What follows belongs to an exercise in optimizing a design on an open flow for small area and a short achievable clock period; a production flow would make more cautious choices.
RTL that was checked went through simulation tests only; none was proved equivalent to the original.
Some runs may be left out. An edit can pass the tests and still lose a function that they never use.
No functional check of the RTL was part of runs 6 to 9.
Power figures rest on the tool's default switching activity, not on a simulated workload.

### flow/run.sh
#!/bin/bash
# synth_recipe.tcl (not shown) runs the flow's synth.tcl, then flattens the netlist and writes it again
# the make line also repeats each setting of config.mk as NAME=value (left out here)
make -C /OpenROAD-flow-scripts/flow DESIGN_CONFIG=/design/flow/config.mk WORK_HOME=/design/flow/orfs CLKGATE_MAP_FILE= SYNTH_SCRIPT=/design/flow/synth_recipe.tcl finish
### flow/design.v
`timescale 1ns/100ps
module BF_op
(
	input  [36-1:0] ia,
	input  [36-1:0] ib,
	output [36-1:0] oa,
	output [36-1:0] ob
);
localparam MULT_OP_DLY = 6;
localparam REAL_MSB = 35;
localparam REAL_LSB = 18;
localparam IMGN_MSB = 17;
localparam IMGN_LSB = 0;
localparam MCPLX_WIDTH = 72;
localparam MREAL_WIDTH = 36;
localparam MIMGN_WIDTH = 36;
localparam REAL_MMSB = 33;
localparam REAL_MLSB = 16;
localparam IMGN_MMSB = 33;
localparam IMGN_MLSB = 16;
assign oa[REAL_MSB:REAL_LSB] = ia[REAL_MSB:REAL_LSB] + ib[REAL_MSB:REAL_LSB];
assign oa[IMGN_MSB:IMGN_LSB] = ia[IMGN_MSB:IMGN_LSB] + ib[IMGN_MSB:IMGN_LSB];
assign ob[REAL_MSB:REAL_LSB] = ia[REAL_MSB:REAL_LSB] - ib[REAL_MSB:REAL_LSB];
assign ob[IMGN_MSB:IMGN_LSB] = ia[IMGN_MSB:IMGN_LSB] - ib[IMGN_MSB:IMGN_LSB];
endmodule
`timescale 1ns/100ps
module BF_stgX
#( parameter FFT_STG = 7 )
(
	input iclk,
	input rst_n,
	input                      ien,
	input [6-1 : 0] iaddr,
	input [36-1 : 0]  idata,
	output reg                      oen,
	output reg [6-1 : 0] oaddr,
	output reg [36-1 : 0]  odata
);
localparam TOTAL_ADDR_MAX   = { 6 { 1'b1 } };
localparam STG_MAX          = { FFT_STG { 1'b1 } };
localparam STG_HALFMAX      = ( STG_MAX >> 1 );
wire [36-1 : 0] bf_ia;
wire [36-1 : 0] bf_ib;
wire [36-1 : 0] bf_oa;
wire [36-1 : 0] bf_ob;
wire is_load;
wire is_calc;
wire with_dump;
reg dump;
reg [36-1 : 0] r [STG_HALFMAX:0];
wire [36-1 : 0] wdata_in;
wire wen_in;
assign is_load = ~iaddr[FFT_STG-1];
assign is_calc = iaddr[FFT_STG-1];
reg [FFT_STG-2:0] dump_cnt;
reg [36-1 : 0] rdata;
reg [36-1 : 0] rdata_out;
wire [FFT_STG-2 : 0] waddr_in;
wire [FFT_STG-2 : 0] raddr_in;
assign raddr_in = (with_dump ? dump_cnt : iaddr[FFT_STG-2:0]) + 2'b10;
assign waddr_in = iaddr[FFT_STG-2:0];
always @(posedge iclk)
begin
	if(wen_in) r[waddr_in] <= wdata_in;
	rdata_out <= r[raddr_in];
	rdata <= rdata_out;
end
assign wdata_in = is_load ? idata : bf_ob;
assign wen_in = ien;
assign bf_ia = rdata;
assign bf_ib = idata;
always @(posedge iclk)
begin
	if(~rst_n)
	begin
		odata <= 0;
		oaddr <= TOTAL_ADDR_MAX;
		oen <= 1'b0;
	end
	else if(is_calc & ien)  
	begin
		odata <= bf_oa;
		oaddr <= oaddr + 1'b1;
		oen <= 1'b1;
	end
	else if((is_load | ~ien) & with_dump)
	begin
		odata <= rdata;
		oaddr <= oaddr + 1'b1;
		oen <= 1'b1;
	end
	else  
	begin
		odata <= 0;
		oaddr <=  TOTAL_ADDR_MAX;
		oen <= 1'b0;
	end
end
always @(posedge iclk)
begin
	if(~rst_n)
		dump <= 1'b0;
	else if(iaddr[FFT_STG-1:0] == STG_MAX && ien)
	begin
		dump <= 1'b1;
		dump_cnt <= 0;
	end
	else if(dump)
	begin
		if(dump_cnt == STG_HALFMAX) dump <= 1'b0;
		dump_cnt <= dump_cnt + 1'b1;
	end
end
assign with_dump = dump;
BF_op bf0(
	.ia(bf_ia),
	.ib(bf_ib),
	.oa(bf_oa),
	.ob(bf_ob)
);
endmodule
`timescale 1ns/100ps
module fft_stage1
#( parameter FFT_STG = 7 )
(
	input iclk,
	input rst_n,
	input                      ien,
	input [6-1 : 0] iaddr,
	input [36-1 : 0]  idata,
	output reg                      oen,
	output reg [6-1 : 0] oaddr,
	output reg [36-1 : 0]  odata
);
localparam TOTAL_ADDR_MAX   = { 6 { 1'b1 } };
localparam STG_MAX          = { FFT_STG { 1'b1 } };
localparam STG_HALFMAX      = ( STG_MAX >> 1 );
wire [36-1 : 0] bf_ia;
wire [36-1 : 0] bf_ib;
wire [36-1 : 0] bf_oa;
wire [36-1 : 0] bf_ob;
wire is_load;
wire is_calc;
wire with_dump;
reg dump;
reg [36-1 : 0] r [STG_HALFMAX:0];
wire [36-1 : 0] wdata_in;
wire wen_in;
assign is_load = ~iaddr[FFT_STG-1];
assign is_calc = iaddr[FFT_STG-1];
reg [FFT_STG-1:0] dump_cnt;
integer i;
always @(posedge iclk) begin
	if(wen_in) r[0] <= wdata_in;
	for(i = STG_HALFMAX; i > 0; i=i-1) 
		r[i] <= r[i-1];
end
assign wdata_in = is_load ? idata : bf_ob;
assign wen_in = ien;
assign bf_ia = r[STG_HALFMAX];
assign bf_ib = idata;
always @(posedge iclk)
begin
	if(~rst_n)
	begin
		odata <= 0;
		oaddr <= TOTAL_ADDR_MAX;
		oen <= 1'b0;
	end
	else if(is_calc & ien)  
	begin
		odata <= bf_oa;
		oaddr <= oaddr + 1'b1;
		oen <= 1'b1;
	end
	else if((is_load | ~ien) & with_dump)
	begin
		odata <= r[STG_HALFMAX];
		oaddr <= oaddr + 1'b1;
		oen <= 1'b1;
	end
	else  
	begin
		odata <= 0;
		oaddr <=  TOTAL_ADDR_MAX;
		oen <= 1'b0;
	end
end
always @(posedge iclk)
begin
	if(~rst_n)
		dump <= 1'b0;
	else if(iaddr[FFT_STG-1:0] == STG_MAX && ien)
	begin
		dump <= 1'b1;
		dump_cnt <= 0;
	end
	else if(dump)
	begin
		if(dump_cnt == STG_HALFMAX) dump <= 1'b0;
		dump_cnt <= dump_cnt + 1'b1;
	end
end
assign with_dump = dump;
BF_op bf0(
	.ia(bf_ia),
	.ib(bf_ib),
	.oa(bf_oa),
	.ob(bf_ob)
);
endmodule
`timescale 1ns/100ps
module ftrans_I 
#( parameter FFT_STG = 7 )
(
	input iclk,
	input rst_n,
	input                    ien,
	input [6-1:0] iaddr,
	input [36-1:0]  idata,
	output reg                    oen,
	output reg [6-1:0] oaddr,
	output reg [36-1:0]  odata
);
localparam MULT_OP_DLY = 6;
localparam REAL_MSB = 35;
localparam REAL_LSB = 18;
localparam IMGN_MSB = 17;
localparam IMGN_LSB = 0;
localparam MCPLX_WIDTH = 72;
localparam MREAL_WIDTH = 36;
localparam MIMGN_WIDTH = 36;
localparam REAL_MMSB = 33;
localparam REAL_MLSB = 16;
localparam IMGN_MMSB = 33;
localparam IMGN_MLSB = 16;
wire k1 = iaddr[FFT_STG-1];
wire k2 = iaddr[FFT_STG-2];
always @(posedge iclk)
begin
	if({k1, k2} == 2'b11)
		begin
			odata[REAL_MSB:REAL_LSB] <= idata[IMGN_MSB:IMGN_LSB];
			odata[IMGN_MSB:IMGN_LSB] <= -idata[REAL_MSB:REAL_LSB];
		end
	else odata <= idata;
	oaddr <= iaddr;
	oen <= rst_n & ien;
end
endmodule
`timescale 1ns/100ps
module ftwiddle7 
(
	input      [6:0]             idx,
	output reg [18-1:0] ore,
	output reg [18-1:0] oim
);
reg [18-1:0] re;
reg [18-1:0] im;
localparam TW_STAGE = 7;
wire [1:0] h_addr = idx[TW_STAGE-1:TW_STAGE-2];
wire [TW_STAGE-3:0] addr = idx[TW_STAGE-3:0];
always @(*)
begin
	case(h_addr)
		2'b00: { ore, oim } = { re, im };
		2'b01: { ore, oim } = { im, -re };
		2'b10: { ore, oim } = { -re, -im };
		2'b11: { ore, oim } = { -im, re };
		default: { ore, oim } = { 18'h10000, 18'h00000 };
	endcase
end
always @(addr) begin
	case(addr)
		5'h00: { re, im } = { 18'h0FFFF, 18'h00000 };
		5'h01: { re, im } = { 18'h0FFB0, 18'h3F370 };
		5'h02: { re, im } = { 18'h0FEC3, 18'h3E6E8 };
		5'h03: { re, im } = { 18'h0FD39, 18'h3DA70 };
		5'h04: { re, im } = { 18'h0FB13, 18'h3CE0E };
		5'h05: { re, im } = { 18'h0F852, 18'h3C1CC };
		5'h06: { re, im } = { 18'h0F4F9, 18'h3B5B0 };
		5'h07: { re, im } = { 18'h0F108, 18'h3A9C1 };
		5'h08: { re, im } = { 18'h0EC82, 18'h39E08 };
		5'h09: { re, im } = { 18'h0E76A, 18'h3928C };
		5'h0A: { re, im } = { 18'h0E1C4, 18'h38753 };
		5'h0B: { re, im } = { 18'h0DB93, 18'h37C64 };
		5'h0C: { re, im } = { 18'h0D4DA, 18'h371C6 };
		5'h0D: { re, im } = { 18'h0CD9E, 18'h36780 };
		5'h0E: { re, im } = { 18'h0C5E3, 18'h35D99 };
		5'h0F: { re, im } = { 18'h0BDAE, 18'h35415 };
		5'h10: { re, im } = { 18'h0B504, 18'h34AFB };
		5'h11: { re, im } = { 18'h0ABEA, 18'h34251 };
		5'h12: { re, im } = { 18'h0A266, 18'h33A1C };
		5'h13: { re, im } = { 18'h0987F, 18'h33261 };
		5'h14: { re, im } = { 18'h08E39, 18'h32B25 };
		5'h15: { re, im } = { 18'h0839B, 18'h3246C };
		5'h16: { re, im } = { 18'h078AC, 18'h31E3B };
		5'h17: { re, im } = { 18'h06D73, 18'h31895 };
		5'h18: { re, im } = { 18'h061F7, 18'h3137D };
		5'h19: { re, im } = { 18'h0563E, 18'h30EF7 };
		5'h1A: { re, im } = { 18'h04A4F, 18'h30B06 };
		5'h1B: { re, im } = { 18'h03E33, 18'h307AD };
		5'h1C: { re, im } = { 18'h031F1, 18'h304EC };
		5'h1D: { re, im } = { 18'h0258F, 18'h302C6 };
		5'h1E: { re, im } = { 18'h01917, 18'h3013C };
		5'h1F: { re, im } = { 18'h00C8F, 18'h3004F };
		default: { re, im } = { 18'h10000, 18'h00000 };
	endcase
end
endmodule
module ftwiddle6 
(
	input [5:0] idx,
	output reg [18-1:0] ore,
	output reg [18-1:0] oim
);
reg [18-1:0] re;
reg [18-1:0] im;
localparam TW_STAGE = 6;
wire [1:0] h_addr = idx[TW_STAGE-1:TW_STAGE-2];
wire [TW_STAGE-3:0] addr = idx[TW_STAGE-3:0];
always @(*)
begin
	case(h_addr)
		2'b00: { ore, oim } = { re, im };
		2'b01: { ore, oim } = { im, -re };
		2'b10: { ore, oim } = { -re, -im };
		2'b11: { ore, oim } = { -im, re };
		default: { ore, oim } = { 18'h10000, 18'h00000 };
	endcase
end
always @(addr) begin
	case(addr)
		4'h0: { re, im } = { 18'h10000, 18'h00000 };
		4'h1: { re, im } = { 18'h0FEC3, 18'h3E6E8 };
		4'h2: { re, im } = { 18'h0FB13, 18'h3CE0E };
		4'h3: { re, im } = { 18'h0F4F9, 18'h3B5B0 };
		4'h4: { re, im } = { 18'h0EC82, 18'h39E08 };
		4'h5: { re, im } = { 18'h0E1C4, 18'h38753 };
		4'h6: { re, im } = { 18'h0D4DA, 18'h371C6 };
		4'h7: { re, im } = { 18'h0C5E3, 18'h35D99 };
		4'h8: { re, im } = { 18'h0B504, 18'h34AFB };
		4'h9: { re, im } = { 18'h0A266, 18'h33A1C };
		4'hA: { re, im } = { 18'h08E39, 18'h32B25 };
		4'hB: { re, im } = { 18'h078AC, 18'h31E3B };
		4'hC: { re, im } = { 18'h061F7, 18'h3137D };
		4'hD: { re, im } = { 18'h04A4F, 18'h30B06 };
		4'hE: { re, im } = { 18'h031F1, 18'h304EC };
		4'hF: { re, im } = { 18'h01917, 18'h3013C };
		default: { re, im } = { 18'h10000, 18'h00000 };
	endcase
end
endmodule
module ftwiddle5 
(
	input      [4:0]             idx,
	output reg [18-1:0] ore,
	output reg [18-1:0] oim
);
reg [18-1:0] re;
reg [18-1:0] im;
localparam TW_STAGE = 5;
wire [1:0] h_addr = idx[TW_STAGE-1:TW_STAGE-2];
wire [TW_STAGE-3:0] addr = idx[TW_STAGE-3:0];
always @(*)
begin
	case(h_addr)
		2'b00: { ore, oim } = { re, im };
		2'b01: { ore, oim } = { im, -re };
		2'b10: { ore, oim } = { -re, -im };
		2'b11: { ore, oim } = { -im, re };
		default: { ore, oim } = { 18'h10000, 18'h00000 };
	endcase
end
always @(addr) begin
	case(addr)
		3'h0: { re, im } = { 18'h10000, 18'h00000 };
		3'h1: { re, im } = { 18'h0FB13, 18'h3CE0E };
		3'h2: { re, im } = { 18'h0EC82, 18'h39E08 };
		3'h3: { re, im } = { 18'h0D4DA, 18'h371C6 };
		3'h4: { re, im } = { 18'h0B504, 18'h34AFB };
		3'h5: { re, im } = { 18'h08E39, 18'h32B25 };
		3'h6: { re, im } = { 18'h061F7, 18'h3137D };
		3'h7: { re, im } = { 18'h031F1, 18'h304EC };
		default: { re, im } = { 18'h10000, 18'h00000 };
	endcase
end
endmodule
module ftwiddle4 (
	input      [3:0]             idx,
	output reg [18-1:0] ore,
	output reg [18-1:0] oim
);
reg [18-1:0] re;
reg [18-1:0] im;
localparam TW_STAGE = 4;
wire [1:0] h_addr = idx[TW_STAGE-1:TW_STAGE-2];
wire [TW_STAGE-3:0] addr = idx[TW_STAGE-3:0];
always @(*)
begin
	case(h_addr)
		2'b00: { ore, oim } = { re, im };
		2'b01: { ore, oim } = { im, -re };
		2'b10: { ore, oim } = { -re, -im };
		2'b11: { ore, oim } = { -im, re };
		default: { ore, oim } = { 18'h10000, 18'h00000 };
	endcase
end
always @(addr)
begin
	case(addr)
		2'h0: { re, im } = { 18'h10000, 18'h00000 };
		2'h1: { re, im } = { 18'h0EC82, 18'h39E08 };
		2'h2: { re, im } = { 18'h0B504, 18'h34AFB };
		2'h3: { re, im } = { 18'h061F7, 18'h3137D };
		default: { re, im } = { 18'h10000, 18'h00000 };
	endcase
end
endmodule
module ftwiddle3 
(
	input      [2:0]             idx,
	output reg [18-1:0] ore,
	output reg [18-1:0] oim
);
reg [18-1:0] re;
reg [18-1:0] im;
wire [1:0] h_addr = idx[2:1];
wire addr = idx[0];
always @(*) begin
	case(h_addr)
		2'b00: { ore, oim } = { re, im };
		2'b01: { ore, oim } = { im, -re };
		2'b10: { ore, oim } = { -re, -im };
		2'b11: { ore, oim } = { -im, re };
		default: { ore, oim } = { 18'h10000, 18'h00000 };
	endcase
end
always @(addr) begin
	case(addr)
		1'h0: { re, im } = { 18'h10000, 18'h00000 };
		1'h1: { re, im } = { 18'h0B504, 18'h34AFB };
		default: { re, im } = { 18'h10000, 18'h00000 };
	endcase
end
endmodule
`timescale 1ns/100ps
module ftwiddle9
(
	input      [8:0]             idx,
	output reg [18-1:0] ore,
	output reg [18-1:0] oim
);
reg [18-1:0] re;
reg [18-1:0] im;
localparam TW_STAGE = 9;
wire [1:0] h_addr = idx[TW_STAGE-1:TW_STAGE-2];
wire [TW_STAGE-3:0] addr = idx[TW_STAGE-3:0];
always @(*)
begin
	case(h_addr)
		2'b00: { ore, oim } = { re, im };
		2'b01: { ore, oim } = { im, -re };
		2'b10: { ore, oim } = { -re, -im };
		2'b11: { ore, oim } = { -im, re };
		default: { ore, oim } = { 18'h10000, 18'h00000 };
	endcase
end
always @(addr) begin
	case(addr)
		7'h00: { re, im } = { 18'h10000, 18'h00000 };
		7'h01: { re, im } = { 18'h0FFFA, 18'h3FCDB };
		7'h02: { re, im } = { 18'h0FFEB, 18'h3F9B7 };
		7'h03: { re, im } = { 18'h0FFD2, 18'h3F693 };
		7'h04: { re, im } = { 18'h0FFB0, 18'h3F370 };
		7'h05: { re, im } = { 18'h0FF83, 18'h3F04D };
		7'h06: { re, im } = { 18'h0FF4D, 18'h3ED2A };
		7'h07: { re, im } = { 18'h0FF0D, 18'h3EA09 };
		7'h08: { re, im } = { 18'h0FEC3, 18'h3E6E8 };
		7'h09: { re, im } = { 18'h0FE6F, 18'h3E3C8 };
		7'h0A: { re, im } = { 18'h0FE12, 18'h3E0A9 };
		7'h0B: { re, im } = { 18'h0FDAA, 18'h3DD8C };
		7'h0C: { re, im } = { 18'h0FD39, 18'h3DA70 };
		7'h0D: { re, im } = { 18'h0FCBE, 18'h3D755 };
		7'h0E: { re, im } = { 18'h0FC3A, 18'h3D43C };
		7'h0F: { re, im } = { 18'h0FBAB, 18'h3D124 };
		7'h10: { re, im } = { 18'h0FB13, 18'h3CE0E };
		7'h11: { re, im } = { 18'h0FA72, 18'h3CAFA };
		7'h12: { re, im } = { 18'h0F9C6, 18'h3C7E9 };
		7'h13: { re, im } = { 18'h0F911, 18'h3C4D9 };
		7'h14: { re, im } = { 18'h0F852, 18'h3C1CC };
		7'h15: { re, im } = { 18'h0F78A, 18'h3BEC1 };
		7'h16: { re, im } = { 18'h0F6B9, 18'h3BBB8 };
		7'h17: { re, im } = { 18'h0F5DD, 18'h3B8B3 };
		7'h18: { re, im } = { 18'h0F4F9, 18'h3B5B0 };
		7'h19: { re, im } = { 18'h0F40A, 18'h3B2B0 };
		7'h1A: { re, im } = { 18'h0F313, 18'h3AFB2 };
		7'h1B: { re, im } = { 18'h0F212, 18'h3ACB8 };
		7'h1C: { re, im } = { 18'h0F108, 18'h3A9C1 };
		7'h1D: { re, im } = { 18'h0EFF4, 18'h3A6CE };
		7'h1E: { re, im } = { 18'h0EED7, 18'h3A3DE };
		7'h1F: { re, im } = { 18'h0EDB1, 18'h3A0F1 };
		7'h20: { re, im } = { 18'h0EC82, 18'h39E08 };
		7'h21: { re, im } = { 18'h0EB4A, 18'h39B23 };
		7'h22: { re, im } = { 18'h0EA08, 18'h39842 };
		7'h23: { re, im } = { 18'h0E8BE, 18'h39565 };
		7'h24: { re, im } = { 18'h0E76A, 18'h3928C };
		7'h25: { re, im } = { 18'h0E60E, 18'h38FB7 };
		7'h26: { re, im } = { 18'h0E4A9, 18'h38CE6 };
		7'h27: { re, im } = { 18'h0E33B, 18'h38A1A };
		7'h28: { re, im } = { 18'h0E1C4, 18'h38753 };
		7'h29: { re, im } = { 18'h0E045, 18'h38490 };
		7'h2A: { re, im } = { 18'h0DEBD, 18'h381D1 };
		7'h2B: { re, im } = { 18'h0DD2C, 18'h37F18 };
		7'h2C: { re, im } = { 18'h0DB93, 18'h37C64 };
		7'h2D: { re, im } = { 18'h0D9F1, 18'h379B5 };
		7'h2E: { re, im } = { 18'h0D847, 18'h3770A };
		7'h2F: { re, im } = { 18'h0D695, 18'h37466 };
		7'h30: { re, im } = { 18'h0D4DA, 18'h371C6 };
		7'h31: { re, im } = { 18'h0D317, 18'h36F2C };
		7'h32: { re, im } = { 18'h0D14C, 18'h36C98 };
		7'h33: { re, im } = { 18'h0CF79, 18'h36A09 };
		7'h34: { re, im } = { 18'h0CD9E, 18'h36780 };
		7'h35: { re, im } = { 18'h0CBBB, 18'h364FD };
		7'h36: { re, im } = { 18'h0C9D0, 18'h36280 };
		7'h37: { re, im } = { 18'h0C7DD, 18'h36009 };
		7'h38: { re, im } = { 18'h0C5E3, 18'h35D99 };
		7'h39: { re, im } = { 18'h0C3E1, 18'h35B2E };
		7'h3A: { re, im } = { 18'h0C1D7, 18'h358CA };
		7'h3B: { re, im } = { 18'h0BFC6, 18'h3566C };
		7'h3C: { re, im } = { 18'h0BDAE, 18'h35415 };
		7'h3D: { re, im } = { 18'h0BB8E, 18'h351C4 };
		7'h3E: { re, im } = { 18'h0B967, 18'h34F7A };
		7'h3F: { re, im } = { 18'h0B739, 18'h34D37 };
		7'h40: { re, im } = { 18'h0B504, 18'h34AFB };
		7'h41: { re, im } = { 18'h0B2C8, 18'h348C6 };
		7'h42: { re, im } = { 18'h0B085, 18'h34698 };
		7'h43: { re, im } = { 18'h0AE3B, 18'h34471 };
		7'h44: { re, im } = { 18'h0ABEA, 18'h34251 };
		7'h45: { re, im } = { 18'h0A993, 18'h34039 };
		7'h46: { re, im } = { 18'h0A735, 18'h33E28 };
		7'h47: { re, im } = { 18'h0A4D1, 18'h33C1E };
		7'h48: { re, im } = { 18'h0A266, 18'h33A1C };
		7'h49: { re, im } = { 18'h09FF6, 18'h33822 };
		7'h4A: { re, im } = { 18'h09D7F, 18'h3362F };
		7'h4B: { re, im } = { 18'h09B02, 18'h33444 };
		7'h4C: { re, im } = { 18'h0987F, 18'h33261 };
		7'h4D: { re, im } = { 18'h095F6, 18'h33086 };
		7'h4E: { re, im } = { 18'h09367, 18'h32EB3 };
		7'h4F: { re, im } = { 18'h090D3, 18'h32CE8 };
		7'h50: { re, im } = { 18'h08E39, 18'h32B25 };
		7'h51: { re, im } = { 18'h08B99, 18'h3296A };
		7'h52: { re, im } = { 18'h088F5, 18'h327B8 };
		7'h53: { re, im } = { 18'h0864A, 18'h3260E };
		7'h54: { re, im } = { 18'h0839B, 18'h3246C };
		7'h55: { re, im } = { 18'h080E7, 18'h322D3 };
		7'h56: { re, im } = { 18'h07E2E, 18'h32142 };
		7'h57: { re, im } = { 18'h07B6F, 18'h31FBA };
		7'h58: { re, im } = { 18'h078AC, 18'h31E3B };
		7'h59: { re, im } = { 18'h075E5, 18'h31CC4 };
		7'h5A: { re, im } = { 18'h07319, 18'h31B56 };
		7'h5B: { re, im } = { 18'h07048, 18'h319F1 };
		7'h5C: { re, im } = { 18'h06D73, 18'h31895 };
		7'h5D: { re, im } = { 18'h06A9A, 18'h31741 };
		7'h5E: { re, im } = { 18'h067BD, 18'h315F7 };
		7'h5F: { re, im } = { 18'h064DC, 18'h314B5 };
		7'h60: { re, im } = { 18'h061F7, 18'h3137D };
		7'h61: { re, im } = { 18'h05F0E, 18'h3124E };
		7'h62: { re, im } = { 18'h05C21, 18'h31128 };
		7'h63: { re, im } = { 18'h05931, 18'h3100B };
		7'h64: { re, im } = { 18'h0563E, 18'h30EF7 };
		7'h65: { re, im } = { 18'h05347, 18'h30DED };
		7'h66: { re, im } = { 18'h0504D, 18'h30CEC };
		7'h67: { re, im } = { 18'h04D4F, 18'h30BF5 };
		7'h68: { re, im } = { 18'h04A4F, 18'h30B06 };
		7'h69: { re, im } = { 18'h0474C, 18'h30A22 };
		7'h6A: { re, im } = { 18'h04447, 18'h30946 };
		7'h6B: { re, im } = { 18'h0413E, 18'h30875 };
		7'h6C: { re, im } = { 18'h03E33, 18'h307AD };
		7'h6D: { re, im } = { 18'h03B26, 18'h306EE };
		7'h6E: { re, im } = { 18'h03816, 18'h30639 };
		7'h6F: { re, im } = { 18'h03505, 18'h3058D };
		7'h70: { re, im } = { 18'h031F1, 18'h304EC };
		7'h71: { re, im } = { 18'h02EDB, 18'h30454 };
		7'h72: { re, im } = { 18'h02BC3, 18'h303C5 };
		7'h73: { re, im } = { 18'h028AA, 18'h30341 };
		7'h74: { re, im } = { 18'h0258F, 18'h302C6 };
		7'h75: { re, im } = { 18'h02273, 18'h30255 };
		7'h76: { re, im } = { 18'h01F56, 18'h301ED };
		7'h77: { re, im } = { 18'h01C37, 18'h30190 };
		7'h78: { re, im } = { 18'h01917, 18'h3013C };
		7'h79: { re, im } = { 18'h015F6, 18'h300F2 };
		7'h7A: { re, im } = { 18'h012D5, 18'h300B2 };
		7'h7B: { re, im } = { 18'h00FB2, 18'h3007C };
		7'h7C: { re, im } = { 18'h00C8F, 18'h3004F };
		7'h7D: { re, im } = { 18'h0096C, 18'h3002D };
		7'h7E: { re, im } = { 18'h00648, 18'h30014 };
		7'h7F: { re, im } = { 18'h00324, 18'h30005 };
		default: { re, im } = { 18'h10000, 18'h00000 };
	endcase
end
endmodule
module ftwiddle8 
(
	input [7:0] idx,
	output reg [18-1:0] ore,
	output reg [18-1:0] oim
);
reg [18-1:0] re;
reg [18-1:0] im;
localparam TW_STAGE = 8;
wire [1:0] h_addr = idx[TW_STAGE-1:TW_STAGE-2];
wire [TW_STAGE-3:0] addr = idx[TW_STAGE-3:0];
always @(*)
begin
	case(h_addr)
		2'b00: { ore, oim } = { re, im };
		2'b01: { ore, oim } = { im, -re };
		2'b10: { ore, oim } = { -re, -im };
		2'b11: { ore, oim } = { -im, re };
		default: { ore, oim } = { 18'h10000, 18'h00000 };
	endcase
end
always @(addr) begin
	case(addr)
		6'h00: { re, im } = { 18'h10000, 18'h00000 };
		6'h01: { re, im } = { 18'h0FFEB, 18'h3F9B7 };
		6'h02: { re, im } = { 18'h0FFB0, 18'h3F370 };
		6'h03: { re, im } = { 18'h0FF4D, 18'h3ED2A };
		6'h04: { re, im } = { 18'h0FEC3, 18'h3E6E8 };
		6'h05: { re, im } = { 18'h0FE12, 18'h3E0A9 };
		6'h06: { re, im } = { 18'h0FD39, 18'h3DA70 };
		6'h07: { re, im } = { 18'h0FC3A, 18'h3D43C };
		6'h08: { re, im } = { 18'h0FB13, 18'h3CE0E };
		6'h09: { re, im } = { 18'h0F9C6, 18'h3C7E9 };
		6'h0A: { re, im } = { 18'h0F852, 18'h3C1CC };
		6'h0B: { re, im } = { 18'h0F6B9, 18'h3BBB8 };
		6'h0C: { re, im } = { 18'h0F4F9, 18'h3B5B0 };
		6'h0D: { re, im } = { 18'h0F313, 18'h3AFB2 };
		6'h0E: { re, im } = { 18'h0F108, 18'h3A9C1 };
		6'h0F: { re, im } = { 18'h0EED7, 18'h3A3DE };
		6'h10: { re, im } = { 18'h0EC82, 18'h39E08 };
		6'h11: { re, im } = { 18'h0EA08, 18'h39842 };
		6'h12: { re, im } = { 18'h0E76A, 18'h3928C };
		6'h13: { re, im } = { 18'h0E4A9, 18'h38CE6 };
		6'h14: { re, im } = { 18'h0E1C4, 18'h38753 };
		6'h15: { re, im } = { 18'h0DEBD, 18'h381D1 };
		6'h16: { re, im } = { 18'h0DB93, 18'h37C64 };
		6'h17: { re, im } = { 18'h0D847, 18'h3770A };
		6'h18: { re, im } = { 18'h0D4DA, 18'h371C6 };
		6'h19: { re, im } = { 18'h0D14C, 18'h36C98 };
		6'h1A: { re, im } = { 18'h0CD9E, 18'h36780 };
		6'h1B: { re, im } = { 18'h0C9D0, 18'h36280 };
		6'h1C: { re, im } = { 18'h0C5E3, 18'h35D99 };
		6'h1D: { re, im } = { 18'h0C1D7, 18'h358CA };
		6'h1E: { re, im } = { 18'h0BDAE, 18'h35415 };
		6'h1F: { re, im } = { 18'h0B967, 18'h34F7A };
		6'h20: { re, im } = { 18'h0B504, 18'h34AFB };
		6'h21: { re, im } = { 18'h0B085, 18'h34698 };
		6'h22: { re, im } = { 18'h0ABEA, 18'h34251 };
		6'h23: { re, im } = { 18'h0A735, 18'h33E28 };
		6'h24: { re, im } = { 18'h0A266, 18'h33A1C };
		6'h25: { re, im } = { 18'h09D7F, 18'h3362F };
		6'h26: { re, im } = { 18'h0987F, 18'h33261 };
		6'h27: { re, im } = { 18'h09367, 18'h32EB3 };
		6'h28: { re, im } = { 18'h08E39, 18'h32B25 };
		6'h29: { re, im } = { 18'h088F5, 18'h327B8 };
		6'h2A: { re, im } = { 18'h0839B, 18'h3246C };
		6'h2B: { re, im } = { 18'h07E2E, 18'h32142 };
		6'h2C: { re, im } = { 18'h078AC, 18'h31E3B };
		6'h2D: { re, im } = { 18'h07319, 18'h31B56 };
		6'h2E: { re, im } = { 18'h06D73, 18'h31895 };
		6'h2F: { re, im } = { 18'h067BD, 18'h315F7 };
		6'h30: { re, im } = { 18'h061F7, 18'h3137D };
		6'h31: { re, im } = { 18'h05C21, 18'h31128 };
		6'h32: { re, im } = { 18'h0563E, 18'h30EF7 };
		6'h33: { re, im } = { 18'h0504D, 18'h30CEC };
		6'h34: { re, im } = { 18'h04A4F, 18'h30B06 };
		6'h35: { re, im } = { 18'h04447, 18'h30946 };
		6'h36: { re, im } = { 18'h03E33, 18'h307AD };
		6'h37: { re, im } = { 18'h03816, 18'h30639 };
		6'h38: { re, im } = { 18'h031F1, 18'h304EC };
		6'h39: { re, im } = { 18'h02BC3, 18'h303C5 };
		6'h3A: { re, im } = { 18'h0258F, 18'h302C6 };
		6'h3B: { re, im } = { 18'h01F56, 18'h301ED };
		6'h3C: { re, im } = { 18'h01917, 18'h3013C };
		6'h3D: { re, im } = { 18'h012D5, 18'h300B2 };
		6'h3E: { re, im } = { 18'h00C8F, 18'h3004F };
		6'h3F: { re, im } = { 18'h00648, 18'h30014 };
		default: { re, im } = { 18'h10000, 18'h00000 };
	endcase
end
endmodule
`timescale 1ns/100ps
module ftwiddle10 
(
	input      [9:0]             idx,
	output reg [18-1:0] ore,
	output reg [18-1:0] oim
);
reg [18-1:0] re;
reg [18-1:0] im;
localparam TW_STAGE = 10;
wire [1:0] h_addr = idx[TW_STAGE-1:TW_STAGE-2];
wire [TW_STAGE-3:0] addr = idx[TW_STAGE-3:0];
always @(*)
begin
	case(h_addr)
		2'b00: { ore, oim } = { re, im };
		2'b01: { ore, oim } = { im, -re };
		2'b10: { ore, oim } = { -re, -im };
		2'b11: { ore, oim } = { -im, re };
		default: { ore, oim } = { 18'h10000, 18'h00000 };
	endcase
end
always @(addr) begin
	case(addr)
		8'h00: { re, im } = { 18'h10000, 18'h00000 };
		8'h01: { re, im } = { 18'h0FFFD, 18'h3FE6D };
		8'h02: { re, im } = { 18'h0FFFA, 18'h3FCDB };
		8'h03: { re, im } = { 18'h0FFF3, 18'h3FB49 };
		8'h04: { re, im } = { 18'h0FFEB, 18'h3F9B7 };
		8'h05: { re, im } = { 18'h0FFE0, 18'h3F825 };
		8'h06: { re, im } = { 18'h0FFD2, 18'h3F693 };
		8'h07: { re, im } = { 18'h0FFC2, 18'h3F502 };
		8'h08: { re, im } = { 18'h0FFB0, 18'h3F370 };
		8'h09: { re, im } = { 18'h0FF9B, 18'h3F1DE };
		8'h0A: { re, im } = { 18'h0FF83, 18'h3F04D };
		8'h0B: { re, im } = { 18'h0FF69, 18'h3EEBC };
		8'h0C: { re, im } = { 18'h0FF4D, 18'h3ED2A };
		8'h0D: { re, im } = { 18'h0FF2E, 18'h3EB9A };
		8'h0E: { re, im } = { 18'h0FF0D, 18'h3EA09 };
		8'h0F: { re, im } = { 18'h0FEE9, 18'h3E878 };
		8'h10: { re, im } = { 18'h0FEC3, 18'h3E6E8 };
		8'h11: { re, im } = { 18'h0FE9A, 18'h3E558 };
		8'h12: { re, im } = { 18'h0FE6F, 18'h3E3C8 };
		8'h13: { re, im } = { 18'h0FE42, 18'h3E239 };
		8'h14: { re, im } = { 18'h0FE12, 18'h3E0A9 };
		8'h15: { re, im } = { 18'h0FDDF, 18'h3DF1A };
		8'h16: { re, im } = { 18'h0FDAA, 18'h3DD8C };
		8'h17: { re, im } = { 18'h0FD73, 18'h3DBFD };
		8'h18: { re, im } = { 18'h0FD39, 18'h3DA70 };
		8'h19: { re, im } = { 18'h0FCFD, 18'h3D8E2 };
		8'h1A: { re, im } = { 18'h0FCBE, 18'h3D755 };
		8'h1B: { re, im } = { 18'h0FC7D, 18'h3D5C8 };
		8'h1C: { re, im } = { 18'h0FC3A, 18'h3D43C };
		8'h1D: { re, im } = { 18'h0FBF4, 18'h3D2B0 };
		8'h1E: { re, im } = { 18'h0FBAB, 18'h3D124 };
		8'h1F: { re, im } = { 18'h0FB61, 18'h3CF99 };
		8'h20: { re, im } = { 18'h0FB13, 18'h3CE0E };
		8'h21: { re, im } = { 18'h0FAC4, 18'h3CC84 };
		8'h22: { re, im } = { 18'h0FA72, 18'h3CAFA };
		8'h23: { re, im } = { 18'h0FA1D, 18'h3C971 };
		8'h24: { re, im } = { 18'h0F9C6, 18'h3C7E9 };
		8'h25: { re, im } = { 18'h0F96D, 18'h3C661 };
		8'h26: { re, im } = { 18'h0F911, 18'h3C4D9 };
		8'h27: { re, im } = { 18'h0F8B3, 18'h3C352 };
		8'h28: { re, im } = { 18'h0F852, 18'h3C1CC };
		8'h29: { re, im } = { 18'h0F7F0, 18'h3C046 };
		8'h2A: { re, im } = { 18'h0F78A, 18'h3BEC1 };
		8'h2B: { re, im } = { 18'h0F723, 18'h3BD3C };
		8'h2C: { re, im } = { 18'h0F6B9, 18'h3BBB8 };
		8'h2D: { re, im } = { 18'h0F64C, 18'h3BA35 };
		8'h2E: { re, im } = { 18'h0F5DD, 18'h3B8B3 };
		8'h2F: { re, im } = { 18'h0F56C, 18'h3B731 };
		8'h30: { re, im } = { 18'h0F4F9, 18'h3B5B0 };
		8'h31: { re, im } = { 18'h0F483, 18'h3B42F };
		8'h32: { re, im } = { 18'h0F40A, 18'h3B2B0 };
		8'h33: { re, im } = { 18'h0F390, 18'h3B131 };
		8'h34: { re, im } = { 18'h0F313, 18'h3AFB2 };
		8'h35: { re, im } = { 18'h0F294, 18'h3AE35 };
		8'h36: { re, im } = { 18'h0F212, 18'h3ACB8 };
		8'h37: { re, im } = { 18'h0F18E, 18'h3AB3C };
		8'h38: { re, im } = { 18'h0F108, 18'h3A9C1 };
		8'h39: { re, im } = { 18'h0F07F, 18'h3A847 };
		8'h3A: { re, im } = { 18'h0EFF4, 18'h3A6CE };
		8'h3B: { re, im } = { 18'h0EF67, 18'h3A555 };
		8'h3C: { re, im } = { 18'h0EED7, 18'h3A3DE };
		8'h3D: { re, im } = { 18'h0EE45, 18'h3A267 };
		8'h3E: { re, im } = { 18'h0EDB1, 18'h3A0F1 };
		8'h3F: { re, im } = { 18'h0ED1B, 18'h39F7C };
		8'h40: { re, im } = { 18'h0EC82, 18'h39E08 };
		8'h41: { re, im } = { 18'h0EBE7, 18'h39C95 };
		8'h42: { re, im } = { 18'h0EB4A, 18'h39B23 };
		8'h43: { re, im } = { 18'h0EAAA, 18'h399B2 };
		8'h44: { re, im } = { 18'h0EA08, 18'h39842 };
		8'h45: { re, im } = { 18'h0E964, 18'h396D3 };
		8'h46: { re, im } = { 18'h0E8BE, 18'h39565 };
		8'h47: { re, im } = { 18'h0E815, 18'h393F8 };
		8'h48: { re, im } = { 18'h0E76A, 18'h3928C };
		8'h49: { re, im } = { 18'h0E6BD, 18'h39121 };
		8'h4A: { re, im } = { 18'h0E60E, 18'h38FB7 };
		8'h4B: { re, im } = { 18'h0E55D, 18'h38E4E };
		8'h4C: { re, im } = { 18'h0E4A9, 18'h38CE6 };
		8'h4D: { re, im } = { 18'h0E3F3, 18'h38B80 };
		8'h4E: { re, im } = { 18'h0E33B, 18'h38A1A };
		8'h4F: { re, im } = { 18'h0E281, 18'h388B6 };
		8'h50: { re, im } = { 18'h0E1C4, 18'h38753 };
		8'h51: { re, im } = { 18'h0E106, 18'h385F0 };
		8'h52: { re, im } = { 18'h0E045, 18'h38490 };
		8'h53: { re, im } = { 18'h0DF82, 18'h38330 };
		8'h54: { re, im } = { 18'h0DEBD, 18'h381D1 };
		8'h55: { re, im } = { 18'h0DDF5, 18'h38074 };
		8'h56: { re, im } = { 18'h0DD2C, 18'h37F18 };
		8'h57: { re, im } = { 18'h0DC60, 18'h37DBD };
		8'h58: { re, im } = { 18'h0DB93, 18'h37C64 };
		8'h59: { re, im } = { 18'h0DAC3, 18'h37B0C };
		8'h5A: { re, im } = { 18'h0D9F1, 18'h379B5 };
		8'h5B: { re, im } = { 18'h0D91D, 18'h3785F };
		8'h5C: { re, im } = { 18'h0D847, 18'h3770A };
		8'h5D: { re, im } = { 18'h0D76F, 18'h375B7 };
		8'h5E: { re, im } = { 18'h0D695, 18'h37466 };
		8'h5F: { re, im } = { 18'h0D5B8, 18'h37315 };
		8'h60: { re, im } = { 18'h0D4DA, 18'h371C6 };
		8'h61: { re, im } = { 18'h0D3F9, 18'h37079 };
		8'h62: { re, im } = { 18'h0D317, 18'h36F2C };
		8'h63: { re, im } = { 18'h0D232, 18'h36DE1 };
		8'h64: { re, im } = { 18'h0D14C, 18'h36C98 };
		8'h65: { re, im } = { 18'h0D063, 18'h36B50 };
		8'h66: { re, im } = { 18'h0CF79, 18'h36A09 };
		8'h67: { re, im } = { 18'h0CE8C, 18'h368C4 };
		8'h68: { re, im } = { 18'h0CD9E, 18'h36780 };
		8'h69: { re, im } = { 18'h0CCAD, 18'h3663E };
		8'h6A: { re, im } = { 18'h0CBBB, 18'h364FD };
		8'h6B: { re, im } = { 18'h0CAC6, 18'h363BE };
		8'h6C: { re, im } = { 18'h0C9D0, 18'h36280 };
		8'h6D: { re, im } = { 18'h0C8D7, 18'h36144 };
		8'h6E: { re, im } = { 18'h0C7DD, 18'h36009 };
		8'h6F: { re, im } = { 18'h0C6E1, 18'h35ED0 };
		8'h70: { re, im } = { 18'h0C5E3, 18'h35D99 };
		8'h71: { re, im } = { 18'h0C4E3, 18'h35C62 };
		8'h72: { re, im } = { 18'h0C3E1, 18'h35B2E };
		8'h73: { re, im } = { 18'h0C2DD, 18'h359FB };
		8'h74: { re, im } = { 18'h0C1D7, 18'h358CA };
		8'h75: { re, im } = { 18'h0C0D0, 18'h3579A };
		8'h76: { re, im } = { 18'h0BFC6, 18'h3566C };
		8'h77: { re, im } = { 18'h0BEBB, 18'h35540 };
		8'h78: { re, im } = { 18'h0BDAE, 18'h35415 };
		8'h79: { re, im } = { 18'h0BC9F, 18'h352EC };
		8'h7A: { re, im } = { 18'h0BB8E, 18'h351C4 };
		8'h7B: { re, im } = { 18'h0BA7B, 18'h3509F };
		8'h7C: { re, im } = { 18'h0B967, 18'h34F7A };
		8'h7D: { re, im } = { 18'h0B851, 18'h34E58 };
		8'h7E: { re, im } = { 18'h0B739, 18'h34D37 };
		8'h7F: { re, im } = { 18'h0B61F, 18'h34C18 };
		8'h80: { re, im } = { 18'h0B504, 18'h34AFB };
		8'h81: { re, im } = { 18'h0B3E7, 18'h349E0 };
		8'h82: { re, im } = { 18'h0B2C8, 18'h348C6 };
		8'h83: { re, im } = { 18'h0B1A7, 18'h347AE };
		8'h84: { re, im } = { 18'h0B085, 18'h34698 };
		8'h85: { re, im } = { 18'h0AF60, 18'h34584 };
		8'h86: { re, im } = { 18'h0AE3B, 18'h34471 };
		8'h87: { re, im } = { 18'h0AD13, 18'h34360 };
		8'h88: { re, im } = { 18'h0ABEA, 18'h34251 };
		8'h89: { re, im } = { 18'h0AABF, 18'h34144 };
		8'h8A: { re, im } = { 18'h0A993, 18'h34039 };
		8'h8B: { re, im } = { 18'h0A865, 18'h33F2F };
		8'h8C: { re, im } = { 18'h0A735, 18'h33E28 };
		8'h8D: { re, im } = { 18'h0A604, 18'h33D22 };
		8'h8E: { re, im } = { 18'h0A4D1, 18'h33C1E };
		8'h8F: { re, im } = { 18'h0A39D, 18'h33B1C };
		8'h90: { re, im } = { 18'h0A266, 18'h33A1C };
		8'h91: { re, im } = { 18'h0A12F, 18'h3391E };
		8'h92: { re, im } = { 18'h09FF6, 18'h33822 };
		8'h93: { re, im } = { 18'h09EBB, 18'h33728 };
		8'h94: { re, im } = { 18'h09D7F, 18'h3362F };
		8'h95: { re, im } = { 18'h09C41, 18'h33539 };
		8'h96: { re, im } = { 18'h09B02, 18'h33444 };
		8'h97: { re, im } = { 18'h099C1, 18'h33352 };
		8'h98: { re, im } = { 18'h0987F, 18'h33261 };
		8'h99: { re, im } = { 18'h0973B, 18'h33173 };
		8'h9A: { re, im } = { 18'h095F6, 18'h33086 };
		8'h9B: { re, im } = { 18'h094AF, 18'h32F9C };
		8'h9C: { re, im } = { 18'h09367, 18'h32EB3 };
		8'h9D: { re, im } = { 18'h0921E, 18'h32DCD };
		8'h9E: { re, im } = { 18'h090D3, 18'h32CE8 };
		8'h9F: { re, im } = { 18'h08F86, 18'h32C06 };
		8'hA0: { re, im } = { 18'h08E39, 18'h32B25 };
		8'hA1: { re, im } = { 18'h08CEA, 18'h32A47 };
		8'hA2: { re, im } = { 18'h08B99, 18'h3296A };
		8'hA3: { re, im } = { 18'h08A48, 18'h32890 };
		8'hA4: { re, im } = { 18'h088F5, 18'h327B8 };
		8'hA5: { re, im } = { 18'h087A0, 18'h326E2 };
		8'hA6: { re, im } = { 18'h0864A, 18'h3260E };
		8'hA7: { re, im } = { 18'h084F3, 18'h3253C };
		8'hA8: { re, im } = { 18'h0839B, 18'h3246C };
		8'hA9: { re, im } = { 18'h08242, 18'h3239F };
		8'hAA: { re, im } = { 18'h080E7, 18'h322D3 };
		8'hAB: { re, im } = { 18'h07F8B, 18'h3220A };
		8'hAC: { re, im } = { 18'h07E2E, 18'h32142 };
		8'hAD: { re, im } = { 18'h07CCF, 18'h3207D };
		8'hAE: { re, im } = { 18'h07B6F, 18'h31FBA };
		8'hAF: { re, im } = { 18'h07A0F, 18'h31EF9 };
		8'hB0: { re, im } = { 18'h078AC, 18'h31E3B };
		8'hB1: { re, im } = { 18'h07749, 18'h31D7E };
		8'hB2: { re, im } = { 18'h075E5, 18'h31CC4 };
		8'hB3: { re, im } = { 18'h0747F, 18'h31C0C };
		8'hB4: { re, im } = { 18'h07319, 18'h31B56 };
		8'hB5: { re, im } = { 18'h071B1, 18'h31AA2 };
		8'hB6: { re, im } = { 18'h07048, 18'h319F1 };
		8'hB7: { re, im } = { 18'h06EDE, 18'h31942 };
		8'hB8: { re, im } = { 18'h06D73, 18'h31895 };
		8'hB9: { re, im } = { 18'h06C07, 18'h317EA };
		8'hBA: { re, im } = { 18'h06A9A, 18'h31741 };
		8'hBB: { re, im } = { 18'h0692C, 18'h3169B };
		8'hBC: { re, im } = { 18'h067BD, 18'h315F7 };
		8'hBD: { re, im } = { 18'h0664D, 18'h31555 };
		8'hBE: { re, im } = { 18'h064DC, 18'h314B5 };
		8'hBF: { re, im } = { 18'h0636A, 18'h31418 };
		8'hC0: { re, im } = { 18'h061F7, 18'h3137D };
		8'hC1: { re, im } = { 18'h06083, 18'h312E4 };
		8'hC2: { re, im } = { 18'h05F0E, 18'h3124E };
		8'hC3: { re, im } = { 18'h05D98, 18'h311BA };
		8'hC4: { re, im } = { 18'h05C21, 18'h31128 };
		8'hC5: { re, im } = { 18'h05AAA, 18'h31098 };
		8'hC6: { re, im } = { 18'h05931, 18'h3100B };
		8'hC7: { re, im } = { 18'h057B8, 18'h30F80 };
		8'hC8: { re, im } = { 18'h0563E, 18'h30EF7 };
		8'hC9: { re, im } = { 18'h054C3, 18'h30E71 };
		8'hCA: { re, im } = { 18'h05347, 18'h30DED };
		8'hCB: { re, im } = { 18'h051CA, 18'h30D6B };
		8'hCC: { re, im } = { 18'h0504D, 18'h30CEC };
		8'hCD: { re, im } = { 18'h04ECE, 18'h30C6F };
		8'hCE: { re, im } = { 18'h04D4F, 18'h30BF5 };
		8'hCF: { re, im } = { 18'h04BD0, 18'h30B7C };
		8'hD0: { re, im } = { 18'h04A4F, 18'h30B06 };
		8'hD1: { re, im } = { 18'h048CE, 18'h30A93 };
		8'hD2: { re, im } = { 18'h0474C, 18'h30A22 };
		8'hD3: { re, im } = { 18'h045CA, 18'h309B3 };
		8'hD4: { re, im } = { 18'h04447, 18'h30946 };
		8'hD5: { re, im } = { 18'h042C3, 18'h308DC };
		8'hD6: { re, im } = { 18'h0413E, 18'h30875 };
		8'hD7: { re, im } = { 18'h03FB9, 18'h3080F };
		8'hD8: { re, im } = { 18'h03E33, 18'h307AD };
		8'hD9: { re, im } = { 18'h03CAD, 18'h3074C };
		8'hDA: { re, im } = { 18'h03B26, 18'h306EE };
		8'hDB: { re, im } = { 18'h0399E, 18'h30692 };
		8'hDC: { re, im } = { 18'h03816, 18'h30639 };
		8'hDD: { re, im } = { 18'h0368E, 18'h305E2 };
		8'hDE: { re, im } = { 18'h03505, 18'h3058D };
		8'hDF: { re, im } = { 18'h0337B, 18'h3053B };
		8'hE0: { re, im } = { 18'h031F1, 18'h304EC };
		8'hE1: { re, im } = { 18'h03066, 18'h3049E };
		8'hE2: { re, im } = { 18'h02EDB, 18'h30454 };
		8'hE3: { re, im } = { 18'h02D4F, 18'h3040B };
		8'hE4: { re, im } = { 18'h02BC3, 18'h303C5 };
		8'hE5: { re, im } = { 18'h02A37, 18'h30382 };
		8'hE6: { re, im } = { 18'h028AA, 18'h30341 };
		8'hE7: { re, im } = { 18'h0271D, 18'h30302 };
		8'hE8: { re, im } = { 18'h0258F, 18'h302C6 };
		8'hE9: { re, im } = { 18'h02402, 18'h3028C };
		8'hEA: { re, im } = { 18'h02273, 18'h30255 };
		8'hEB: { re, im } = { 18'h020E5, 18'h30220 };
		8'hEC: { re, im } = { 18'h01F56, 18'h301ED };
		8'hED: { re, im } = { 18'h01DC6, 18'h301BD };
		8'hEE: { re, im } = { 18'h01C37, 18'h30190 };
		8'hEF: { re, im } = { 18'h01AA7, 18'h30165 };
		8'hF0: { re, im } = { 18'h01917, 18'h3013C };
		8'hF1: { re, im } = { 18'h01787, 18'h30116 };
		8'hF2: { re, im } = { 18'h015F6, 18'h300F2 };
		8'hF3: { re, im } = { 18'h01465, 18'h300D1 };
		8'hF4: { re, im } = { 18'h012D5, 18'h300B2 };
		8'hF5: { re, im } = { 18'h01143, 18'h30096 };
		8'hF6: { re, im } = { 18'h00FB2, 18'h3007C };
		8'hF7: { re, im } = { 18'h00E21, 18'h30064 };
		8'hF8: { re, im } = { 18'h00C8F, 18'h3004F };
		8'hF9: { re, im } = { 18'h00AFD, 18'h3003D };
		8'hFA: { re, im } = { 18'h0096C, 18'h3002D };
		8'hFB: { re, im } = { 18'h007DA, 18'h3001F };
		8'hFC: { re, im } = { 18'h00648, 18'h30014 };
		8'hFD: { re, im } = { 18'h004B6, 18'h3000C };
		8'hFE: { re, im } = { 18'h00324, 18'h30005 };
		8'hFF: { re, im } = { 18'h00192, 18'h30002 };
		default: { re, im } = { 18'h10000, 18'h00000 };
	endcase
end
endmodule
`timescale 1ns/100ps
module ftwiddle11 
(
	input      [10:0]            idx,
	output reg [18-1:0] ore,
	output reg [18-1:0] oim
);
reg [18-1:0] re;
reg [18-1:0] im;
localparam TW_STAGE = 11;
wire [1:0] h_addr = idx[TW_STAGE-1:TW_STAGE-2];
wire [TW_STAGE-3:0] addr = idx[TW_STAGE-3:0];
always @(*)
begin
	case(h_addr)
		2'b00: { ore, oim } = { re, im };
		2'b01: { ore, oim } = { im, -re };
		2'b10: { ore, oim } = { -re, -im };
		2'b11: { ore, oim } = { -im, re };
		default: { ore, oim } = { 18'h10000, 18'h00000 };
	endcase
end
always @(addr) begin
	case(addr)
		9'h000: { re, im } = { 18'h10000, 18'h00000 };
		9'h001: { re, im } = { 18'h0FFFE, 18'h3FF36 };
		9'h002: { re, im } = { 18'h0FFFD, 18'h3FE6D };
		9'h003: { re, im } = { 18'h0FFFC, 18'h3FDA4 };
		9'h004: { re, im } = { 18'h0FFFA, 18'h3FCDB };
		9'h005: { re, im } = { 18'h0FFF7, 18'h3FC12 };
		9'h006: { re, im } = { 18'h0FFF3, 18'h3FB49 };
		9'h007: { re, im } = { 18'h0FFEF, 18'h3FA80 };
		9'h008: { re, im } = { 18'h0FFEB, 18'h3F9B7 };
		9'h009: { re, im } = { 18'h0FFE6, 18'h3F8EE };
		9'h00A: { re, im } = { 18'h0FFE0, 18'h3F825 };
		9'h00B: { re, im } = { 18'h0FFD9, 18'h3F75C };
		9'h00C: { re, im } = { 18'h0FFD2, 18'h3F693 };
		9'h00D: { re, im } = { 18'h0FFCA, 18'h3F5CA };
		9'h00E: { re, im } = { 18'h0FFC2, 18'h3F502 };
		9'h00F: { re, im } = { 18'h0FFB9, 18'h3F439 };
		9'h010: { re, im } = { 18'h0FFB0, 18'h3F370 };
		9'h011: { re, im } = { 18'h0FFA5, 18'h3F2A7 };
		9'h012: { re, im } = { 18'h0FF9B, 18'h3F1DE };
		9'h013: { re, im } = { 18'h0FF8F, 18'h3F116 };
		9'h014: { re, im } = { 18'h0FF83, 18'h3F04D };
		9'h015: { re, im } = { 18'h0FF77, 18'h3EF84 };
		9'h016: { re, im } = { 18'h0FF69, 18'h3EEBC };
		9'h017: { re, im } = { 18'h0FF5B, 18'h3EDF3 };
		9'h018: { re, im } = { 18'h0FF4D, 18'h3ED2A };
		9'h019: { re, im } = { 18'h0FF3E, 18'h3EC62 };
		9'h01A: { re, im } = { 18'h0FF2E, 18'h3EB9A };
		9'h01B: { re, im } = { 18'h0FF1E, 18'h3EAD1 };
		9'h01C: { re, im } = { 18'h0FF0D, 18'h3EA09 };
		9'h01D: { re, im } = { 18'h0FEFB, 18'h3E940 };
		9'h01E: { re, im } = { 18'h0FEE9, 18'h3E878 };
		9'h01F: { re, im } = { 18'h0FED6, 18'h3E7B0 };
		9'h020: { re, im } = { 18'h0FEC3, 18'h3E6E8 };
		9'h021: { re, im } = { 18'h0FEAF, 18'h3E620 };
		9'h022: { re, im } = { 18'h0FE9A, 18'h3E558 };
		9'h023: { re, im } = { 18'h0FE85, 18'h3E490 };
		9'h024: { re, im } = { 18'h0FE6F, 18'h3E3C8 };
		9'h025: { re, im } = { 18'h0FE59, 18'h3E300 };
		9'h026: { re, im } = { 18'h0FE42, 18'h3E239 };
		9'h027: { re, im } = { 18'h0FE2A, 18'h3E171 };
		9'h028: { re, im } = { 18'h0FE12, 18'h3E0A9 };
		9'h029: { re, im } = { 18'h0FDF9, 18'h3DFE2 };
		9'h02A: { re, im } = { 18'h0FDDF, 18'h3DF1A };
		9'h02B: { re, im } = { 18'h0FDC5, 18'h3DE53 };
		9'h02C: { re, im } = { 18'h0FDAA, 18'h3DD8C };
		9'h02D: { re, im } = { 18'h0FD8F, 18'h3DCC5 };
		9'h02E: { re, im } = { 18'h0FD73, 18'h3DBFD };
		9'h02F: { re, im } = { 18'h0FD56, 18'h3DB36 };
		9'h030: { re, im } = { 18'h0FD39, 18'h3DA70 };
		9'h031: { re, im } = { 18'h0FD1B, 18'h3D9A9 };
		9'h032: { re, im } = { 18'h0FCFD, 18'h3D8E2 };
		9'h033: { re, im } = { 18'h0FCDE, 18'h3D81B };
		9'h034: { re, im } = { 18'h0FCBE, 18'h3D755 };
		9'h035: { re, im } = { 18'h0FC9E, 18'h3D68E };
		9'h036: { re, im } = { 18'h0FC7D, 18'h3D5C8 };
		9'h037: { re, im } = { 18'h0FC5C, 18'h3D502 };
		9'h038: { re, im } = { 18'h0FC3A, 18'h3D43C };
		9'h039: { re, im } = { 18'h0FC17, 18'h3D375 };
		9'h03A: { re, im } = { 18'h0FBF4, 18'h3D2B0 };
		9'h03B: { re, im } = { 18'h0FBD0, 18'h3D1EA };
		9'h03C: { re, im } = { 18'h0FBAB, 18'h3D124 };
		9'h03D: { re, im } = { 18'h0FB86, 18'h3D05E };
		9'h03E: { re, im } = { 18'h0FB61, 18'h3CF99 };
		9'h03F: { re, im } = { 18'h0FB3A, 18'h3CED4 };
		9'h040: { re, im } = { 18'h0FB13, 18'h3CE0E };
		9'h041: { re, im } = { 18'h0FAEC, 18'h3CD49 };
		9'h042: { re, im } = { 18'h0FAC4, 18'h3CC84 };
		9'h043: { re, im } = { 18'h0FA9B, 18'h3CBBF };
		9'h044: { re, im } = { 18'h0FA72, 18'h3CAFA };
		9'h045: { re, im } = { 18'h0FA48, 18'h3CA36 };
		9'h046: { re, im } = { 18'h0FA1D, 18'h3C971 };
		9'h047: { re, im } = { 18'h0F9F2, 18'h3C8AD };
		9'h048: { re, im } = { 18'h0F9C6, 18'h3C7E9 };
		9'h049: { re, im } = { 18'h0F99A, 18'h3C725 };
		9'h04A: { re, im } = { 18'h0F96D, 18'h3C661 };
		9'h04B: { re, im } = { 18'h0F93F, 18'h3C59D };
		9'h04C: { re, im } = { 18'h0F911, 18'h3C4D9 };
		9'h04D: { re, im } = { 18'h0F8E2, 18'h3C416 };
		9'h04E: { re, im } = { 18'h0F8B3, 18'h3C352 };
		9'h04F: { re, im } = { 18'h0F883, 18'h3C28F };
		9'h050: { re, im } = { 18'h0F852, 18'h3C1CC };
		9'h051: { re, im } = { 18'h0F821, 18'h3C109 };
		9'h052: { re, im } = { 18'h0F7F0, 18'h3C046 };
		9'h053: { re, im } = { 18'h0F7BD, 18'h3BF83 };
		9'h054: { re, im } = { 18'h0F78A, 18'h3BEC1 };
		9'h055: { re, im } = { 18'h0F757, 18'h3BDFF };
		9'h056: { re, im } = { 18'h0F723, 18'h3BD3C };
		9'h057: { re, im } = { 18'h0F6EE, 18'h3BC7A };
		9'h058: { re, im } = { 18'h0F6B9, 18'h3BBB8 };
		9'h059: { re, im } = { 18'h0F683, 18'h3BAF7 };
		9'h05A: { re, im } = { 18'h0F64C, 18'h3BA35 };
		9'h05B: { re, im } = { 18'h0F615, 18'h3B974 };
		9'h05C: { re, im } = { 18'h0F5DD, 18'h3B8B3 };
		9'h05D: { re, im } = { 18'h0F5A5, 18'h3B7F2 };
		9'h05E: { re, im } = { 18'h0F56C, 18'h3B731 };
		9'h05F: { re, im } = { 18'h0F533, 18'h3B670 };
		9'h060: { re, im } = { 18'h0F4F9, 18'h3B5B0 };
		9'h061: { re, im } = { 18'h0F4BE, 18'h3B4EF };
		9'h062: { re, im } = { 18'h0F483, 18'h3B42F };
		9'h063: { re, im } = { 18'h0F447, 18'h3B36F };
		9'h064: { re, im } = { 18'h0F40A, 18'h3B2B0 };
		9'h065: { re, im } = { 18'h0F3CD, 18'h3B1F0 };
		9'h066: { re, im } = { 18'h0F390, 18'h3B131 };
		9'h067: { re, im } = { 18'h0F352, 18'h3B071 };
		9'h068: { re, im } = { 18'h0F313, 18'h3AFB2 };
		9'h069: { re, im } = { 18'h0F2D3, 18'h3AEF4 };
		9'h06A: { re, im } = { 18'h0F294, 18'h3AE35 };
		9'h06B: { re, im } = { 18'h0F253, 18'h3AD77 };
		9'h06C: { re, im } = { 18'h0F212, 18'h3ACB8 };
		9'h06D: { re, im } = { 18'h0F1D0, 18'h3ABFA };
		9'h06E: { re, im } = { 18'h0F18E, 18'h3AB3C };
		9'h06F: { re, im } = { 18'h0F14B, 18'h3AA7F };
		9'h070: { re, im } = { 18'h0F108, 18'h3A9C1 };
		9'h071: { re, im } = { 18'h0F0C4, 18'h3A904 };
		9'h072: { re, im } = { 18'h0F07F, 18'h3A847 };
		9'h073: { re, im } = { 18'h0F03A, 18'h3A78A };
		9'h074: { re, im } = { 18'h0EFF4, 18'h3A6CE };
		9'h075: { re, im } = { 18'h0EFAE, 18'h3A612 };
		9'h076: { re, im } = { 18'h0EF67, 18'h3A555 };
		9'h077: { re, im } = { 18'h0EF1F, 18'h3A499 };
		9'h078: { re, im } = { 18'h0EED7, 18'h3A3DE };
		9'h079: { re, im } = { 18'h0EE8F, 18'h3A322 };
		9'h07A: { re, im } = { 18'h0EE45, 18'h3A267 };
		9'h07B: { re, im } = { 18'h0EDFC, 18'h3A1AC };
		9'h07C: { re, im } = { 18'h0EDB1, 18'h3A0F1 };
		9'h07D: { re, im } = { 18'h0ED66, 18'h3A037 };
		9'h07E: { re, im } = { 18'h0ED1B, 18'h39F7C };
		9'h07F: { re, im } = { 18'h0ECCF, 18'h39EC2 };
		9'h080: { re, im } = { 18'h0EC82, 18'h39E08 };
		9'h081: { re, im } = { 18'h0EC35, 18'h39D4F };
		9'h082: { re, im } = { 18'h0EBE7, 18'h39C95 };
		9'h083: { re, im } = { 18'h0EB99, 18'h39BDC };
		9'h084: { re, im } = { 18'h0EB4A, 18'h39B23 };
		9'h085: { re, im } = { 18'h0EAFA, 18'h39A6B };
		9'h086: { re, im } = { 18'h0EAAA, 18'h399B2 };
		9'h087: { re, im } = { 18'h0EA59, 18'h398FA };
		9'h088: { re, im } = { 18'h0EA08, 18'h39842 };
		9'h089: { re, im } = { 18'h0E9B6, 18'h3978A };
		9'h08A: { re, im } = { 18'h0E964, 18'h396D3 };
		9'h08B: { re, im } = { 18'h0E911, 18'h3961C };
		9'h08C: { re, im } = { 18'h0E8BE, 18'h39565 };
		9'h08D: { re, im } = { 18'h0E86A, 18'h394AE };
		9'h08E: { re, im } = { 18'h0E815, 18'h393F8 };
		9'h08F: { re, im } = { 18'h0E7C0, 18'h39342 };
		9'h090: { re, im } = { 18'h0E76A, 18'h3928C };
		9'h091: { re, im } = { 18'h0E714, 18'h391D6 };
		9'h092: { re, im } = { 18'h0E6BD, 18'h39121 };
		9'h093: { re, im } = { 18'h0E666, 18'h3906C };
		9'h094: { re, im } = { 18'h0E60E, 18'h38FB7 };
		9'h095: { re, im } = { 18'h0E5B6, 18'h38F02 };
		9'h096: { re, im } = { 18'h0E55D, 18'h38E4E };
		9'h097: { re, im } = { 18'h0E503, 18'h38D9A };
		9'h098: { re, im } = { 18'h0E4A9, 18'h38CE6 };
		9'h099: { re, im } = { 18'h0E44E, 18'h38C33 };
		9'h09A: { re, im } = { 18'h0E3F3, 18'h38B80 };
		9'h09B: { re, im } = { 18'h0E397, 18'h38ACD };
		9'h09C: { re, im } = { 18'h0E33B, 18'h38A1A };
		9'h09D: { re, im } = { 18'h0E2DE, 18'h38968 };
		9'h09E: { re, im } = { 18'h0E281, 18'h388B6 };
		9'h09F: { re, im } = { 18'h0E223, 18'h38804 };
		9'h0A0: { re, im } = { 18'h0E1C4, 18'h38753 };
		9'h0A1: { re, im } = { 18'h0E165, 18'h386A1 };
		9'h0A2: { re, im } = { 18'h0E106, 18'h385F0 };
		9'h0A3: { re, im } = { 18'h0E0A5, 18'h38540 };
		9'h0A4: { re, im } = { 18'h0E045, 18'h38490 };
		9'h0A5: { re, im } = { 18'h0DFE4, 18'h383E0 };
		9'h0A6: { re, im } = { 18'h0DF82, 18'h38330 };
		9'h0A7: { re, im } = { 18'h0DF1F, 18'h38281 };
		9'h0A8: { re, im } = { 18'h0DEBD, 18'h381D1 };
		9'h0A9: { re, im } = { 18'h0DE59, 18'h38123 };
		9'h0AA: { re, im } = { 18'h0DDF5, 18'h38074 };
		9'h0AB: { re, im } = { 18'h0DD91, 18'h37FC6 };
		9'h0AC: { re, im } = { 18'h0DD2C, 18'h37F18 };
		9'h0AD: { re, im } = { 18'h0DCC6, 18'h37E6B };
		9'h0AE: { re, im } = { 18'h0DC60, 18'h37DBD };
		9'h0AF: { re, im } = { 18'h0DBFA, 18'h37D10 };
		9'h0B0: { re, im } = { 18'h0DB93, 18'h37C64 };
		9'h0B1: { re, im } = { 18'h0DB2B, 18'h37BB7 };
		9'h0B2: { re, im } = { 18'h0DAC3, 18'h37B0C };
		9'h0B3: { re, im } = { 18'h0DA5A, 18'h37A60 };
		9'h0B4: { re, im } = { 18'h0D9F1, 18'h379B5 };
		9'h0B5: { re, im } = { 18'h0D987, 18'h3790A };
		9'h0B6: { re, im } = { 18'h0D91D, 18'h3785F };
		9'h0B7: { re, im } = { 18'h0D8B2, 18'h377B4 };
		9'h0B8: { re, im } = { 18'h0D847, 18'h3770A };
		9'h0B9: { re, im } = { 18'h0D7DB, 18'h37661 };
		9'h0BA: { re, im } = { 18'h0D76F, 18'h375B7 };
		9'h0BB: { re, im } = { 18'h0D702, 18'h3750E };
		9'h0BC: { re, im } = { 18'h0D695, 18'h37466 };
		9'h0BD: { re, im } = { 18'h0D627, 18'h373BD };
		9'h0BE: { re, im } = { 18'h0D5B8, 18'h37315 };
		9'h0BF: { re, im } = { 18'h0D549, 18'h3726E };
		9'h0C0: { re, im } = { 18'h0D4DA, 18'h371C6 };
		9'h0C1: { re, im } = { 18'h0D46A, 18'h3711F };
		9'h0C2: { re, im } = { 18'h0D3F9, 18'h37079 };
		9'h0C3: { re, im } = { 18'h0D388, 18'h36FD2 };
		9'h0C4: { re, im } = { 18'h0D317, 18'h36F2C };
		9'h0C5: { re, im } = { 18'h0D2A5, 18'h36E87 };
		9'h0C6: { re, im } = { 18'h0D232, 18'h36DE1 };
		9'h0C7: { re, im } = { 18'h0D1BF, 18'h36D3C };
		9'h0C8: { re, im } = { 18'h0D14C, 18'h36C98 };
		9'h0C9: { re, im } = { 18'h0D0D8, 18'h36BF4 };
		9'h0CA: { re, im } = { 18'h0D063, 18'h36B50 };
		9'h0CB: { re, im } = { 18'h0CFEE, 18'h36AAC };
		9'h0CC: { re, im } = { 18'h0CF79, 18'h36A09 };
		9'h0CD: { re, im } = { 18'h0CF03, 18'h36966 };
		9'h0CE: { re, im } = { 18'h0CE8C, 18'h368C4 };
		9'h0CF: { re, im } = { 18'h0CE15, 18'h36822 };
		9'h0D0: { re, im } = { 18'h0CD9E, 18'h36780 };
		9'h0D1: { re, im } = { 18'h0CD26, 18'h366DF };
		9'h0D2: { re, im } = { 18'h0CCAD, 18'h3663E };
		9'h0D3: { re, im } = { 18'h0CC34, 18'h3659E };
		9'h0D4: { re, im } = { 18'h0CBBB, 18'h364FD };
		9'h0D5: { re, im } = { 18'h0CB41, 18'h3645E };
		9'h0D6: { re, im } = { 18'h0CAC6, 18'h363BE };
		9'h0D7: { re, im } = { 18'h0CA4B, 18'h3631F };
		9'h0D8: { re, im } = { 18'h0C9D0, 18'h36280 };
		9'h0D9: { re, im } = { 18'h0C954, 18'h361E2 };
		9'h0DA: { re, im } = { 18'h0C8D7, 18'h36144 };
		9'h0DB: { re, im } = { 18'h0C85B, 18'h360A7 };
		9'h0DC: { re, im } = { 18'h0C7DD, 18'h36009 };
		9'h0DD: { re, im } = { 18'h0C75F, 18'h35F6D };
		9'h0DE: { re, im } = { 18'h0C6E1, 18'h35ED0 };
		9'h0DF: { re, im } = { 18'h0C662, 18'h35E34 };
		9'h0E0: { re, im } = { 18'h0C5E3, 18'h35D99 };
		9'h0E1: { re, im } = { 18'h0C563, 18'h35CFD };
		9'h0E2: { re, im } = { 18'h0C4E3, 18'h35C62 };
		9'h0E3: { re, im } = { 18'h0C462, 18'h35BC8 };
		9'h0E4: { re, im } = { 18'h0C3E1, 18'h35B2E };
		9'h0E5: { re, im } = { 18'h0C35F, 18'h35A94 };
		9'h0E6: { re, im } = { 18'h0C2DD, 18'h359FB };
		9'h0E7: { re, im } = { 18'h0C25A, 18'h35962 };
		9'h0E8: { re, im } = { 18'h0C1D7, 18'h358CA };
		9'h0E9: { re, im } = { 18'h0C154, 18'h35832 };
		9'h0EA: { re, im } = { 18'h0C0D0, 18'h3579A };
		9'h0EB: { re, im } = { 18'h0C04B, 18'h35703 };
		9'h0EC: { re, im } = { 18'h0BFC6, 18'h3566C };
		9'h0ED: { re, im } = { 18'h0BF41, 18'h355D6 };
		9'h0EE: { re, im } = { 18'h0BEBB, 18'h35540 };
		9'h0EF: { re, im } = { 18'h0BE35, 18'h354AA };
		9'h0F0: { re, im } = { 18'h0BDAE, 18'h35415 };
		9'h0F1: { re, im } = { 18'h0BD26, 18'h35380 };
		9'h0F2: { re, im } = { 18'h0BC9F, 18'h352EC };
		9'h0F3: { re, im } = { 18'h0BC17, 18'h35258 };
		9'h0F4: { re, im } = { 18'h0BB8E, 18'h351C4 };
		9'h0F5: { re, im } = { 18'h0BB05, 18'h35131 };
		9'h0F6: { re, im } = { 18'h0BA7B, 18'h3509F };
		9'h0F7: { re, im } = { 18'h0B9F1, 18'h3500C };
		9'h0F8: { re, im } = { 18'h0B967, 18'h34F7A };
		9'h0F9: { re, im } = { 18'h0B8DC, 18'h34EE9 };
		9'h0FA: { re, im } = { 18'h0B851, 18'h34E58 };
		9'h0FB: { re, im } = { 18'h0B7C5, 18'h34DC8 };
		9'h0FC: { re, im } = { 18'h0B739, 18'h34D37 };
		9'h0FD: { re, im } = { 18'h0B6AC, 18'h34CA8 };
		9'h0FE: { re, im } = { 18'h0B61F, 18'h34C18 };
		9'h0FF: { re, im } = { 18'h0B592, 18'h34B8A };
		9'h100: { re, im } = { 18'h0B504, 18'h34AFB };
		9'h101: { re, im } = { 18'h0B475, 18'h34A6D };
		9'h102: { re, im } = { 18'h0B3E7, 18'h349E0 };
		9'h103: { re, im } = { 18'h0B357, 18'h34953 };
		9'h104: { re, im } = { 18'h0B2C8, 18'h348C6 };
		9'h105: { re, im } = { 18'h0B237, 18'h3483A };
		9'h106: { re, im } = { 18'h0B1A7, 18'h347AE };
		9'h107: { re, im } = { 18'h0B116, 18'h34723 };
		9'h108: { re, im } = { 18'h0B085, 18'h34698 };
		9'h109: { re, im } = { 18'h0AFF3, 18'h3460E };
		9'h10A: { re, im } = { 18'h0AF60, 18'h34584 };
		9'h10B: { re, im } = { 18'h0AECE, 18'h344FA };
		9'h10C: { re, im } = { 18'h0AE3B, 18'h34471 };
		9'h10D: { re, im } = { 18'h0ADA7, 18'h343E8 };
		9'h10E: { re, im } = { 18'h0AD13, 18'h34360 };
		9'h10F: { re, im } = { 18'h0AC7F, 18'h342D9 };
		9'h110: { re, im } = { 18'h0ABEA, 18'h34251 };
		9'h111: { re, im } = { 18'h0AB55, 18'h341CA };
		9'h112: { re, im } = { 18'h0AABF, 18'h34144 };
		9'h113: { re, im } = { 18'h0AA29, 18'h340BE };
		9'h114: { re, im } = { 18'h0A993, 18'h34039 };
		9'h115: { re, im } = { 18'h0A8FC, 18'h33FB4 };
		9'h116: { re, im } = { 18'h0A865, 18'h33F2F };
		9'h117: { re, im } = { 18'h0A7CD, 18'h33EAB };
		9'h118: { re, im } = { 18'h0A735, 18'h33E28 };
		9'h119: { re, im } = { 18'h0A69D, 18'h33DA5 };
		9'h11A: { re, im } = { 18'h0A604, 18'h33D22 };
		9'h11B: { re, im } = { 18'h0A56B, 18'h33CA0 };
		9'h11C: { re, im } = { 18'h0A4D1, 18'h33C1E };
		9'h11D: { re, im } = { 18'h0A437, 18'h33B9D };
		9'h11E: { re, im } = { 18'h0A39D, 18'h33B1C };
		9'h11F: { re, im } = { 18'h0A302, 18'h33A9C };
		9'h120: { re, im } = { 18'h0A266, 18'h33A1C };
		9'h121: { re, im } = { 18'h0A1CB, 18'h3399D };
		9'h122: { re, im } = { 18'h0A12F, 18'h3391E };
		9'h123: { re, im } = { 18'h0A092, 18'h338A0 };
		9'h124: { re, im } = { 18'h09FF6, 18'h33822 };
		9'h125: { re, im } = { 18'h09F58, 18'h337A4 };
		9'h126: { re, im } = { 18'h09EBB, 18'h33728 };
		9'h127: { re, im } = { 18'h09E1D, 18'h336AB };
		9'h128: { re, im } = { 18'h09D7F, 18'h3362F };
		9'h129: { re, im } = { 18'h09CE0, 18'h335B4 };
		9'h12A: { re, im } = { 18'h09C41, 18'h33539 };
		9'h12B: { re, im } = { 18'h09BA1, 18'h334BE };
		9'h12C: { re, im } = { 18'h09B02, 18'h33444 };
		9'h12D: { re, im } = { 18'h09A61, 18'h333CB };
		9'h12E: { re, im } = { 18'h099C1, 18'h33352 };
		9'h12F: { re, im } = { 18'h09920, 18'h332D9 };
		9'h130: { re, im } = { 18'h0987F, 18'h33261 };
		9'h131: { re, im } = { 18'h097DD, 18'h331EA };
		9'h132: { re, im } = { 18'h0973B, 18'h33173 };
		9'h133: { re, im } = { 18'h09699, 18'h330FC };
		9'h134: { re, im } = { 18'h095F6, 18'h33086 };
		9'h135: { re, im } = { 18'h09553, 18'h33011 };
		9'h136: { re, im } = { 18'h094AF, 18'h32F9C };
		9'h137: { re, im } = { 18'h0940B, 18'h32F27 };
		9'h138: { re, im } = { 18'h09367, 18'h32EB3 };
		9'h139: { re, im } = { 18'h092C3, 18'h32E40 };
		9'h13A: { re, im } = { 18'h0921E, 18'h32DCD };
		9'h13B: { re, im } = { 18'h09178, 18'h32D5A };
		9'h13C: { re, im } = { 18'h090D3, 18'h32CE8 };
		9'h13D: { re, im } = { 18'h0902D, 18'h32C77 };
		9'h13E: { re, im } = { 18'h08F86, 18'h32C06 };
		9'h13F: { re, im } = { 18'h08EE0, 18'h32B95 };
		9'h140: { re, im } = { 18'h08E39, 18'h32B25 };
		9'h141: { re, im } = { 18'h08D91, 18'h32AB6 };
		9'h142: { re, im } = { 18'h08CEA, 18'h32A47 };
		9'h143: { re, im } = { 18'h08C42, 18'h329D8 };
		9'h144: { re, im } = { 18'h08B99, 18'h3296A };
		9'h145: { re, im } = { 18'h08AF1, 18'h328FD };
		9'h146: { re, im } = { 18'h08A48, 18'h32890 };
		9'h147: { re, im } = { 18'h0899E, 18'h32824 };
		9'h148: { re, im } = { 18'h088F5, 18'h327B8 };
		9'h149: { re, im } = { 18'h0884B, 18'h3274D };
		9'h14A: { re, im } = { 18'h087A0, 18'h326E2 };
		9'h14B: { re, im } = { 18'h086F5, 18'h32678 };
		9'h14C: { re, im } = { 18'h0864A, 18'h3260E };
		9'h14D: { re, im } = { 18'h0859F, 18'h325A5 };
		9'h14E: { re, im } = { 18'h084F3, 18'h3253C };
		9'h14F: { re, im } = { 18'h08448, 18'h324D4 };
		9'h150: { re, im } = { 18'h0839B, 18'h3246C };
		9'h151: { re, im } = { 18'h082EF, 18'h32405 };
		9'h152: { re, im } = { 18'h08242, 18'h3239F };
		9'h153: { re, im } = { 18'h08194, 18'h32339 };
		9'h154: { re, im } = { 18'h080E7, 18'h322D3 };
		9'h155: { re, im } = { 18'h08039, 18'h3226E };
		9'h156: { re, im } = { 18'h07F8B, 18'h3220A };
		9'h157: { re, im } = { 18'h07EDC, 18'h321A6 };
		9'h158: { re, im } = { 18'h07E2E, 18'h32142 };
		9'h159: { re, im } = { 18'h07D7E, 18'h320E0 };
		9'h15A: { re, im } = { 18'h07CCF, 18'h3207D };
		9'h15B: { re, im } = { 18'h07C1F, 18'h3201B };
		9'h15C: { re, im } = { 18'h07B6F, 18'h31FBA };
		9'h15D: { re, im } = { 18'h07ABF, 18'h31F5A };
		9'h15E: { re, im } = { 18'h07A0F, 18'h31EF9 };
		9'h15F: { re, im } = { 18'h0795E, 18'h31E9A };
		9'h160: { re, im } = { 18'h078AC, 18'h31E3B };
		9'h161: { re, im } = { 18'h077FB, 18'h31DDC };
		9'h162: { re, im } = { 18'h07749, 18'h31D7E };
		9'h163: { re, im } = { 18'h07697, 18'h31D21 };
		9'h164: { re, im } = { 18'h075E5, 18'h31CC4 };
		9'h165: { re, im } = { 18'h07532, 18'h31C68 };
		9'h166: { re, im } = { 18'h0747F, 18'h31C0C };
		9'h167: { re, im } = { 18'h073CC, 18'h31BB1 };
		9'h168: { re, im } = { 18'h07319, 18'h31B56 };
		9'h169: { re, im } = { 18'h07265, 18'h31AFC };
		9'h16A: { re, im } = { 18'h071B1, 18'h31AA2 };
		9'h16B: { re, im } = { 18'h070FD, 18'h31A49 };
		9'h16C: { re, im } = { 18'h07048, 18'h319F1 };
		9'h16D: { re, im } = { 18'h06F93, 18'h31999 };
		9'h16E: { re, im } = { 18'h06EDE, 18'h31942 };
		9'h16F: { re, im } = { 18'h06E29, 18'h318EB };
		9'h170: { re, im } = { 18'h06D73, 18'h31895 };
		9'h171: { re, im } = { 18'h06CBD, 18'h3183F };
		9'h172: { re, im } = { 18'h06C07, 18'h317EA };
		9'h173: { re, im } = { 18'h06B51, 18'h31795 };
		9'h174: { re, im } = { 18'h06A9A, 18'h31741 };
		9'h175: { re, im } = { 18'h069E3, 18'h316EE };
		9'h176: { re, im } = { 18'h0692C, 18'h3169B };
		9'h177: { re, im } = { 18'h06875, 18'h31649 };
		9'h178: { re, im } = { 18'h067BD, 18'h315F7 };
		9'h179: { re, im } = { 18'h06705, 18'h315A6 };
		9'h17A: { re, im } = { 18'h0664D, 18'h31555 };
		9'h17B: { re, im } = { 18'h06594, 18'h31505 };
		9'h17C: { re, im } = { 18'h064DC, 18'h314B5 };
		9'h17D: { re, im } = { 18'h06423, 18'h31466 };
		9'h17E: { re, im } = { 18'h0636A, 18'h31418 };
		9'h17F: { re, im } = { 18'h062B0, 18'h313CA };
		9'h180: { re, im } = { 18'h061F7, 18'h3137D };
		9'h181: { re, im } = { 18'h0613D, 18'h31330 };
		9'h182: { re, im } = { 18'h06083, 18'h312E4 };
		9'h183: { re, im } = { 18'h05FC8, 18'h31299 };
		9'h184: { re, im } = { 18'h05F0E, 18'h3124E };
		9'h185: { re, im } = { 18'h05E53, 18'h31203 };
		9'h186: { re, im } = { 18'h05D98, 18'h311BA };
		9'h187: { re, im } = { 18'h05CDD, 18'h31170 };
		9'h188: { re, im } = { 18'h05C21, 18'h31128 };
		9'h189: { re, im } = { 18'h05B66, 18'h310E0 };
		9'h18A: { re, im } = { 18'h05AAA, 18'h31098 };
		9'h18B: { re, im } = { 18'h059ED, 18'h31051 };
		9'h18C: { re, im } = { 18'h05931, 18'h3100B };
		9'h18D: { re, im } = { 18'h05875, 18'h30FC5 };
		9'h18E: { re, im } = { 18'h057B8, 18'h30F80 };
		9'h18F: { re, im } = { 18'h056FB, 18'h30F3B };
		9'h190: { re, im } = { 18'h0563E, 18'h30EF7 };
		9'h191: { re, im } = { 18'h05580, 18'h30EB4 };
		9'h192: { re, im } = { 18'h054C3, 18'h30E71 };
		9'h193: { re, im } = { 18'h05405, 18'h30E2F };
		9'h194: { re, im } = { 18'h05347, 18'h30DED };
		9'h195: { re, im } = { 18'h05288, 18'h30DAC };
		9'h196: { re, im } = { 18'h051CA, 18'h30D6B };
		9'h197: { re, im } = { 18'h0510B, 18'h30D2C };
		9'h198: { re, im } = { 18'h0504D, 18'h30CEC };
		9'h199: { re, im } = { 18'h04F8E, 18'h30CAD };
		9'h19A: { re, im } = { 18'h04ECE, 18'h30C6F };
		9'h19B: { re, im } = { 18'h04E0F, 18'h30C32 };
		9'h19C: { re, im } = { 18'h04D4F, 18'h30BF5 };
		9'h19D: { re, im } = { 18'h04C90, 18'h30BB8 };
		9'h19E: { re, im } = { 18'h04BD0, 18'h30B7C };
		9'h19F: { re, im } = { 18'h04B10, 18'h30B41 };
		9'h1A0: { re, im } = { 18'h04A4F, 18'h30B06 };
		9'h1A1: { re, im } = { 18'h0498F, 18'h30ACC };
		9'h1A2: { re, im } = { 18'h048CE, 18'h30A93 };
		9'h1A3: { re, im } = { 18'h0480D, 18'h30A5A };
		9'h1A4: { re, im } = { 18'h0474C, 18'h30A22 };
		9'h1A5: { re, im } = { 18'h0468B, 18'h309EA };
		9'h1A6: { re, im } = { 18'h045CA, 18'h309B3 };
		9'h1A7: { re, im } = { 18'h04508, 18'h3097C };
		9'h1A8: { re, im } = { 18'h04447, 18'h30946 };
		9'h1A9: { re, im } = { 18'h04385, 18'h30911 };
		9'h1AA: { re, im } = { 18'h042C3, 18'h308DC };
		9'h1AB: { re, im } = { 18'h04200, 18'h308A8 };
		9'h1AC: { re, im } = { 18'h0413E, 18'h30875 };
		9'h1AD: { re, im } = { 18'h0407C, 18'h30842 };
		9'h1AE: { re, im } = { 18'h03FB9, 18'h3080F };
		9'h1AF: { re, im } = { 18'h03EF6, 18'h307DE };
		9'h1B0: { re, im } = { 18'h03E33, 18'h307AD };
		9'h1B1: { re, im } = { 18'h03D70, 18'h3077C };
		9'h1B2: { re, im } = { 18'h03CAD, 18'h3074C };
		9'h1B3: { re, im } = { 18'h03BE9, 18'h3071D };
		9'h1B4: { re, im } = { 18'h03B26, 18'h306EE };
		9'h1B5: { re, im } = { 18'h03A62, 18'h306C0 };
		9'h1B6: { re, im } = { 18'h0399E, 18'h30692 };
		9'h1B7: { re, im } = { 18'h038DA, 18'h30665 };
		9'h1B8: { re, im } = { 18'h03816, 18'h30639 };
		9'h1B9: { re, im } = { 18'h03752, 18'h3060D };
		9'h1BA: { re, im } = { 18'h0368E, 18'h305E2 };
		9'h1BB: { re, im } = { 18'h035C9, 18'h305B7 };
		9'h1BC: { re, im } = { 18'h03505, 18'h3058D };
		9'h1BD: { re, im } = { 18'h03440, 18'h30564 };
		9'h1BE: { re, im } = { 18'h0337B, 18'h3053B };
		9'h1BF: { re, im } = { 18'h032B6, 18'h30513 };
		9'h1C0: { re, im } = { 18'h031F1, 18'h304EC };
		9'h1C1: { re, im } = { 18'h0312B, 18'h304C5 };
		9'h1C2: { re, im } = { 18'h03066, 18'h3049E };
		9'h1C3: { re, im } = { 18'h02FA1, 18'h30479 };
		9'h1C4: { re, im } = { 18'h02EDB, 18'h30454 };
		9'h1C5: { re, im } = { 18'h02E15, 18'h3042F };
		9'h1C6: { re, im } = { 18'h02D4F, 18'h3040B };
		9'h1C7: { re, im } = { 18'h02C8A, 18'h303E8 };
		9'h1C8: { re, im } = { 18'h02BC3, 18'h303C5 };
		9'h1C9: { re, im } = { 18'h02AFD, 18'h303A3 };
		9'h1CA: { re, im } = { 18'h02A37, 18'h30382 };
		9'h1CB: { re, im } = { 18'h02971, 18'h30361 };
		9'h1CC: { re, im } = { 18'h028AA, 18'h30341 };
		9'h1CD: { re, im } = { 18'h027E4, 18'h30321 };
		9'h1CE: { re, im } = { 18'h0271D, 18'h30302 };
		9'h1CF: { re, im } = { 18'h02656, 18'h302E4 };
		9'h1D0: { re, im } = { 18'h0258F, 18'h302C6 };
		9'h1D1: { re, im } = { 18'h024C9, 18'h302A9 };
		9'h1D2: { re, im } = { 18'h02402, 18'h3028C };
		9'h1D3: { re, im } = { 18'h0233A, 18'h30270 };
		9'h1D4: { re, im } = { 18'h02273, 18'h30255 };
		9'h1D5: { re, im } = { 18'h021AC, 18'h3023A };
		9'h1D6: { re, im } = { 18'h020E5, 18'h30220 };
		9'h1D7: { re, im } = { 18'h0201D, 18'h30206 };
		9'h1D8: { re, im } = { 18'h01F56, 18'h301ED };
		9'h1D9: { re, im } = { 18'h01E8E, 18'h301D5 };
		9'h1DA: { re, im } = { 18'h01DC6, 18'h301BD };
		9'h1DB: { re, im } = { 18'h01CFF, 18'h301A6 };
		9'h1DC: { re, im } = { 18'h01C37, 18'h30190 };
		9'h1DD: { re, im } = { 18'h01B6F, 18'h3017A };
		9'h1DE: { re, im } = { 18'h01AA7, 18'h30165 };
		9'h1DF: { re, im } = { 18'h019DF, 18'h30150 };
		9'h1E0: { re, im } = { 18'h01917, 18'h3013C };
		9'h1E1: { re, im } = { 18'h0184F, 18'h30129 };
		9'h1E2: { re, im } = { 18'h01787, 18'h30116 };
		9'h1E3: { re, im } = { 18'h016BF, 18'h30104 };
		9'h1E4: { re, im } = { 18'h015F6, 18'h300F2 };
		9'h1E5: { re, im } = { 18'h0152E, 18'h300E1 };
		9'h1E6: { re, im } = { 18'h01465, 18'h300D1 };
		9'h1E7: { re, im } = { 18'h0139D, 18'h300C1 };
		9'h1E8: { re, im } = { 18'h012D5, 18'h300B2 };
		9'h1E9: { re, im } = { 18'h0120C, 18'h300A4 };
		9'h1EA: { re, im } = { 18'h01143, 18'h30096 };
		9'h1EB: { re, im } = { 18'h0107B, 18'h30088 };
		9'h1EC: { re, im } = { 18'h00FB2, 18'h3007C };
		9'h1ED: { re, im } = { 18'h00EE9, 18'h30070 };
		9'h1EE: { re, im } = { 18'h00E21, 18'h30064 };
		9'h1EF: { re, im } = { 18'h00D58, 18'h3005A };
		9'h1F0: { re, im } = { 18'h00C8F, 18'h3004F };
		9'h1F1: { re, im } = { 18'h00BC6, 18'h30046 };
		9'h1F2: { re, im } = { 18'h00AFD, 18'h3003D };
		9'h1F3: { re, im } = { 18'h00A35, 18'h30035 };
		9'h1F4: { re, im } = { 18'h0096C, 18'h3002D };
		9'h1F5: { re, im } = { 18'h008A3, 18'h30026 };
		9'h1F6: { re, im } = { 18'h007DA, 18'h3001F };
		9'h1F7: { re, im } = { 18'h00711, 18'h30019 };
		9'h1F8: { re, im } = { 18'h00648, 18'h30014 };
		9'h1F9: { re, im } = { 18'h0057F, 18'h30010 };
		9'h1FA: { re, im } = { 18'h004B6, 18'h3000C };
		9'h1FB: { re, im } = { 18'h003ED, 18'h30008 };
		9'h1FC: { re, im } = { 18'h00324, 18'h30005 };
		9'h1FD: { re, im } = { 18'h0025B, 18'h30003 };
		9'h1FE: { re, im } = { 18'h00192, 18'h30002 };
		9'h1FF: { re, im } = { 18'h000C9, 18'h30001 };
		default: { re, im } = { 18'h10000, 18'h00000 };
	endcase
end
endmodule
`timescale 1 ps / 1 ps
module cmpl_mul_2clk 
(
	input	        clock,
	input	[17:0]  dataa_imag,
	input	[17:0]  dataa_real,
	input	[17:0]  datab_imag,
	input	[17:0]  datab_real,
	output	[35:0]  result_imag,
	output	[35:0]  result_real
);
wire [35:0] sub_wire0;
wire [35:0] sub_wire1;
wire signed [17:0]ar,ai,br,bi;
assign ar=dataa_real;
assign ai=dataa_imag;
assign bi=datab_imag;
assign br=datab_real;
reg signed [35:0]outr,outi;
reg signed [35:0]r1,i1;
always@(posedge clock)
begin
	outr<=ar*br-ai*bi;
	outi<=ar*bi+ai*br;
end
always@(posedge clock)
begin
	r1<=outr;
	i1<=outi;
end
assign result_imag=i1;
assign result_real=r1;
endmodule
`timescale 1 ps / 1 ps
module cmpl_mul_6clk 
(
	input	        clock,
	input	[17:0]  dataa_imag,
	input	[17:0]  dataa_real,
	input	[17:0]  datab_imag,
	input	[17:0]  datab_real,
	output	[35:0]  result_imag,
	output	[35:0]  result_real
);
wire [35:0] sub_wire0;
wire [35:0] sub_wire1;
wire signed [17:0]ar,ai,br,bi;
assign ar=dataa_real;
assign ai=dataa_imag;
assign bi=datab_imag;
assign br=datab_real;
reg signed [35:0]outr,outi;
reg signed [35:0]r1,i1,r2,i2,r3,i3,r4,i4,r5,i5;
always@(posedge clock)
begin
	outr<=ar*br-ai*bi;
	outi<=ar*bi+ai*br;
end
always@(posedge clock)
begin
	r1<=outr;
	r2<=r1;
	r3<=r2;
	r4<=r3;
	r5<=r4;
	i1<=outi;
	i2<=i1;
	i3<=i2;
	i4<=i3;
	i5<=i4;
end
assign result_imag=i5;
assign result_real=r5;
endmodule
`timescale 1ns/100ps
module ftrans_II
#( parameter FFT_STG = 7 )
(
	input iclk,
	input rst_n,
	input                    ien,
	input [6-1:0] iaddr,
	input [36-1:0]  idata,
	output reg                    oen,
	output reg [6-1:0] oaddr,
	output reg [36-1:0]  odata
);
localparam MULT_OP_DLY = 6;
localparam REAL_MSB = 35;
localparam REAL_LSB = 18;
localparam IMGN_MSB = 17;
localparam IMGN_LSB = 0;
localparam MCPLX_WIDTH = 72;
localparam MREAL_WIDTH = 36;
localparam MIMGN_WIDTH = 36;
localparam REAL_MMSB = 33;
localparam REAL_MLSB = 16;
localparam IMGN_MMSB = 33;
localparam IMGN_MLSB = 16;
wire [18-1:0] twiddle_ore;
wire [18-1:0] twiddle_oim;
wire [MREAL_WIDTH-1:0] mul_ore;
wire [MIMGN_WIDTH-1:0] mul_oim;
	reg [6-1:0] oaddr_d [MULT_OP_DLY-1:0];
reg [MULT_OP_DLY-1:0] oen_d;
always @(posedge iclk) oaddr_d[0] <= iaddr;
generate	 
	genvar index;
	for(index=0; index<MULT_OP_DLY-1; index=index+1) begin: ShiftReg_iaddr
		always @(posedge iclk) oaddr_d[index+1] <= oaddr_d[index];
	end
endgenerate
always @(posedge iclk) oaddr <= oaddr_d[MULT_OP_DLY-1];
always @(posedge iclk)
begin
	if(~rst_n)
	begin
		oen_d <= 0;
		oen <= 1'b0;
	end
	else
	begin
		oen_d <= {oen_d[MULT_OP_DLY-2:0], ien};
		oen <= oen_d[MULT_OP_DLY-1];
	end
end
wire k1 = iaddr[FFT_STG-1];
wire k2 = iaddr[FFT_STG-2];
wire [FFT_STG-3:0] n3 = iaddr[FFT_STG-3:0];
wire [FFT_STG-2:0] addr1 = k1 ? {1'b0, n3} : { (FFT_STG-1) {1'b0} };
wire [FFT_STG-2:0] addr2 = k2 ? {n3, 1'b0} : { (FFT_STG-1) {1'b0} };
wire [FFT_STG-1:0] ROM_addr = addr1 + addr2;	 
generate
	case(FFT_STG)
		3:  ftwiddle3 ftwiddle3_inst (
				.idx(ROM_addr),
				.ore(twiddle_ore),
				.oim(twiddle_oim)
			);
		4:  ftwiddle4 ftwiddle4_inst (
				.idx(ROM_addr),
				.ore(twiddle_ore),
				.oim(twiddle_oim)
			);
		5:  ftwiddle5 ftwiddle5_inst (
				.idx(ROM_addr),
				.ore(twiddle_ore),
				.oim(twiddle_oim)
			);
		6:  ftwiddle6 ftwiddle6_inst (
				.idx(ROM_addr),
				.ore(twiddle_ore),
				.oim(twiddle_oim)
			);
		7:  ftwiddle7 ftwiddle7_inst (
				.idx(ROM_addr),
				.ore(twiddle_ore),
				.oim(twiddle_oim)
			);
		8:  ftwiddle8 ftwiddle8_inst (
				.idx(ROM_addr),
				.ore(twiddle_ore),
				.oim(twiddle_oim)
			);
		9:  ftwiddle9 ftwiddle9_inst (
				.idx(ROM_addr),
				.ore(twiddle_ore),
				.oim(twiddle_oim)
			);
		10: ftwiddle10 ftwiddle10_inst (
				.idx(ROM_addr),
				.ore(twiddle_ore),
				.oim(twiddle_oim)
			);
		11: ftwiddle11 ftwiddle11_inst (
				.idx(ROM_addr),
				.ore(twiddle_ore),
				.oim(twiddle_oim)
			);
	endcase
endgenerate
generate
	if(2==MULT_OP_DLY)
		cmpl_mul_2clk cmpl_mul_2c_inst(
			.clock(iclk),
			.dataa_real(idata[REAL_MSB:REAL_LSB]),
			.dataa_imag(idata[IMGN_MSB:IMGN_LSB]),
			.datab_real(twiddle_ore),
			.datab_imag(twiddle_oim),
			.result_real(mul_ore),
			.result_imag(mul_oim)
		);
	else if(6==MULT_OP_DLY)
		cmpl_mul_6clk cmpl_mul_6c_inst(
			.clock(iclk),
			.dataa_real(idata[REAL_MSB:REAL_LSB]),
			.dataa_imag(idata[IMGN_MSB:IMGN_LSB]),
			.datab_real(twiddle_ore),
			.datab_imag(twiddle_oim),
			.result_real(mul_ore),
			.result_imag(mul_oim)
		);
	else begin
		cmpl_mul_2clk cmpl_mul_2c_inst(
			.clock(iclk),
			.dataa_real(idata[REAL_MSB:REAL_LSB]),
			.dataa_imag(idata[IMGN_MSB:IMGN_LSB]),
			.datab_real(twiddle_ore),
			.datab_imag(twiddle_oim),
			.result_real(mul_ore),
			.result_imag(mul_oim)
		);
	end
endgenerate
always @(posedge iclk) odata <= { mul_ore[REAL_MMSB:REAL_MLSB], mul_oim[IMGN_MMSB:IMGN_MLSB] }; 
endmodule
`timescale 1ns/100ps
module fft_stage2 
(
	input iclk,
	input rst_n,
	input                      ien,
	input [6-1 : 0] iaddr,
	input [36-1 : 0]  idata,
	output                      oen,
	output [6-1 : 0] oaddr,
	output [36-1 : 0]  odata
);
wire	                   bfX_oen;
wire	[6-1:0] bfX_oaddr;
wire	[36-1:0]  bfX_odata;
wire	                   Trans_I_oen;
wire	[6-1:0] Trans_I_oaddr;
wire	[36-1:0]  Trans_I_odata;
fft_stage1 #( 
	.FFT_STG(2) 
) fft_stg1_inst2 (
	.iclk(iclk),
	.rst_n(rst_n),
	.ien(ien),
	.iaddr(iaddr),
	.idata(idata),
	.oen(bfX_oen),
	.oaddr(bfX_oaddr),
	.odata(bfX_odata)
);
ftrans_I #( 
	.FFT_STG(2)
) ftrans_I_inst (
	.iclk(iclk),
	.rst_n(rst_n),
	.ien(bfX_oen),
	.iaddr(bfX_oaddr),
	.idata(bfX_odata),
	.oen(Trans_I_oen),
	.oaddr(Trans_I_oaddr),
	.odata(Trans_I_odata)
);
fft_stage1 #( 
	.FFT_STG(1) 
) fft_stg1_inst1 (
	.iclk(iclk),
	.rst_n(rst_n),
	.ien(Trans_I_oen),
	.iaddr(Trans_I_oaddr),
	.idata(Trans_I_odata),
	.oen(oen),
	.oaddr(oaddr),
	.odata(odata)
);
endmodule
`timescale 1ns/100ps
module fft_stageX
#( parameter FFT_STG = 7 )
(
	input iclk,
	input rst_n,
	input                      ien,
	input [6-1 : 0] iaddr,
	input [36-1 : 0]  idata,
	output                      oen,
	output [6-1 : 0] oaddr,
	output [36-1 : 0]  odata
);
wire	                   bfX_oen;
wire	[6-1:0] bfX_oaddr;
wire	[36-1:0]  bfX_odata;
wire	                   Trans_I_oen;
wire	[6-1:0] Trans_I_oaddr;
wire	[36-1:0]  Trans_I_odata;
wire	                   bfX_1_oen;
wire	[6-1:0] bfX_1_oaddr;
wire	[36-1:0]  bfX_1_data;
BF_stgX #( 
	.FFT_STG(FFT_STG) 
) BF_inst0 (
	.iclk(iclk),
	.rst_n(rst_n),
	.ien(ien),
	.iaddr(iaddr),
	.idata(idata),
	.oen(bfX_oen),
	.oaddr(bfX_oaddr),
	.odata(bfX_odata)
);
ftrans_I #( 
	.FFT_STG(FFT_STG)
) ftrans_I_inst (
	.iclk(iclk),
	.rst_n(rst_n),
	.ien(bfX_oen),
	.iaddr(bfX_oaddr),
	.idata(bfX_odata),
	.oen(Trans_I_oen),
	.oaddr(Trans_I_oaddr),
	.odata(Trans_I_odata)
);
ftrans_II #( 
	.FFT_STG(FFT_STG)
) ftrans_II_inst (
	.iclk(iclk),
	.rst_n(rst_n),
	.ien(bfX_1_oen),
	.iaddr(bfX_1_oaddr),
	.idata(bfX_1_data),
	.oen(oen),
	.oaddr(oaddr),
	.odata(odata)
);
generate begin
	if(3==FFT_STG)
		fft_stage1 #( 
			.FFT_STG(2) 
		) BF_inst1 (
			.iclk(iclk),
			.rst_n(rst_n),
			.ien(Trans_I_oen),
			.iaddr(Trans_I_oaddr),
			.idata(Trans_I_odata),
			.oen(bfX_1_oen),
			.oaddr(bfX_1_oaddr),
			.odata(bfX_1_data)
		);
	else
		BF_stgX #( 
			.FFT_STG(FFT_STG-1) 
		) BF_inst1 (
			.iclk(iclk),
			.rst_n(rst_n),
			.ien(Trans_I_oen),
			.iaddr(Trans_I_oaddr),
			.idata(Trans_I_odata),
			.oen(bfX_1_oen),
			.oaddr(bfX_1_oaddr),
			.odata(bfX_1_data)
		);
end
endgenerate
endmodule
`timescale 1ns/100ps
module ftrans1
(
	input                     ien,
	input  [6-1:0] iaddr,
	input  [36-1:0]  idata,
	output                    oen,
	output [6-1:0] oaddr,
	output [36-1:0]  odata
);
assign odata = idata;
assign oen = ien;
generate	 
	genvar index;
	for(index=0; index<6; index=index+1) begin: bit_reverse
		assign oaddr[6-index-1] = iaddr[index];
	end
endgenerate
endmodule
`timescale 1ns/100ps
module fft 
(
	input iclk,
	input rst_n,
	input                    ien,
	input [6-1:0] iaddr,
	input [18-1:0]  iReal,
	input [18-1:0]  iImag,
	output                    oen,
	output [6-1:0] oaddr,
	output [18-1:0]  oReal,
	output [18-1:0]  oImag
);
localparam INTER_MODU_WIRE_NUM = ((6-1)/2);
wire en_end;
wire [6-1:0] addr_end;
wire [36-1:0] data_end;
wire en_w [INTER_MODU_WIRE_NUM:0];
wire [6-1:0] addr_w [INTER_MODU_WIRE_NUM:0];
wire [36-1:0]  data_w [INTER_MODU_WIRE_NUM:0];
assign en_w[INTER_MODU_WIRE_NUM] = ien;
assign addr_w[INTER_MODU_WIRE_NUM] = iaddr;
assign data_w[INTER_MODU_WIRE_NUM] = {iReal, iImag};
generate
	genvar gv_stg;
	genvar gv_index;
	for(gv_stg=6; gv_stg>2; gv_stg=gv_stg-2) begin:	stagX
		fft_stageX #( 
			.FFT_STG(gv_stg)
		) stgX_inst (
			.iclk(iclk),
			.rst_n(rst_n),
			.iaddr(addr_w[((gv_stg-1)/2)]),
			.idata(data_w[((gv_stg-1)/2)]),
			.ien(en_w[((gv_stg-1)/2)]),
			.oaddr(addr_w[((gv_stg-1)/2)-1]),
			.odata(data_w[((gv_stg-1)/2)-1]),
			.oen(en_w[((gv_stg-1)/2)-1])
		);
	end
	if(6%2) 
		begin
		fft_stage1 #(
			.FFT_STG(1)
		) stg1_inst (
			.iclk(iclk),
			.rst_n(rst_n),
			.ien(en_w[0]),
			.iaddr(addr_w[0]),
			.idata(data_w[0]),
			.oen(en_end),
			.oaddr(addr_end),
			.odata(data_end)
		);
		end
	else
		begin
		fft_stage2 stg2_inst (
			.iclk(iclk),
			.rst_n(rst_n),
			.ien(en_w[0]),
			.iaddr(addr_w[0]),
			.idata(data_w[0]),
			.oen(en_end),
			.oaddr(addr_end),
			.odata(data_end)
		); 
		end
endgenerate
ftrans1 ft1 (
	.ien(en_end),
	.iaddr(addr_end),
	.idata(data_end),
	.oen(oen),
	.oaddr(oaddr),
	.odata({oReal, oImag})
);
endmodule
### flow/constraint.sdc
create_clock -name core_clock -period 11.0 [get_ports {iclk}]
set_input_delay 2.2000 -clock core_clock [delete_from_list [all_inputs] [get_ports {iclk}]]
set_output_delay 2.2000 -clock core_clock [all_outputs]
set_load 0.01 [all_outputs]
### flow/config.mk
export PLATFORM = sky130hd
export DESIGN_NAME = fft
export DESIGN_NICKNAME = fft
export VERILOG_FILES = /design/flow/design.v
export SDC_FILE = /design/flow/constraint.sdc
export NUM_CORES = 4
export LEC_CHECK = 0
export CAP_MARGIN = 20
export CORE_MARGIN = 2
export CORE_UTILIZATION = 40
export SLEW_MARGIN = 20
==> flow_summary.json, run 1 <==
{
  "outcome": "timing/DRC/antenna clean",
  "async_flop_share": 0,
  "p_int_uw": 32500,
  "crit_family": "adder cells",
  "worst-path-stages": 40,
  "numSequentialCells": 3509,
  "ys_seq_area_frac": 0.397,
  "mostFrequentLayoutCell": "nand2_1",
  "cts_buffer_depth": 4,
  "die_h_microns": 768,
  "grt_first_pass_wirelength_microns": 986000,
  "ys_warn_count": 19,
  "overflow": 0,
  "ctsHtreeMaxLevel": 5,
  "post-route-drc-count": 0,
  "worstSkewPairLatency_ns": 1.01,
  "start_util": 0.402,
  "grt.total_usage": 0.216,
  "max_stage_delay_ns": 0.64,
  "num-multi-input-gates": 13900,
  "root_buffer": "clkbuf_16",
  "clkSinkCount": 3509,
  "grt_setup_unrepaired": "yes",
  "clkPwrFrac": 0.240,
  "multi_input_area_share": 0.489,
  "crit_top_cell": "fa_1",
  "fp.dieW_microns": 768,
  "clock_area_frac": 0.0460,
  "ys_ff_latch": 3509,
  "grt.busiest_layer": "met2",
  "synth_area_leader_cell": "edfxtp_1",
  "core_area_sq_um": 581000,
  "gr-usage-met2": 0.363,
  "fillers": 54000,
  "p_sw_uw": 18400,
  "syn_inst": 21700,
  "dr.first_iter.drc_count": 12800,
  "dominant_cells": "multi-input combinational cells",
  "fin_skew_ns": 0.115,
  "fin_nets": 25500,
  "io_buffers": 87,
  "synth.distinct_cells": 96,
  "hold_depth": 0,
  "route.vias.total": 156000,
  "min_period_ns": 10.60,
  "final-nonclk-buf-share": 0.0226,
  "fin_util": 0.444,
  "cp.buffers_inverters": 6,
  "switching_share": 0.362,
  "multi_input_area_sq_um": 126000,
  "seq_area_sq_um": 92800,
  "n_tap_cell": 7755,
  "clock.fmax_ghz": 0.0944,
  "grt_pass1_vias": 159000,
  "power_density_nw_per_um2": 197,
  "postRouteWirelength_microns": 641000,
  "crit_fanout": 17,
  "clkTransAtPathRegs_ns": 0.06,
  "synth_top_cell_area_share": 0.289,
  "antenna_found_initial": 42,
  "inverters": 3097,
  "drtAntennaViolNets": 0,
  "post_drt_via_cell_ratio": 5.24,
  "p_leak_uw": 0.107,
  "slew_headroom": 0.214,
  "met3_usage": 0.0265,
  "worstPathRequired_ns": 11.81,
  "routed.top_layer": "met5",
  "syn_avg_cell_area_sq_um": 10.7,
  "routabilityCongestion": 0.899,
  "comb_power_share": 0.425,
  "wl_met2_microns": 308000,
  "drive_gt1_frac": 0.0761,
  "grt_max_degree": 219,
  "dr.pass1.iters": 8,
  "seq_share": 0.360,
  "synthTopCellsByCount": "nand2_1, inv_1, fa_1",
  "start_kind": "flip-flop",
  "area_growth_pct": 10.6,
  "insertedDiodeCount": 58,
  "dieArea_sq_um": 590000,
  "final_max_slew_viol_count": 0,
  "cts_tree": "yes",
  "tightest_slew_ns": 1.18,
  "reg2reg_depth": 40,
  "dp.cells": 29000,
  "wl_per_cell_microns": 21.6,
  "grtUsageMet1": 0.292,
  "irDropWorstVdd_mv": 0.813,
  "drv_cap": 0,
  "numCtsBuffers": 355,
  "wl_met3_microns": 38300,
  "seq_power_share": 0.335,
  "min_path_type": "reg -> reg",
  "wl_met1_microns": 272000,
  "setup_tns_ns": 0,
  "worstSetupEndpointType": "flip-flop",
  "min_period_over_period": 0.963,
  "mostFrequentLayoutCells": "nand2_1, inv_1, fa_1",
  "dp_hpwl_microns": 453000,
  "signal_buffers": 694,
  "ys_top_cells_by_area": "edfxtp_1, fa_1, dfxtp_1, nand2_1, ha_1"
}
==> run 1: through the flow <==
stage	setup slack [ns]	cell area (sq um)	power [uW]
global placement	0.0930	246000	38200
detailed placement	0.164	246000	38600
finish	0.404	258000	50900
floorplan	0.0642	233000	31100
global route	-0.00860	258000	54200
CTS	0.0691	258000	50900
==> run 1: kinds of logic (layout without fill, tap and decap cells) <==
logic type | Yosys count | after routing | share of synthesized area
other cells | 0 | 58 | 0
buf+inv | 4287 | 4454 | 0.0690
flops | 3509 | 3509 | 0.397
fa+ha+maj | 3837 | 3837 | 0.295
mux | 255 | 255 | 0.0166
xor+xnor | 542 | 542 | 0.0206
compound gates | 2236 | 2236 | 0.0621
simple gates | 7061 | 7061 | 0.139
==> run 1: power groups by stage <==
| stage | clock network, uW | registers [uW] | logic (uW) |
|---|---|---|---|
| floorplan | 0 | 16900 | 14100 |
| global placement | 0 | 17300 | 20900 |
| detailed placement | 0 | 17300 | 21200 |
| CTS | 12500 | 17100 | 21400 |
| global route | 12900 | 17100 | 24100 |
| finish | 12200 | 17000 | 21600 |
==> run 1: timing repair <==
item                       CTS  global route
resized for setup            0            21
buffers inserted             0             3
setup endpoints to repair    0            23
hold buffers                 0             0
Fig. 1: run 1, supply network
The bar under the picture is 200 microns long. Pins as bars on the die edge. Tap cells in gray.
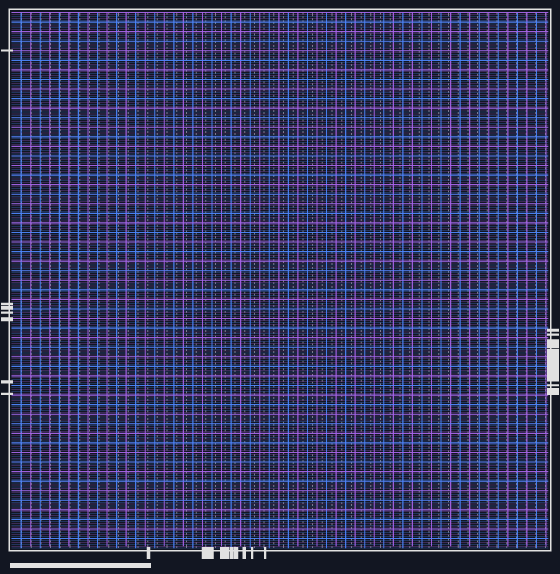
blue -> VSS
purple -> VDD
rows = 280
met1 rails = 281

Fig. 2: run 1, cells colored by class
The bar under the picture is 200 microns long.
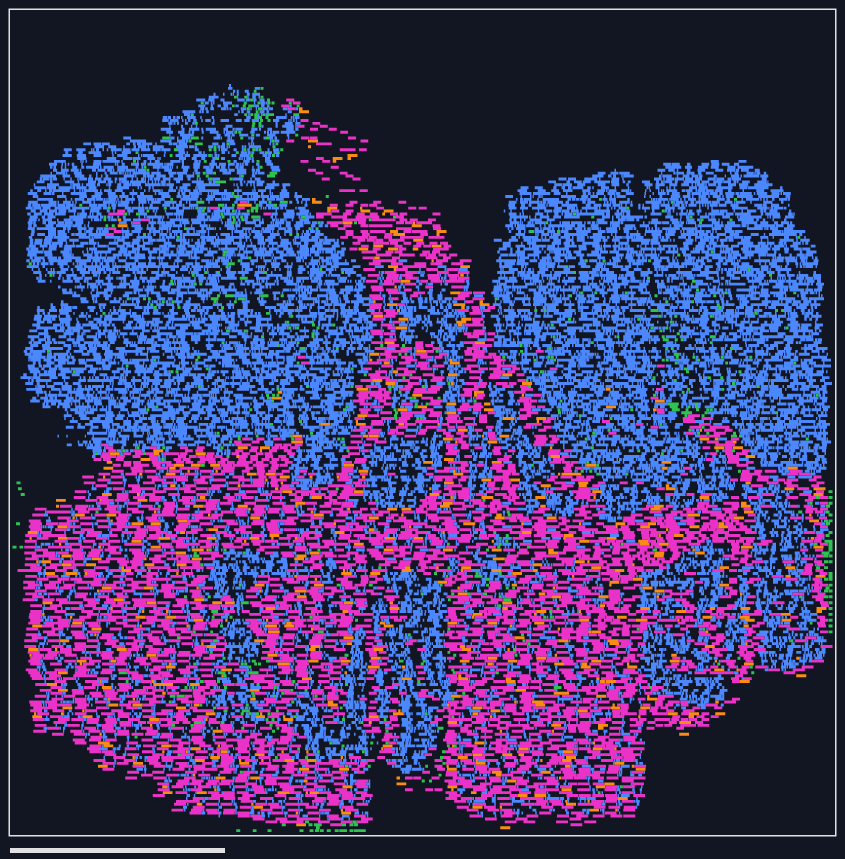
blue -> all other logic  # cells 17,028
magenta -> flip-flops  # cells 3,509
orange -> clock drivers and dummy loads  # cells 663
green -> other buffers and delay cells  # cells 694

Fig. 3: run 1, routed clock nets over the placement
The bar under the picture is 200 microns long.
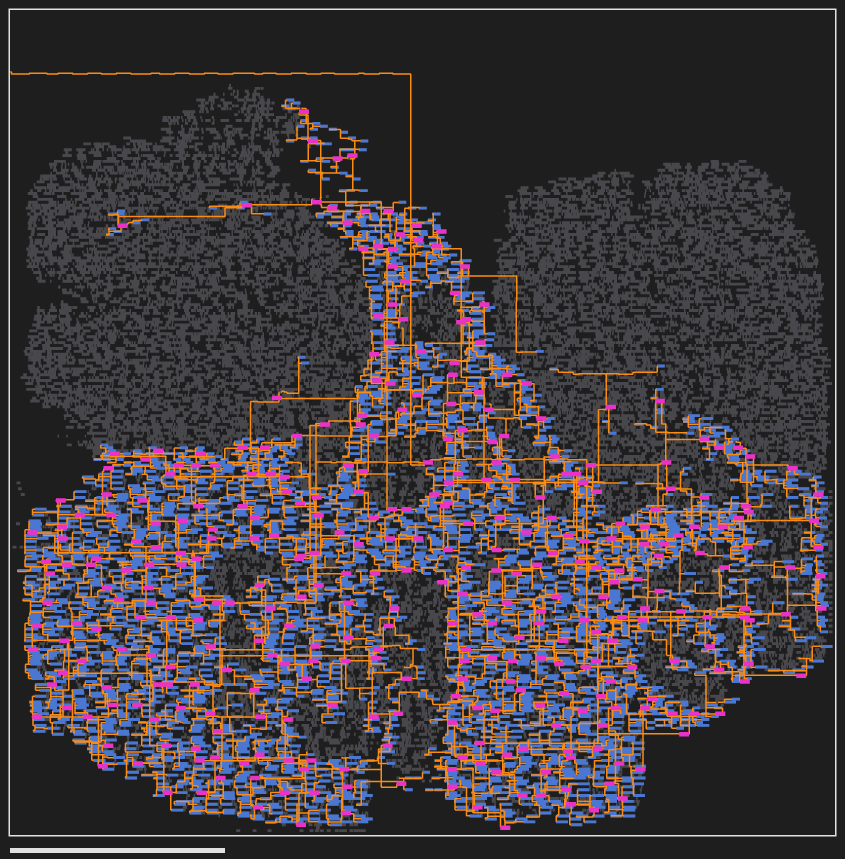
orange -> clock wires  # length 41.7 mm
magenta -> cells driving clock nets  # count 355
blue -> flip-flops  # count 3,509
routed clock nets = 356

Fig. 4: run 1, metal layers overlaid
The bar under the picture is 200 microns long.
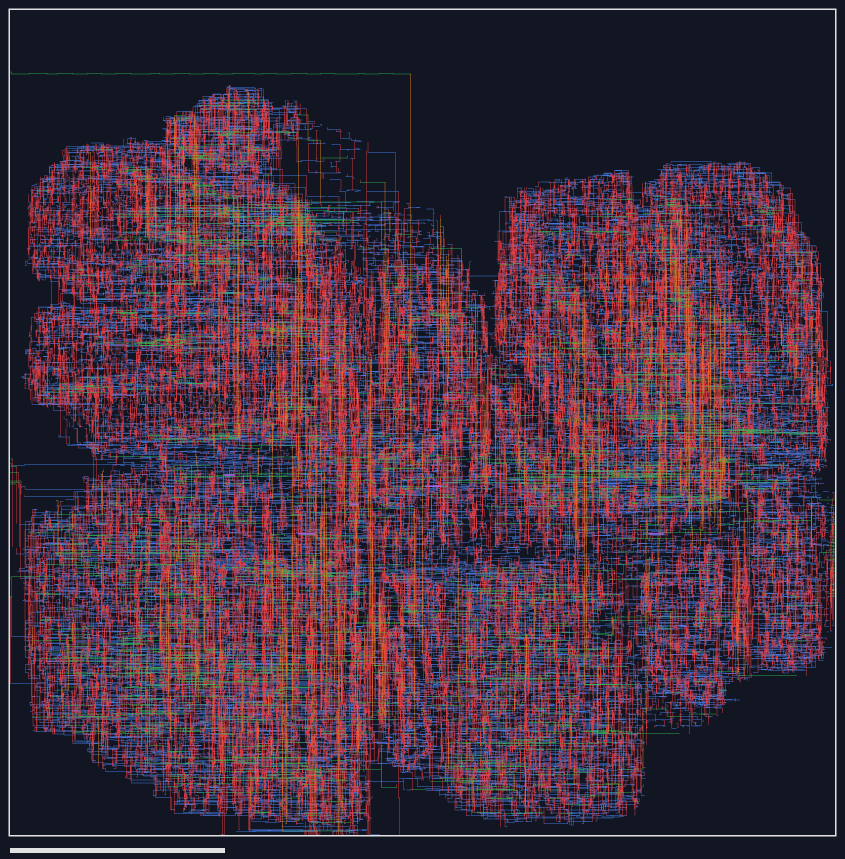
orange -> met4  # wire length 22.6 mm
red -> met2  # wire length 308 mm
blue -> met1  # wire length 272 mm
purple -> met5  # wire length 69.9 microns
green -> met3  # wire length 38.3 mm

==> run 2: too many edits to list; what changed since run 1 <==
flow/design.v: 1974 -> 3166 lines; modules unchanged: 1
  BF_stgX: edited, 95 -> 87 lines
  tw_rom6R: new, 71 lines
  tw_rom6I: new, 71 lines
  tw_rom6: new, 4 lines
  tw_rom4R: new, 71 lines
  tw_rom4I: new, 71 lines
  tw_rom4: new, 4 lines
  tw_mul: new, 2663 lines
  ftrans_II: edited, 141 -> 36 lines
  fft: edited, 78 -> 66 lines
  removed: BF_op, fft_stage1, ftrans_I, ftwiddle7, ftwiddle6, ftwiddle5, ftwiddle4, ftwiddle3, ftwiddle9, ftwiddle8, ftwiddle10, ftwiddle11, cmpl_mul_2clk, cmpl_mul_6clk, fft_stage2, fft_stageX
==> module fft as of run 2 <==
module fft
(
	input iclk,
	input rst_n,
	input                    ien,
	input [6-1:0] iaddr,
	input [18-1:0]  iReal,
	input [18-1:0]  iImag,
	output                    oen,
	output [6-1:0] oaddr,
	output [18-1:0]  oReal,
	output [18-1:0]  oImag
);
reg        v0;
reg [5:0]  a0;
reg [35:0] x0;
always @(posedge iclk) begin
	v0 <= ien & rst_n;
	a0 <= iaddr;
	x0 <= {iReal, iImag};
end
wire v6, v5, v4, v3, v2, v1;
wire [5:0] a6, a5, a5n;
wire [3:0] a4, a3, a3n;
wire [1:0] a2;
wire [5:0] a1;
wire [35:0] x6, x5, x4, x3, x2, x1;
BF_stgX #(.S(6), .ROT(0), .SWP(1), .QK(1), .CW(6)) bf6 (
	.iclk(iclk), .rst_n(rst_n), .ien(v0), .iaddr(a0), .idata(x0),
	.oen(v6), .oaddr(a6), .oaddr_nxt(), .odata(x6));
BF_stgX #(.S(5), .ROT(1), .SWP(0), .QK(1), .CW(6)) bf5 (
	.iclk(iclk), .rst_n(rst_n), .ien(v6), .iaddr(a6), .idata(x6),
	.oen(v5), .oaddr(a5), .oaddr_nxt(a5n), .odata(x5));
wire        vt6;
wire [3:0]  at6;
wire [35:0] xt6;
ftrans_II #(.STG(6)) tw6 (
	.iclk(iclk), .rst_n(rst_n), .ien(v5), .iaddr(a5), .idata(x5),
	.oen(vt6), .oaddr(at6), .odata(xt6));
BF_stgX #(.S(4), .ROT(0), .SWP(1), .QK(1), .CW(4)) bf4 (
	.iclk(iclk), .rst_n(rst_n), .ien(vt6), .iaddr({2'b00, at6}), .idata(xt6),
	.oen(v4), .oaddr(a4), .oaddr_nxt(), .odata(x4));
BF_stgX #(.S(3), .ROT(1), .SWP(0), .QK(1), .CW(4)) bf3 (
	.iclk(iclk), .rst_n(rst_n), .ien(v4), .iaddr({2'b00, a4}), .idata(x4),
	.oen(v3), .oaddr(a3), .oaddr_nxt(a3n), .odata(x3));
wire        vt4;
wire [3:0]  at4;
wire [35:0] xt4;
ftrans_II #(.STG(4)) tw4 (
	.iclk(iclk), .rst_n(rst_n), .ien(v3), .iaddr({2'b00, a3}), .idata(x3),
	.oen(vt4), .oaddr(at4), .odata(xt4));
BF_stgX #(.S(2), .ROT(0), .SWP(1), .QK(0), .CW(2)) bf2 (
	.iclk(iclk), .rst_n(rst_n), .ien(vt4), .iaddr({2'b00, at4}), .idata(xt4),
	.oen(v2), .oaddr(a2), .oaddr_nxt(), .odata(x2));
BF_stgX #(.S(1), .ROT(1), .SWP(0), .QK(0), .CW(6)) bf1 (
	.iclk(iclk), .rst_n(rst_n), .ien(v2), .iaddr({4'b0000, a2}), .idata(x2),
	.oen(v1), .oaddr(a1), .oaddr_nxt(), .odata(x1));
ftrans1 ft1 (
	.ien(v1),
	.iaddr(a1),
	.idata(x1),
	.oen(oen),
	.oaddr(oaddr),
	.odata({oReal, oImag})
);
endmodule
==> module tw_rom4I as of run 2 <==
module tw_rom4I (input [5:0] j, output reg [53:0] dig);
always @(*) begin
	case (j)
		6'd0: dig = 54'h3ffffffeffffff;
		6'd1: dig = 54'h3ffffffeffffff;
		6'd2: dig = 54'h3ffffffeffffff;
		6'd3: dig = 54'h3ffffffeffffff;
		6'd4: dig = 54'h16c97e964b6ff7;
		6'd5: dig = 54'h17ffffffffffff;
		6'd6: dig = 54'h16c97ebad92fd2;
		6'd7: dig = 54'h3ffffffeffffff;
		6'd8: dig = 54'h39bcfc7ee963f1;
		6'd9: dig = 54'h16c97e964b6ff7;
		6'd10: dig = 54'h17d95eb7a7deaa;
		6'd11: dig = 54'h3ffffffeffffff;
		6'd12: dig = 54'h17d95eb7a7deaa;
		6'd13: dig = 54'h16c97ebad92fd2;
		6'd14: dig = 54'h3d3efe7afb2bf9;
		6'd15: dig = 54'h3ffffffeffffff;
		6'd16: dig = 54'h3ffffffeffffff;
		6'd17: dig = 54'h3ffffffeffffff;
		6'd18: dig = 54'h3ffffffeffffff;
		6'd19: dig = 54'h3ffffffeffffff;
		6'd20: dig = 54'h16c97e964b6ff7;
		6'd21: dig = 54'h17ffffffffffff;
		6'd22: dig = 54'h16c97ebad92fd2;
		6'd23: dig = 54'h3ffffffeffffff;
		6'd24: dig = 54'h39bcfc7ee963f1;
		6'd25: dig = 54'h16c97e964b6ff7;
		6'd26: dig = 54'h17d95eb7a7deaa;
		6'd27: dig = 54'h3ffffffeffffff;
		6'd28: dig = 54'h17d95eb7a7deaa;
		6'd29: dig = 54'h16c97ebad92fd2;
		6'd30: dig = 54'h3d3efe7afb2bf9;
		6'd31: dig = 54'h3ffffffeffffff;
		6'd32: dig = 54'h3ffffffeffffff;
		6'd33: dig = 54'h3ffffffeffffff;
		6'd34: dig = 54'h3ffffffeffffff;
		6'd35: dig = 54'h3ffffffeffffff;
		6'd36: dig = 54'h16c97e964b6ff7;
		6'd37: dig = 54'h17ffffffffffff;
		6'd38: dig = 54'h16c97ebad92fd2;
		6'd39: dig = 54'h3ffffffeffffff;
		6'd40: dig = 54'h39bcfc7ee963f1;
		6'd41: dig = 54'h16c97e964b6ff7;
		6'd42: dig = 54'h17d95eb7a7deaa;
		6'd43: dig = 54'h3ffffffeffffff;
		6'd44: dig = 54'h17d95eb7a7deaa;
		6'd45: dig = 54'h16c97ebad92fd2;
		6'd46: dig = 54'h3d3efe7afb2bf9;
		6'd47: dig = 54'h3ffffffeffffff;
		6'd48: dig = 54'h3ffffffeffffff;
		6'd49: dig = 54'h3ffffffeffffff;
		6'd50: dig = 54'h3ffffffeffffff;
		6'd51: dig = 54'h3ffffffeffffff;
		6'd52: dig = 54'h16c97e964b6ff7;
		6'd53: dig = 54'h17ffffffffffff;
		6'd54: dig = 54'h16c97ebad92fd2;
		6'd55: dig = 54'h3ffffffeffffff;
		6'd56: dig = 54'h39bcfc7ee963f1;
		6'd57: dig = 54'h16c97e964b6ff7;
		6'd58: dig = 54'h17d95eb7a7deaa;
		6'd59: dig = 54'h3ffffffeffffff;
		6'd60: dig = 54'h17d95eb7a7deaa;
		6'd61: dig = 54'h16c97ebad92fd2;
		6'd62: dig = 54'h3d3efe7afb2bf9;
		6'd63: dig = 54'h3ffffffeffffff;
		default: dig = 54'h0;
	endcase
end
endmodule
==> module tw_rom6 as of run 2 <==
module tw_rom6 (input [5:0] j, output [107:0] dig);
tw_rom6R r (.j(j), .dig(dig[107:54]));
tw_rom6I i (.j(j), .dig(dig[53:0]));
endmodule
==> module tw_rom4R as of run 2 <==
module tw_rom4R (input [5:0] j, output reg [53:0] dig);
always @(*) begin
	case (j)
		6'd0: dig = 54'h08000000000000;
		6'd1: dig = 54'h08000000000000;
		6'd2: dig = 54'h08000000000000;
		6'd3: dig = 54'h08000000000000;
		6'd4: dig = 54'h0da48041b49009;
		6'd5: dig = 54'h00000001000000;
		6'd6: dig = 54'h29368169b49008;
		6'd7: dig = 54'h08000000000000;
		6'd8: dig = 54'h08b4e070582030;
		6'd9: dig = 54'h0da48041b49009;
		6'd10: dig = 54'h02c10aa9169c0d;
		6'd11: dig = 54'h08000000000000;
		6'd12: dig = 54'h02c10aa9169c0d;
		6'd13: dig = 54'h29368169b49008;
		6'd14: dig = 54'h2826a030c86070;
		6'd15: dig = 54'h08000000000000;
		6'd16: dig = 54'h08000000000000;
		6'd17: dig = 54'h08000000000000;
		6'd18: dig = 54'h08000000000000;
		6'd19: dig = 54'h08000000000000;
		6'd20: dig = 54'h0da48041b49009;
		6'd21: dig = 54'h00000001000000;
		6'd22: dig = 54'h29368169b49008;
		6'd23: dig = 54'h08000000000000;
		6'd24: dig = 54'h08b4e070582030;
		6'd25: dig = 54'h0da48041b49009;
		6'd26: dig = 54'h02c10aa9169c0d;
		6'd27: dig = 54'h08000000000000;
		6'd28: dig = 54'h02c10aa9169c0d;
		6'd29: dig = 54'h29368169b49008;
		6'd30: dig = 54'h2826a030c86070;
		6'd31: dig = 54'h08000000000000;
		6'd32: dig = 54'h08000000000000;
		6'd33: dig = 54'h08000000000000;
		6'd34: dig = 54'h08000000000000;
		6'd35: dig = 54'h08000000000000;
		6'd36: dig = 54'h0da48041b49009;
		6'd37: dig = 54'h00000001000000;
		6'd38: dig = 54'h29368169b49008;
		6'd39: dig = 54'h08000000000000;
		6'd40: dig = 54'h08b4e070582030;
		6'd41: dig = 54'h0da48041b49009;
		6'd42: dig = 54'h02c10aa9169c0d;
		6'd43: dig = 54'h08000000000000;
		6'd44: dig = 54'h02c10aa9169c0d;
		6'd45: dig = 54'h29368169b49008;
		6'd46: dig = 54'h2826a030c86070;
		6'd47: dig = 54'h08000000000000;
		6'd48: dig = 54'h08000000000000;
		6'd49: dig = 54'h08000000000000;
		6'd50: dig = 54'h08000000000000;
		6'd51: dig = 54'h08000000000000;
		6'd52: dig = 54'h0da48041b49009;
		6'd53: dig = 54'h00000001000000;
		6'd54: dig = 54'h29368169b49008;
		6'd55: dig = 54'h08000000000000;
		6'd56: dig = 54'h08b4e070582030;
		6'd57: dig = 54'h0da48041b49009;
		6'd58: dig = 54'h02c10aa9169c0d;
		6'd59: dig = 54'h08000000000000;
		6'd60: dig = 54'h02c10aa9169c0d;
		6'd61: dig = 54'h29368169b49008;
		6'd62: dig = 54'h2826a030c86070;
		6'd63: dig = 54'h08000000000000;
		default: dig = 54'h0;
	endcase
end
endmodule
==> module tw_rom4 as of run 2 <==
module tw_rom4 (input [5:0] j, output [107:0] dig);
tw_rom4R r (.j(j), .dig(dig[107:54]));
tw_rom4I i (.j(j), .dig(dig[53:0]));
endmodule
==> module tw_rom6R as of run 2 <==
module tw_rom6R (input [5:0] j, output reg [53:0] dig);
always @(*) begin
	case (j)
		6'd0: dig = 54'h08000000000000;
		6'd1: dig = 54'h08000000000000;
		6'd2: dig = 54'h08000000000000;
		6'd3: dig = 54'h08000000000000;
		6'd4: dig = 54'h08000000000000;
		6'd5: dig = 54'h08000000000000;
		6'd6: dig = 54'h08000000000000;
		6'd7: dig = 54'h08000000000000;
		6'd8: dig = 54'h08000000000000;
		6'd9: dig = 54'h08000000000000;
		6'd10: dig = 54'h08000000000000;
		6'd11: dig = 54'h08000000000000;
		6'd12: dig = 54'h08000000000000;
		6'd13: dig = 54'h08000000000000;
		6'd14: dig = 54'h08000000000000;
		6'd15: dig = 54'h08000000000000;
		6'd16: dig = 54'h0816826834214e;
		6'd17: dig = 54'h08b4e070582030;
		6'd18: dig = 54'h0d24d571c4622e;
		6'd19: dig = 54'h0da48041b49009;
		6'd20: dig = 54'h0e231189a49aad;
		6'd21: dig = 54'h02c10aa9169c0d;
		6'd22: dig = 54'h01a10a0902d048;
		6'd23: dig = 54'h00000001000000;
		6'd24: dig = 54'h0523023102d04d;
		6'd25: dig = 54'h06430381169c0e;
		6'd26: dig = 54'h2aa150b1a49aae;
		6'd27: dig = 54'h29368169b49008;
		6'd28: dig = 54'h29b69c49c46231;
		6'd29: dig = 54'h2826a148582155;
		6'd30: dig = 54'h28048b40342141;
		6'd31: dig = 54'h08000000000000;
		6'd32: dig = 54'h0802d0680b10b0;
		6'd33: dig = 54'h0816826834214e;
		6'd34: dig = 54'h08a4818826e240;
		6'd35: dig = 54'h08b4e070582030;
		6'd36: dig = 54'h08c15040431b69;
		6'd37: dig = 54'h0d24d571c4622e;
		6'd38: dig = 54'h0d050c69b8e595;
		6'd39: dig = 54'h0da48041b49009;
		6'd40: dig = 54'h0dc72cb1a0a188;
		6'd41: dig = 54'h0e231189a49aad;
		6'd42: dig = 54'h0218db41182a09;
		6'd43: dig = 54'h02c10aa9169c0d;
		6'd44: dig = 54'h0137122914902e;
		6'd45: dig = 54'h01a10a0902d048;
		6'd46: dig = 54'h005882a9005a08;
		6'd47: dig = 54'h08000000000000;
		6'd48: dig = 54'h08a4818826e240;
		6'd49: dig = 54'h0d24d571c4622e;
		6'd50: dig = 54'h0dc72cb1a0a188;
		6'd51: dig = 54'h02c10aa9169c0d;
		6'd52: dig = 54'h005882a9005a08;
		6'd53: dig = 54'h0523023102d04d;
		6'd54: dig = 54'h060a9269182a08;
		6'd55: dig = 54'h29368169b49008;
		6'd56: dig = 54'h28431168431b68;
		6'd57: dig = 54'h28048b40342141;
		6'd58: dig = 54'h28009148195170;
		6'd59: dig = 54'h2826a030c86070;
		6'd60: dig = 54'h2917054d2aacb1;
		6'd61: dig = 54'h2aa150ad36d389;
		6'd62: dig = 54'h05a55a0d06d016;
		6'd63: dig = 54'h08000000000000;
		default: dig = 54'h0;
	endcase
end
endmodule
==> module tw_rom6I as of run 2 <==
module tw_rom6I (input [5:0] j, output reg [53:0] dig);
always @(*) begin
	case (j)
		6'd0: dig = 54'h3ffffffeffffff;
		6'd1: dig = 54'h3ffffffeffffff;
		6'd2: dig = 54'h3ffffffeffffff;
		6'd3: dig = 54'h3ffffffeffffff;
		6'd4: dig = 54'h3ffffffeffffff;
		6'd5: dig = 54'h3ffffffeffffff;
		6'd6: dig = 54'h3ffffffeffffff;
		6'd7: dig = 54'h3ffffffeffffff;
		6'd8: dig = 54'h3ffffffeffffff;
		6'd9: dig = 54'h3ffffffeffffff;
		6'd10: dig = 54'h3ffffffeffffff;
		6'd11: dig = 54'h3ffffffeffffff;
		6'd12: dig = 54'h3ffffffeffffff;
		6'd13: dig = 54'h3ffffffeffffff;
		6'd14: dig = 54'h3ffffffeffffff;
		6'd15: dig = 54'h3ffffffeffffff;
		6'd16: dig = 54'h3adcfdcefd2fb2;
		6'd17: dig = 54'h39bcfc7ee963f1;
		6'd18: dig = 54'h155eaf4e5b6551;
		6'd19: dig = 54'h16c97e964b6ff7;
		6'd20: dig = 54'h164963b63b9dce;
		6'd21: dig = 54'h17d95eb7a7deaa;
		6'd22: dig = 54'h17fb74bfcbdebe;
		6'd23: dig = 54'h17ffffffffffff;
		6'd24: dig = 54'h17fb74b75b9fb9;
		6'd25: dig = 54'h17d95fcf379f8f;
		6'd26: dig = 54'h1649634aabd5e9;
		6'd27: dig = 54'h16c97ebad92fd2;
		6'd28: dig = 54'h155eaf52c92c76;
		6'd29: dig = 54'h39bcfc72fb2bd6;
		6'd30: dig = 54'h3adcfdd2ff6e97;
		6'd31: dig = 54'h3ffffffeffffff;
		6'd32: dig = 54'h3f35747effa5f2;
		6'd33: dig = 54'h3adcfdcefd2fb2;
		6'd34: dig = 54'h3a5aa5feeb6fce;
		6'd35: dig = 54'h39bcfc7ee963f1;
		6'd36: dig = 54'h39f56d96e7d5f7;
		6'd37: dig = 54'h155eaf4e5b6551;
		6'd38: dig = 54'h16aa9a765f5e72;
		6'd39: dig = 54'h16c97e964b6ff7;
		6'd40: dig = 54'h16e8fabe471a69;
		6'd41: dig = 54'h164963b63b9dce;
		6'd42: dig = 54'h17bcee97bce497;
		6'd43: dig = 54'h17d95eb7a7deaa;
		6'd44: dig = 54'h17c97f4fd91dba;
		6'd45: dig = 54'h17fb74bfcbdebe;
		6'd46: dig = 54'h17ff6ebff4efaa;
		6'd47: dig = 54'h3ffffffeffffff;
		6'd48: dig = 54'h3a5aa5feeb6fce;
		6'd49: dig = 54'h155eaf4e5b6551;
		6'd50: dig = 54'h16e8fabe471a69;
		6'd51: dig = 54'h17d95eb7a7deaa;
		6'd52: dig = 54'h17ff6ebff4efaa;
		6'd53: dig = 54'h17fb74b75b9fb9;
		6'd54: dig = 54'h17bceebf3eadb2;
		6'd55: dig = 54'h16c97ebad92fd2;
		6'd56: dig = 54'h39f56dbaf79dd2;
		6'd57: dig = 54'h3adcfdd2ff6e97;
		6'd58: dig = 54'h3fa77a7affedd6;
		6'd59: dig = 54'h3d3efe7afb2bf9;
		6'd60: dig = 54'h3238d352dd1f56;
		6'd61: dig = 54'h32db2a92abd5ea;
		6'd62: dig = 54'h375b7e8f4b54be;
		6'd63: dig = 54'h3ffffffeffffff;
		default: dig = 54'h0;
	endcase
end
endmodule
==> module ftrans_II as of run 2 <==
module ftrans_II
#( parameter STG = 6 )
(
	input iclk,
	input rst_n,
	input             ien,
	input  [5:0]      iaddr,
	input  [35:0]     idata,
	output reg        oen,
	output reg [3:0]  oaddr,
	output     [35:0] odata
);
wire [107:0] dig_w;
generate
	if (STG == 6) begin : g6
		tw_rom6 rom (.j(iaddr), .dig(dig_w));
	end else begin : g4
		tw_rom4 rom (.j(iaddr), .dig(dig_w));
	end
endgenerate
reg [107:0] dig;
always @(posedge iclk) dig <= dig_w;
tw_mul mul (
	.iclk(iclk),
	.xr(idata[35:18]), .xi(idata[17:0]),
	.dig(dig),
	.odata(odata));
reg        en_q;
reg [3:0]  addr_q;
always @(posedge iclk) begin
	addr_q <= iaddr[3:0];
	en_q   <= rst_n & ien;
	oaddr  <= addr_q;
	oen    <= rst_n & en_q;
end
endmodule
Fig. 5: run 2, cells colored by class
The bar under the picture is 200 microns long.
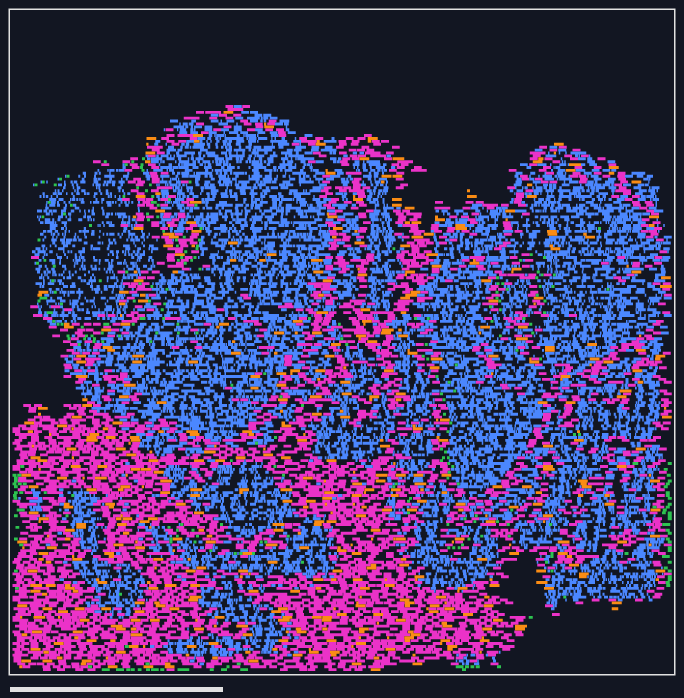
blue -> all other logic  # cells 10,396
magenta -> flip-flops  # cells 3,350
green -> other buffers and delay cells  # cells 298
orange -> clock drivers and dummy loads  # cells 593

Fig. 6: run 2, routed clock nets over the placement
The bar under the picture is 200 microns long.
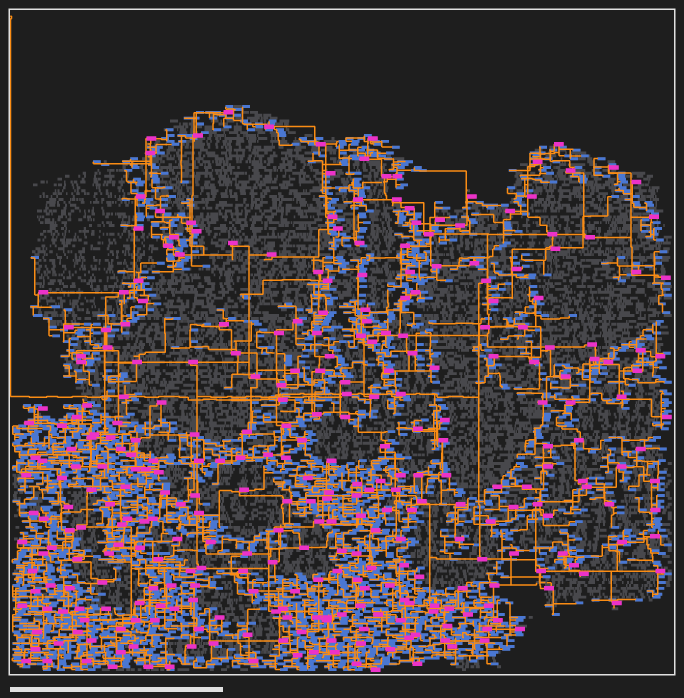
magenta -> cells driving clock nets  # count 328
orange -> clock wires  # length 38.3 mm
blue -> flip-flops  # count 3,350
routed clock nets = 329

Fig. 7: run 2, supply network
The bar under the picture is 200 microns long. Pins as bars on the die edge. Tap cells in gray.
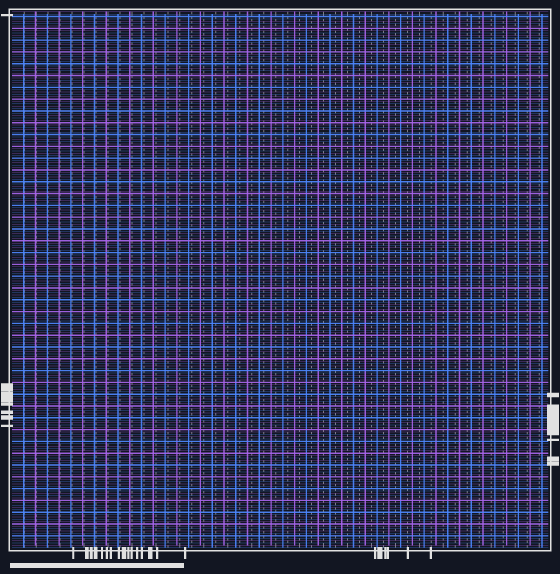
purple -> VDD
blue -> VSS
met4 straps = 45
tap cells = 5,038
met1 rails = 228
met5 straps = 45
rows = 227

==> flow_summary.json, run 2 <==
{
  "switching_share": 0.378,
  "grt.total_usage": 0.202,
  "worstPathRequired_ns": 11.80,
  "grt_setup_unrepaired": "no",
  "multi_input_area_share": 0.453,
  "die_h_microns": 622,
  "ys_top_cells_by_area": "dfxtp_1, fa_1, xnor2_1, ha_1, inv_1",
  "final_max_slew_viol_count": 0,
  "n_tap_cell": 5038,
  "slew_headroom": 0.216,
  "p_int_uw": 32800,
  "wl_met2_microns": 179000,
  "p_leak_uw": 0.0742,
  "async_flop_share": 0,
  "clkPwrFrac": 0.224,
  "routed.top_layer": "met5",
  "start_util": 0.401,
  "final-nonclk-buf-share": 0.0145,
  "max_stage_delay_ns": 0.88,
  "ys_warn_count": 14,
  "comb_power_share": 0.434,
  "postRouteWirelength_microns": 399000,
  "worst-path-stages": 10,
  "insertedDiodeCount": 6,
  "multi_input_area_sq_um": 77100,
  "numSequentialCells": 3350,
  "hold_depth": 0,
  "min_period_over_period": 0.423,
  "io_buffers": 87,
  "synth.distinct_cells": 99,
  "power_density_nw_per_um2": 310,
  "grt_max_degree": 161,
  "seq_area_sq_um": 67300,
  "cts_buffer_depth": 4,
  "num-multi-input-gates": 8925,
  "inverters": 1471,
  "dominant_cells": "multi-input combinational cells",
  "core_area_sq_um": 381000,
  "ys_seq_area_frac": 0.440,
  "signal_buffers": 298,
  "cts_tree": "yes",
  "synthTopCellsByCount": "dfxtp_1, inv_1, xnor2_1",
  "reg2reg_depth": 10,
  "dr.first_iter.drc_count": 7961,
  "mostFrequentLayoutCells": "dfxtp_1, inv_1, xnor2_1",
  "crit_fanout": 18,
  "syn_avg_cell_area_sq_um": 10.5,
  "clkSinkCount": 3350,
  "seq_power_share": 0.342,
  "wl_met3_microns": 24600,
  "wl_per_cell_microns": 20.3,
  "crit_family": "adder cells",
  "post_drt_via_cell_ratio": 5.08,
  "dp.cells": 19100,
  "antenna_found_initial": 7,
  "post-route-drc-count": 0,
  "wl_met1_microns": 176000,
  "syn_inst": 14600,
  "seq_share": 0.395,
  "route.vias.total": 100000,
  "clkTransAtPathRegs_ns": 0.07,
  "fp.dieW_microns": 622,
  "synth_area_leader_cell": "dfxtp_1",
  "mostFrequentLayoutCell": "dfxtp_1",
  "fin_skew_ns": 0.0783,
  "crit_top_cell": "fa_1",
  "overflow": 0,
  "irDropWorstVdd_mv": 0.188,
  "postCtsSetupBuffers": 0,
  "outcome": "timing/DRC/antenna clean",
  "grt_pass1_vias": 99800,
  "dr.pass1.iters": 7,
  "setup_slack_ns": 6.35,
  "drtAntennaViolNets": 0,
  "clock.fmax_ghz": 0.215,
  "setup_tns_ns": 0,
  "tightest_slew_ns": 1.16,
  "start_kind": "flip-flop",
  "root_buffer": "clkbuf_16",
  "min_path_type": "reg -> reg",
  "worstSkewPairLatency_ns": 0.94,
  "clock_area_frac": 0.0679
}
run 2: power by group through the flow:
stage	logic [uW]	clock network [uW]	registers, uW
2_1_floorplan	16700	0	17400
3_3_place_gp	22600	0	18200
3_5_place_dp	22800	0	18300
4_1_cts	23000	12100	18100
5_1_grt	25700	12600	18400
6_report	22800	11800	18000
run 2: layer usage:
layer | up-vias | track usage
li1 | 47100 | -
met1 | 48500 | 0.272
met2 | 3434 | 0.321
met3 | 930 | 0.0287
met4 | 2 | 0.0931
met5 | - | 0
run 2: stage by stage:
step | instance area [sq um] | total power [uW]
after floorplan | 153000 | 34200
after global placement | 159000 | 40800
after detailed placement | 159000 | 41100
after CTS | 170000 | 53100
after global routing | 170000 | 56700
final | 170000 | 52700
run 2: logic make-up (layout without fill, tap and decap cells):
family	after synthesis	count (layout)	share of synthesized area
buf+inv	2297	2362	0.0565
fa+ha+maj	1860	1860	0.208
flops	3350	3350	0.440
simple gates	2533	2533	0.0753
other cells	0	6	0
mux	290	290	0.0206
xor+xnor	1580	1580	0.0905
compound gates	2662	2662	0.109
Fig. 8: run 2, metal layers overlaid
The bar under the picture is 200 microns long.
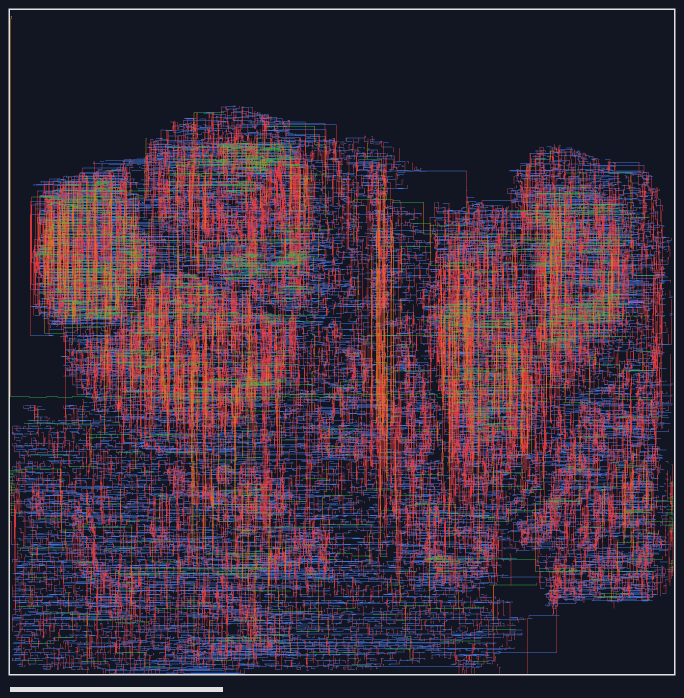

==> run 2 -> run 3 <==
==> flow/flow/run.sh (new file) <==
#!/bin/bash
# The standard layout (standard.sh) with two changes to how it is made:
# - the port buffers are plain buffers (buf_4) instead of the cell that
#   buffer_ports picks by default;
# - timing repair aims for 7.4 ns of setup slack at the design's 11 ns clock,
#   so that it works on paths the standard margin leaves alone.
set -euo pipefail
export BUFFER_PORTS_ARGS="-buffer_cell sky130_fd_sc_hd__buf_4"
export SETUP_SLACK_MARGIN=7.4
bash standard.sh > standard.log 2>&1
==> flow/standard.sh (new file) <==
#!/bin/bash
# synth_recipe.tcl (not shown) runs the flow's synth.tcl, then flattens the netlist and writes it again
# the make line also repeats each setting of config.mk as NAME=value (left out here)
make -C /OpenROAD-flow-scripts/flow DESIGN_CONFIG=/design/flow/config.mk WORK_HOME=/design/flow/orfs CLKGATE_MAP_FILE= SYNTH_SCRIPT=/design/flow/synth_recipe.tcl "${@:-finish}"
removed: flow/run.sh
Fig. 9: run 3, metal layers overlaid
The bar under the picture is 200 microns long.
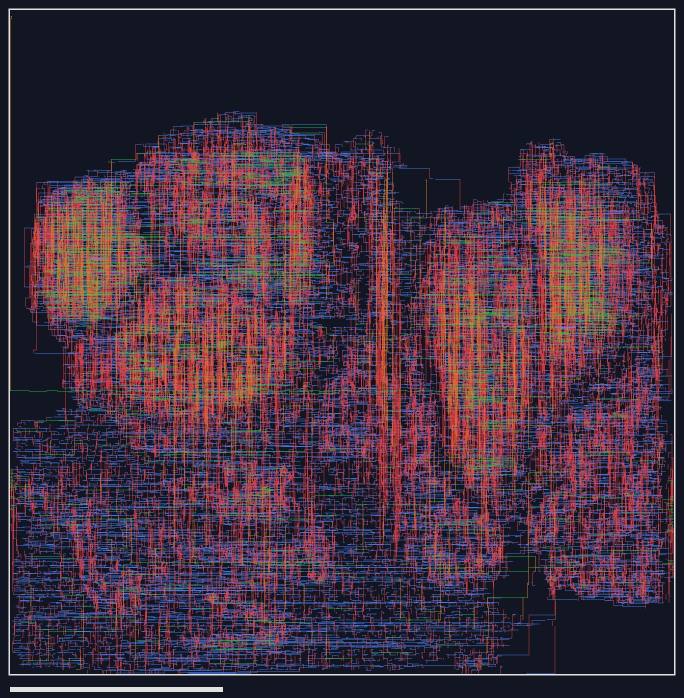
red -> met2  # wire length 183 mm
purple -> met5  # wire length 28.5 microns
orange -> met4  # wire length 20.4 mm
green -> met3  # wire length 27.9 mm
blue -> met1  # wire length 178 mm

Fig. 10: run 3, routed clock nets over the placement
The bar under the picture is 200 microns long.
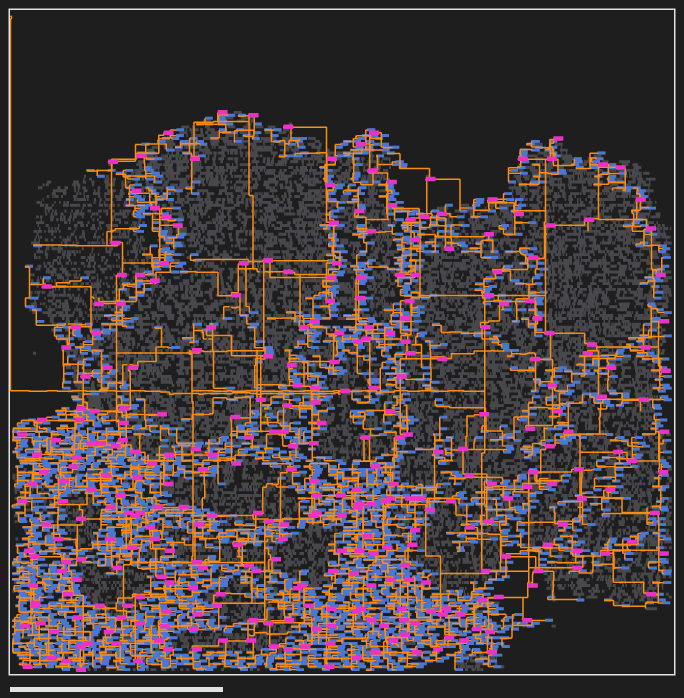
magenta -> cells driving clock nets  # count 328
blue -> flip-flops  # count 3,350
orange -> clock wires  # length 38.8 mm
routed clock nets = 329

Fig. 11: run 3, cells colored by class
The bar under the picture is 200 microns long.
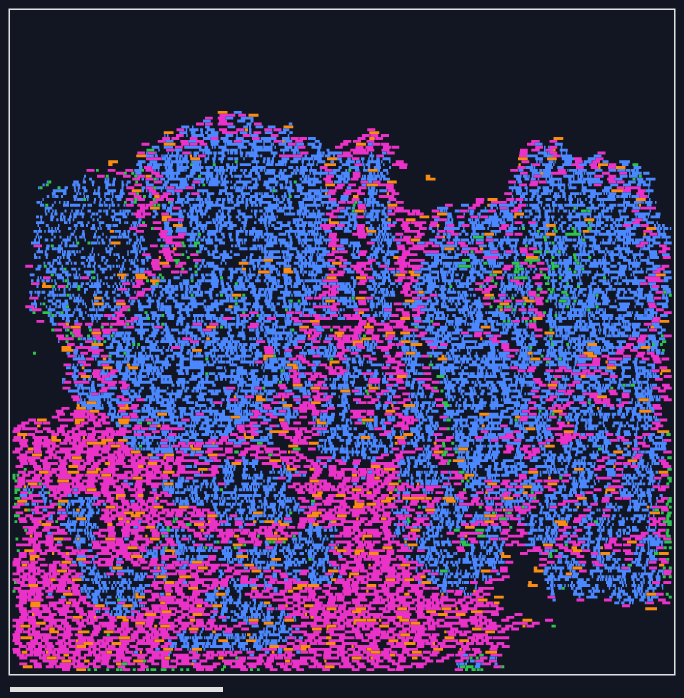
orange -> clock drivers and dummy loads  # cells 594
magenta -> flip-flops  # cells 3,350
blue -> all other logic  # cells 10,397
green -> other buffers and delay cells  # cells 431

==> flow_summary.json, run 3 <==
{
  "grt.total_usage": 0.207,
  "dpl_worst_slack_ns": 6.40,
  "slew_headroom": 0.187,
  "dr.pass1.iters": 7,
  "setup_slack_ns": 7.25,
  "setup_tns_ns": 0,
  "fin_area_sq_um": 173000,
  "area_growth_pct": 13.0,
  "root_buffer": "clkbuf_16",
  "wl_met1_microns": 178000,
  "crit_top_cell": "buf_4",
  "worst-path-stages": 18,
  "wl_met3_microns": 27900,
  "p_leak_uw": 0.0751,
  "comb_power_share": 0.448,
  "crit_fanout": 5,
  "post-route-drc-count": 0,
  "fin_skew_ns": 0.105,
  "seq_power_share": 0.335,
  "p_int_uw": 33300,
  "ys_top_cells_by_area": "dfxtp_1, fa_1, xnor2_1, ha_1, inv_1",
  "dp.cells": 19100,
  "hold_buffers": 0,
  "p_total_uw": 53900,
  "crit_type": "reg -> reg",
  "dr.first_iter.drc_count": 8987,
  "postCtsSetupBuffers": 53,
  "synth.distinct_cells": 99,
  "mostFrequentLayoutCell": "dfxtp_1",
  "die_h_microns": 622,
  "wl_per_cell_microns": 20.6,
  "routabilityCongestion": 0.953,
  "synth_top_cell_area_share": 0.437,
  "cts_tree": "yes",
  "start_util": 0.401,
  "syn_inst": 14600,
  "drtAntennaViolNets": 0,
  "overflow": 0,
  "ys_ff_latch": 3350,
  "synthTopCellsByCount": "dfxtp_1, inv_1, xnor2_1",
  "routed.top_layer": "met5",
  "clkSinkCount": 3350,
  "worstPathRequired_ns": 11.82,
  "cts_resized": 381,
  "route.vias.total": 101000,
  "mostFrequentLayoutCells": "dfxtp_1, inv_1, xnor2_1",
  "outcome": "timing/DRC/antenna clean",
  "start_kind": "flip-flop",
  "fp.dieW_microns": 622,
  "p_sw_uw": 20600,
  "post_drt_via_cell_ratio": 5.12,
  "worstSkewPairLatency_ns": 0.97,
  "clkPwrFrac": 0.217,
  "drive_gt1_frac": 0.104,
  "switching_share": 0.382,
  "gr-usage-met2": 0.328,
  "ctsHtreeMaxLevel": 5,
  "power_density_nw_per_um2": 312,
  "min_path_type": "reg -> reg",
  "cp.buffers_inverters": 6,
  "drv_cap": 0,
  "tightest_slew_ns": 1.21,
  "crit_family": "adder cells",
  "grt.busiest_layer": "met2",
  "worstSetupEndpointType": "flip-flop",
  "irDropWorstVdd_mv": 0.195,
  "reg2reg_depth": 18,
  "clkTransAtPathRegs_ns": 0.06,
  "numCtsBuffers": 328,
  "hold_depth": 0,
  "final_max_slew_viol_count": 0,
  "fin_nets": 16400,
  "met3_usage": 0.0327,
  "synth_area_leader_cell": "dfxtp_1",
  "antenna_found_initial": 13,
  "ys_seq_area_frac": 0.440,
  "grt_pass1_vias": 101000,
  "grtUsageMet1": 0.278,
  "postRouteWirelength_microns": 409000,
  "dpl_cell_area_sq_um": 158000,
  "ys_warn_count": 14,
  "clock.fmax_ghz": 0.266,
  "max_stage_delay_ns": 0.52,
  "syn_avg_cell_area_sq_um": 10.5,
  "min_period_ns": 3.75,
  "grt_setup_unrepaired": "yes",
  "min_period_over_period": 0.341,
  "async_flop_share": 0,
  "dieArea_sq_um": 387000,
  "io_buffers": 87,
  "grt_max_degree": 173
}
[run 3: changes by cell type in the layout (fill, tap and decap cells not counted), sizes merged]
cell,previous run,this run
clkinv,96,99
diode,6,12
clkdlybuf4s50,86,0
clkinvlp,23,44
bufinv,37,34
buf,212,429
clkbuf,455,443
bufbuf,0,2
inv,1453,1446
[run 3: power by group through the flow]
stage               combinational [uW]  clock (uW)  sequential [uW]
floorplan                        16700           0            17400
global placement                 22500           0            18200
detailed placement               22700           0            18300
CTS                              23700       12000            18100
global route                     27000       12500            18500
finish                           24100       11700            18100
[run 3: layout make-up]
class	instances	area (sq um)
repair inverters	1	7.51
clock buffers	443	9400
fillers	35700	209000
inverters	1471	5750
clock inverters	151	1980
repair buffers	431	3710
flip-flops and latches	3350	67500
multi-input cells	8925	78200
diodes	12	30.0
well taps	5038	6300
[run 3: cells by family after synthesis]
kind of cell / share of synthesized area
adders and majority gates: 0.208
AOI/OAI and AO/OA: 0.109
xor gates and xnor gates: 0.0905
and+or+nand+nor: 0.0753
buffers and inverters: 0.0565
DFF: 0.440
muxes: 0.0206
Fig. 12: run 3, supply network
The bar under the picture is 200 microns long. Pins as bars on the die edge. Tap cells in gray.
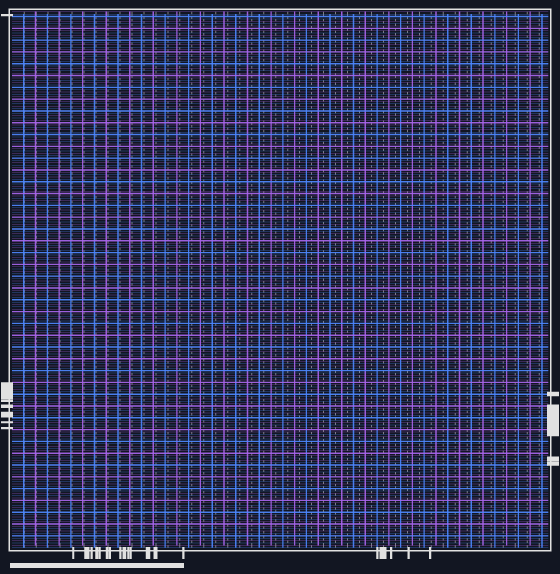

==> run 3 -> run 4 <==
--- a/flow/design.v
+++ b/flow/design.v
@@ -86,7 +86,7 @@
 	odata <= swp ? {ores[17:0], ores[35:18]} : ores;
 end
 endmodule
-module tw_rom6R (input [5:0] j, output reg [53:0] dig);
+module tw_rom6 (input [5:0] j, output reg [53:0] dig);
 always @(*) begin
 	case (j)
 		6'd0: dig = 54'h08000000000000;
@@ -105,291 +105,141 @@
 		6'd13: dig = 54'h08000000000000;
 		6'd14: dig = 54'h08000000000000;
 		6'd15: dig = 54'h08000000000000;
-		6'd16: dig = 54'h0816826834214e;
-		6'd17: dig = 54'h08b4e070582030;
-		6'd18: dig = 54'h0d24d571c4622e;
-		6'd19: dig = 54'h0da48041b49009;
-		6'd20: dig = 54'h0e231189a49aad;
-		6'd21: dig = 54'h02c10aa9169c0d;
-		6'd22: dig = 54'h01a10a0902d048;
-		6'd23: dig = 54'h00000001000000;
-		6'd24: dig = 54'h0523023102d04d;
-		6'd25: dig = 54'h06430381169c0e;
-		6'd26: dig = 54'h2aa150b1a49aae;
-		6'd27: dig = 54'h29368169b49008;
-		6'd28: dig = 54'h29b69c49c46231;
-		6'd29: dig = 54'h2826a148582155;
-		6'd30: dig = 54'h28048b40342141;
-		6'd31: dig = 54'h08000000000000;
-		6'd32: dig = 54'h0802d0680b10b0;
-		6'd33: dig = 54'h0816826834214e;
-		6'd34: dig = 54'h08a4818826e240;
-		6'd35: dig = 54'h08b4e070582030;
-		6'd36: dig = 54'h08c15040431b69;
-		6'd37: dig = 54'h0d24d571c4622e;
-		6'd38: dig = 54'h0d050c69b8e595;
-		6'd39: dig = 54'h0da48041b49009;
-		6'd40: dig = 54'h0dc72cb1a0a188;
-		6'd41: dig = 54'h0e231189a49aad;
-		6'd42: dig = 54'h0218db41182a09;
-		6'd43: dig = 54'h02c10aa9169c0d;
-		6'd44: dig = 54'h0137122914902e;
-		6'd45: dig = 54'h01a10a0902d048;
-		6'd46: dig = 54'h005882a9005a08;
-		6'd47: dig = 54'h08000000000000;
-		6'd48: dig = 54'h08a4818826e240;
-		6'd49: dig = 54'h0d24d571c4622e;
-		6'd50: dig = 54'h0dc72cb1a0a188;
-		6'd51: dig = 54'h02c10aa9169c0d;
-		6'd52: dig = 54'h005882a9005a08;
-		6'd53: dig = 54'h0523023102d04d;
-		6'd54: dig = 54'h060a9269182a08;
-		6'd55: dig = 54'h29368169b49008;
-		6'd56: dig = 54'h28431168431b68;
-		6'd57: dig = 54'h28048b40342141;
-		6'd58: dig = 54'h28009148195170;
-		6'd59: dig = 54'h2826a030c86070;
-		6'd60: dig = 54'h2917054d2aacb1;
-		6'd61: dig = 54'h2aa150ad36d389;
-		6'd62: dig = 54'h05a55a0d06d016;
-		6'd63: dig = 54'h08000000000000;
-		default: dig = 54'h0;
-	endcase
-end
-endmodule
-module tw_rom6I (input [5:0] j, output reg [53:0] dig);
-always @(*) begin
-	case (j)
-		6'd0: dig = 54'h3ffffffeffffff;
-		6'd1: dig = 54'h3ffffffeffffff;
-		6'd2: dig = 54'h3ffffffeffffff;
-		6'd3: dig = 54'h3ffffffeffffff;
-		6'd4: dig = 54'h3ffffffeffffff;
-		6'd5: dig = 54'h3ffffffeffffff;
-		6'd6: dig = 54'h3ffffffeffffff;
-		6'd7: dig = 54'h3ffffffeffffff;
-		6'd8: dig = 54'h3ffffffeffffff;
-		6'd9: dig = 54'h3ffffffeffffff;
-		6'd10: dig = 54'h3ffffffeffffff;
-		6'd11: dig = 54'h3ffffffeffffff;
-		6'd12: dig = 54'h3ffffffeffffff;
-		6'd13: dig = 54'h3ffffffeffffff;
-		6'd14: dig = 54'h3ffffffeffffff;
-		6'd15: dig = 54'h3ffffffeffffff;
-		6'd16: dig = 54'h3adcfdcefd2fb2;
-		6'd17: dig = 54'h39bcfc7ee963f1;
-		6'd18: dig = 54'h155eaf4e5b6551;
-		6'd19: dig = 54'h16c97e964b6ff7;
-		6'd20: dig = 54'h164963b63b9dce;
-		6'd21: dig = 54'h17d95eb7a7deaa;
-		6'd22: dig = 54'h17fb74bfcbdebe;
-		6'd23: dig = 54'h17ffffffffffff;
-		6'd24: dig = 54'h17fb74b75b9fb9;
-		6'd25: dig = 54'h17d95fcf379f8f;
-		6'd26: dig = 54'h1649634aabd5e9;
-		6'd27: dig = 54'h16c97ebad92fd2;
-		6'd28: dig = 54'h155eaf52c92c76;
-		6'd29: dig = 54'h39bcfc72fb2bd6;
-		6'd30: dig = 54'h3adcfdd2ff6e97;
-		6'd31: dig = 54'h3ffffffeffffff;
-		6'd32: dig = 54'h3f35747effa5f2;
-		6'd33: dig = 54'h3adcfdcefd2fb2;
-		6'd34: dig = 54'h3a5aa5feeb6fce;
-		6'd35: dig = 54'h39bcfc7ee963f1;
-		6'd36: dig = 54'h39f56d96e7d5f7;
-		6'd37: dig = 54'h155eaf4e5b6551;
-		6'd38: dig = 54'h16aa9a765f5e72;
-		6'd39: dig = 54'h16c97e964b6ff7;
-		6'd40: dig = 54'h16e8fabe471a69;
-		6'd41: dig = 54'h164963b63b9dce;
-		6'd42: dig = 54'h17bcee97bce497;
-		6'd43: dig = 54'h17d95eb7a7deaa;
-		6'd44: dig = 54'h17c97f4fd91dba;
-		6'd45: dig = 54'h17fb74bfcbdebe;
-		6'd46: dig = 54'h17ff6ebff4efaa;
-		6'd47: dig = 54'h3ffffffeffffff;
-		6'd48: dig = 54'h3a5aa5feeb6fce;
-		6'd49: dig = 54'h155eaf4e5b6551;
-		6'd50: dig = 54'h16e8fabe471a69;
-		6'd51: dig = 54'h17d95eb7a7deaa;
-		6'd52: dig = 54'h17ff6ebff4efaa;
-		6'd53: dig = 54'h17fb74b75b9fb9;
-		6'd54: dig = 54'h17bceebf3eadb2;
-		6'd55: dig = 54'h16c97ebad92fd2;
-		6'd56: dig = 54'h39f56dbaf79dd2;
-		6'd57: dig = 54'h3adcfdd2ff6e97;
-		6'd58: dig = 54'h3fa77a7affedd6;
-		6'd59: dig = 54'h3d3efe7afb2bf9;
-		6'd60: dig = 54'h3238d352dd1f56;
-		6'd61: dig = 54'h32db2a92abd5ea;
-		6'd62: dig = 54'h375b7e8f4b54be;
-		6'd63: dig = 54'h3ffffffeffffff;
+		6'd16: dig = 54'h08000000000000;
+		6'd17: dig = 54'h08168268a46046;
+		6'd18: dig = 54'h08b4e070c86070;
+		6'd19: dig = 54'h0d24d575542a16;
+		6'd20: dig = 54'h0da4804526d02d;
+		6'd21: dig = 54'h0e23118d36d389;
+		6'd22: dig = 54'h02c10aad04d429;
+		6'd23: dig = 54'h01a10a0d009168;
+		6'd24: dig = 54'h00000005000000;
+		6'd25: dig = 54'h05230235009169;
+		6'd26: dig = 54'h0643038504d406;
+		6'd27: dig = 54'h2aa150b536d396;
+		6'd28: dig = 54'h2936816d26d028;
+		6'd29: dig = 54'h29b69c4d542a15;
+		6'd30: dig = 54'h2826a148c86071;
+		6'd31: dig = 54'h28048b40a46045;
+		6'd32: dig = 54'h08000000000000;
+		6'd33: dig = 54'h0802d068195170;
+		6'd34: dig = 54'h08168268a46046;
+		6'd35: dig = 54'h08a48188b4ab40;
+		6'd36: dig = 54'h08b4e070c86070;
+		6'd37: dig = 54'h08c15040c1524d;
+		6'd38: dig = 54'h0d24d575542a16;
+		6'd39: dig = 54'h0d050c6d2aacb1;
+		6'd40: dig = 54'h0da4804526d02d;
+		6'd41: dig = 54'h0dc72cb522e0a8;
+		6'd42: dig = 54'h0e23118d36d389;
+		6'd43: dig = 54'h0218db4508622d;
+		6'd44: dig = 54'h02c10aad04d429;
+		6'd45: dig = 54'h0137122d06d016;
+		6'd46: dig = 54'h01a10a0d009168;
+		6'd47: dig = 54'h005882ad001228;
+		6'd48: dig = 54'h08000000000000;
+		6'd49: dig = 54'h08a48188b4ab40;
+		6'd50: dig = 54'h0d24d575542a16;
+		6'd51: dig = 54'h0dc72cb522e0a8;
+		6'd52: dig = 54'h02c10aad04d429;
+		6'd53: dig = 54'h005882ad001228;
+		6'd54: dig = 54'h05230235009169;
+		6'd55: dig = 54'h060a926d086228;
+		6'd56: dig = 54'h2936816d26d028;
+		6'd57: dig = 54'h28431168c15248;
+		6'd58: dig = 54'h28048b40a46045;
+		6'd59: dig = 54'h280091480b10b0;
+		6'd60: dig = 54'h2826a030582030;
+		6'd61: dig = 54'h29170549b8e595;
+		6'd62: dig = 54'h2aa150a9a49aad;
+		6'd63: dig = 54'h05a55a0914902e;
 		default: dig = 54'h0;
 	endcase
 end
 endmodule
-module tw_rom6 (input [5:0] j, output [107:0] dig);
-tw_rom6R r (.j(j), .dig(dig[107:54]));
-tw_rom6I i (.j(j), .dig(dig[53:0]));
-endmodule
-module tw_rom4R (input [5:0] j, output reg [53:0] dig);
+module tw_rom4 (input [5:0] j, output reg [53:0] dig);
 always @(*) begin
 	case (j)
 		6'd0: dig = 54'h08000000000000;
 		6'd1: dig = 54'h08000000000000;
 		6'd2: dig = 54'h08000000000000;
 		6'd3: dig = 54'h08000000000000;
-		6'd4: dig = 54'h0da48041b49009;
-		6'd5: dig = 54'h00000001000000;
-		6'd6: dig = 54'h29368169b49008;
-		6'd7: dig = 54'h08000000000000;
-		6'd8: dig = 54'h08b4e070582030;
-		6'd9: dig = 54'h0da48041b49009;
-		6'd10: dig = 54'h02c10aa9169c0d;
-		6'd11: dig = 54'h08000000000000;
-		6'd12: dig = 54'h02c10aa9169c0d;
-		6'd13: dig = 54'h29368169b49008;
-		6'd14: dig = 54'h2826a030c86070;
-		6'd15: dig = 54'h08000000000000;
+		6'd4: dig = 54'h08000000000000;
+		6'd5: dig = 54'h0da4804526d02d;
+		6'd6: dig = 54'h00000005000000;
+		6'd7: dig = 54'h2936816d26d028;
+		6'd8: dig = 54'h08000000000000;
+		6'd9: dig = 54'h08b4e070c86070;
+		6'd10: dig = 54'h0da4804526d02d;
+		6'd11: dig = 54'h02c10aad04d429;
+		6'd12: dig = 54'h08000000000000;
+		6'd13: dig = 54'h02c10aad04d429;
+		6'd14: dig = 54'h2936816d26d028;
+		6'd15: dig = 54'h2826a030582030;
 		6'd16: dig = 54'h08000000000000;
 		6'd17: dig = 54'h08000000000000;
 		6'd18: dig = 54'h08000000000000;
 		6'd19: dig = 54'h08000000000000;
-		6'd20: dig = 54'h0da48041b49009;
-		6'd21: dig = 54'h00000001000000;
-		6'd22: dig = 54'h29368169b49008;
-		6'd23: dig = 54'h08000000000000;
-		6'd24: dig = 54'h08b4e070582030;
-		6'd25: dig = 54'h0da48041b49009;
-		6'd26: dig = 54'h02c10aa9169c0d;
-		6'd27: dig = 54'h08000000000000;
-		6'd28: dig = 54'h02c10aa9169c0d;
-		6'd29: dig = 54'h29368169b49008;
-		6'd30: dig = 54'h2826a030c86070;
-		6'd31: dig = 54'h08000000000000;
+		6'd20: dig = 54'h08000000000000;
+		6'd21: dig = 54'h0da4804526d02d;
+		6'd22: dig = 54'h00000005000000;
+		6'd23: dig = 54'h2936816d26d028;
+		6'd24: dig = 54'h08000000000000;
+		6'd25: dig = 54'h08b4e070c86070;
+		6'd26: dig = 54'h0da4804526d02d;
+		6'd27: dig = 54'h02c10aad04d429;
+		6'd28: dig = 54'h08000000000000;
+		6'd29: dig = 54'h02c10aad04d429;
+		6'd30: dig = 54'h2936816d26d028;
+		6'd31: dig = 54'h2826a030582030;
 		6'd32: dig = 54'h08000000000000;
 		6'd33: dig = 54'h08000000000000;
 		6'd34: dig = 54'h08000000000000;
 		6'd35: dig = 54'h08000000000000;
-		6'd36: dig = 54'h0da48041b49009;
-		6'd37: dig = 54'h00000001000000;
-		6'd38: dig = 54'h29368169b49008;
-		6'd39: dig = 54'h08000000000000;
-		6'd40: dig = 54'h08b4e070582030;
-		6'd41: dig = 54'h0da48041b49009;
-		6'd42: dig = 54'h02c10aa9169c0d;
-		6'd43: dig = 54'h08000000000000;
-		6'd44: dig = 54'h02c10aa9169c0d;
-		6'd45: dig = 54'h29368169b49008;
-		6'd46: dig = 54'h2826a030c86070;
-		6'd47: dig = 54'h08000000000000;
+		6'd36: dig = 54'h08000000000000;
+		6'd37: dig = 54'h0da4804526d02d;
+		6'd38: dig = 54'h00000005000000;
+		6'd39: dig = 54'h2936816d26d028;
+		6'd40: dig = 54'h08000000000000;
+		6'd41: dig = 54'h08b4e070c86070;
+		6'd42: dig = 54'h0da4804526d02d;
+		6'd43: dig = 54'h02c10aad04d429;
+		6'd44: dig = 54'h08000000000000;
+		6'd45: dig = 54'h02c10aad04d429;
+		6'd46: dig = 54'h2936816d26d028;
+		6'd47: dig = 54'h2826a030582030;
 		6'd48: dig = 54'h08000000000000;
 		6'd49: dig = 54'h08000000000000;
 		6'd50: dig = 54'h08000000000000;
 		6'd51: dig = 54'h08000000000000;
-		6'd52: dig = 54'h0da48041b49009;
-		6'd53: dig = 54'h00000001000000;
-		6'd54: dig = 54'h29368169b49008;
-		6'd55: dig = 54'h08000000000000;
-		6'd56: dig = 54'h08b4e070582030;
-		6'd57: dig = 54'h0da48041b49009;
-		6'd58: dig = 54'h02c10aa9169c0d;
-		6'd59: dig = 54'h08000000000000;
-		6'd60: dig = 54'h02c10aa9169c0d;
-		6'd61: dig = 54'h29368169b49008;
-		6'd62: dig = 54'h2826a030c86070;
-		6'd63: dig = 54'h08000000000000;
+		6'd52: dig = 54'h08000000000000;
+		6'd53: dig = 54'h0da4804526d02d;
+		6'd54: dig = 54'h00000005000000;
+		6'd55: dig = 54'h2936816d26d028;
+		6'd56: dig = 54'h08000000000000;
+		6'd57: dig = 54'h08b4e070c86070;
+		6'd58: dig = 54'h0da4804526d02d;
+		6'd59: dig = 54'h02c10aad04d429;
+		6'd60: dig = 54'h08000000000000;
+		6'd61: dig = 54'h02c10aad04d429;
+		6'd62: dig = 54'h2936816d26d028;
+		6'd63: dig = 54'h2826a030582030;
 		default: dig = 54'h0;
 	endcase
 end
 endmodule
-module tw_rom4I (input [5:0] j, output reg [53:0] dig);
-always @(*) begin
-	case (j)
-		6'd0: dig = 54'h3ffffffeffffff;
-		6'd1: dig = 54'h3ffffffeffffff;
-		6'd2: dig = 54'h3ffffffeffffff;
-		6'd3: dig = 54'h3ffffffeffffff;
-		6'd4: dig = 54'h16c97e964b6ff7;
-		6'd5: dig = 54'h17ffffffffffff;
-		6'd6: dig = 54'h16c97ebad92fd2;
-		6'd7: dig = 54'h3ffffffeffffff;
-		6'd8: dig = 54'h39bcfc7ee963f1;
-		6'd9: dig = 54'h16c97e964b6ff7;
-		6'd10: dig = 54'h17d95eb7a7deaa;
-		6'd11: dig = 54'h3ffffffeffffff;
-		6'd12: dig = 54'h17d95eb7a7deaa;
-		6'd13: dig = 54'h16c97ebad92fd2;
-		6'd14: dig = 54'h3d3efe7afb2bf9;
-		6'd15: dig = 54'h3ffffffeffffff;
-		6'd16: dig = 54'h3ffffffeffffff;
-		6'd17: dig = 54'h3ffffffeffffff;
-		6'd18: dig = 54'h3ffffffeffffff;
-		6'd19: dig = 54'h3ffffffeffffff;
-		6'd20: dig = 54'h16c97e964b6ff7;
-		6'd21: dig = 54'h17ffffffffffff;
-		6'd22: dig = 54'h16c97ebad92fd2;
-		6'd23: dig = 54'h3ffffffeffffff;
-		6'd24: dig = 54'h39bcfc7ee963f1;
-		6'd25: dig = 54'h16c97e964b6ff7;
-		6'd26: dig = 54'h17d95eb7a7deaa;
-		6'd27: dig = 54'h3ffffffeffffff;
-		6'd28: dig = 54'h17d95eb7a7deaa;
-		6'd29: dig = 54'h16c97ebad92fd2;
-		6'd30: dig = 54'h3d3efe7afb2bf9;
-		6'd31: dig = 54'h3ffffffeffffff;
-		6'd32: dig = 54'h3ffffffeffffff;
-		6'd33: dig = 54'h3ffffffeffffff;
-		6'd34: dig = 54'h3ffffffeffffff;
-		6'd35: dig = 54'h3ffffffeffffff;
-		6'd36: dig = 54'h16c97e964b6ff7;
-		6'd37: dig = 54'h17ffffffffffff;
-		6'd38: dig = 54'h16c97ebad92fd2;
-		6'd39: dig = 54'h3ffffffeffffff;
-		6'd40: dig = 54'h39bcfc7ee963f1;
-		6'd41: dig = 54'h16c97e964b6ff7;
-		6'd42: dig = 54'h17d95eb7a7deaa;
-		6'd43: dig = 54'h3ffffffeffffff;
-		6'd44: dig = 54'h17d95eb7a7deaa;
-		6'd45: dig = 54'h16c97ebad92fd2;
-		6'd46: dig = 54'h3d3efe7afb2bf9;
-		6'd47: dig = 54'h3ffffffeffffff;
-		6'd48: dig = 54'h3ffffffeffffff;
-		6'd49: dig = 54'h3ffffffeffffff;
-		6'd50: dig = 54'h3ffffffeffffff;
-		6'd51: dig = 54'h3ffffffeffffff;
-		6'd52: dig = 54'h16c97e964b6ff7;
-		6'd53: dig = 54'h17ffffffffffff;
-		6'd54: dig = 54'h16c97ebad92fd2;
-		6'd55: dig = 54'h3ffffffeffffff;
-		6'd56: dig = 54'h39bcfc7ee963f1;
-		6'd57: dig = 54'h16c97e964b6ff7;
-		6'd58: dig = 54'h17d95eb7a7deaa;
-		6'd59: dig = 54'h3ffffffeffffff;
-		6'd60: dig = 54'h17d95eb7a7deaa;
-		6'd61: dig = 54'h16c97ebad92fd2;
-		6'd62: dig = 54'h3d3efe7afb2bf9;
-		6'd63: dig = 54'h3ffffffeffffff;
-		default: dig = 54'h0;
-	endcase
-end
-endmodule
-module tw_rom4 (input [5:0] j, output [107:0] dig);
-tw_rom4R r (.j(j), .dig(dig[107:54]));
-tw_rom4I i (.j(j), .dig(dig[53:0]));
-endmodule
 module tw_mul (
 	input iclk,
 	input [17:0] xr, input [17:0] xi,
-	input [107:0] dig,
+	input [53:0] dig,
 	output reg [35:0] odata);
 wire [8:0] oa, ta, na, ob, tb, nb, oc, tc, nc, od, td, nd;
 genvar g;
 generate for (g = 0; g < 9; g = g + 1) begin : dg
-	assign oa[g] = dig[81+3*g]; assign ta[g] = dig[82+3*g]; assign na[g] = dig[83+3*g];
-	assign ob[g] = dig[54+3*g]; assign tb[g] = dig[55+3*g]; assign nb[g] = dig[56+3*g];
-	assign oc[g] = ~dig[27+3*g]; assign tc[g] = ~dig[28+3*g]; assign nc[g] = ~dig[29+3*g];
-	assign od[g] = ~dig[3*g]; assign td[g] = ~dig[1+3*g]; assign nd[g] = ~dig[2+3*g];
+	assign oa[g] = dig[27+3*g]; assign ta[g] = dig[28+3*g]; assign na[g] = dig[29+3*g];
+	assign oc[g] = dig[3*g]; assign tc[g] = dig[1+3*g]; assign nc[g] = dig[2+3*g];
+	assign ob[g] = oc[g]; assign tb[g] = tc[g]; assign nb[g] = (oc[g] | tc[g]) & ~nc[g];
+	assign od[g] = oa[g]; assign td[g] = ta[g]; assign nd[g] = na[g];
 end endgenerate
 wire pR0_0_0 = (oa[0] & xr[0]) ^ na[0];
 wire pR0_0_1 = ((oa[0] & xr[1]) | (ta[0] & xr[0])) ^ na[0];
@@ -3049,20 +2899,23 @@
 	input rst_n,
 	input             ien,
 	input  [5:0]      iaddr,
+	input  [5:0]      iaddr_nxt,
 	input  [35:0]     idata,
 	output reg        oen,
 	output reg [3:0]  oaddr,
 	output     [35:0] odata
 );
-wire [107:0] dig_w;
+reg [5:0] tj;
+always @(posedge iclk) tj <= (rst_n ? iaddr_nxt : 6'h3f) + 1'b1;
+wire [53:0] dig_w;
 generate
 	if (STG == 6) begin : g6
-		tw_rom6 rom (.j(iaddr), .dig(dig_w));
+		tw_rom6 rom (.j(tj), .dig(dig_w));
 	end else begin : g4
-		tw_rom4 rom (.j(iaddr), .dig(dig_w));
+		tw_rom4 rom (.j(tj), .dig(dig_w));
 	end
 endgenerate
-reg [107:0] dig;
+reg [53:0] dig;
 always @(posedge iclk) dig <= dig_w;
 tw_mul mul (
 	.iclk(iclk),
@@ -3135,7 +2988,7 @@
 wire [3:0]  at6;
 wire [35:0] xt6;
 ftrans_II #(.STG(6)) tw6 (
-	.iclk(iclk), .rst_n(rst_n), .ien(v5), .iaddr(a5), .idata(x5),
+	.iclk(iclk), .rst_n(rst_n), .ien(v5), .iaddr(a5), .iaddr_nxt(a5n), .idata(x5),
 	.oen(vt6), .oaddr(at6), .odata(xt6));
 BF_stgX #(.S(4), .ROT(0), .SWP(1), .QK(1), .CW(4)) bf4 (
 	.iclk(iclk), .rst_n(rst_n), .ien(vt6), .iaddr({2'b00, at6}), .idata(xt6),
@@ -3147,7 +3000,7 @@
 wire [3:0]  at4;
 wire [35:0] xt4;
 ftrans_II #(.STG(4)) tw4 (
-	.iclk(iclk), .rst_n(rst_n), .ien(v3), .iaddr({2'b00, a3}), .idata(x3),
+	.iclk(iclk), .rst_n(rst_n), .ien(v3), .iaddr({2'b00, a3}), .iaddr_nxt({2'b00, a3n}), .idata(x3),
 	.oen(vt4), .oaddr(at4), .odata(xt4));
 BF_stgX #(.S(2), .ROT(0), .SWP(1), .QK(0), .CW(2)) bf2 (
 	.iclk(iclk), .rst_n(rst_n), .ien(vt4), .iaddr({2'b00, at4}), .idata(xt4),
--- a/flow/config.mk
+++ b/flow/config.mk
@@ -7,5 +7,7 @@
 export LEC_CHECK = 0
 export CAP_MARGIN = 20
 export CORE_MARGIN = 2
-export CORE_UTILIZATION = 40
+export CORE_UTILIZATION = 60
+export CTS_CLUSTER_DIAMETER = 40
+export CTS_CLUSTER_SIZE = 32
 export SLEW_MARGIN = 20
Fig. 13: run 4, supply network
The bar under the picture is 200 microns long. Pins as bars on the die edge. Tap cells in gray.
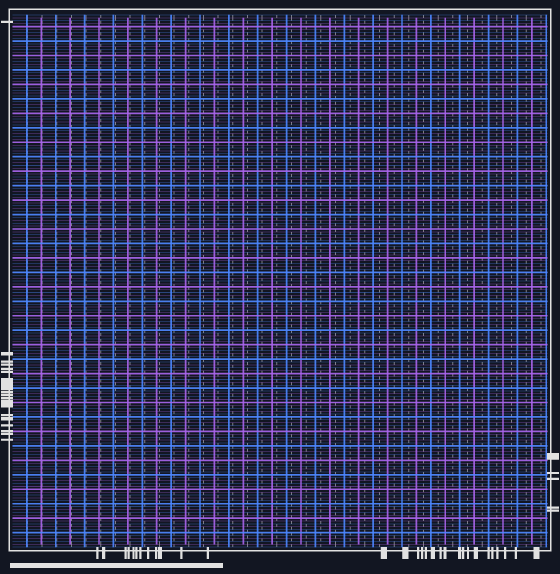
blue -> VSS
purple -> VDD
met1 rails = 185
tap cells = 3,348
met4 straps = 37

Fig. 14: run 4, routed clock nets over the placement
The bar under the picture is 200 microns long.
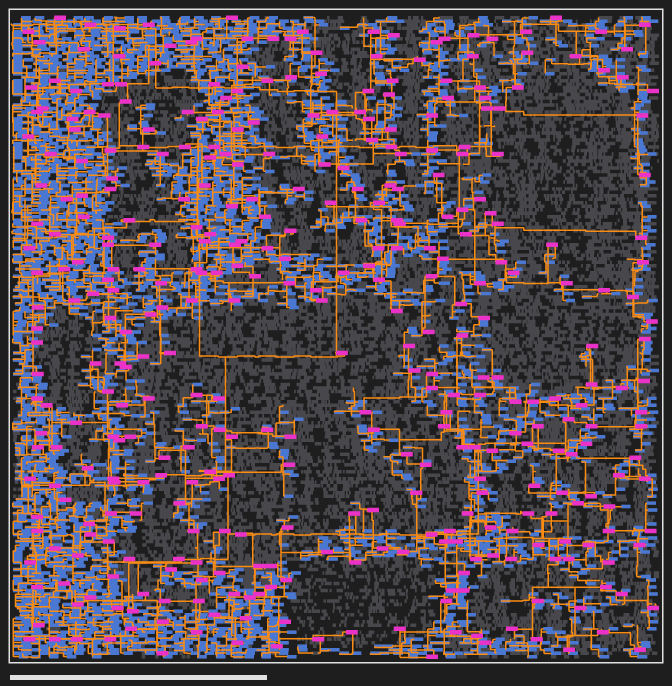
magenta -> cells driving clock nets  # count 382
orange -> clock wires  # length 36.4 mm
blue -> flip-flops  # count 3,287
routed clock nets = 383

==> flow_summary.json, run 4 <==
{
  "ctsHtreeMaxLevel": 5,
  "power_density_nw_per_um2": 328,
  "drtAntennaViolNets": 0,
  "numCtsBuffers": 382,
  "hold_buffers": 0,
  "antenna_found_initial": 12,
  "seq_area_sq_um": 66200,
  "hold_depth": 0,
  "min_path_type": "reg -> reg",
  "cts_resized": 409,
  "clkSinkCount": 3287,
  "grt_setup_unrepaired": "yes",
  "wl_met1_microns": 166000,
  "syn_avg_cell_area_sq_um": 10.4,
  "fin_skew_ns": 0.138,
  "drive_gt1_frac": 0.115,
  "synth_top_cell_area_share": 0.430,
  "mostFrequentLayoutCell": "dfxtp_1",
  "fp.dieW_microns": 508,
  "overflow": 0,
  "clock.fmax_ghz": 0.266,
  "fin_util": 0.686,
  "synth_area_leader_cell": "dfxtp_1",
  "grt.busiest_layer": "met2",
  "cp.buffers_inverters": 3,
  "crit_type": "reg -> reg",
  "post_drt_via_cell_ratio": 5.84,
  "wl_per_cell_microns": 24.3,
  "grt_first_pass_wirelength_microns": 661000,
  "reg2reg_depth": 16,
  "synth_compound_area_frac": 0.123,
  "outcome": "timing/DRC/antenna clean",
  "worstSkewPairLatency_ns": 1.04,
  "tightest_slew_ns": 1.19,
  "dp.cells": 17300,
  "multi_input_area_sq_um": 79100,
  "slew_headroom": 0.203,
  "routabilityCongestion": 0.966,
  "comb_power_share": 0.455,
  "seq_power_share": 0.314,
  "switching_share": 0.401,
  "route.vias.total": 106000,
  "die_h_microns": 508,
  "wl_met3_microns": 40600,
  "ys_ff_latch": 3287,
  "crit_fanout": 3,
  "syn_inst": 14600,
  "root_buffer": "clkbuf_16",
  "synth-xor-area-share": 0.0817,
  "worst-path-stages": 16,
  "drv_cap": 0,
  "synthTopCellsByCount": "dfxtp_1, inv_1, nand2_1",
  "power_sequential_uw": 17800,
  "wl_met2_microns": 203000,
  "met3_usage": 0.0755,
  "cts_tree": "yes",
  "clkPwrFrac": 0.231,
  "crit_family": "compound AO/OA/AOI/OAI gates",
  "p_comb_uw": 25700,
  "clk-power_uw": 13100,
  "fin_area_sq_um": 173000,
  "p_total_uw": 56600,
  "synth_top_family_by_area": "adder cells",
  "core_area_sq_um": 252000,
  "worstSetupEndpointType": "flip-flop",
  "dpl_cell_area_sq_um": 155000,
  "dieArea_sq_um": 258000,
  "dp_hpwl_microns": 288000,
  "routed.top_layer": "met5",
  "worstPathRequired_ns": 11.90,
  "grt.total_usage": 0.336,
  "fillers": 18800,
  "setup_slack_ns": 7.24,
  "post-route-drc-count": 0,
  "ys_top_cells_by_area": "dfxtp_1, fa_1, ha_1, xnor2_1, inv_1",
  "async_flop_share": 0,
  "p_leak_uw": 0.0763
}
Fig. 15: run 4, cells colored by class
The bar under the picture is 200 microns long.
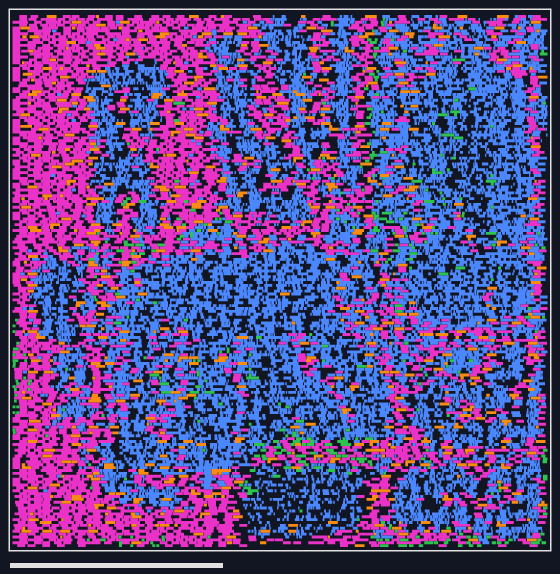
orange -> clock drivers and dummy loads  # cells 692
green -> other buffers and delay cells  # cells 392
blue -> all other logic  # cells 10,396
magenta -> flip-flops  # cells 3,287

-- run 4: changes by cell type after synthesis, moves of 44 or more --
cell / previous run / this run
a211o_1: 16 / 92
a22o_1: 12 / 83
a22oi_1: 335 / 557
clkbuf_1: 595 / 701
dfxtp_1: 3334 / 3271
nand2_1: 927 / 1178
nand2b_1: 75 / 122
nor2_1: 736 / 475
o21ai_0: 608 / 760
o22ai_1: 308 / 39
xnor2_1: 1144 / 941
xor2_1: 436 / 480
-- run 4: final timing paths --
path                            slack [ns]           endpoint      startpoint
worst max-delay path                  7.24  tw4.mul.odata[11]  tw4.mul.qI_9_0
worst min register to register        0.24        bf6.dl[221]     bf6.dl[185]
worst min-delay path                  0.24        bf6.dl[221]     bf6.dl[185]
worst max register to register        7.24  tw4.mul.odata[11]  tw4.mul.qI_9_0
-- run 4: final cells by class --
class / count / share of cell area
multi-input cells: 8981 / 0.458
flip-flops and latches: 3287 / 0.383
clock buffers: 419 / 0.0579
inverters: 1415 / 0.0308
repair buffers: 392 / 0.0260
well taps: 3348 / 0.0243
clock inverters: 273 / 0.0200
diodes: 7 / 0.000101
Fig. 16: run 4, metal layers overlaid
The bar under the picture is 200 microns long.
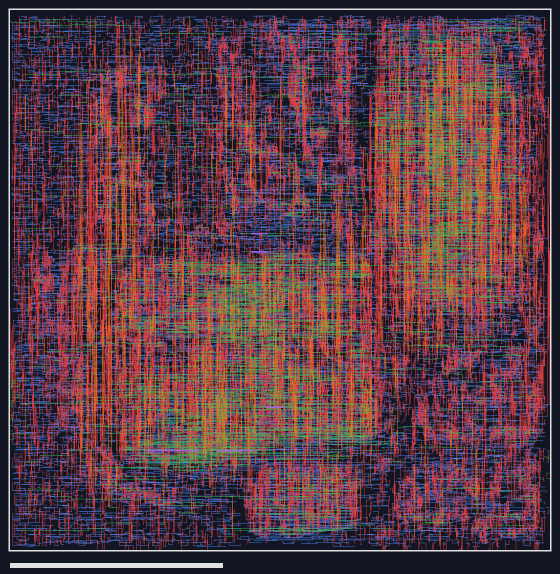

==> run 4 -> run 5 <==
--- a/flow/config.mk
+++ b/flow/config.mk
@@ -8,6 +8,6 @@
 export CAP_MARGIN = 20
 export CORE_MARGIN = 2
 export CORE_UTILIZATION = 60
-export CTS_CLUSTER_DIAMETER = 40
-export CTS_CLUSTER_SIZE = 32
+export CTS_CLUSTER_DIAMETER = 60
+export CTS_CLUSTER_SIZE = 26
 export SLEW_MARGIN = 20
Fig. 17: run 5, metal layers overlaid
The bar under the picture is 200 microns long.
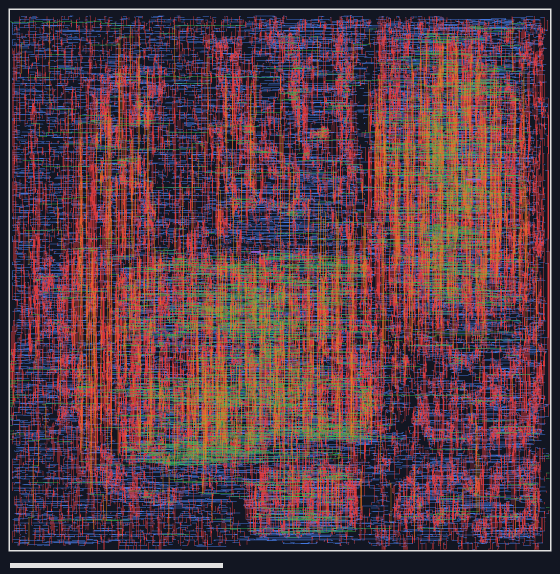
purple -> met5  # wire length 20.2 microns
green -> met3  # wire length 38.4 mm
red -> met2  # wire length 200 mm
orange -> met4  # wire length 29.8 mm
blue -> met1  # wire length 165 mm

Fig. 18: run 5, cells colored by class
The bar under the picture is 200 microns long.
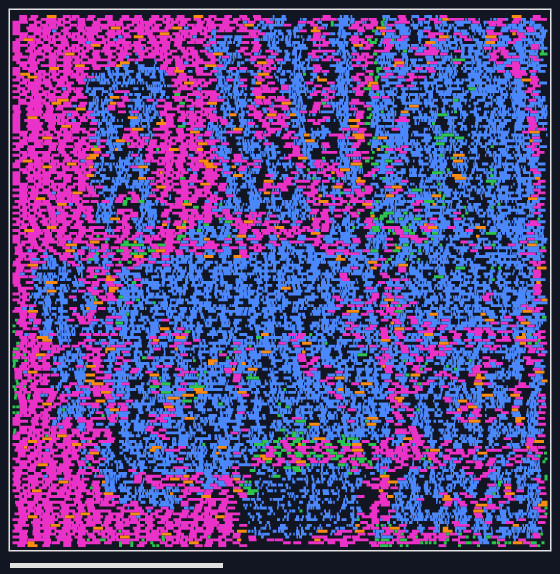
orange -> clock drivers and dummy loads  # cells 321
green -> other buffers and delay cells  # cells 389
blue -> all other logic  # cells 10,396
magenta -> flip-flops  # cells 3,287

Fig. 19: run 5, routed clock nets over the placement
The bar under the picture is 200 microns long.
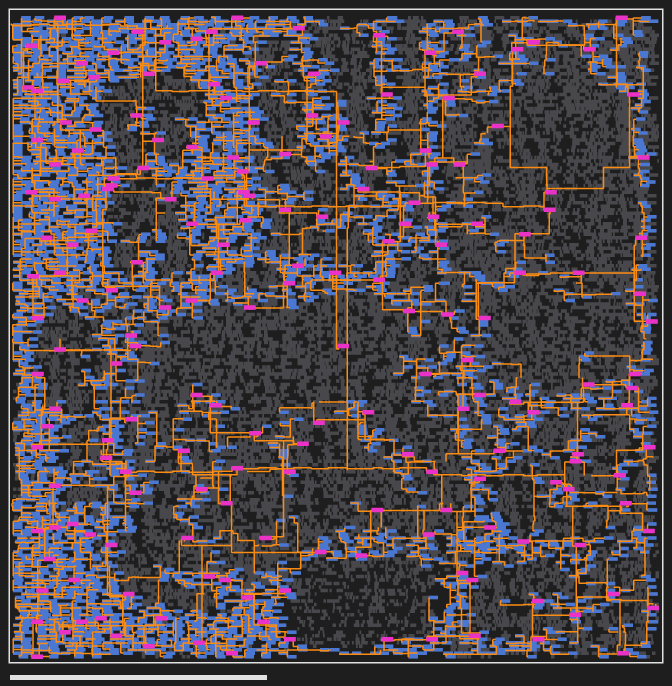
blue -> flip-flops  # count 3,287
orange -> clock wires  # length 32.5 mm
magenta -> cells driving clock nets  # count 196
routed clock nets = 197

==> flow_summary.json, run 5 <==
{
  "clkSinkCount": 3287,
  "synth.distinct_cells": 103,
  "async_flop_share": 0,
  "min_period_over_period": 0.340,
  "fin_skew_ns": 0.0939,
  "p_total_uw": 51200,
  "min_path_type": "reg -> reg",
  "clkPwrFrac": 0.160,
  "fp.dieW_microns": 508,
  "min_to": "bf5.dl[499]",
  "start_util": 0.605,
  "dieArea_sq_um": 258000,
  "tightest_slew_ns": 1.10,
  "slew_headroom": 0.257,
  "rrSetupSlack_ns": 7.26,
  "drtAntennaViolNets": 0,
  "syn_avg_cell_area_sq_um": 10.4,
  "final-nonclk-buf-share": 0.0268,
  "inverters": 1415,
  "clk-power_uw": 8190,
  "r2r_start": "tw6.mul.qI_6_2",
  "clock.fmax_ghz": 0.267,
  "routabilityCongestion": 0.966,
  "area_growth_pct": 8.94,
  "fillers": 19600,
  "ctsHtreeMaxLevel": 4,
  "worstSetupEndpointType": "flip-flop",
  "worstSkewPairLatency_ns": 0.93,
  "overflow": 0,
  "dp_hpwl_microns": 288000,
  "p_sw_uw": 21200,
  "crit_fanout": 5,
  "reg2reg_depth": 17,
  "comb_power_share": 0.494,
  "grt_first_pass_wirelength_microns": 650000,
  "grt.total_usage": 0.331,
  "mostFrequentLayoutCell": "dfxtp_1",
  "multi_input_area_sq_um": 78900,
  "num-multi-input-gates": 8981,
  "dr.first_iter.drc_count": 10400,
  "fin_area_sq_um": 166000,
  "power_density_nw_per_um2": 308,
  "antenna_found_initial": 14,
  "ys_top_cells_by_area": "dfxtp_1, fa_1, ha_1, xnor2_1, inv_1",
  "switching_share": 0.415,
  "core_area_sq_um": 252000,
  "fin_util": 0.659,
  "worstPathRequired_ns": 11.79,
  "r2r-end": "tw6.mul.odata[16]",
  "route.vias.total": 104000,
  "dominant_cells": "multi-input combinational cells",
  "outcome": "timing/DRC/antenna clean",
  "dpl_worst_slack_ns": 6.09,
  "numSequentialCells": 3287,
  "syn_inst": 14600,
  "fin_nets": 16200,
  "seq_power_share": 0.346,
  "p_int_uw": 29900,
  "power_sequential_uw": 17700,
  "seq_area_sq_um": 66200,
  "ys_ff_latch": 3287,
  "hold_depth": 0,
  "cp.buffers_inverters": 5,
  "signal_buffers": 389,
  "hp-start": "bf5.dl[463]",
  "insertedDiodeCount": 9,
  "setup_tns_ns": 0,
  "drv_cap": 0,
  "ys_warn_count": 12,
  "die_h_microns": 508,
  "dr.pass1.iters": 7,
  "final_max_slew_viol_count": 0,
  "synth_area_leader_cell": "dfxtp_1",
  "grt_setup_unrepaired": "yes",
  "seq_share": 0.399,
  "cts_buffer_depth": 3,
  "grt_pass1_vias": 106000,
  "drive_gt1_frac": 0.0888,
  "clock_area_frac": 0.0415,
  "mostFrequentLayoutCells": "dfxtp_1, inv_1, nand2_1",
  "min_period_ns": 3.74,
  "maxPowerGroup": "combinational cells",
  "max_stage_delay_ns": 0.53,
  "cts_tree": "yes",
  "io_buffers": 87,
  "crit_type": "reg -> reg",
  "clkTransAtPathRegs_ns": 0.09,
  "synth_top_cell_area_share": 0.430,
  "multi_input_area_share": 0.476,
  "root_buffer": "clkbuf_16",
  "p_comb_uw": 25200
}
run 5: cells by family after synthesis:
group | Yosys count | share of synthesized area
flops | 3287 | 0.433
compound gates | 2899 | 0.123
simple gates | 2513 | 0.0745
buf+inv | 2350 | 0.0583
fa+ha+maj | 1852 | 0.208
xor+xnor | 1421 | 0.0817
mux | 293 | 0.0209
run 5: repair_timing:
action,4_1_cts,5_1_grt
gates cloned,5,13
setup buffers,56,49
pin swaps,75,41
gates resized for setup,363,284
setup endpoints to repair,345,180
run 5: how the worst max path moves through the flow:
stage,start,endpoint,slack (ns),depth (start not counted)
finish,tw6.mul.qI_6_2,tw6.mul.odata[16],7.26,17
global route,tw6.mul.qI_6_2,tw6.mul.odata[13],7.12,17
CTS,tw6.mul.qI_6_2,tw6.mul.odata[16],7.26,17
detailed placement,tw4.mul.qI_7_0,tw4.mul.odata[17],6.09,15
global placement,rst_n,tw6.tj[3],5.78,6
floorplan,tw6.dig[2],tw6.mul.qI_18_3,7.38,11
run 5: metal layers:
metal	share of wire	wire, microns	vias to the layer above	track usage
met2	0.46	200000	5234	0.541
met1	0.38	165000	50800	0.409
li1	-	-	46900	-
met4	0.069	29800	4	0.191
met5	0.000046	20	-	0
met3	0.089	38400	1484	0.0639
==> run 5 -> run 6 <==
--- a/flow/design.v
+++ b/flow/design.v
@@ -1495,75 +1495,77 @@
 wire tR_640 = (tR_570 & tR_571) | (tR_570 & qR_32_3) | (tR_571 & qR_32_3);
 wire tR_641 = tR_572 ^ tR_573 ^ qR_33_3;
 wire tR_642 = (tR_572 & tR_573) | (tR_572 & qR_33_3) | (tR_573 & qR_33_3);
-wire [33:0] sR, cR;
-assign sR[0] = tR_575;
-assign cR[0] = qR_0_3;
-assign sR[1] = tR_576;
-assign cR[1] = tR_577;
-assign sR[2] = tR_578;
-assign cR[2] = tR_579;
-assign sR[3] = tR_580;
-assign cR[3] = tR_581;
-assign sR[4] = tR_582;
-assign cR[4] = tR_583;
-assign sR[5] = tR_584;
-assign cR[5] = tR_585;
-assign sR[6] = tR_586;
-assign cR[6] = tR_587;
-assign sR[7] = tR_588;
-assign cR[7] = tR_589;
-assign sR[8] = tR_590;
-assign cR[8] = tR_591;
-assign sR[9] = tR_592;
-assign cR[9] = tR_593;
-assign sR[10] = tR_594;
-assign cR[10] = tR_595;
-assign sR[11] = tR_596;
-assign cR[11] = tR_597;
-assign sR[12] = tR_598;
-assign cR[12] = tR_599;
-assign sR[13] = tR_600;
-assign cR[13] = tR_601;
-assign sR[14] = tR_602;
-assign cR[14] = tR_603;
-assign sR[15] = tR_604;
-assign cR[15] = tR_605;
-assign sR[16] = tR_606;
-assign cR[16] = tR_607;
-assign sR[17] = tR_608;
-assign cR[17] = tR_609;
-assign sR[18] = tR_610;
-assign cR[18] = tR_611;
-assign sR[19] = tR_612;
-assign cR[19] = tR_613;
-assign sR[20] = tR_614;
-assign cR[20] = tR_615;
-assign sR[21] = tR_616;
-assign cR[21] = tR_617;
-assign sR[22] = tR_618;
-assign cR[22] = tR_619;
-assign sR[23] = tR_620;
-assign cR[23] = tR_621;
-assign sR[24] = tR_622;
-assign cR[24] = tR_623;
-assign sR[25] = tR_624;
-assign cR[25] = tR_625;
-assign sR[26] = tR_626;
-assign cR[26] = tR_627;
-assign sR[27] = tR_628;
-assign cR[27] = tR_629;
-assign sR[28] = tR_630;
-assign cR[28] = tR_631;
-assign sR[29] = tR_632;
-assign cR[29] = tR_633;
-assign sR[30] = tR_634;
-assign cR[30] = tR_635;
-assign sR[31] = tR_636;
-assign cR[31] = tR_637;
-assign sR[32] = tR_638;
-assign cR[32] = tR_639;
-assign sR[33] = tR_640;
-assign cR[33] = tR_641;
+reg [33:0] sR, cR;
+always @(posedge iclk) begin
+	sR[0] <= tR_575;
+	cR[0] <= qR_0_3;
+	sR[1] <= tR_576;
+	cR[1] <= tR_577;
+	sR[2] <= tR_578;
+	cR[2] <= tR_579;
+	sR[3] <= tR_580;
+	cR[3] <= tR_581;
+	sR[4] <= tR_582;
+	cR[4] <= tR_583;
+	sR[5] <= tR_584;
+	cR[5] <= tR_585;
+	sR[6] <= tR_586;
+	cR[6] <= tR_587;
+	sR[7] <= tR_588;
+	cR[7] <= tR_589;
+	sR[8] <= tR_590;
+	cR[8] <= tR_591;
+	sR[9] <= tR_592;
+	cR[9] <= tR_593;
+	sR[10] <= tR_594;
+	cR[10] <= tR_595;
+	sR[11] <= tR_596;
+	cR[11] <= tR_597;
+	sR[12] <= tR_598;
+	cR[12] <= tR_599;
+	sR[13] <= tR_600;
+	cR[13] <= tR_601;
+	sR[14] <= tR_602;
+	cR[14] <= tR_603;
+	sR[15] <= tR_604;
+	cR[15] <= tR_605;
+	sR[16] <= tR_606;
+	cR[16] <= tR_607;
+	sR[17] <= tR_608;
+	cR[17] <= tR_609;
+	sR[18] <= tR_610;
+	cR[18] <= tR_611;
+	sR[19] <= tR_612;
+	cR[19] <= tR_613;
+	sR[20] <= tR_614;
+	cR[20] <= tR_615;
+	sR[21] <= tR_616;
+	cR[21] <= tR_617;
+	sR[22] <= tR_618;
+	cR[22] <= tR_619;
+	sR[23] <= tR_620;
+	cR[23] <= tR_621;
+	sR[24] <= tR_622;
+	cR[24] <= tR_623;
+	sR[25] <= tR_624;
+	cR[25] <= tR_625;
+	sR[26] <= tR_626;
+	cR[26] <= tR_627;
+	sR[27] <= tR_628;
+	cR[27] <= tR_629;
+	sR[28] <= tR_630;
+	cR[28] <= tR_631;
+	sR[29] <= tR_632;
+	cR[29] <= tR_633;
+	sR[30] <= tR_634;
+	cR[30] <= tR_635;
+	sR[31] <= tR_636;
+	cR[31] <= tR_637;
+	sR[32] <= tR_638;
+	cR[32] <= tR_639;
+	sR[33] <= tR_640;
+	cR[33] <= tR_641;
+end
 wire [33:0] pR = sR + cR;
 wire pI0_0_0 = (oc[0] & xr[0]) ^ nc[0];
 wire pI0_0_1 = ((oc[0] & xr[1]) | (tc[0] & xr[0])) ^ nc[0];
@@ -2819,75 +2821,77 @@
 wire tI_640 = (tI_570 & tI_571) | (tI_570 & qI_32_3) | (tI_571 & qI_32_3);
 wire tI_641 = tI_572 ^ tI_573 ^ qI_33_3;
 wire tI_642 = (tI_572 & tI_573) | (tI_572 & qI_33_3) | (tI_573 & qI_33_3);
-wire [33:0] sI, cI;
-assign sI[0] = tI_575;
-assign cI[0] = qI_0_3;
-assign sI[1] = tI_576;
-assign cI[1] = tI_577;
-assign sI[2] = tI_578;
-assign cI[2] = tI_579;
-assign sI[3] = tI_580;
-assign cI[3] = tI_581;
-assign sI[4] = tI_582;
-assign cI[4] = tI_583;
-assign sI[5] = tI_584;
-assign cI[5] = tI_585;
-assign sI[6] = tI_586;
-assign cI[6] = tI_587;
-assign sI[7] = tI_588;
-assign cI[7] = tI_589;
-assign sI[8] = tI_590;
-assign cI[8] = tI_591;
-assign sI[9] = tI_592;
-assign cI[9] = tI_593;
-assign sI[10] = tI_594;
-assign cI[10] = tI_595;
-assign sI[11] = tI_596;
-assign cI[11] = tI_597;
-assign sI[12] = tI_598;
-assign cI[12] = tI_599;
-assign sI[13] = tI_600;
-assign cI[13] = tI_601;
-assign sI[14] = tI_602;
-assign cI[14] = tI_603;
-assign sI[15] = tI_604;
-assign cI[15] = tI_605;
-assign sI[16] = tI_606;
-assign cI[16] = tI_607;
-assign sI[17] = tI_608;
-assign cI[17] = tI_609;
-assign sI[18] = tI_610;
-assign cI[18] = tI_611;
-assign sI[19] = tI_612;
-assign cI[19] = tI_613;
-assign sI[20] = tI_614;
-assign cI[20] = tI_615;
-assign sI[21] = tI_616;
-assign cI[21] = tI_617;
-assign sI[22] = tI_618;
-assign cI[22] = tI_619;
-assign sI[23] = tI_620;
-assign cI[23] = tI_621;
-assign sI[24] = tI_622;
-assign cI[24] = tI_623;
-assign sI[25] = tI_624;
-assign cI[25] = tI_625;
-assign sI[26] = tI_626;
-assign cI[26] = tI_627;
-assign sI[27] = tI_628;
-assign cI[27] = tI_629;
-assign sI[28] = tI_630;
-assign cI[28] = tI_631;
-assign sI[29] = tI_632;
-assign cI[29] = tI_633;
-assign sI[30] = tI_634;
-assign cI[30] = tI_635;
-assign sI[31] = tI_636;
-assign cI[31] = tI_637;
-assign sI[32] = tI_638;
-assign cI[32] = tI_639;
-assign sI[33] = tI_640;
-assign cI[33] = tI_641;
+reg [33:0] sI, cI;
+always @(posedge iclk) begin
+	sI[0] <= tI_575;
+	cI[0] <= qI_0_3;
+	sI[1] <= tI_576;
+	cI[1] <= tI_577;
+	sI[2] <= tI_578;
+	cI[2] <= tI_579;
+	sI[3] <= tI_580;
+	cI[3] <= tI_581;
+	sI[4] <= tI_582;
+	cI[4] <= tI_583;
+	sI[5] <= tI_584;
+	cI[5] <= tI_585;
+	sI[6] <= tI_586;
+	cI[6] <= tI_587;
+	sI[7] <= tI_588;
+	cI[7] <= tI_589;
+	sI[8] <= tI_590;
+	cI[8] <= tI_591;
+	sI[9] <= tI_592;
+	cI[9] <= tI_593;
+	sI[10] <= tI_594;
+	cI[10] <= tI_595;
+	sI[11] <= tI_596;
+	cI[11] <= tI_597;
+	sI[12] <= tI_598;
+	cI[12] <= tI_599;
+	sI[13] <= tI_600;
+	cI[13] <= tI_601;
+	sI[14] <= tI_602;
+	cI[14] <= tI_603;
+	sI[15] <= tI_604;
+	cI[15] <= tI_605;
+	sI[16] <= tI_606;
+	cI[16] <= tI_607;
+	sI[17] <= tI_608;
+	cI[17] <= tI_609;
+	sI[18] <= tI_610;
+	cI[18] <= tI_611;
+	sI[19] <= tI_612;
+	cI[19] <= tI_613;
+	sI[20] <= tI_614;
+	cI[20] <= tI_615;
+	sI[21] <= tI_616;
+	cI[21] <= tI_617;
+	sI[22] <= tI_618;
+	cI[22] <= tI_619;
+	sI[23] <= tI_620;
+	cI[23] <= tI_621;
+	sI[24] <= tI_622;
+	cI[24] <= tI_623;
+	sI[25] <= tI_624;
+	cI[25] <= tI_625;
+	sI[26] <= tI_626;
+	cI[26] <= tI_627;
+	sI[27] <= tI_628;
+	cI[27] <= tI_629;
+	sI[28] <= tI_630;
+	cI[28] <= tI_631;
+	sI[29] <= tI_632;
+	cI[29] <= tI_633;
+	sI[30] <= tI_634;
+	cI[30] <= tI_635;
+	sI[31] <= tI_636;
+	cI[31] <= tI_637;
+	sI[32] <= tI_638;
+	cI[32] <= tI_639;
+	sI[33] <= tI_640;
+	cI[33] <= tI_641;
+end
 wire [33:0] pI = sI + cI;
 always @(posedge iclk) odata <= {pR[33:16], pI[33:16]};
 endmodule
@@ -2922,13 +2926,15 @@
 	.xr(idata[35:18]), .xi(idata[17:0]),
 	.dig(dig),
 	.odata(odata));
-reg        en_q;
-reg [3:0]  addr_q;
+reg        en_q, en_q2;
+reg [3:0]  addr_q, addr_q2;
 always @(posedge iclk) begin
-	addr_q <= iaddr[3:0];
-	en_q   <= rst_n & ien;
-	oaddr  <= addr_q;
-	oen    <= rst_n & en_q;
+	addr_q  <= iaddr[3:0];
+	en_q    <= rst_n & ien;
+	addr_q2 <= addr_q;
+	en_q2   <= rst_n & en_q;
+	oaddr   <= addr_q2;
+	oen     <= rst_n & en_q2;
 end
 endmodule
 `timescale 1ns/100ps
==> flow/flow/run.sh (replaced) <==
#!/bin/bash
# The standard layout (standard.sh) with two changes to how it is made:
# - the port buffers are plain buffers (buf_4) instead of the cell that
#   buffer_ports picks by default;
# - timing repair aims for 7.6 ns of setup slack at the design's 11 ns clock,
#   so that it works on paths the standard margin leaves alone.
set -euo pipefail
export BUFFER_PORTS_ARGS="-buffer_cell sky130_fd_sc_hd__buf_4"
export SETUP_SLACK_MARGIN=7.6
bash standard.sh > standard.log 2>&1
--- a/flow/config.mk
+++ b/flow/config.mk
@@ -7,7 +7,7 @@
 export LEC_CHECK = 0
 export CAP_MARGIN = 20
 export CORE_MARGIN = 2
-export CORE_UTILIZATION = 60
+export CORE_UTILIZATION = 40
 export CTS_CLUSTER_DIAMETER = 60
 export CTS_CLUSTER_SIZE = 26
 export SLEW_MARGIN = 20
Fig. 20: run 6, metal layers overlaid
The bar under the picture is 200 microns long.
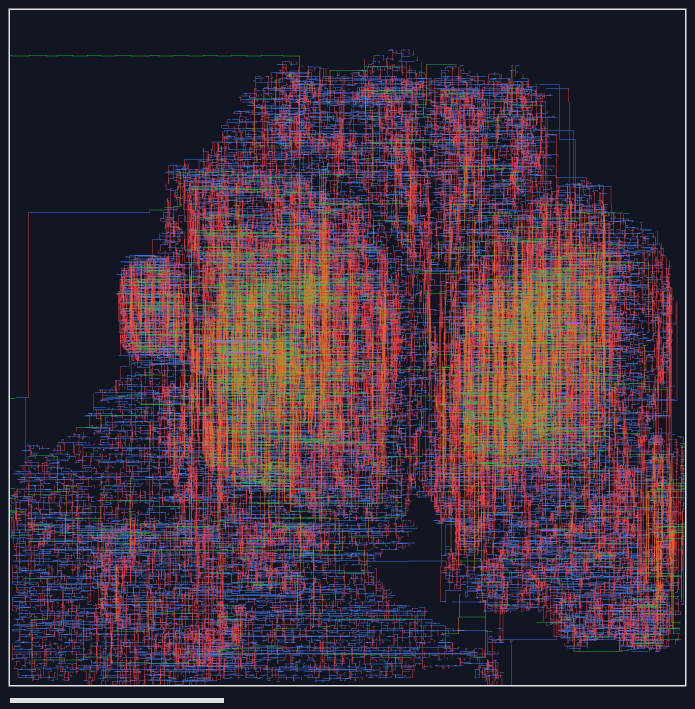
purple -> met5  # wire length 119 microns
blue -> met1  # wire length 182 mm
orange -> met4  # wire length 30.5 mm
green -> met3  # wire length 38.7 mm
red -> met2  # wire length 195 mm

Fig. 21: run 6, cells colored by class
The bar under the picture is 200 microns long.
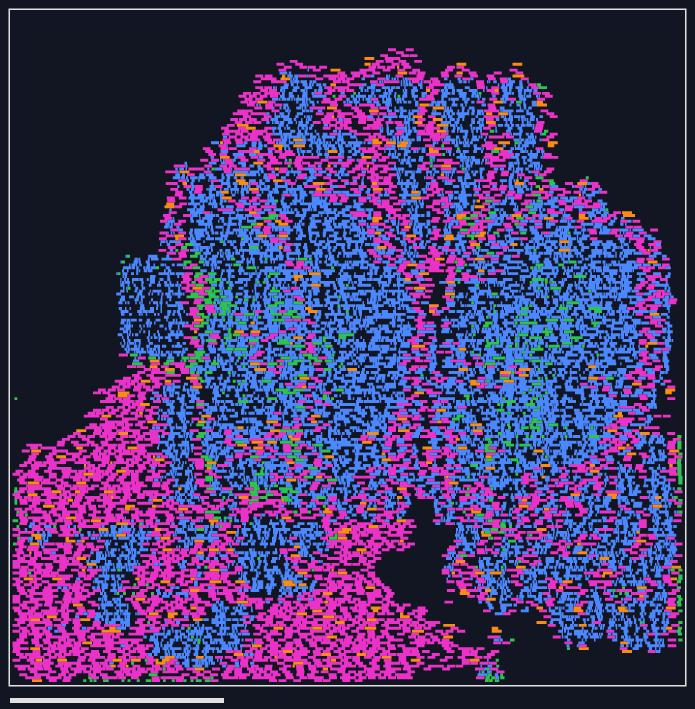
magenta -> flip-flops  # cells 3,567
blue -> all other logic  # cells 10,350
orange -> clock drivers and dummy loads  # cells 428
green -> other buffers and delay cells  # cells 573

==> flow_summary.json, run 6 <==
{
  "dpl_cell_area_sq_um": 163000,
  "max_stage_delay_ns": 0.37,
  "grt_first_pass_wirelength_microns": 643000,
  "power_density_nw_per_um2": 288,
  "inverters": 1252,
  "wl_per_cell_microns": 22.1,
  "yosys.area_share.simple": 0.0778,
  "met3_usage": 0.0376,
  "min_period_ns": 3.66,
  "async_flop_share": 0,
  "wl_met2_microns": 195000,
  "clock_area_frac": 0.0499,
  "worstPathRequired_ns": 8.80,
  "dp_hpwl_microns": 280000,
  "synth_top_family_by_area": "adder cells",
  "drv_cap": 0,
  "dominant_cells": "multi-input combinational cells",
  "clkSinkCount": 3567,
  "fin_nets": 16600,
  "grt_setup_unrepaired": "yes",
  "seq_area_sq_um": 71900,
  "fin_skew_ns": 0.105,
  "syn_inst": 14800,
  "slew_headroom": 0.0433,
  "synthTopCellsByCount": "dfxtp_1, inv_1, nand2_1",
  "hold_buffers": 0,
  "area_growth_pct": 14.3,
  "grt_max_degree": 75,
  "dr.first_iter.drc_count": 10500,
  "start_util": 0.402,
  "multi_input_area_sq_um": 79800,
  "setup_tns_ns": 0,
  "io_buffers": 87,
  "ys_ff_latch": 3567,
  "crit_family": "flip-flops",
  "overflow": 0,
  "numCtsBuffers": 240,
  "signal_buffers": 573,
  "tightest_slew_ns": 1.42,
  "cts_buffer_depth": 4,
  "crit_type": "reg -> out",
  "dr.pass1.iters": 7,
  "antenna_found_initial": 18,
  "min_period_over_period": 0.333,
  "p_leak_uw": 0.0778,
  "worstSetupEndpointType": "output port",
  "final-nonclk-buf-share": 0.0442,
  "synthAdderAreaFrac": 0.201,
  "final_max_slew_viol_count": 0,
  "outcome": "timing/DRC/antenna clean",
  "wl_met1_microns": 182000,
  "ys_seq_area_frac": 0.454,
  "synth.mux.area_fraction": 0.0186,
  "irDropWorstVdd_mv": 0.194,
  "numSequentialCells": 3567,
  "synth_top_cell_area_share": 0.451,
  "start_kind": "flip-flop",
  "fin_util": 0.459,
  "cp.buffers_inverters": 1,
  "grtUsageMet1": 0.274,
  "seq_share": 0.400,
  "drive_gt1_frac": 0.114,
  "seq_power_share": 0.370,
  "multi_input_area_share": 0.443,
  "num-multi-input-gates": 9098,
  "die_h_microns": 632,
  "post-route-drc-count": 0,
  "clkPwrFrac": 0.192,
  "crit_fanout": 1,
  "wl_met3_microns": 38700,
  "gr-usage-met2": 0.335,
  "post_drt_via_cell_ratio": 5.25,
  "comb_power_share": 0.438,
  "route.vias.total": 106000,
  "ys_top_cells_by_area": "dfxtp_1, fa_1, ha_1, xnor2_1, inv_1",
  "insertedDiodeCount": 53,
  "p_int_uw": 31300,
  "mostFrequentLayoutCell": "dfxtp_1",
  "dieArea_sq_um": 399000
}
Fig. 22: run 6, supply network
The bar under the picture is 200 microns long. Pins as bars on the die edge. Tap cells in gray.
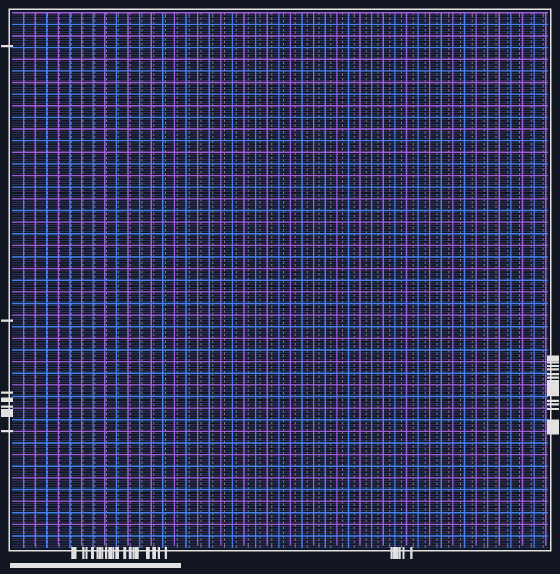
purple -> VDD
blue -> VSS
met1 rails = 231
tap cells = 5,220

run 6: cell count changes after synthesis, moves of 16 or more:
cell,change
mux2i_1,-29
buf_2,-24
nor3_1,+25
nand3b_1,+27
inv_1,-167
nand2b_1,+22
xor2_1,-57
a21oi_1,+20
clkbuf_1,+23
xnor2_1,+26
o21bai_1,+16
nor2_1,+31
dfxtp_1,+280
o31ai_1,+20
run 6: final timing paths:
check,slack [ns],cells after the start,from,endpoint
worst max register to register,7.45,10,tw4.dig[37],tw4.mul.qR_12_3
worst min-delay path,0.28,0,bf2.dl[0],bf2.dl[36]
worst max-delay path,7.34,1,bf1.odata[0],oImag[0]
worst min register to register,0.28,0,bf2.dl[0],bf2.dl[36]
run 6: metrics by stage:
step	cells	power [uW]	worst slack, ns
after floorplan	14800	33600	7.55
final	20200	51800	7.34
after CTS	19900	50900	7.29
after detailed placement	19400	40200	6.38
after global placement	19400	39800	6.44
after global routing	20200	55400	7.31
run 6: timing repair:
item	in CTS	in global routing
buffers inserted	87	134
pin swaps	28	147
endpoints found under the setup margin	391	250
gates cloned	23	55
gates resized for setup	596	491
Fig. 23: run 6, routed clock nets over the placement
The bar under the picture is 200 microns long.
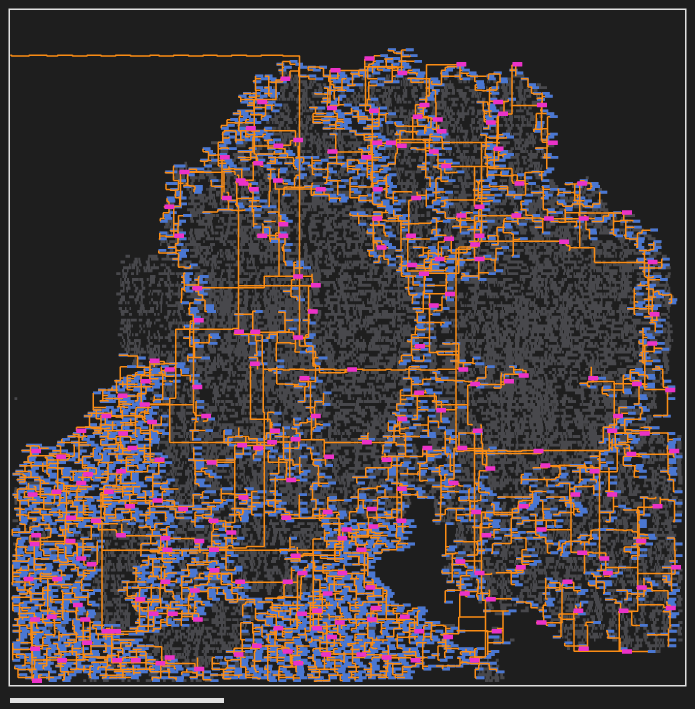

==> run 6 -> run 7 <==
--- a/flow/config.mk
+++ b/flow/config.mk
@@ -7,7 +7,7 @@
 export LEC_CHECK = 0
 export CAP_MARGIN = 20
 export CORE_MARGIN = 2
-export CORE_UTILIZATION = 40
+export CORE_UTILIZATION = 60
 export CTS_CLUSTER_DIAMETER = 60
 export CTS_CLUSTER_SIZE = 26
 export SLEW_MARGIN = 20
Fig. 24: run 7, routed clock nets over the placement
The bar under the picture is 200 microns long.
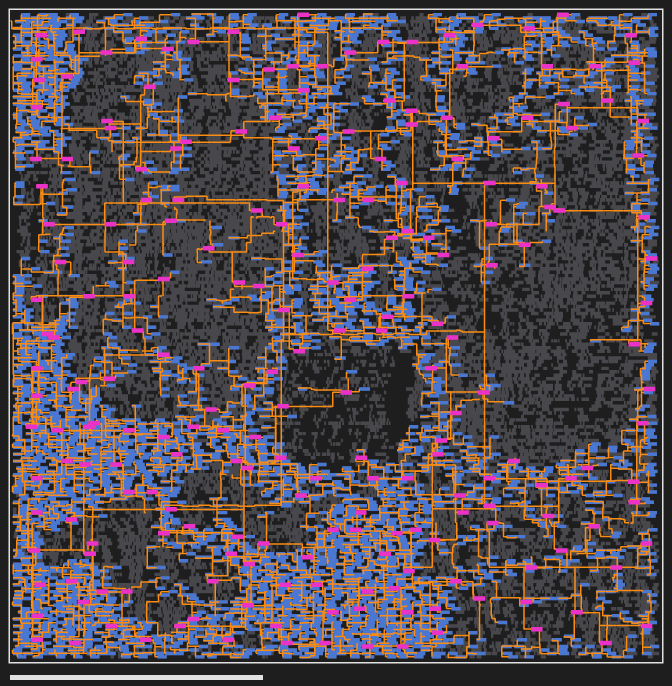
blue -> flip-flops  # count 3,567
magenta -> cells driving clock nets  # count 223
orange -> clock wires  # length 35.6 mm
flops lie = all over the die

Fig. 25: run 7, metal layers overlaid
The bar under the picture is 200 microns long.
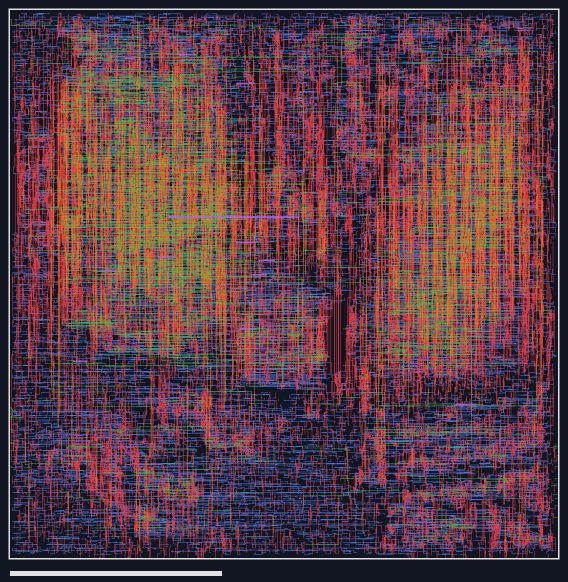
orange -> met4  # wire length 36.8 mm
green -> met3  # wire length 43.3 mm
red -> met2  # wire length 211 mm
purple -> met5  # wire length 274 microns
blue -> met1  # wire length 176 mm

Fig. 26: run 7, supply network
The bar under the picture is 200 microns long. Pins as bars on the die edge. Tap cells in gray.
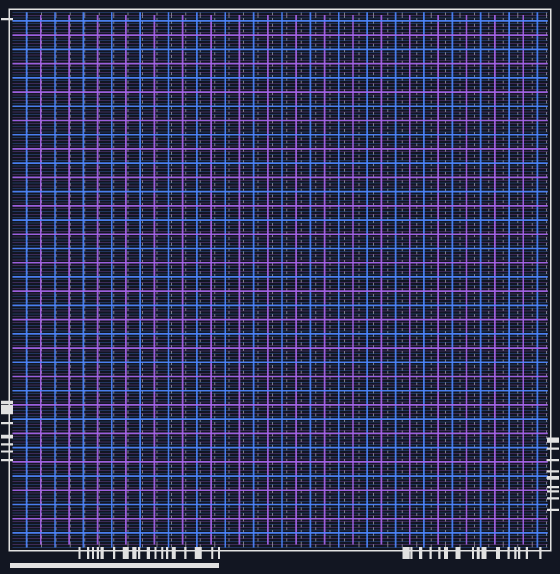
purple -> VDD
blue -> VSS
met4 straps = 37
tap cells = 3,515
signal pins = 88
rows = 188

==> flow_summary.json, run 7 <==
{
  "ys_warn_count": 12,
  "dpl_cell_area_sq_um": 161000,
  "dr.pass1.iters": 10,
  "cp.buffers_inverters": 1,
  "grt_max_degree": 89,
  "grt_pass1_vias": 109000,
  "hp-start": "bf6.dl[1059]",
  "min_period_ns": 3.61,
  "slew_headroom": 0.105,
  "postRouteWirelength_microns": 467000,
  "min_period_over_period": 0.328,
  "top_regs": "bf6.dl (1152), bf5.dl (576), bf4.dl (288)",
  "wl_per_cell_microns": 25.4,
  "wl_met2_microns": 211000,
  "met3_usage": 0.0638,
  "worstPathRequired_ns": 8.80,
  "setup_slack_ns": 7.39,
  "ys_seq_area_frac": 0.454,
  "hold_buffers": 0,
  "hold_slack_ns": 0.284,
  "routed.top_layer": "met5",
  "fin_nets": 16600,
  "drv_cap": 0,
  "min_to": "bf6.dl[1095]",
  "crit_family": "flip-flops",
  "irDropWorstVdd_mv": 0.244,
  "r2r-end": "tw4.mul.qR_16_3",
  "min_path_type": "reg -> reg",
  "clkSinkCount": 3567,
  "route.vias.total": 109000,
  "worst-path-stages": 1,
  "fin_area_sq_um": 177000,
  "root_buffer": "clkbuf_16",
  "ys_top_cells_by_area": "dfxtp_1, fa_1, ha_1, xnor2_1, inv_1",
  "mostFrequentLayoutCells": "dfxtp_1, inv_1, nand2_1",
  "p_leak_uw": 0.0775,
  "ys_ff_latch": 3567,
  "synth_nets": 16700,
  "die_h_microns": 516,
  "final_max_slew_viol_count": 0,
  "cp-endpoint": "oaddr[2]",
  "overflow": 0,
  "grt_first_pass_wirelength_microns": 671000,
  "syn_avg_cell_area_sq_um": 10.6,
  "cts_tree": "yes",
  "wl_met3_microns": 43300,
  "outcome": "timing/DRC/antenna clean",
  "wl_met1_microns": 176000,
  "grt.busiest_layer": "met2",
  "drive_gt1_frac": 0.114,
  "clkTransAtPathRegs_ns": 0.09,
  "setup_viol": 0,
  "hold_depth": 0,
  "crit_type": "reg -> out",
  "ctsHtreeMaxLevel": 4,
  "numCtsBuffers": 223,
  "p_total_uw": 51500,
  "synth_area_leader_cell": "dfxtp_1",
  "start_kind": "flip-flop",
  "clock.fmax_ghz": 0.277,
  "antenna_found_initial": 27,
  "post-route-drc-count": 0,
  "synth_top_cell_area_share": 0.451,
  "finalHoldViolCount": 0,
  "fin_util": 0.676,
  "reg2reg_depth": 12,
  "power_density_nw_per_um2": 291,
  "start_util": 0.602,
  "fp.dieW_microns": 516,
  "async_flop_share": 0,
  "post_drt_via_cell_ratio": 5.91,
  "gr-usage-met2": 0.539,
  "cts_buffer_depth": 4,
  "grtUsageMet1": 0.410,
  "dpl_worst_slack_ns": 6.40,
  "routabilityCongestion": 0.989,
  "setup_tns_ns": 0,
  "synth.distinct_cells": 88,
  "grt_setup_unrepaired": "yes",
  "tightest_slew_ns": 1.33,
  "worstSetupEndpointType": "output port",
  "dp.cells": 17700,
  "r2r_start": "tw4.dig[37]",
  "crit_fanout": 4,
  "max_stage_delay_ns": 0.37,
  "area_growth_pct": 12.4,
  "core_area_sq_um": 262000,
  "synth_edf_count": 16,
  "mostFrequentLayoutCell": "dfxtp_1",
  "drtAntennaViolNets": 0,
  "instances_no_fill": 18400,
  "worstSkewPairLatency_ns": 0.97,
  "synth_flop_cell": "dfxtp_1",
  "io_buffers": 87,
  "synthTopCellsByCount": "dfxtp_1, inv_1, nand2_1",
  "dr.first_iter.drc_count": 10700,
  "dieArea_sq_um": 267000,
  "grt.total_usage": 0.332,
  "fin_skew_ns": 0.0762,
  "setup.worst_path.start": "bf1.oaddr[3]",
  "dp_hpwl_microns": 294000,
  "rrSetupSlack_ns": 7.49
}
==> run 7: cell types whose count changed in the layout (fill, tap and decap cells not counted), moves of 13 or more <==
cell,previous run,this run
a21oi_2,31,44
diode_2,53,5
a21oi_1,599,584
clkinv_8,29,13
clkbuf_16,295,274
inv_8,25,11
==> run 7: cell families after synthesis <==
family                   after synthesis  synth area share
XOR/XNOR                            1390            0.0773
multiplexers                         260            0.0186
AO/OA/AOI/OAI                       2922             0.119
AND/OR/NAND/NOR                     2672            0.0778
buffers and inverters               2173            0.0518
adder cells (fa/ha/maj)             1852             0.201
flip-flops                          3567             0.454
==> run 7: layout make-up <==
type	count	area, sq um
Clock inverter	127	2200
Timing Repair Buffer	573	8010
Tap cell	3515	4400
Sequential cell	3567	71900
Clock buffer	245	5760
Inverter	1251	4720
Fill cell	19600	84700
Antenna cell	5	12.5
Multi-Input combinational cell	9098	80000
==> run 7: report_power, final <==
group	internal [uW]	switching, uW
clock network	4330	4990
logic	9300	13600
registers	17300	2030
total	30900	20600
==> run 7: timing repair <==
action | in CTS | in global routing
pin swaps | 37 | 159
setup endpoints to repair | 398 | 251
gates cloned | 36 | 50
gates resized for setup | 617 | 506
buffers inserted | 99 | 118
Fig. 27: run 7, cells colored by class
The bar under the picture is 200 microns long.
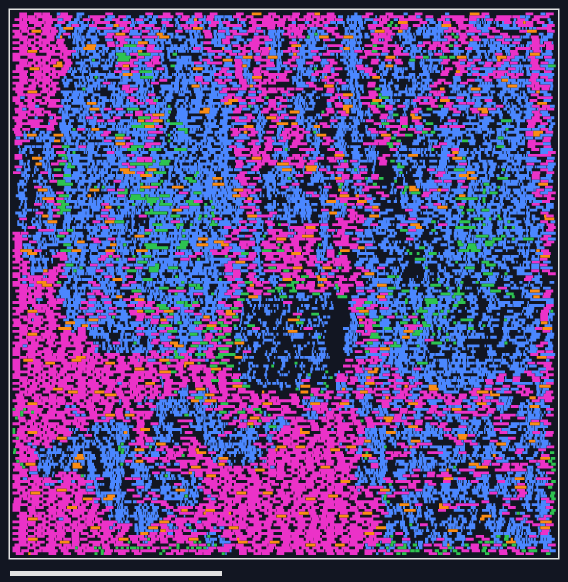

==> run 7 -> run 8 <==
==> flow/flow/run.sh (replaced) <==
#!/bin/bash
# The standard layout (standard.sh) with two changes to how it is made:
# - the port buffers are plain buffers (buf_4) instead of the cell that
#   buffer_ports picks by default;
# - timing repair aims for 7.45 ns of setup slack at the design's 11 ns clock,
#   so that it works on paths the standard margin leaves alone.
set -euo pipefail
export BUFFER_PORTS_ARGS="-buffer_cell sky130_fd_sc_hd__buf_4"
export SETUP_SLACK_MARGIN=7.45
bash standard.sh > standard.log 2>&1
Fig. 28: run 8, cells colored by class
The bar under the picture is 200 microns long.
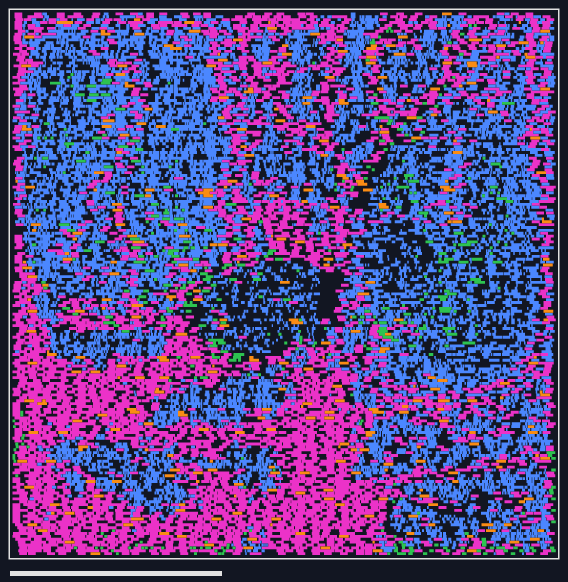
green -> other buffers and delay cells  # cells 439
magenta -> flip-flops  # cells 3,567
orange -> clock drivers and dummy loads  # cells 353
blue -> all other logic  # cells 10,349

Fig. 29: run 8, supply network
The bar under the picture is 200 microns long. Pins as bars on the die edge. Tap cells in gray.
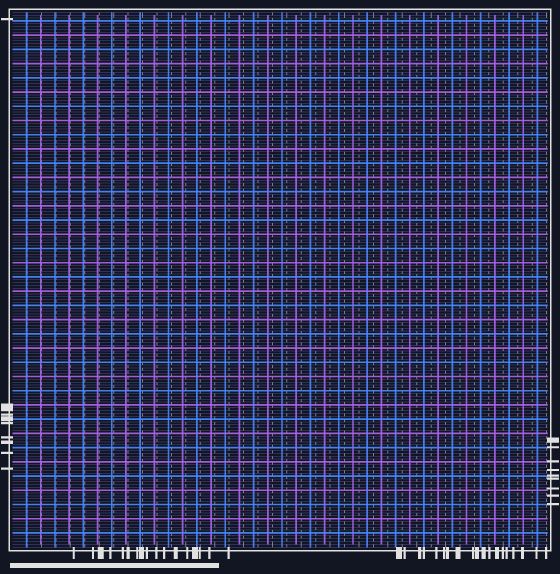
purple -> VDD
blue -> VSS
signal pins = 88
met5 straps = 37
met4 straps = 37

==> flow_summary.json, run 8 <==
{
  "postRouteWirelength_microns": 446000,
  "max_stage_delay_ns": 0.36,
  "worstSetupEndpointType": "output port",
  "drv_cap": 0,
  "irDropWorstVdd_mv": 0.214,
  "seq_power_share": 0.384,
  "worstSkewPairLatency_ns": 0.93,
  "hold_slack_ns": 0.296,
  "min_to": "bf5.dl[378]",
  "ys_ff_latch": 3567,
  "synth_compound_area_frac": 0.119,
  "setup_tns_ns": 0,
  "slew_headroom": 0.0713,
  "hold_depth": 0,
  "min_path_type": "reg -> reg",
  "root_buffer": "clkbuf_16",
  "clkSinkCount": 3567,
  "hp-start": "bf5.dl[342]",
  "grt_first_pass_wirelength_microns": 653000,
  "die_h_microns": 516,
  "dpl_cell_area_sq_um": 161000,
  "r2r_start": "tw4.dig[37]",
  "setup_slack_ns": 7.41,
  "fin_nets": 16500,
  "numCtsBuffers": 215,
  "overflow": 0,
  "mostFrequentLayoutCell": "dfxtp_1",
  "synthTopCellsByCount": "dfxtp_1, inv_1, nand2_1",
  "clkTransAtPathRegs_ns": 0.09,
  "routabilityCongestion": 1.00,
  "async_flop_share": 0,
  "synth_top_family_by_area": "adder cells",
  "synth.mux.area_fraction": 0.0186,
  "cts_tree": "yes",
  "min_period_ns": 3.59,
  "drtAntennaViolNets": 0,
  "p_leak_uw": 0.0757,
  "rrSetupSlack_ns": 7.43,
  "finalHoldViolCount": 0,
  "ys_seq_area_frac": 0.454,
  "dp.cells": 17700,
  "post_drt_via_cell_ratio": 5.86,
  "outcome": "timing/DRC/antenna clean",
  "mostFrequentLayoutCells": "dfxtp_1, inv_1, nand2_1",
  "fp.dieW_microns": 516,
  "r2r-end": "tw4.mul.qR_18_3",
  "instances_no_fill": 18200,
  "comb_power_share": 0.441,
  "route.vias.total": 107000,
  "dr.first_iter.drc_count": 10300,
  "worst-path-stages": 1,
  "tightest_slew_ns": 1.38,
  "dr.pass1.iters": 9,
  "fin_util": 0.661,
  "cp.buffers_inverters": 1,
  "crit_type": "reg -> out",
  "p_int_uw": 30200,
  "p_total_uw": 50100,
  "multi_input_area_sq_um": 79000,
  "grt_setup_unrepaired": "yes",
  "switching_share": 0.397,
  "seq_area_sq_um": 71800,
  "start_util": 0.602,
  "synth_flop_cell": "dfxtp_1",
  "synth_edf_count": 16,
  "core_area_sq_um": 262000,
  "antenna_found_initial": 19,
  "cts_buffer_depth": 4,
  "synth_top_cell_area_share": 0.451,
  "clkPwrFrac": 0.175,
  "ctsHtreeMaxLevel": 4,
  "crit_fanout": 2,
  "start_kind": "flip-flop",
  "ys_top_cells_by_area": "dfxtp_1, fa_1, ha_1, xnor2_1, inv_1",
  "post-route-drc-count": 0,
  "dpl_worst_slack_ns": 6.52,
  "grt_pass1_vias": 107000,
  "ys_warn_count": 12,
  "reg2reg_depth": 11,
  "power_density_nw_per_um2": 290,
  "synth.distinct_cells": 88,
  "final_max_slew_viol_count": 0,
  "min_period_over_period": 0.327,
  "top_regs": "bf6.dl (1152), bf5.dl (576), bf4.dl (288)",
  "synthAdderAreaFrac": 0.201,
  "dp_hpwl_microns": 294000,
  "area_growth_pct": 9.79,
  "setup_viol": 0,
  "setup.worst_path.start": "bf1.oaddr[0]"
}
Fig. 30: run 8, routed clock nets over the placement
The bar under the picture is 200 microns long.
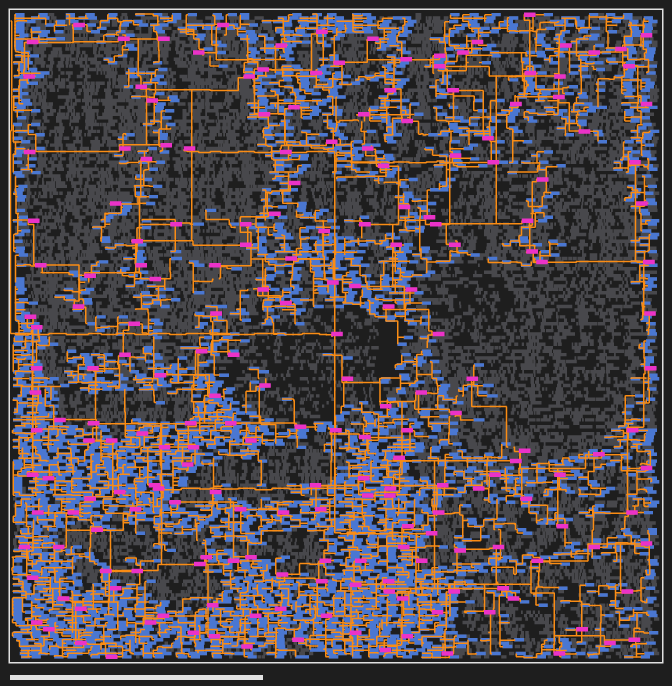
orange -> clock wires  # length 34.8 mm
blue -> flip-flops  # count 3,567
magenta -> cells driving clock nets  # count 215
routed clock nets = 216

==> run 8: cell count changes in the layout (fill, tap and decap cells not counted), sizes merged, moves of 8 or more <==
cell	previous run	this run
bufbuf	28	6
diode	5	13
inv	1322	1300
clkbuf	296	275
buf	494	396
clkinv	42	52
==> run 8: cell type report <==
cell class,instances,area share
well taps,3515,0.0254
clock buffers,238,0.0328
inverters,1251,0.0273
diodes,13,0.000188
clock inverters,115,0.00993
flip-flops and latches,3567,0.415
repair buffers,439,0.0323
multi-input cells,9098,0.457
==> run 8: power groups by stage <==
stage / sequential [uW] / combinational, uW / clock (uW)
global route: 19600 / 24300 / 9440
CTS: 19200 / 21300 / 8990
floorplan: 18600 / 15100 / 0
detailed placement: 19500 / 20900 / 0
global placement: 19300 / 20300 / 0
finish: 19200 / 22100 / 8790
==> run 8: layer usage <==
layer  vias to the layer above  routed length (microns)  GRT usage
met5                         -                      140          0
met4                        10                    31100      0.170
met3                      1648                    40600     0.0623
met2                      5236                   197000      0.511
met1                     51900                   177000      0.417
li1                      48100                        -          -
==> run 8: what timing repair did <==
action,4_1_cts,5_1_grt
gates resized for setup,360,394
pin swaps,7,49
setup buffers,45,79
setup endpoints to repair,344,232
hold buffers,0,0
cloned,10,32
Fig. 31: run 8, metal layers overlaid
The bar under the picture is 200 microns long.
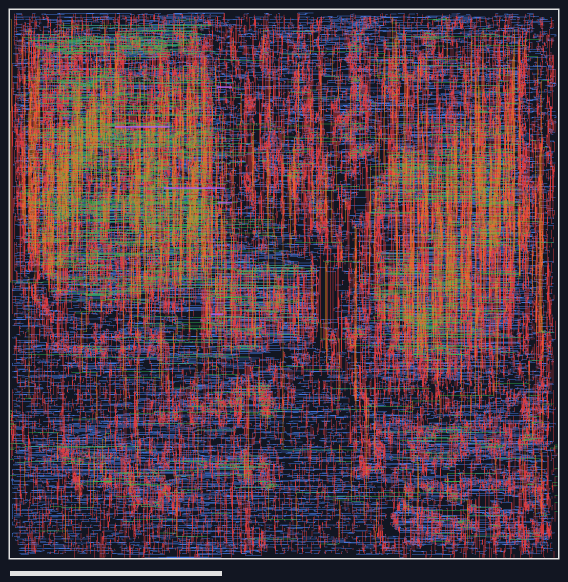

==> run 8 -> run 9 <==
--- a/flow/config.mk
+++ b/flow/config.mk
@@ -8,6 +8,6 @@
 export CAP_MARGIN = 20
 export CORE_MARGIN = 2
 export CORE_UTILIZATION = 60
-export CTS_CLUSTER_DIAMETER = 60
-export CTS_CLUSTER_SIZE = 26
+export CTS_CLUSTER_DIAMETER = 40
+export CTS_CLUSTER_SIZE = 32
 export SLEW_MARGIN = 20
Fig. 32: run 9, metal layers overlaid
The bar under the picture is 200 microns long.
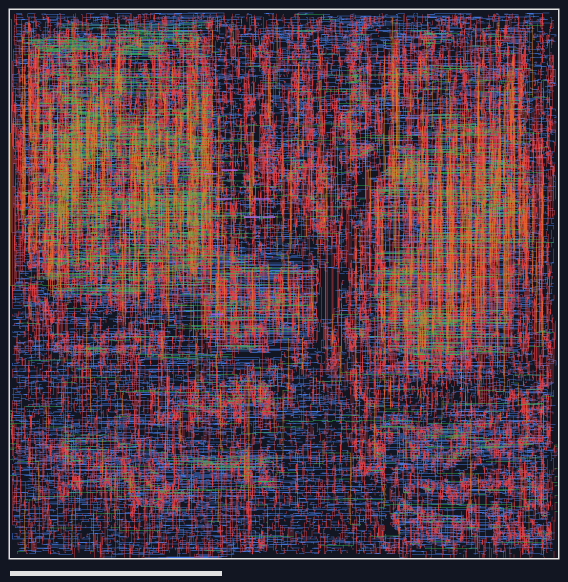
blue -> met1  # wire length 177 mm
orange -> met4  # wire length 30.0 mm
purple -> met5  # wire length 86.5 microns
green -> met3  # wire length 39.6 mm
red -> met2  # wire length 202 mm

Fig. 33: run 9, routed clock nets over the placement
The bar under the picture is 200 microns long.
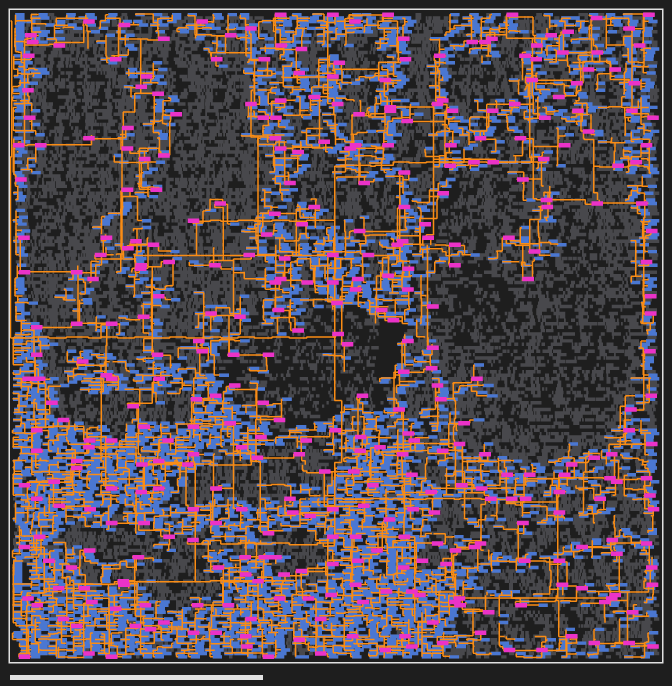
blue -> flip-flops  # count 3,567
orange -> clock wires  # length 38.4 mm
magenta -> cells driving clock nets  # count 382
routed clock nets = 383

Fig. 34: run 9, cells colored by class
The bar under the picture is 200 microns long.
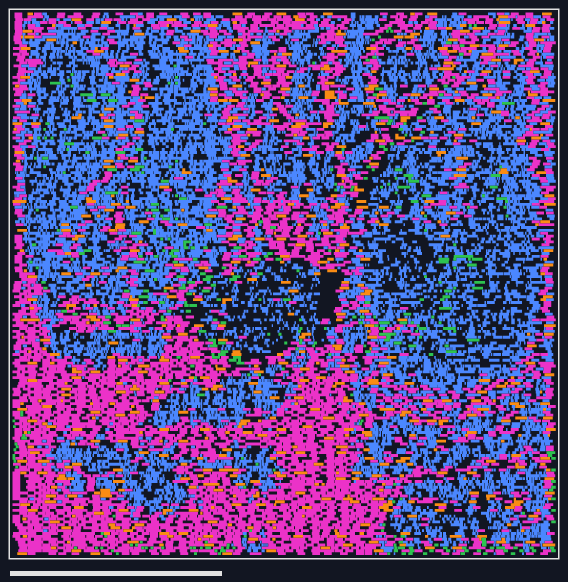
orange -> clock drivers and dummy loads  # cells 711
blue -> all other logic  # cells 10,349
green -> other buffers and delay cells  # cells 397
magenta -> flip-flops  # cells 3,567

==> flow_summary.json, run 9 <==
{
  "slew_headroom": 0.334,
  "seq_share": 0.403,
  "max_stage_delay_ns": 0.49,
  "top_regs": "bf6.dl (1152), bf5.dl (576), bf4.dl (288)",
  "yosys.area_share.simple": 0.0778,
  "dp.cells": 17700,
  "insertedDiodeCount": 12,
  "dp_hpwl_microns": 294000,
  "postRouteWirelength_microns": 448000,
  "post_drt_via_cell_ratio": 5.83,
  "power_sequential_uw": 19300,
  "min_period_ns": 3.57,
  "ys_warn_count": 12,
  "reg2reg_depth": 10,
  "worst-path-stages": 10,
  "p_comb_uw": 22000,
  "switching_share": 0.387,
  "ys_ff_latch": 3567,
  "power_density_nw_per_um2": 307,
  "grt_setup_unrepaired": "yes",
  "clkPwrFrac": 0.246,
  "cp.buffers_inverters": 3,
  "synth_top_family_by_area": "adder cells",
  "routabilityCongestion": 1.00,
  "p_sw_uw": 21200,
  "start_kind": "flip-flop",
  "clkTransAtPathRegs_ns": 0.07,
  "clockBufferCount": 419,
  "drive_gt1_frac": 0.106,
  "tightest_slew_ns": 0.988,
  "fin_skew_ns": 0.0767,
  "irDropWorstVdd_mv": 0.253,
  "numSequentialCells": 3567,
  "antenna_found_initial": 24,
  "synth_flop_cell": "dfxtp_1",
  "grt_pass1_vias": 110000,
  "fin_nets": 16600,
  "crit_fanout": 15,
  "fp.dieW_microns": 516,
  "setup_tns_ns": 0,
  "setup_viol": 0,
  "worstPathRequired_ns": 11.80,
  "grt_max_degree": 81,
  "grt.total_usage": 0.326,
  "hold_buffers": 0,
  "min_to": "bf3.dl[140]",
  "clock.fmax_ghz": 0.280,
  "dr.first_iter.drc_count": 10400,
  "synth_area_leader_cell": "dfxtp_1",
  "maxPowerGroup": "combinational cells",
  "syn_avg_cell_area_sq_um": 10.6,
  "seq_power_share": 0.352,
  "io_buffers": 87,
  "outcome": "timing/DRC/antenna clean",
  "fillers": 19500,
  "dieArea_sq_um": 267000,
  "grt_first_pass_wirelength_microns": 664000,
  "clock_area_frac": 0.0768,
  "synth.distinct_cells": 88,
  "comb_power_share": 0.403,
  "setup.worst_path.start": "bf3.odata[25]",
  "synth.mux.area_fraction": 0.0186,
  "synthAdderAreaFrac": 0.201,
  "hold_depth": 0,
  "clk-power_uw": 13400,
  "start_util": 0.602,
  "root_buffer": "clkbuf_16",
  "dominant_cells": "multi-input combinational cells",
  "dr.pass1.iters": 7,
  "wl_per_cell_microns": 24.2,
  "final_max_slew_viol_count": 0,
  "finalHoldViolCount": 0,
  "drtAntennaViolNets": 0,
  "multi_input_area_sq_um": 78700,
  "cp-endpoint": "tw4.mul.qI_10_3",
  "n_tap_cell": 3515,
  "rrSetupSlack_ns": 7.43,
  "crit_type": "reg -> reg",
  "final-nonclk-buf-share": 0.0277,
  "route.vias.total": 108000,
  "core_area_sq_um": 262000,
  "clkSinkCount": 3567,
  "die_h_microns": 516,
  "synth_compound_area_frac": 0.119,
  "signal_buffers": 397,
  "synth_edf_count": 16,
  "syn_inst": 14800,
  "numCtsBuffers": 382,
  "ctsHtreeMaxLevel": 5,
  "mostFrequentLayoutCell": "dfxtp_1",
  "overflow": 0,
  "r2r_start": "bf3.odata[25]",
  "mostFrequentLayoutCells": "dfxtp_1, inv_1, nand2_1"
}
[run 9: cell counts after synthesis]
No cell type changed its count.
[run 9: what timing repair did]
item                       4_1_cts  5_1_grt
setup endpoints to repair      336      205
setup buffers                   39       55
gates resized for setup        334      316
pin swaps                        7       27
cloned                          11       19
hold endpoints to repair         0        0
[run 9: kinds of logic after synthesis]
| kind of cell | count (synthesis) |
|---|---|
| flip-flops | 3567 |
| AO/OA/AOI/OAI | 2922 |
| AND/OR/NAND/NOR | 2672 |
| buffers and inverters | 2173 |
| adder cells (fa/ha/maj) | 1852 |
| XOR/XNOR | 1390 |
| multiplexers | 260 |
[run 9: per-stage QoR]
stage | worst slack, ns | instance area, sq um | util | power, uW
after global routing | 7.29 | 178000 | 0.681 | 58000
after detailed placement | 6.52 | 161000 | 0.614 | 40300
after floorplan | 7.39 | 158000 | - | 33600
after global placement | 6.59 | 161000 | 0.614 | 39700
final | 7.43 | 178000 | 0.681 | 54700
after CTS | 7.33 | 176000 | 0.673 | 54200
[run 9: per-layer routing]
layer  part of all wire  track usage
met1               0.39        0.420
met2               0.45        0.520
met3              0.088       0.0632
met4              0.067        0.176
met5            0.00019            0
==> run 9 -> run 10 <==
--- a/flow/design.v
+++ b/flow/design.v
@@ -1495,78 +1495,84 @@
 wire tR_640 = (tR_570 & tR_571) | (tR_570 & qR_32_3) | (tR_571 & qR_32_3);
 wire tR_641 = tR_572 ^ tR_573 ^ qR_33_3;
 wire tR_642 = (tR_572 & tR_573) | (tR_572 & qR_33_3) | (tR_573 & qR_33_3);
-reg [33:0] sR, cR;
+wire [33:0] sRw, cRw;
+assign sRw[0] = tR_575;
+assign cRw[0] = qR_0_3;
+assign sRw[1] = tR_576;
+assign cRw[1] = tR_577;
+assign sRw[2] = tR_578;
+assign cRw[2] = tR_579;
+assign sRw[3] = tR_580;
+assign cRw[3] = tR_581;
+assign sRw[4] = tR_582;
+assign cRw[4] = tR_583;
+assign sRw[5] = tR_584;
+assign cRw[5] = tR_585;
+assign sRw[6] = tR_586;
+assign cRw[6] = tR_587;
+assign sRw[7] = tR_588;
+assign cRw[7] = tR_589;
+assign sRw[8] = tR_590;
+assign cRw[8] = tR_591;
+assign sRw[9] = tR_592;
+assign cRw[9] = tR_593;
+assign sRw[10] = tR_594;
+assign cRw[10] = tR_595;
+assign sRw[11] = tR_596;
+assign cRw[11] = tR_597;
+assign sRw[12] = tR_598;
+assign cRw[12] = tR_599;
+assign sRw[13] = tR_600;
+assign cRw[13] = tR_601;
+assign sRw[14] = tR_602;
+assign cRw[14] = tR_603;
+assign sRw[15] = tR_604;
+assign cRw[15] = tR_605;
+assign sRw[16] = tR_606;
+assign cRw[16] = tR_607;
+assign sRw[17] = tR_608;
+assign cRw[17] = tR_609;
+assign sRw[18] = tR_610;
+assign cRw[18] = tR_611;
+assign sRw[19] = tR_612;
+assign cRw[19] = tR_613;
+assign sRw[20] = tR_614;
+assign cRw[20] = tR_615;
+assign sRw[21] = tR_616;
+assign cRw[21] = tR_617;
+assign sRw[22] = tR_618;
+assign cRw[22] = tR_619;
+assign sRw[23] = tR_620;
+assign cRw[23] = tR_621;
+assign sRw[24] = tR_622;
+assign cRw[24] = tR_623;
+assign sRw[25] = tR_624;
+assign cRw[25] = tR_625;
+assign sRw[26] = tR_626;
+assign cRw[26] = tR_627;
+assign sRw[27] = tR_628;
+assign cRw[27] = tR_629;
+assign sRw[28] = tR_630;
+assign cRw[28] = tR_631;
+assign sRw[29] = tR_632;
+assign cRw[29] = tR_633;
+assign sRw[30] = tR_634;
+assign cRw[30] = tR_635;
+assign sRw[31] = tR_636;
+assign cRw[31] = tR_637;
+assign sRw[32] = tR_638;
+assign cRw[32] = tR_639;
+assign sRw[33] = tR_640;
+assign cRw[33] = tR_641;
+wire [16:0] lR = sRw[15:0] + cRw[15:0];
+reg [17:0] sR, cR;
+reg kR;
 always @(posedge iclk) begin
-	sR[0] <= tR_575;
-	cR[0] <= qR_0_3;
-	sR[1] <= tR_576;
-	cR[1] <= tR_577;
-	sR[2] <= tR_578;
-	cR[2] <= tR_579;
-	sR[3] <= tR_580;
-	cR[3] <= tR_581;
-	sR[4] <= tR_582;
-	cR[4] <= tR_583;
-	sR[5] <= tR_584;
-	cR[5] <= tR_585;
-	sR[6] <= tR_586;
-	cR[6] <= tR_587;
-	sR[7] <= tR_588;
-	cR[7] <= tR_589;
-	sR[8] <= tR_590;
-	cR[8] <= tR_591;
-	sR[9] <= tR_592;
-	cR[9] <= tR_593;
-	sR[10] <= tR_594;
-	cR[10] <= tR_595;
-	sR[11] <= tR_596;
-	cR[11] <= tR_597;
-	sR[12] <= tR_598;
-	cR[12] <= tR_599;
-	sR[13] <= tR_600;
-	cR[13] <= tR_601;
-	sR[14] <= tR_602;
-	cR[14] <= tR_603;
-	sR[15] <= tR_604;
-	cR[15] <= tR_605;
-	sR[16] <= tR_606;
-	cR[16] <= tR_607;
-	sR[17] <= tR_608;
-	cR[17] <= tR_609;
-	sR[18] <= tR_610;
-	cR[18] <= tR_611;
-	sR[19] <= tR_612;
-	cR[19] <= tR_613;
-	sR[20] <= tR_614;
-	cR[20] <= tR_615;
-	sR[21] <= tR_616;
-	cR[21] <= tR_617;
-	sR[22] <= tR_618;
-	cR[22] <= tR_619;
-	sR[23] <= tR_620;
-	cR[23] <= tR_621;
-	sR[24] <= tR_622;
-	cR[24] <= tR_623;
-	sR[25] <= tR_624;
-	cR[25] <= tR_625;
-	sR[26] <= tR_626;
-	cR[26] <= tR_627;
-	sR[27] <= tR_628;
-	cR[27] <= tR_629;
-	sR[28] <= tR_630;
-	cR[28] <= tR_631;
-	sR[29] <= tR_632;
-	cR[29] <= tR_633;
-	sR[30] <= tR_634;
-	cR[30] <= tR_635;
-	sR[31] <= tR_636;
-	cR[31] <= tR_637;
-	sR[32] <= tR_638;
-	cR[32] <= tR_639;
-	sR[33] <= tR_640;
-	cR[33] <= tR_641;
+	sR <= sRw[33:16];
+	cR <= cRw[33:16];
+	kR <= lR[16];
 end
-wire [33:0] pR = sR + cR;
+wire [17:0] pR = sR + cR + kR;
 wire pI0_0_0 = (oc[0] & xr[0]) ^ nc[0];
 wire pI0_0_1 = ((oc[0] & xr[1]) | (tc[0] & xr[0])) ^ nc[0];
 wire pI0_0_2 = ((oc[0] & xr[2]) | (tc[0] & xr[1])) ^ nc[0];
@@ -2821,79 +2827,85 @@
 wire tI_640 = (tI_570 & tI_571) | (tI_570 & qI_32_3) | (tI_571 & qI_32_3);
 wire tI_641 = tI_572 ^ tI_573 ^ qI_33_3;
 wire tI_642 = (tI_572 & tI_573) | (tI_572 & qI_33_3) | (tI_573 & qI_33_3);
-reg [33:0] sI, cI;
+wire [33:0] sIw, cIw;
+assign sIw[0] = tI_575;
+assign cIw[0] = qI_0_3;
+assign sIw[1] = tI_576;
+assign cIw[1] = tI_577;
+assign sIw[2] = tI_578;
+assign cIw[2] = tI_579;
+assign sIw[3] = tI_580;
+assign cIw[3] = tI_581;
+assign sIw[4] = tI_582;
+assign cIw[4] = tI_583;
+assign sIw[5] = tI_584;
+assign cIw[5] = tI_585;
+assign sIw[6] = tI_586;
+assign cIw[6] = tI_587;
+assign sIw[7] = tI_588;
+assign cIw[7] = tI_589;
+assign sIw[8] = tI_590;
+assign cIw[8] = tI_591;
+assign sIw[9] = tI_592;
+assign cIw[9] = tI_593;
+assign sIw[10] = tI_594;
+assign cIw[10] = tI_595;
+assign sIw[11] = tI_596;
+assign cIw[11] = tI_597;
+assign sIw[12] = tI_598;
+assign cIw[12] = tI_599;
+assign sIw[13] = tI_600;
+assign cIw[13] = tI_601;
+assign sIw[14] = tI_602;
+assign cIw[14] = tI_603;
+assign sIw[15] = tI_604;
+assign cIw[15] = tI_605;
+assign sIw[16] = tI_606;
+assign cIw[16] = tI_607;
+assign sIw[17] = tI_608;
+assign cIw[17] = tI_609;
+assign sIw[18] = tI_610;
+assign cIw[18] = tI_611;
+assign sIw[19] = tI_612;
+assign cIw[19] = tI_613;
+assign sIw[20] = tI_614;
+assign cIw[20] = tI_615;
+assign sIw[21] = tI_616;
+assign cIw[21] = tI_617;
+assign sIw[22] = tI_618;
+assign cIw[22] = tI_619;
+assign sIw[23] = tI_620;
+assign cIw[23] = tI_621;
+assign sIw[24] = tI_622;
+assign cIw[24] = tI_623;
+assign sIw[25] = tI_624;
+assign cIw[25] = tI_625;
+assign sIw[26] = tI_626;
+assign cIw[26] = tI_627;
+assign sIw[27] = tI_628;
+assign cIw[27] = tI_629;
+assign sIw[28] = tI_630;
+assign cIw[28] = tI_631;
+assign sIw[29] = tI_632;
+assign cIw[29] = tI_633;
+assign sIw[30] = tI_634;
+assign cIw[30] = tI_635;
+assign sIw[31] = tI_636;
+assign cIw[31] = tI_637;
+assign sIw[32] = tI_638;
+assign cIw[32] = tI_639;
+assign sIw[33] = tI_640;
+assign cIw[33] = tI_641;
+wire [16:0] lI = sIw[15:0] + cIw[15:0];
+reg [17:0] sI, cI;
+reg kI;
 always @(posedge iclk) begin
-	sI[0] <= tI_575;
-	cI[0] <= qI_0_3;
-	sI[1] <= tI_576;
-	cI[1] <= tI_577;
-	sI[2] <= tI_578;
-	cI[2] <= tI_579;
-	sI[3] <= tI_580;
-	cI[3] <= tI_581;
-	sI[4] <= tI_582;
-	cI[4] <= tI_583;
-	sI[5] <= tI_584;
-	cI[5] <= tI_585;
-	sI[6] <= tI_586;
-	cI[6] <= tI_587;
-	sI[7] <= tI_588;
-	cI[7] <= tI_589;
-	sI[8] <= tI_590;
-	cI[8] <= tI_591;
-	sI[9] <= tI_592;
-	cI[9] <= tI_593;
-	sI[10] <= tI_594;
-	cI[10] <= tI_595;
-	sI[11] <= tI_596;
-	cI[11] <= tI_597;
-	sI[12] <= tI_598;
-	cI[12] <= tI_599;
-	sI[13] <= tI_600;
-	cI[13] <= tI_601;
-	sI[14] <= tI_602;
-	cI[14] <= tI_603;
-	sI[15] <= tI_604;
-	cI[15] <= tI_605;
-	sI[16] <= tI_606;
-	cI[16] <= tI_607;
-	sI[17] <= tI_608;
-	cI[17] <= tI_609;
-	sI[18] <= tI_610;
-	cI[18] <= tI_611;
-	sI[19] <= tI_612;
-	cI[19] <= tI_613;
-	sI[20] <= tI_614;
-	cI[20] <= tI_615;
-	sI[21] <= tI_616;
-	cI[21] <= tI_617;
-	sI[22] <= tI_618;
-	cI[22] <= tI_619;
-	sI[23] <= tI_620;
-	cI[23] <= tI_621;
-	sI[24] <= tI_622;
-	cI[24] <= tI_623;
-	sI[25] <= tI_624;
-	cI[25] <= tI_625;
-	sI[26] <= tI_626;
-	cI[26] <= tI_627;
-	sI[27] <= tI_628;
-	cI[27] <= tI_629;
-	sI[28] <= tI_630;
-	cI[28] <= tI_631;
-	sI[29] <= tI_632;
-	cI[29] <= tI_633;
-	sI[30] <= tI_634;
-	cI[30] <= tI_635;
-	sI[31] <= tI_636;
-	cI[31] <= tI_637;
-	sI[32] <= tI_638;
-	cI[32] <= tI_639;
-	sI[33] <= tI_640;
-	cI[33] <= tI_641;
+	sI <= sIw[33:16];
+	cI <= cIw[33:16];
+	kI <= lI[16];
 end
-wire [33:0] pI = sI + cI;
-always @(posedge iclk) odata <= {pR[33:16], pI[33:16]};
+wire [17:0] pI = sI + cI + kI;
+always @(posedge iclk) odata <= {pR, pI};
 endmodule
 `timescale 1ns/100ps
 module ftrans_II
--- a/flow/config.mk
+++ b/flow/config.mk
@@ -7,7 +7,7 @@
 export LEC_CHECK = 0
 export CAP_MARGIN = 20
 export CORE_MARGIN = 2
-export CORE_UTILIZATION = 60
-export CTS_CLUSTER_DIAMETER = 40
-export CTS_CLUSTER_SIZE = 32
+export CORE_UTILIZATION = 70
+export CTS_CLUSTER_DIAMETER = 60
+export CTS_CLUSTER_SIZE = 26
 export SLEW_MARGIN = 20
Fig. 35: run 10, cells colored by class
The bar under the picture is 100 microns long.
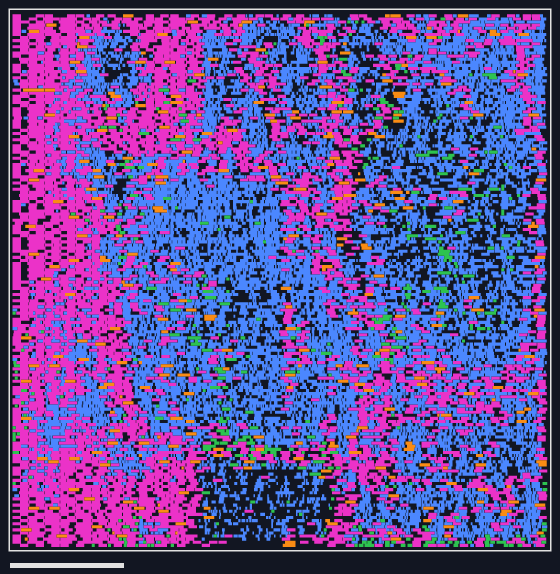
orange -> clock drivers and dummy loads  # cells 312
blue -> all other logic  # cells 10,310
magenta -> flip-flops  # cells 3,443
green -> other buffers and delay cells  # cells 426

Fig. 36: run 10, supply network
The bar under the picture is 100 microns long. Pins as bars on the die edge. Tap cells in gray.
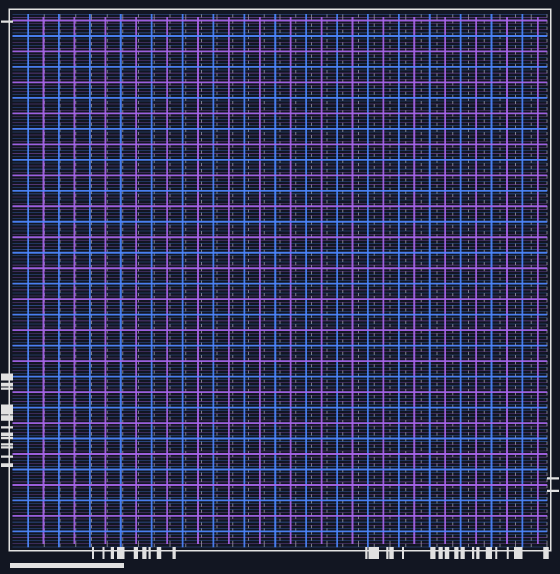
purple -> VDD
blue -> VSS
tap cells = 2,958
signal pins = 88
met5 straps = 34
rows = 172

==> flow_summary.json, run 10 <==
{
  "synthTopCellsByCount": "dfxtp_1, inv_1, nand2_1",
  "worstSkewPairLatency_ns": 0.95,
  "p_leak_uw": 0.0743,
  "outcome": "timing/DRC/antenna clean",
  "ys_top_cells_by_area": "dfxtp_1, fa_1, ha_1, xnor2_1, inv_1",
  "syn_avg_cell_area_sq_um": 10.6,
  "synth_top_cell_area_share": 0.443,
  "fin_nets": 16300,
  "fillers": 13800,
  "power_sequential_uw": 19000,
  "final_max_slew_viol_count": 0,
  "hold_slack_ns": 0.279,
  "start_util": 0.705,
  "worstSetupEndpointType": "flip-flop",
  "wl_per_cell_microns": 27.2,
  "irDropWorstVdd_mv": 0.298,
  "cts_tree": "yes",
  "wl_met2_microns": 216000,
  "grtUsageMet1": 0.475,
  "top_regs": "bf6.dl (1152), bf5.dl (576), bf4.dl (288)",
  "dieArea_sq_um": 225000,
  "signal_buffers": 426,
  "dpl_cell_area_sq_um": 157000,
  "p_sw_uw": 20700,
  "crit_type": "reg -> reg",
  "io_buffers": 87,
  "grt_max_degree": 101,
  "clk-power_uw": 8270,
  "post_drt_via_cell_ratio": 6.29,
  "synth-xor-area-share": 0.0813,
  "min_path_type": "reg -> reg",
  "insertedDiodeCount": 12,
  "route.vias.total": 110000,
  "finalHoldViolCount": 0,
  "clkSinkCount": 3443,
  "core_area_sq_um": 220000,
  "num-multi-input-gates": 8923,
  "rrSetupSlack_ns": 7.25,
  "numSequentialCells": 3443,
  "synth_compound_area_frac": 0.121,
  "ctsHtreeMaxLevel": 4,
  "multi_input_area_sq_um": 78100,
  "worstPathRequired_ns": 11.82,
  "post-route-drc-count": 0,
  "dp_hpwl_microns": 302000,
  "clkPwrFrac": 0.166,
  "grt_first_pass_wirelength_microns": 691000,
  "mostFrequentLayoutCell": "dfxtp_1",
  "inverters": 1387,
  "clkTransAtPathRegs_ns": 0.11,
  "drv_cap": 0,
  "area_growth_pct": 8.69,
  "n_tap_cell": 2958,
  "r2r-end": "bf6.dl[17]",
  "routed.top_layer": "met5",
  "dominant_cells": "multi-input combinational cells",
  "cts_buffer_depth": 3,
  "slew_headroom": 0.187,
  "fin_util": 0.766,
  "comb_power_share": 0.455,
  "maxPowerGroup": "combinational cells",
  "clock_area_frac": 0.0396,
  "instances_no_fill": 17500,
  "grt_setup_unrepaired": "yes",
  "cp-endpoint": "bf6.dl[17]",
  "gr-usage-met2": 0.656,
  "seq_area_sq_um": 69300,
  "wl_met3_microns": 48100,
  "ys_warn_count": 12,
  "synth_nets": 16600,
  "syn_inst": 14700,
  "grt.total_usage": 0.409,
  "drtAntennaViolNets": 0,
  "antenna_found_initial": 20,
  "overflow": 0,
  "synth_flop_cell": "dfxtp_1",
  "synth_top_family_by_area": "adder cells",
  "fin_area_sq_um": 168000,
  "dr.first_iter.drc_count": 13200,
  "dpl_worst_slack_ns": 6.43,
  "setup_tns_ns": 0,
  "fin_skew_ns": 0.103,
  "setup.worst_path.start": "x0[1]",
  "dr.pass1.iters": 13,
  "numCtsBuffers": 195,
  "p_total_uw": 50000,
  "synth.distinct_cells": 99,
  "switching_share": 0.415,
  "die_h_microns": 474,
  "r2r_start": "x0[1]",
  "root_buffer": "clkbuf_16",
  "clock.fmax_ghz": 0.266
}
Fig. 37: run 10, routed clock nets over the placement
The bar under the picture is 100 microns long.
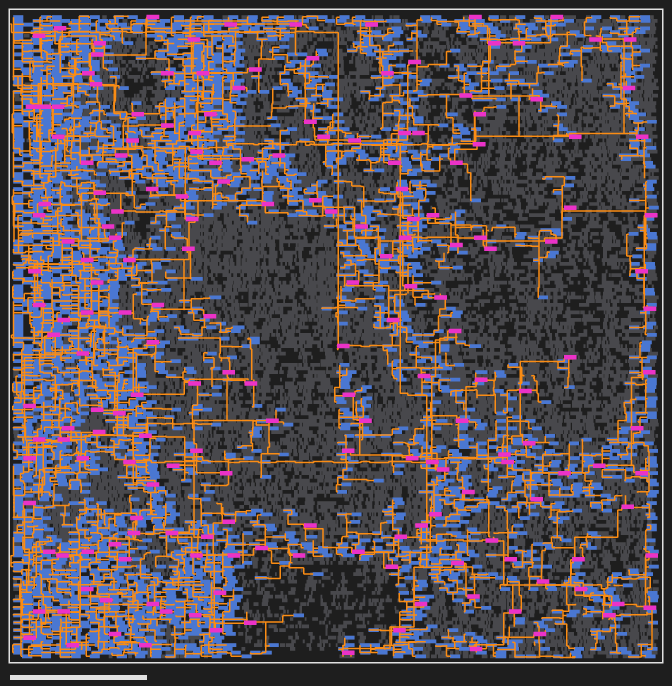
orange -> clock wires  # length 34.0 mm
blue -> flip-flops  # count 3,443
magenta -> cells driving clock nets  # count 195
routed clock nets = 196
flops lie = all over the die

## run 10: changes by cell type after synthesis, sizes merged, moves of 40 or more
cell and change:
xor2 +40, inv +138, o21ai +44, nand3 -43
dfxtp -124, nor3 -75
## run 10: critical path: stages, from the launching register on
cell,delay (ns)
dfxtp_1,0.50
inv_1,0.15
ha_1,0.35
nor2b_1,0.15
o21ai_1,0.30
a21oi_1,0.21
o21ai_1,0.37
o31ai_1,0.20
o41a_1,0.41
a31oi_1,0.41
xor2_1,0.27
nand2_1,0.13
xnor2_1,0.19
## run 10: how the worst min path moves through the flow
stage               cells after the start  slack (ns)      startpoint      endpoint
floorplan                               0        0.31       bf2.dl[0]    bf2.dl[36]
global placement                        0        0.31      bf3.dl[97]   bf3.dl[133]
detailed placement                      0        0.31     bf4.dl[230]   bf4.dl[266]
CTS                                     0        0.28  tw4.addr_q2[1]  tw4.oaddr[1]
global route                            0        0.29     bf5.dl[101]   bf5.dl[137]
finish                                  0        0.28      bf3.dl[61]    bf3.dl[97]
## run 10: repair_timing
item / CTS / global route
cloned: 9 / 27
pin swaps: 10 / 34
resized for setup: 348 / 337
setup buffers: 51 / 73
setup endpoints to repair: 327 / 212
endpoints found under the hold margin: 0 / 0
Fig. 38: run 10, metal layers overlaid
The bar under the picture is 100 microns long.
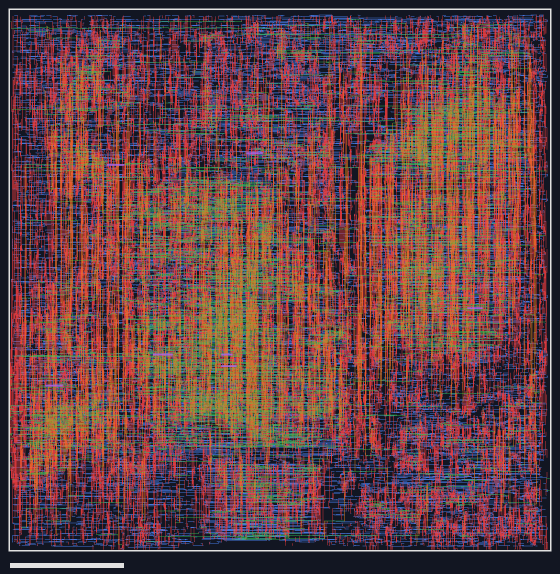

==> run 10 -> run 11 <==
--- a/flow/config.mk
+++ b/flow/config.mk
@@ -7,7 +7,7 @@
 export LEC_CHECK = 0
 export CAP_MARGIN = 20
 export CORE_MARGIN = 2
-export CORE_UTILIZATION = 70
+export CORE_UTILIZATION = 60
 export CTS_CLUSTER_DIAMETER = 60
 export CTS_CLUSTER_SIZE = 26
 export SLEW_MARGIN = 20
Fig. 39: run 11, metal layers overlaid
The bar under the picture is 200 microns long.
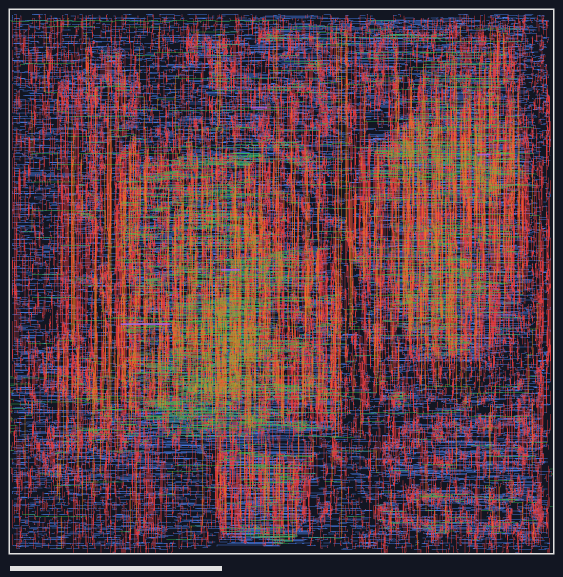
purple -> met5  # wire length 84.6 microns
green -> met3  # wire length 38.6 mm
blue -> met1  # wire length 170 mm
red -> met2  # wire length 208 mm
orange -> met4  # wire length 36.3 mm

Fig. 40: run 11, cells colored by class
The bar under the picture is 200 microns long.
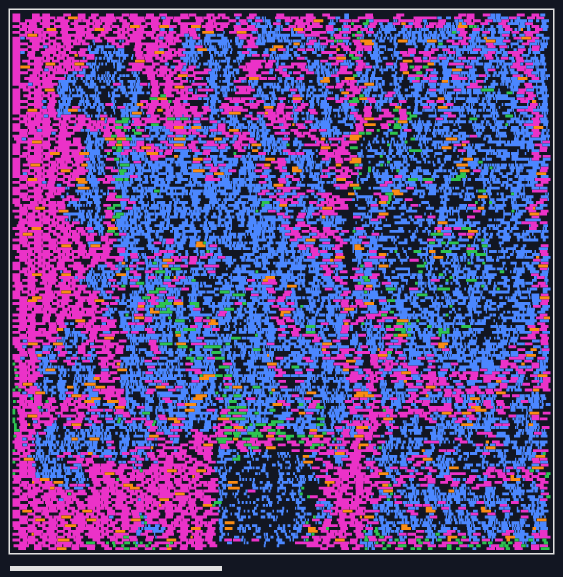
orange -> clock drivers and dummy loads  # cells 347
magenta -> flip-flops  # cells 3,443
blue -> all other logic  # cells 10,308
green -> other buffers and delay cells  # cells 406

Fig. 41: run 11, supply network
The bar under the picture is 200 microns long. Pins as bars on the die edge. Tap cells in gray.
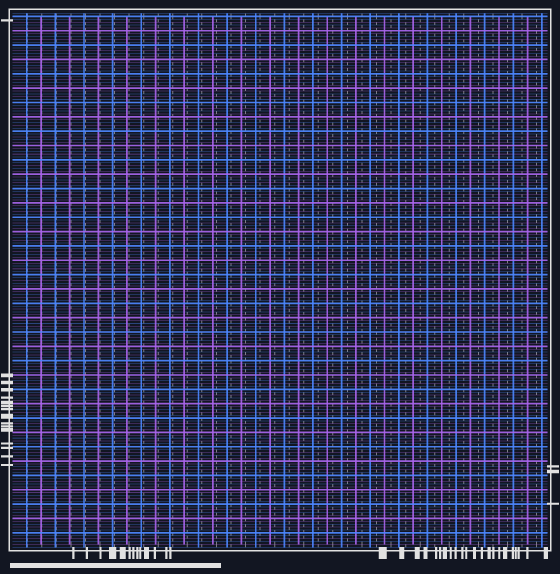
blue -> VSS
purple -> VDD
signal pins = 88
met4 straps = 37

==> flow_summary.json, run 11 <==
{
  "clock.fmax_ghz": 0.277,
  "fin_nets": 16300,
  "path_cells": "inv_1 -> ha_1 -> nor2b_1 -> o31a_1 -> o21ai_0 -> a21oi_1 -> o211ai_1 -> a31oi_1 -> mux2i_1 -> xnor2_1 -> nor2_1 -> xor2_1",
  "final_max_slew_viol_count": 0,
  "worstSetupEndpointType": "flip-flop",
  "cp.buffers_inverters": 1,
  "die_h_microns": 512,
  "dpl_cell_area_sq_um": 158000,
  "overflow": 0,
  "max_stage_delay_ns": 0.74,
  "reg2reg_depth": 12,
  "synth_area_leader_cell": "dfxtp_1",
  "cts_buffer_depth": 3,
  "dieArea_sq_um": 262000,
  "cp-endpoint": "bf5.odata[17]",
  "async_flop_share": 0,
  "routabilityCongestion": 0.973,
  "instances_no_fill": 17900,
  "root_buffer": "clkbuf_16",
  "grt_first_pass_wirelength_microns": 665000,
  "numCtsBuffers": 208,
  "seq_area_sq_um": 69300,
  "start_kind": "flip-flop",
  "post_drt_via_cell_ratio": 5.87,
  "synth_nets": 16600,
  "io_buffers": 87,
  "worstSkewPairLatency_ns": 0.91,
  "worstPathRequired_ns": 11.77,
  "syn_avg_cell_area_sq_um": 10.6,
  "post-route-drc-count": 0,
  "grt.total_usage": 0.334,
  "power_density_nw_per_um2": 294,
  "drive_gt1_frac": 0.0831,
  "dr.pass1.iters": 8,
  "synth.distinct_cells": 99,
  "synth_edf_count": 16,
  "multi_input_area_sq_um": 77700,
  "hold_depth": 0,
  "synth_top_cell_area_share": 0.443,
  "dp_hpwl_microns": 298000,
  "outcome": "timing/DRC/antenna clean",
  "crit_type": "reg -> reg",
  "crit_family": "compound AO/OA/AOI/OAI gates",
  "wl_per_cell_microns": 25.3,
  "setup_tns_ns": 0,
  "cts_tree": "yes",
  "top_regs": "bf6.dl (1152), bf5.dl (576), bf4.dl (288)",
  "fp.dieW_microns": 512,
  "ys_top_cells_by_area": "dfxtp_1, fa_1, ha_1, xnor2_1, inv_1",
  "grt_setup_unrepaired": "yes",
  "setup.worst_path.start": "bf6.odata[1]",
  "min_to": "bf2.dl[65]",
  "mostFrequentLayoutCells": "dfxtp_1, inv_1, fa_1",
  "synthTopCellsByCount": "dfxtp_1, inv_1, nand2_1",
  "setup_slack_ns": 7.40,
  "mostFrequentLayoutCell": "dfxtp_1",
  "dr.first_iter.drc_count": 10300,
  "postRouteWirelength_microns": 453000,
  "core_area_sq_um": 257000,
  "cpMaxStageDelayCell": "mux2i_1",
  "p_leak_uw": 0.0746,
  "start_util": 0.603,
  "r2r_start": "bf6.odata[1]",
  "route.vias.total": 105000
}
run 11: cell counts after synthesis:
Identical to the previous run, type by type.
run 11: layout make-up:
class,instances,area share
inverter,1387,0.0310
multi-input combinational,8921,0.459
antenna,21,0.000310
clock inverter,120,0.0120
sequential,3443,0.410
timing repair buffer,406,0.0317
tap,3384,0.0250
clock buffer,227,0.0316
run 11: cell families after synthesis:
logic type | after synthesis | synth area share
XOR/XNOR | 1438 | 0.0813
AO/OA/AOI/OAI | 2918 | 0.121
adder cells (fa/ha/maj) | 1856 | 0.205
buffers and inverters | 2300 | 0.0564
flip-flops | 3443 | 0.446
multiplexers | 282 | 0.0198
AND/OR/NAND/NOR | 2426 | 0.0703
run 11: what timing repair did:
item,CTS,global route
buffers inserted,47,58
resized for setup,358,276
hold buffers,0,0
gates cloned,10,26
pin swaps,13,18
setup endpoints to repair,298,162
run 11: routing by layer:
metal,share of wire,global-route usage
met1,0.38,0.406
met2,0.46,0.548
met3,0.085,0.0634
met4,0.080,0.209
met5,0.00019,0
run 11: power by group:
group	switching (uW)	internal, uW	total [uW]
Clock	4700	4000	8700
Sequential	1910	16700	18600
Combinational	13400	8970	22400

## re-timing with driven ports
How much do the figures lean on ideal ports? The routed layouts below were timed once more, with nothing changed but the port constraints. Step 1: set_driving_cell puts a clkbuf_16 on iclk and a buf_2 on each other input, an assumption about the parent block. Step 2 times the ports against the registers' clock, not the clock port: input delays grow and output delays shrink by t, the midpoint of the rising clock arrivals with the driver on. Slacks: ideal ports / drivers / drivers and shift; pairs: ideal ports / drivers.
run	shift t [ns]	slack for setup (ns)	hold WS [ns]	latest minus earliest clock arrival (ns)	pins driven straight from the clock port
run 1	1.079	0.404 / 0.404 / 0.404	0.255 / 0.255 / 0.255	0.134 / 0.135	1
run 2	1.022	6.348 / 6.348 / 6.348	0.266 / 0.266 / 0.266	0.109 / 0.109	1
run 3	1.024	7.247 / 7.247 / 7.015	0.263 / 0.263 / 0.263	0.111 / 0.110	1
run 4	1.083	7.243 / 7.243 / 6.539	0.245 / 0.245 / 0.245	0.150 / 0.151	1
run 5	0.984	7.260 / 7.260 / 6.499	0.285 / 0.285 / 0.285	0.113 / 0.113	1
run 6	1.072	7.337 / 7.221 / 6.817	0.282 / 0.282 / 0.282	0.119 / 0.120	1
run 7	1.055	7.390 / 7.276 / 7.087	0.284 / 0.284 / 0.284	0.094 / 0.094	1
run 8	1.000	7.405 / 7.303 / 7.065	0.296 / 0.296 / 0.296	0.074 / 0.073	1
run 9	1.036	7.426 / 7.334 / 7.027	0.281 / 0.281 / 0.281	0.103 / 0.103	1
run 10	0.999	7.247 / 7.247 / 6.859	0.279 / 0.279 / 0.279	0.104 / 0.104	1
run 11	0.996	7.396 / 7.323 / 7.103	0.269 / 0.269 / 0.269	0.114 / 0.113	1
After both steps setup and hold are still met in every run listed. The setup slack of run 5, which loses most, moves by 0.000 ns with the drivers and by -0.761 ns with both steps.
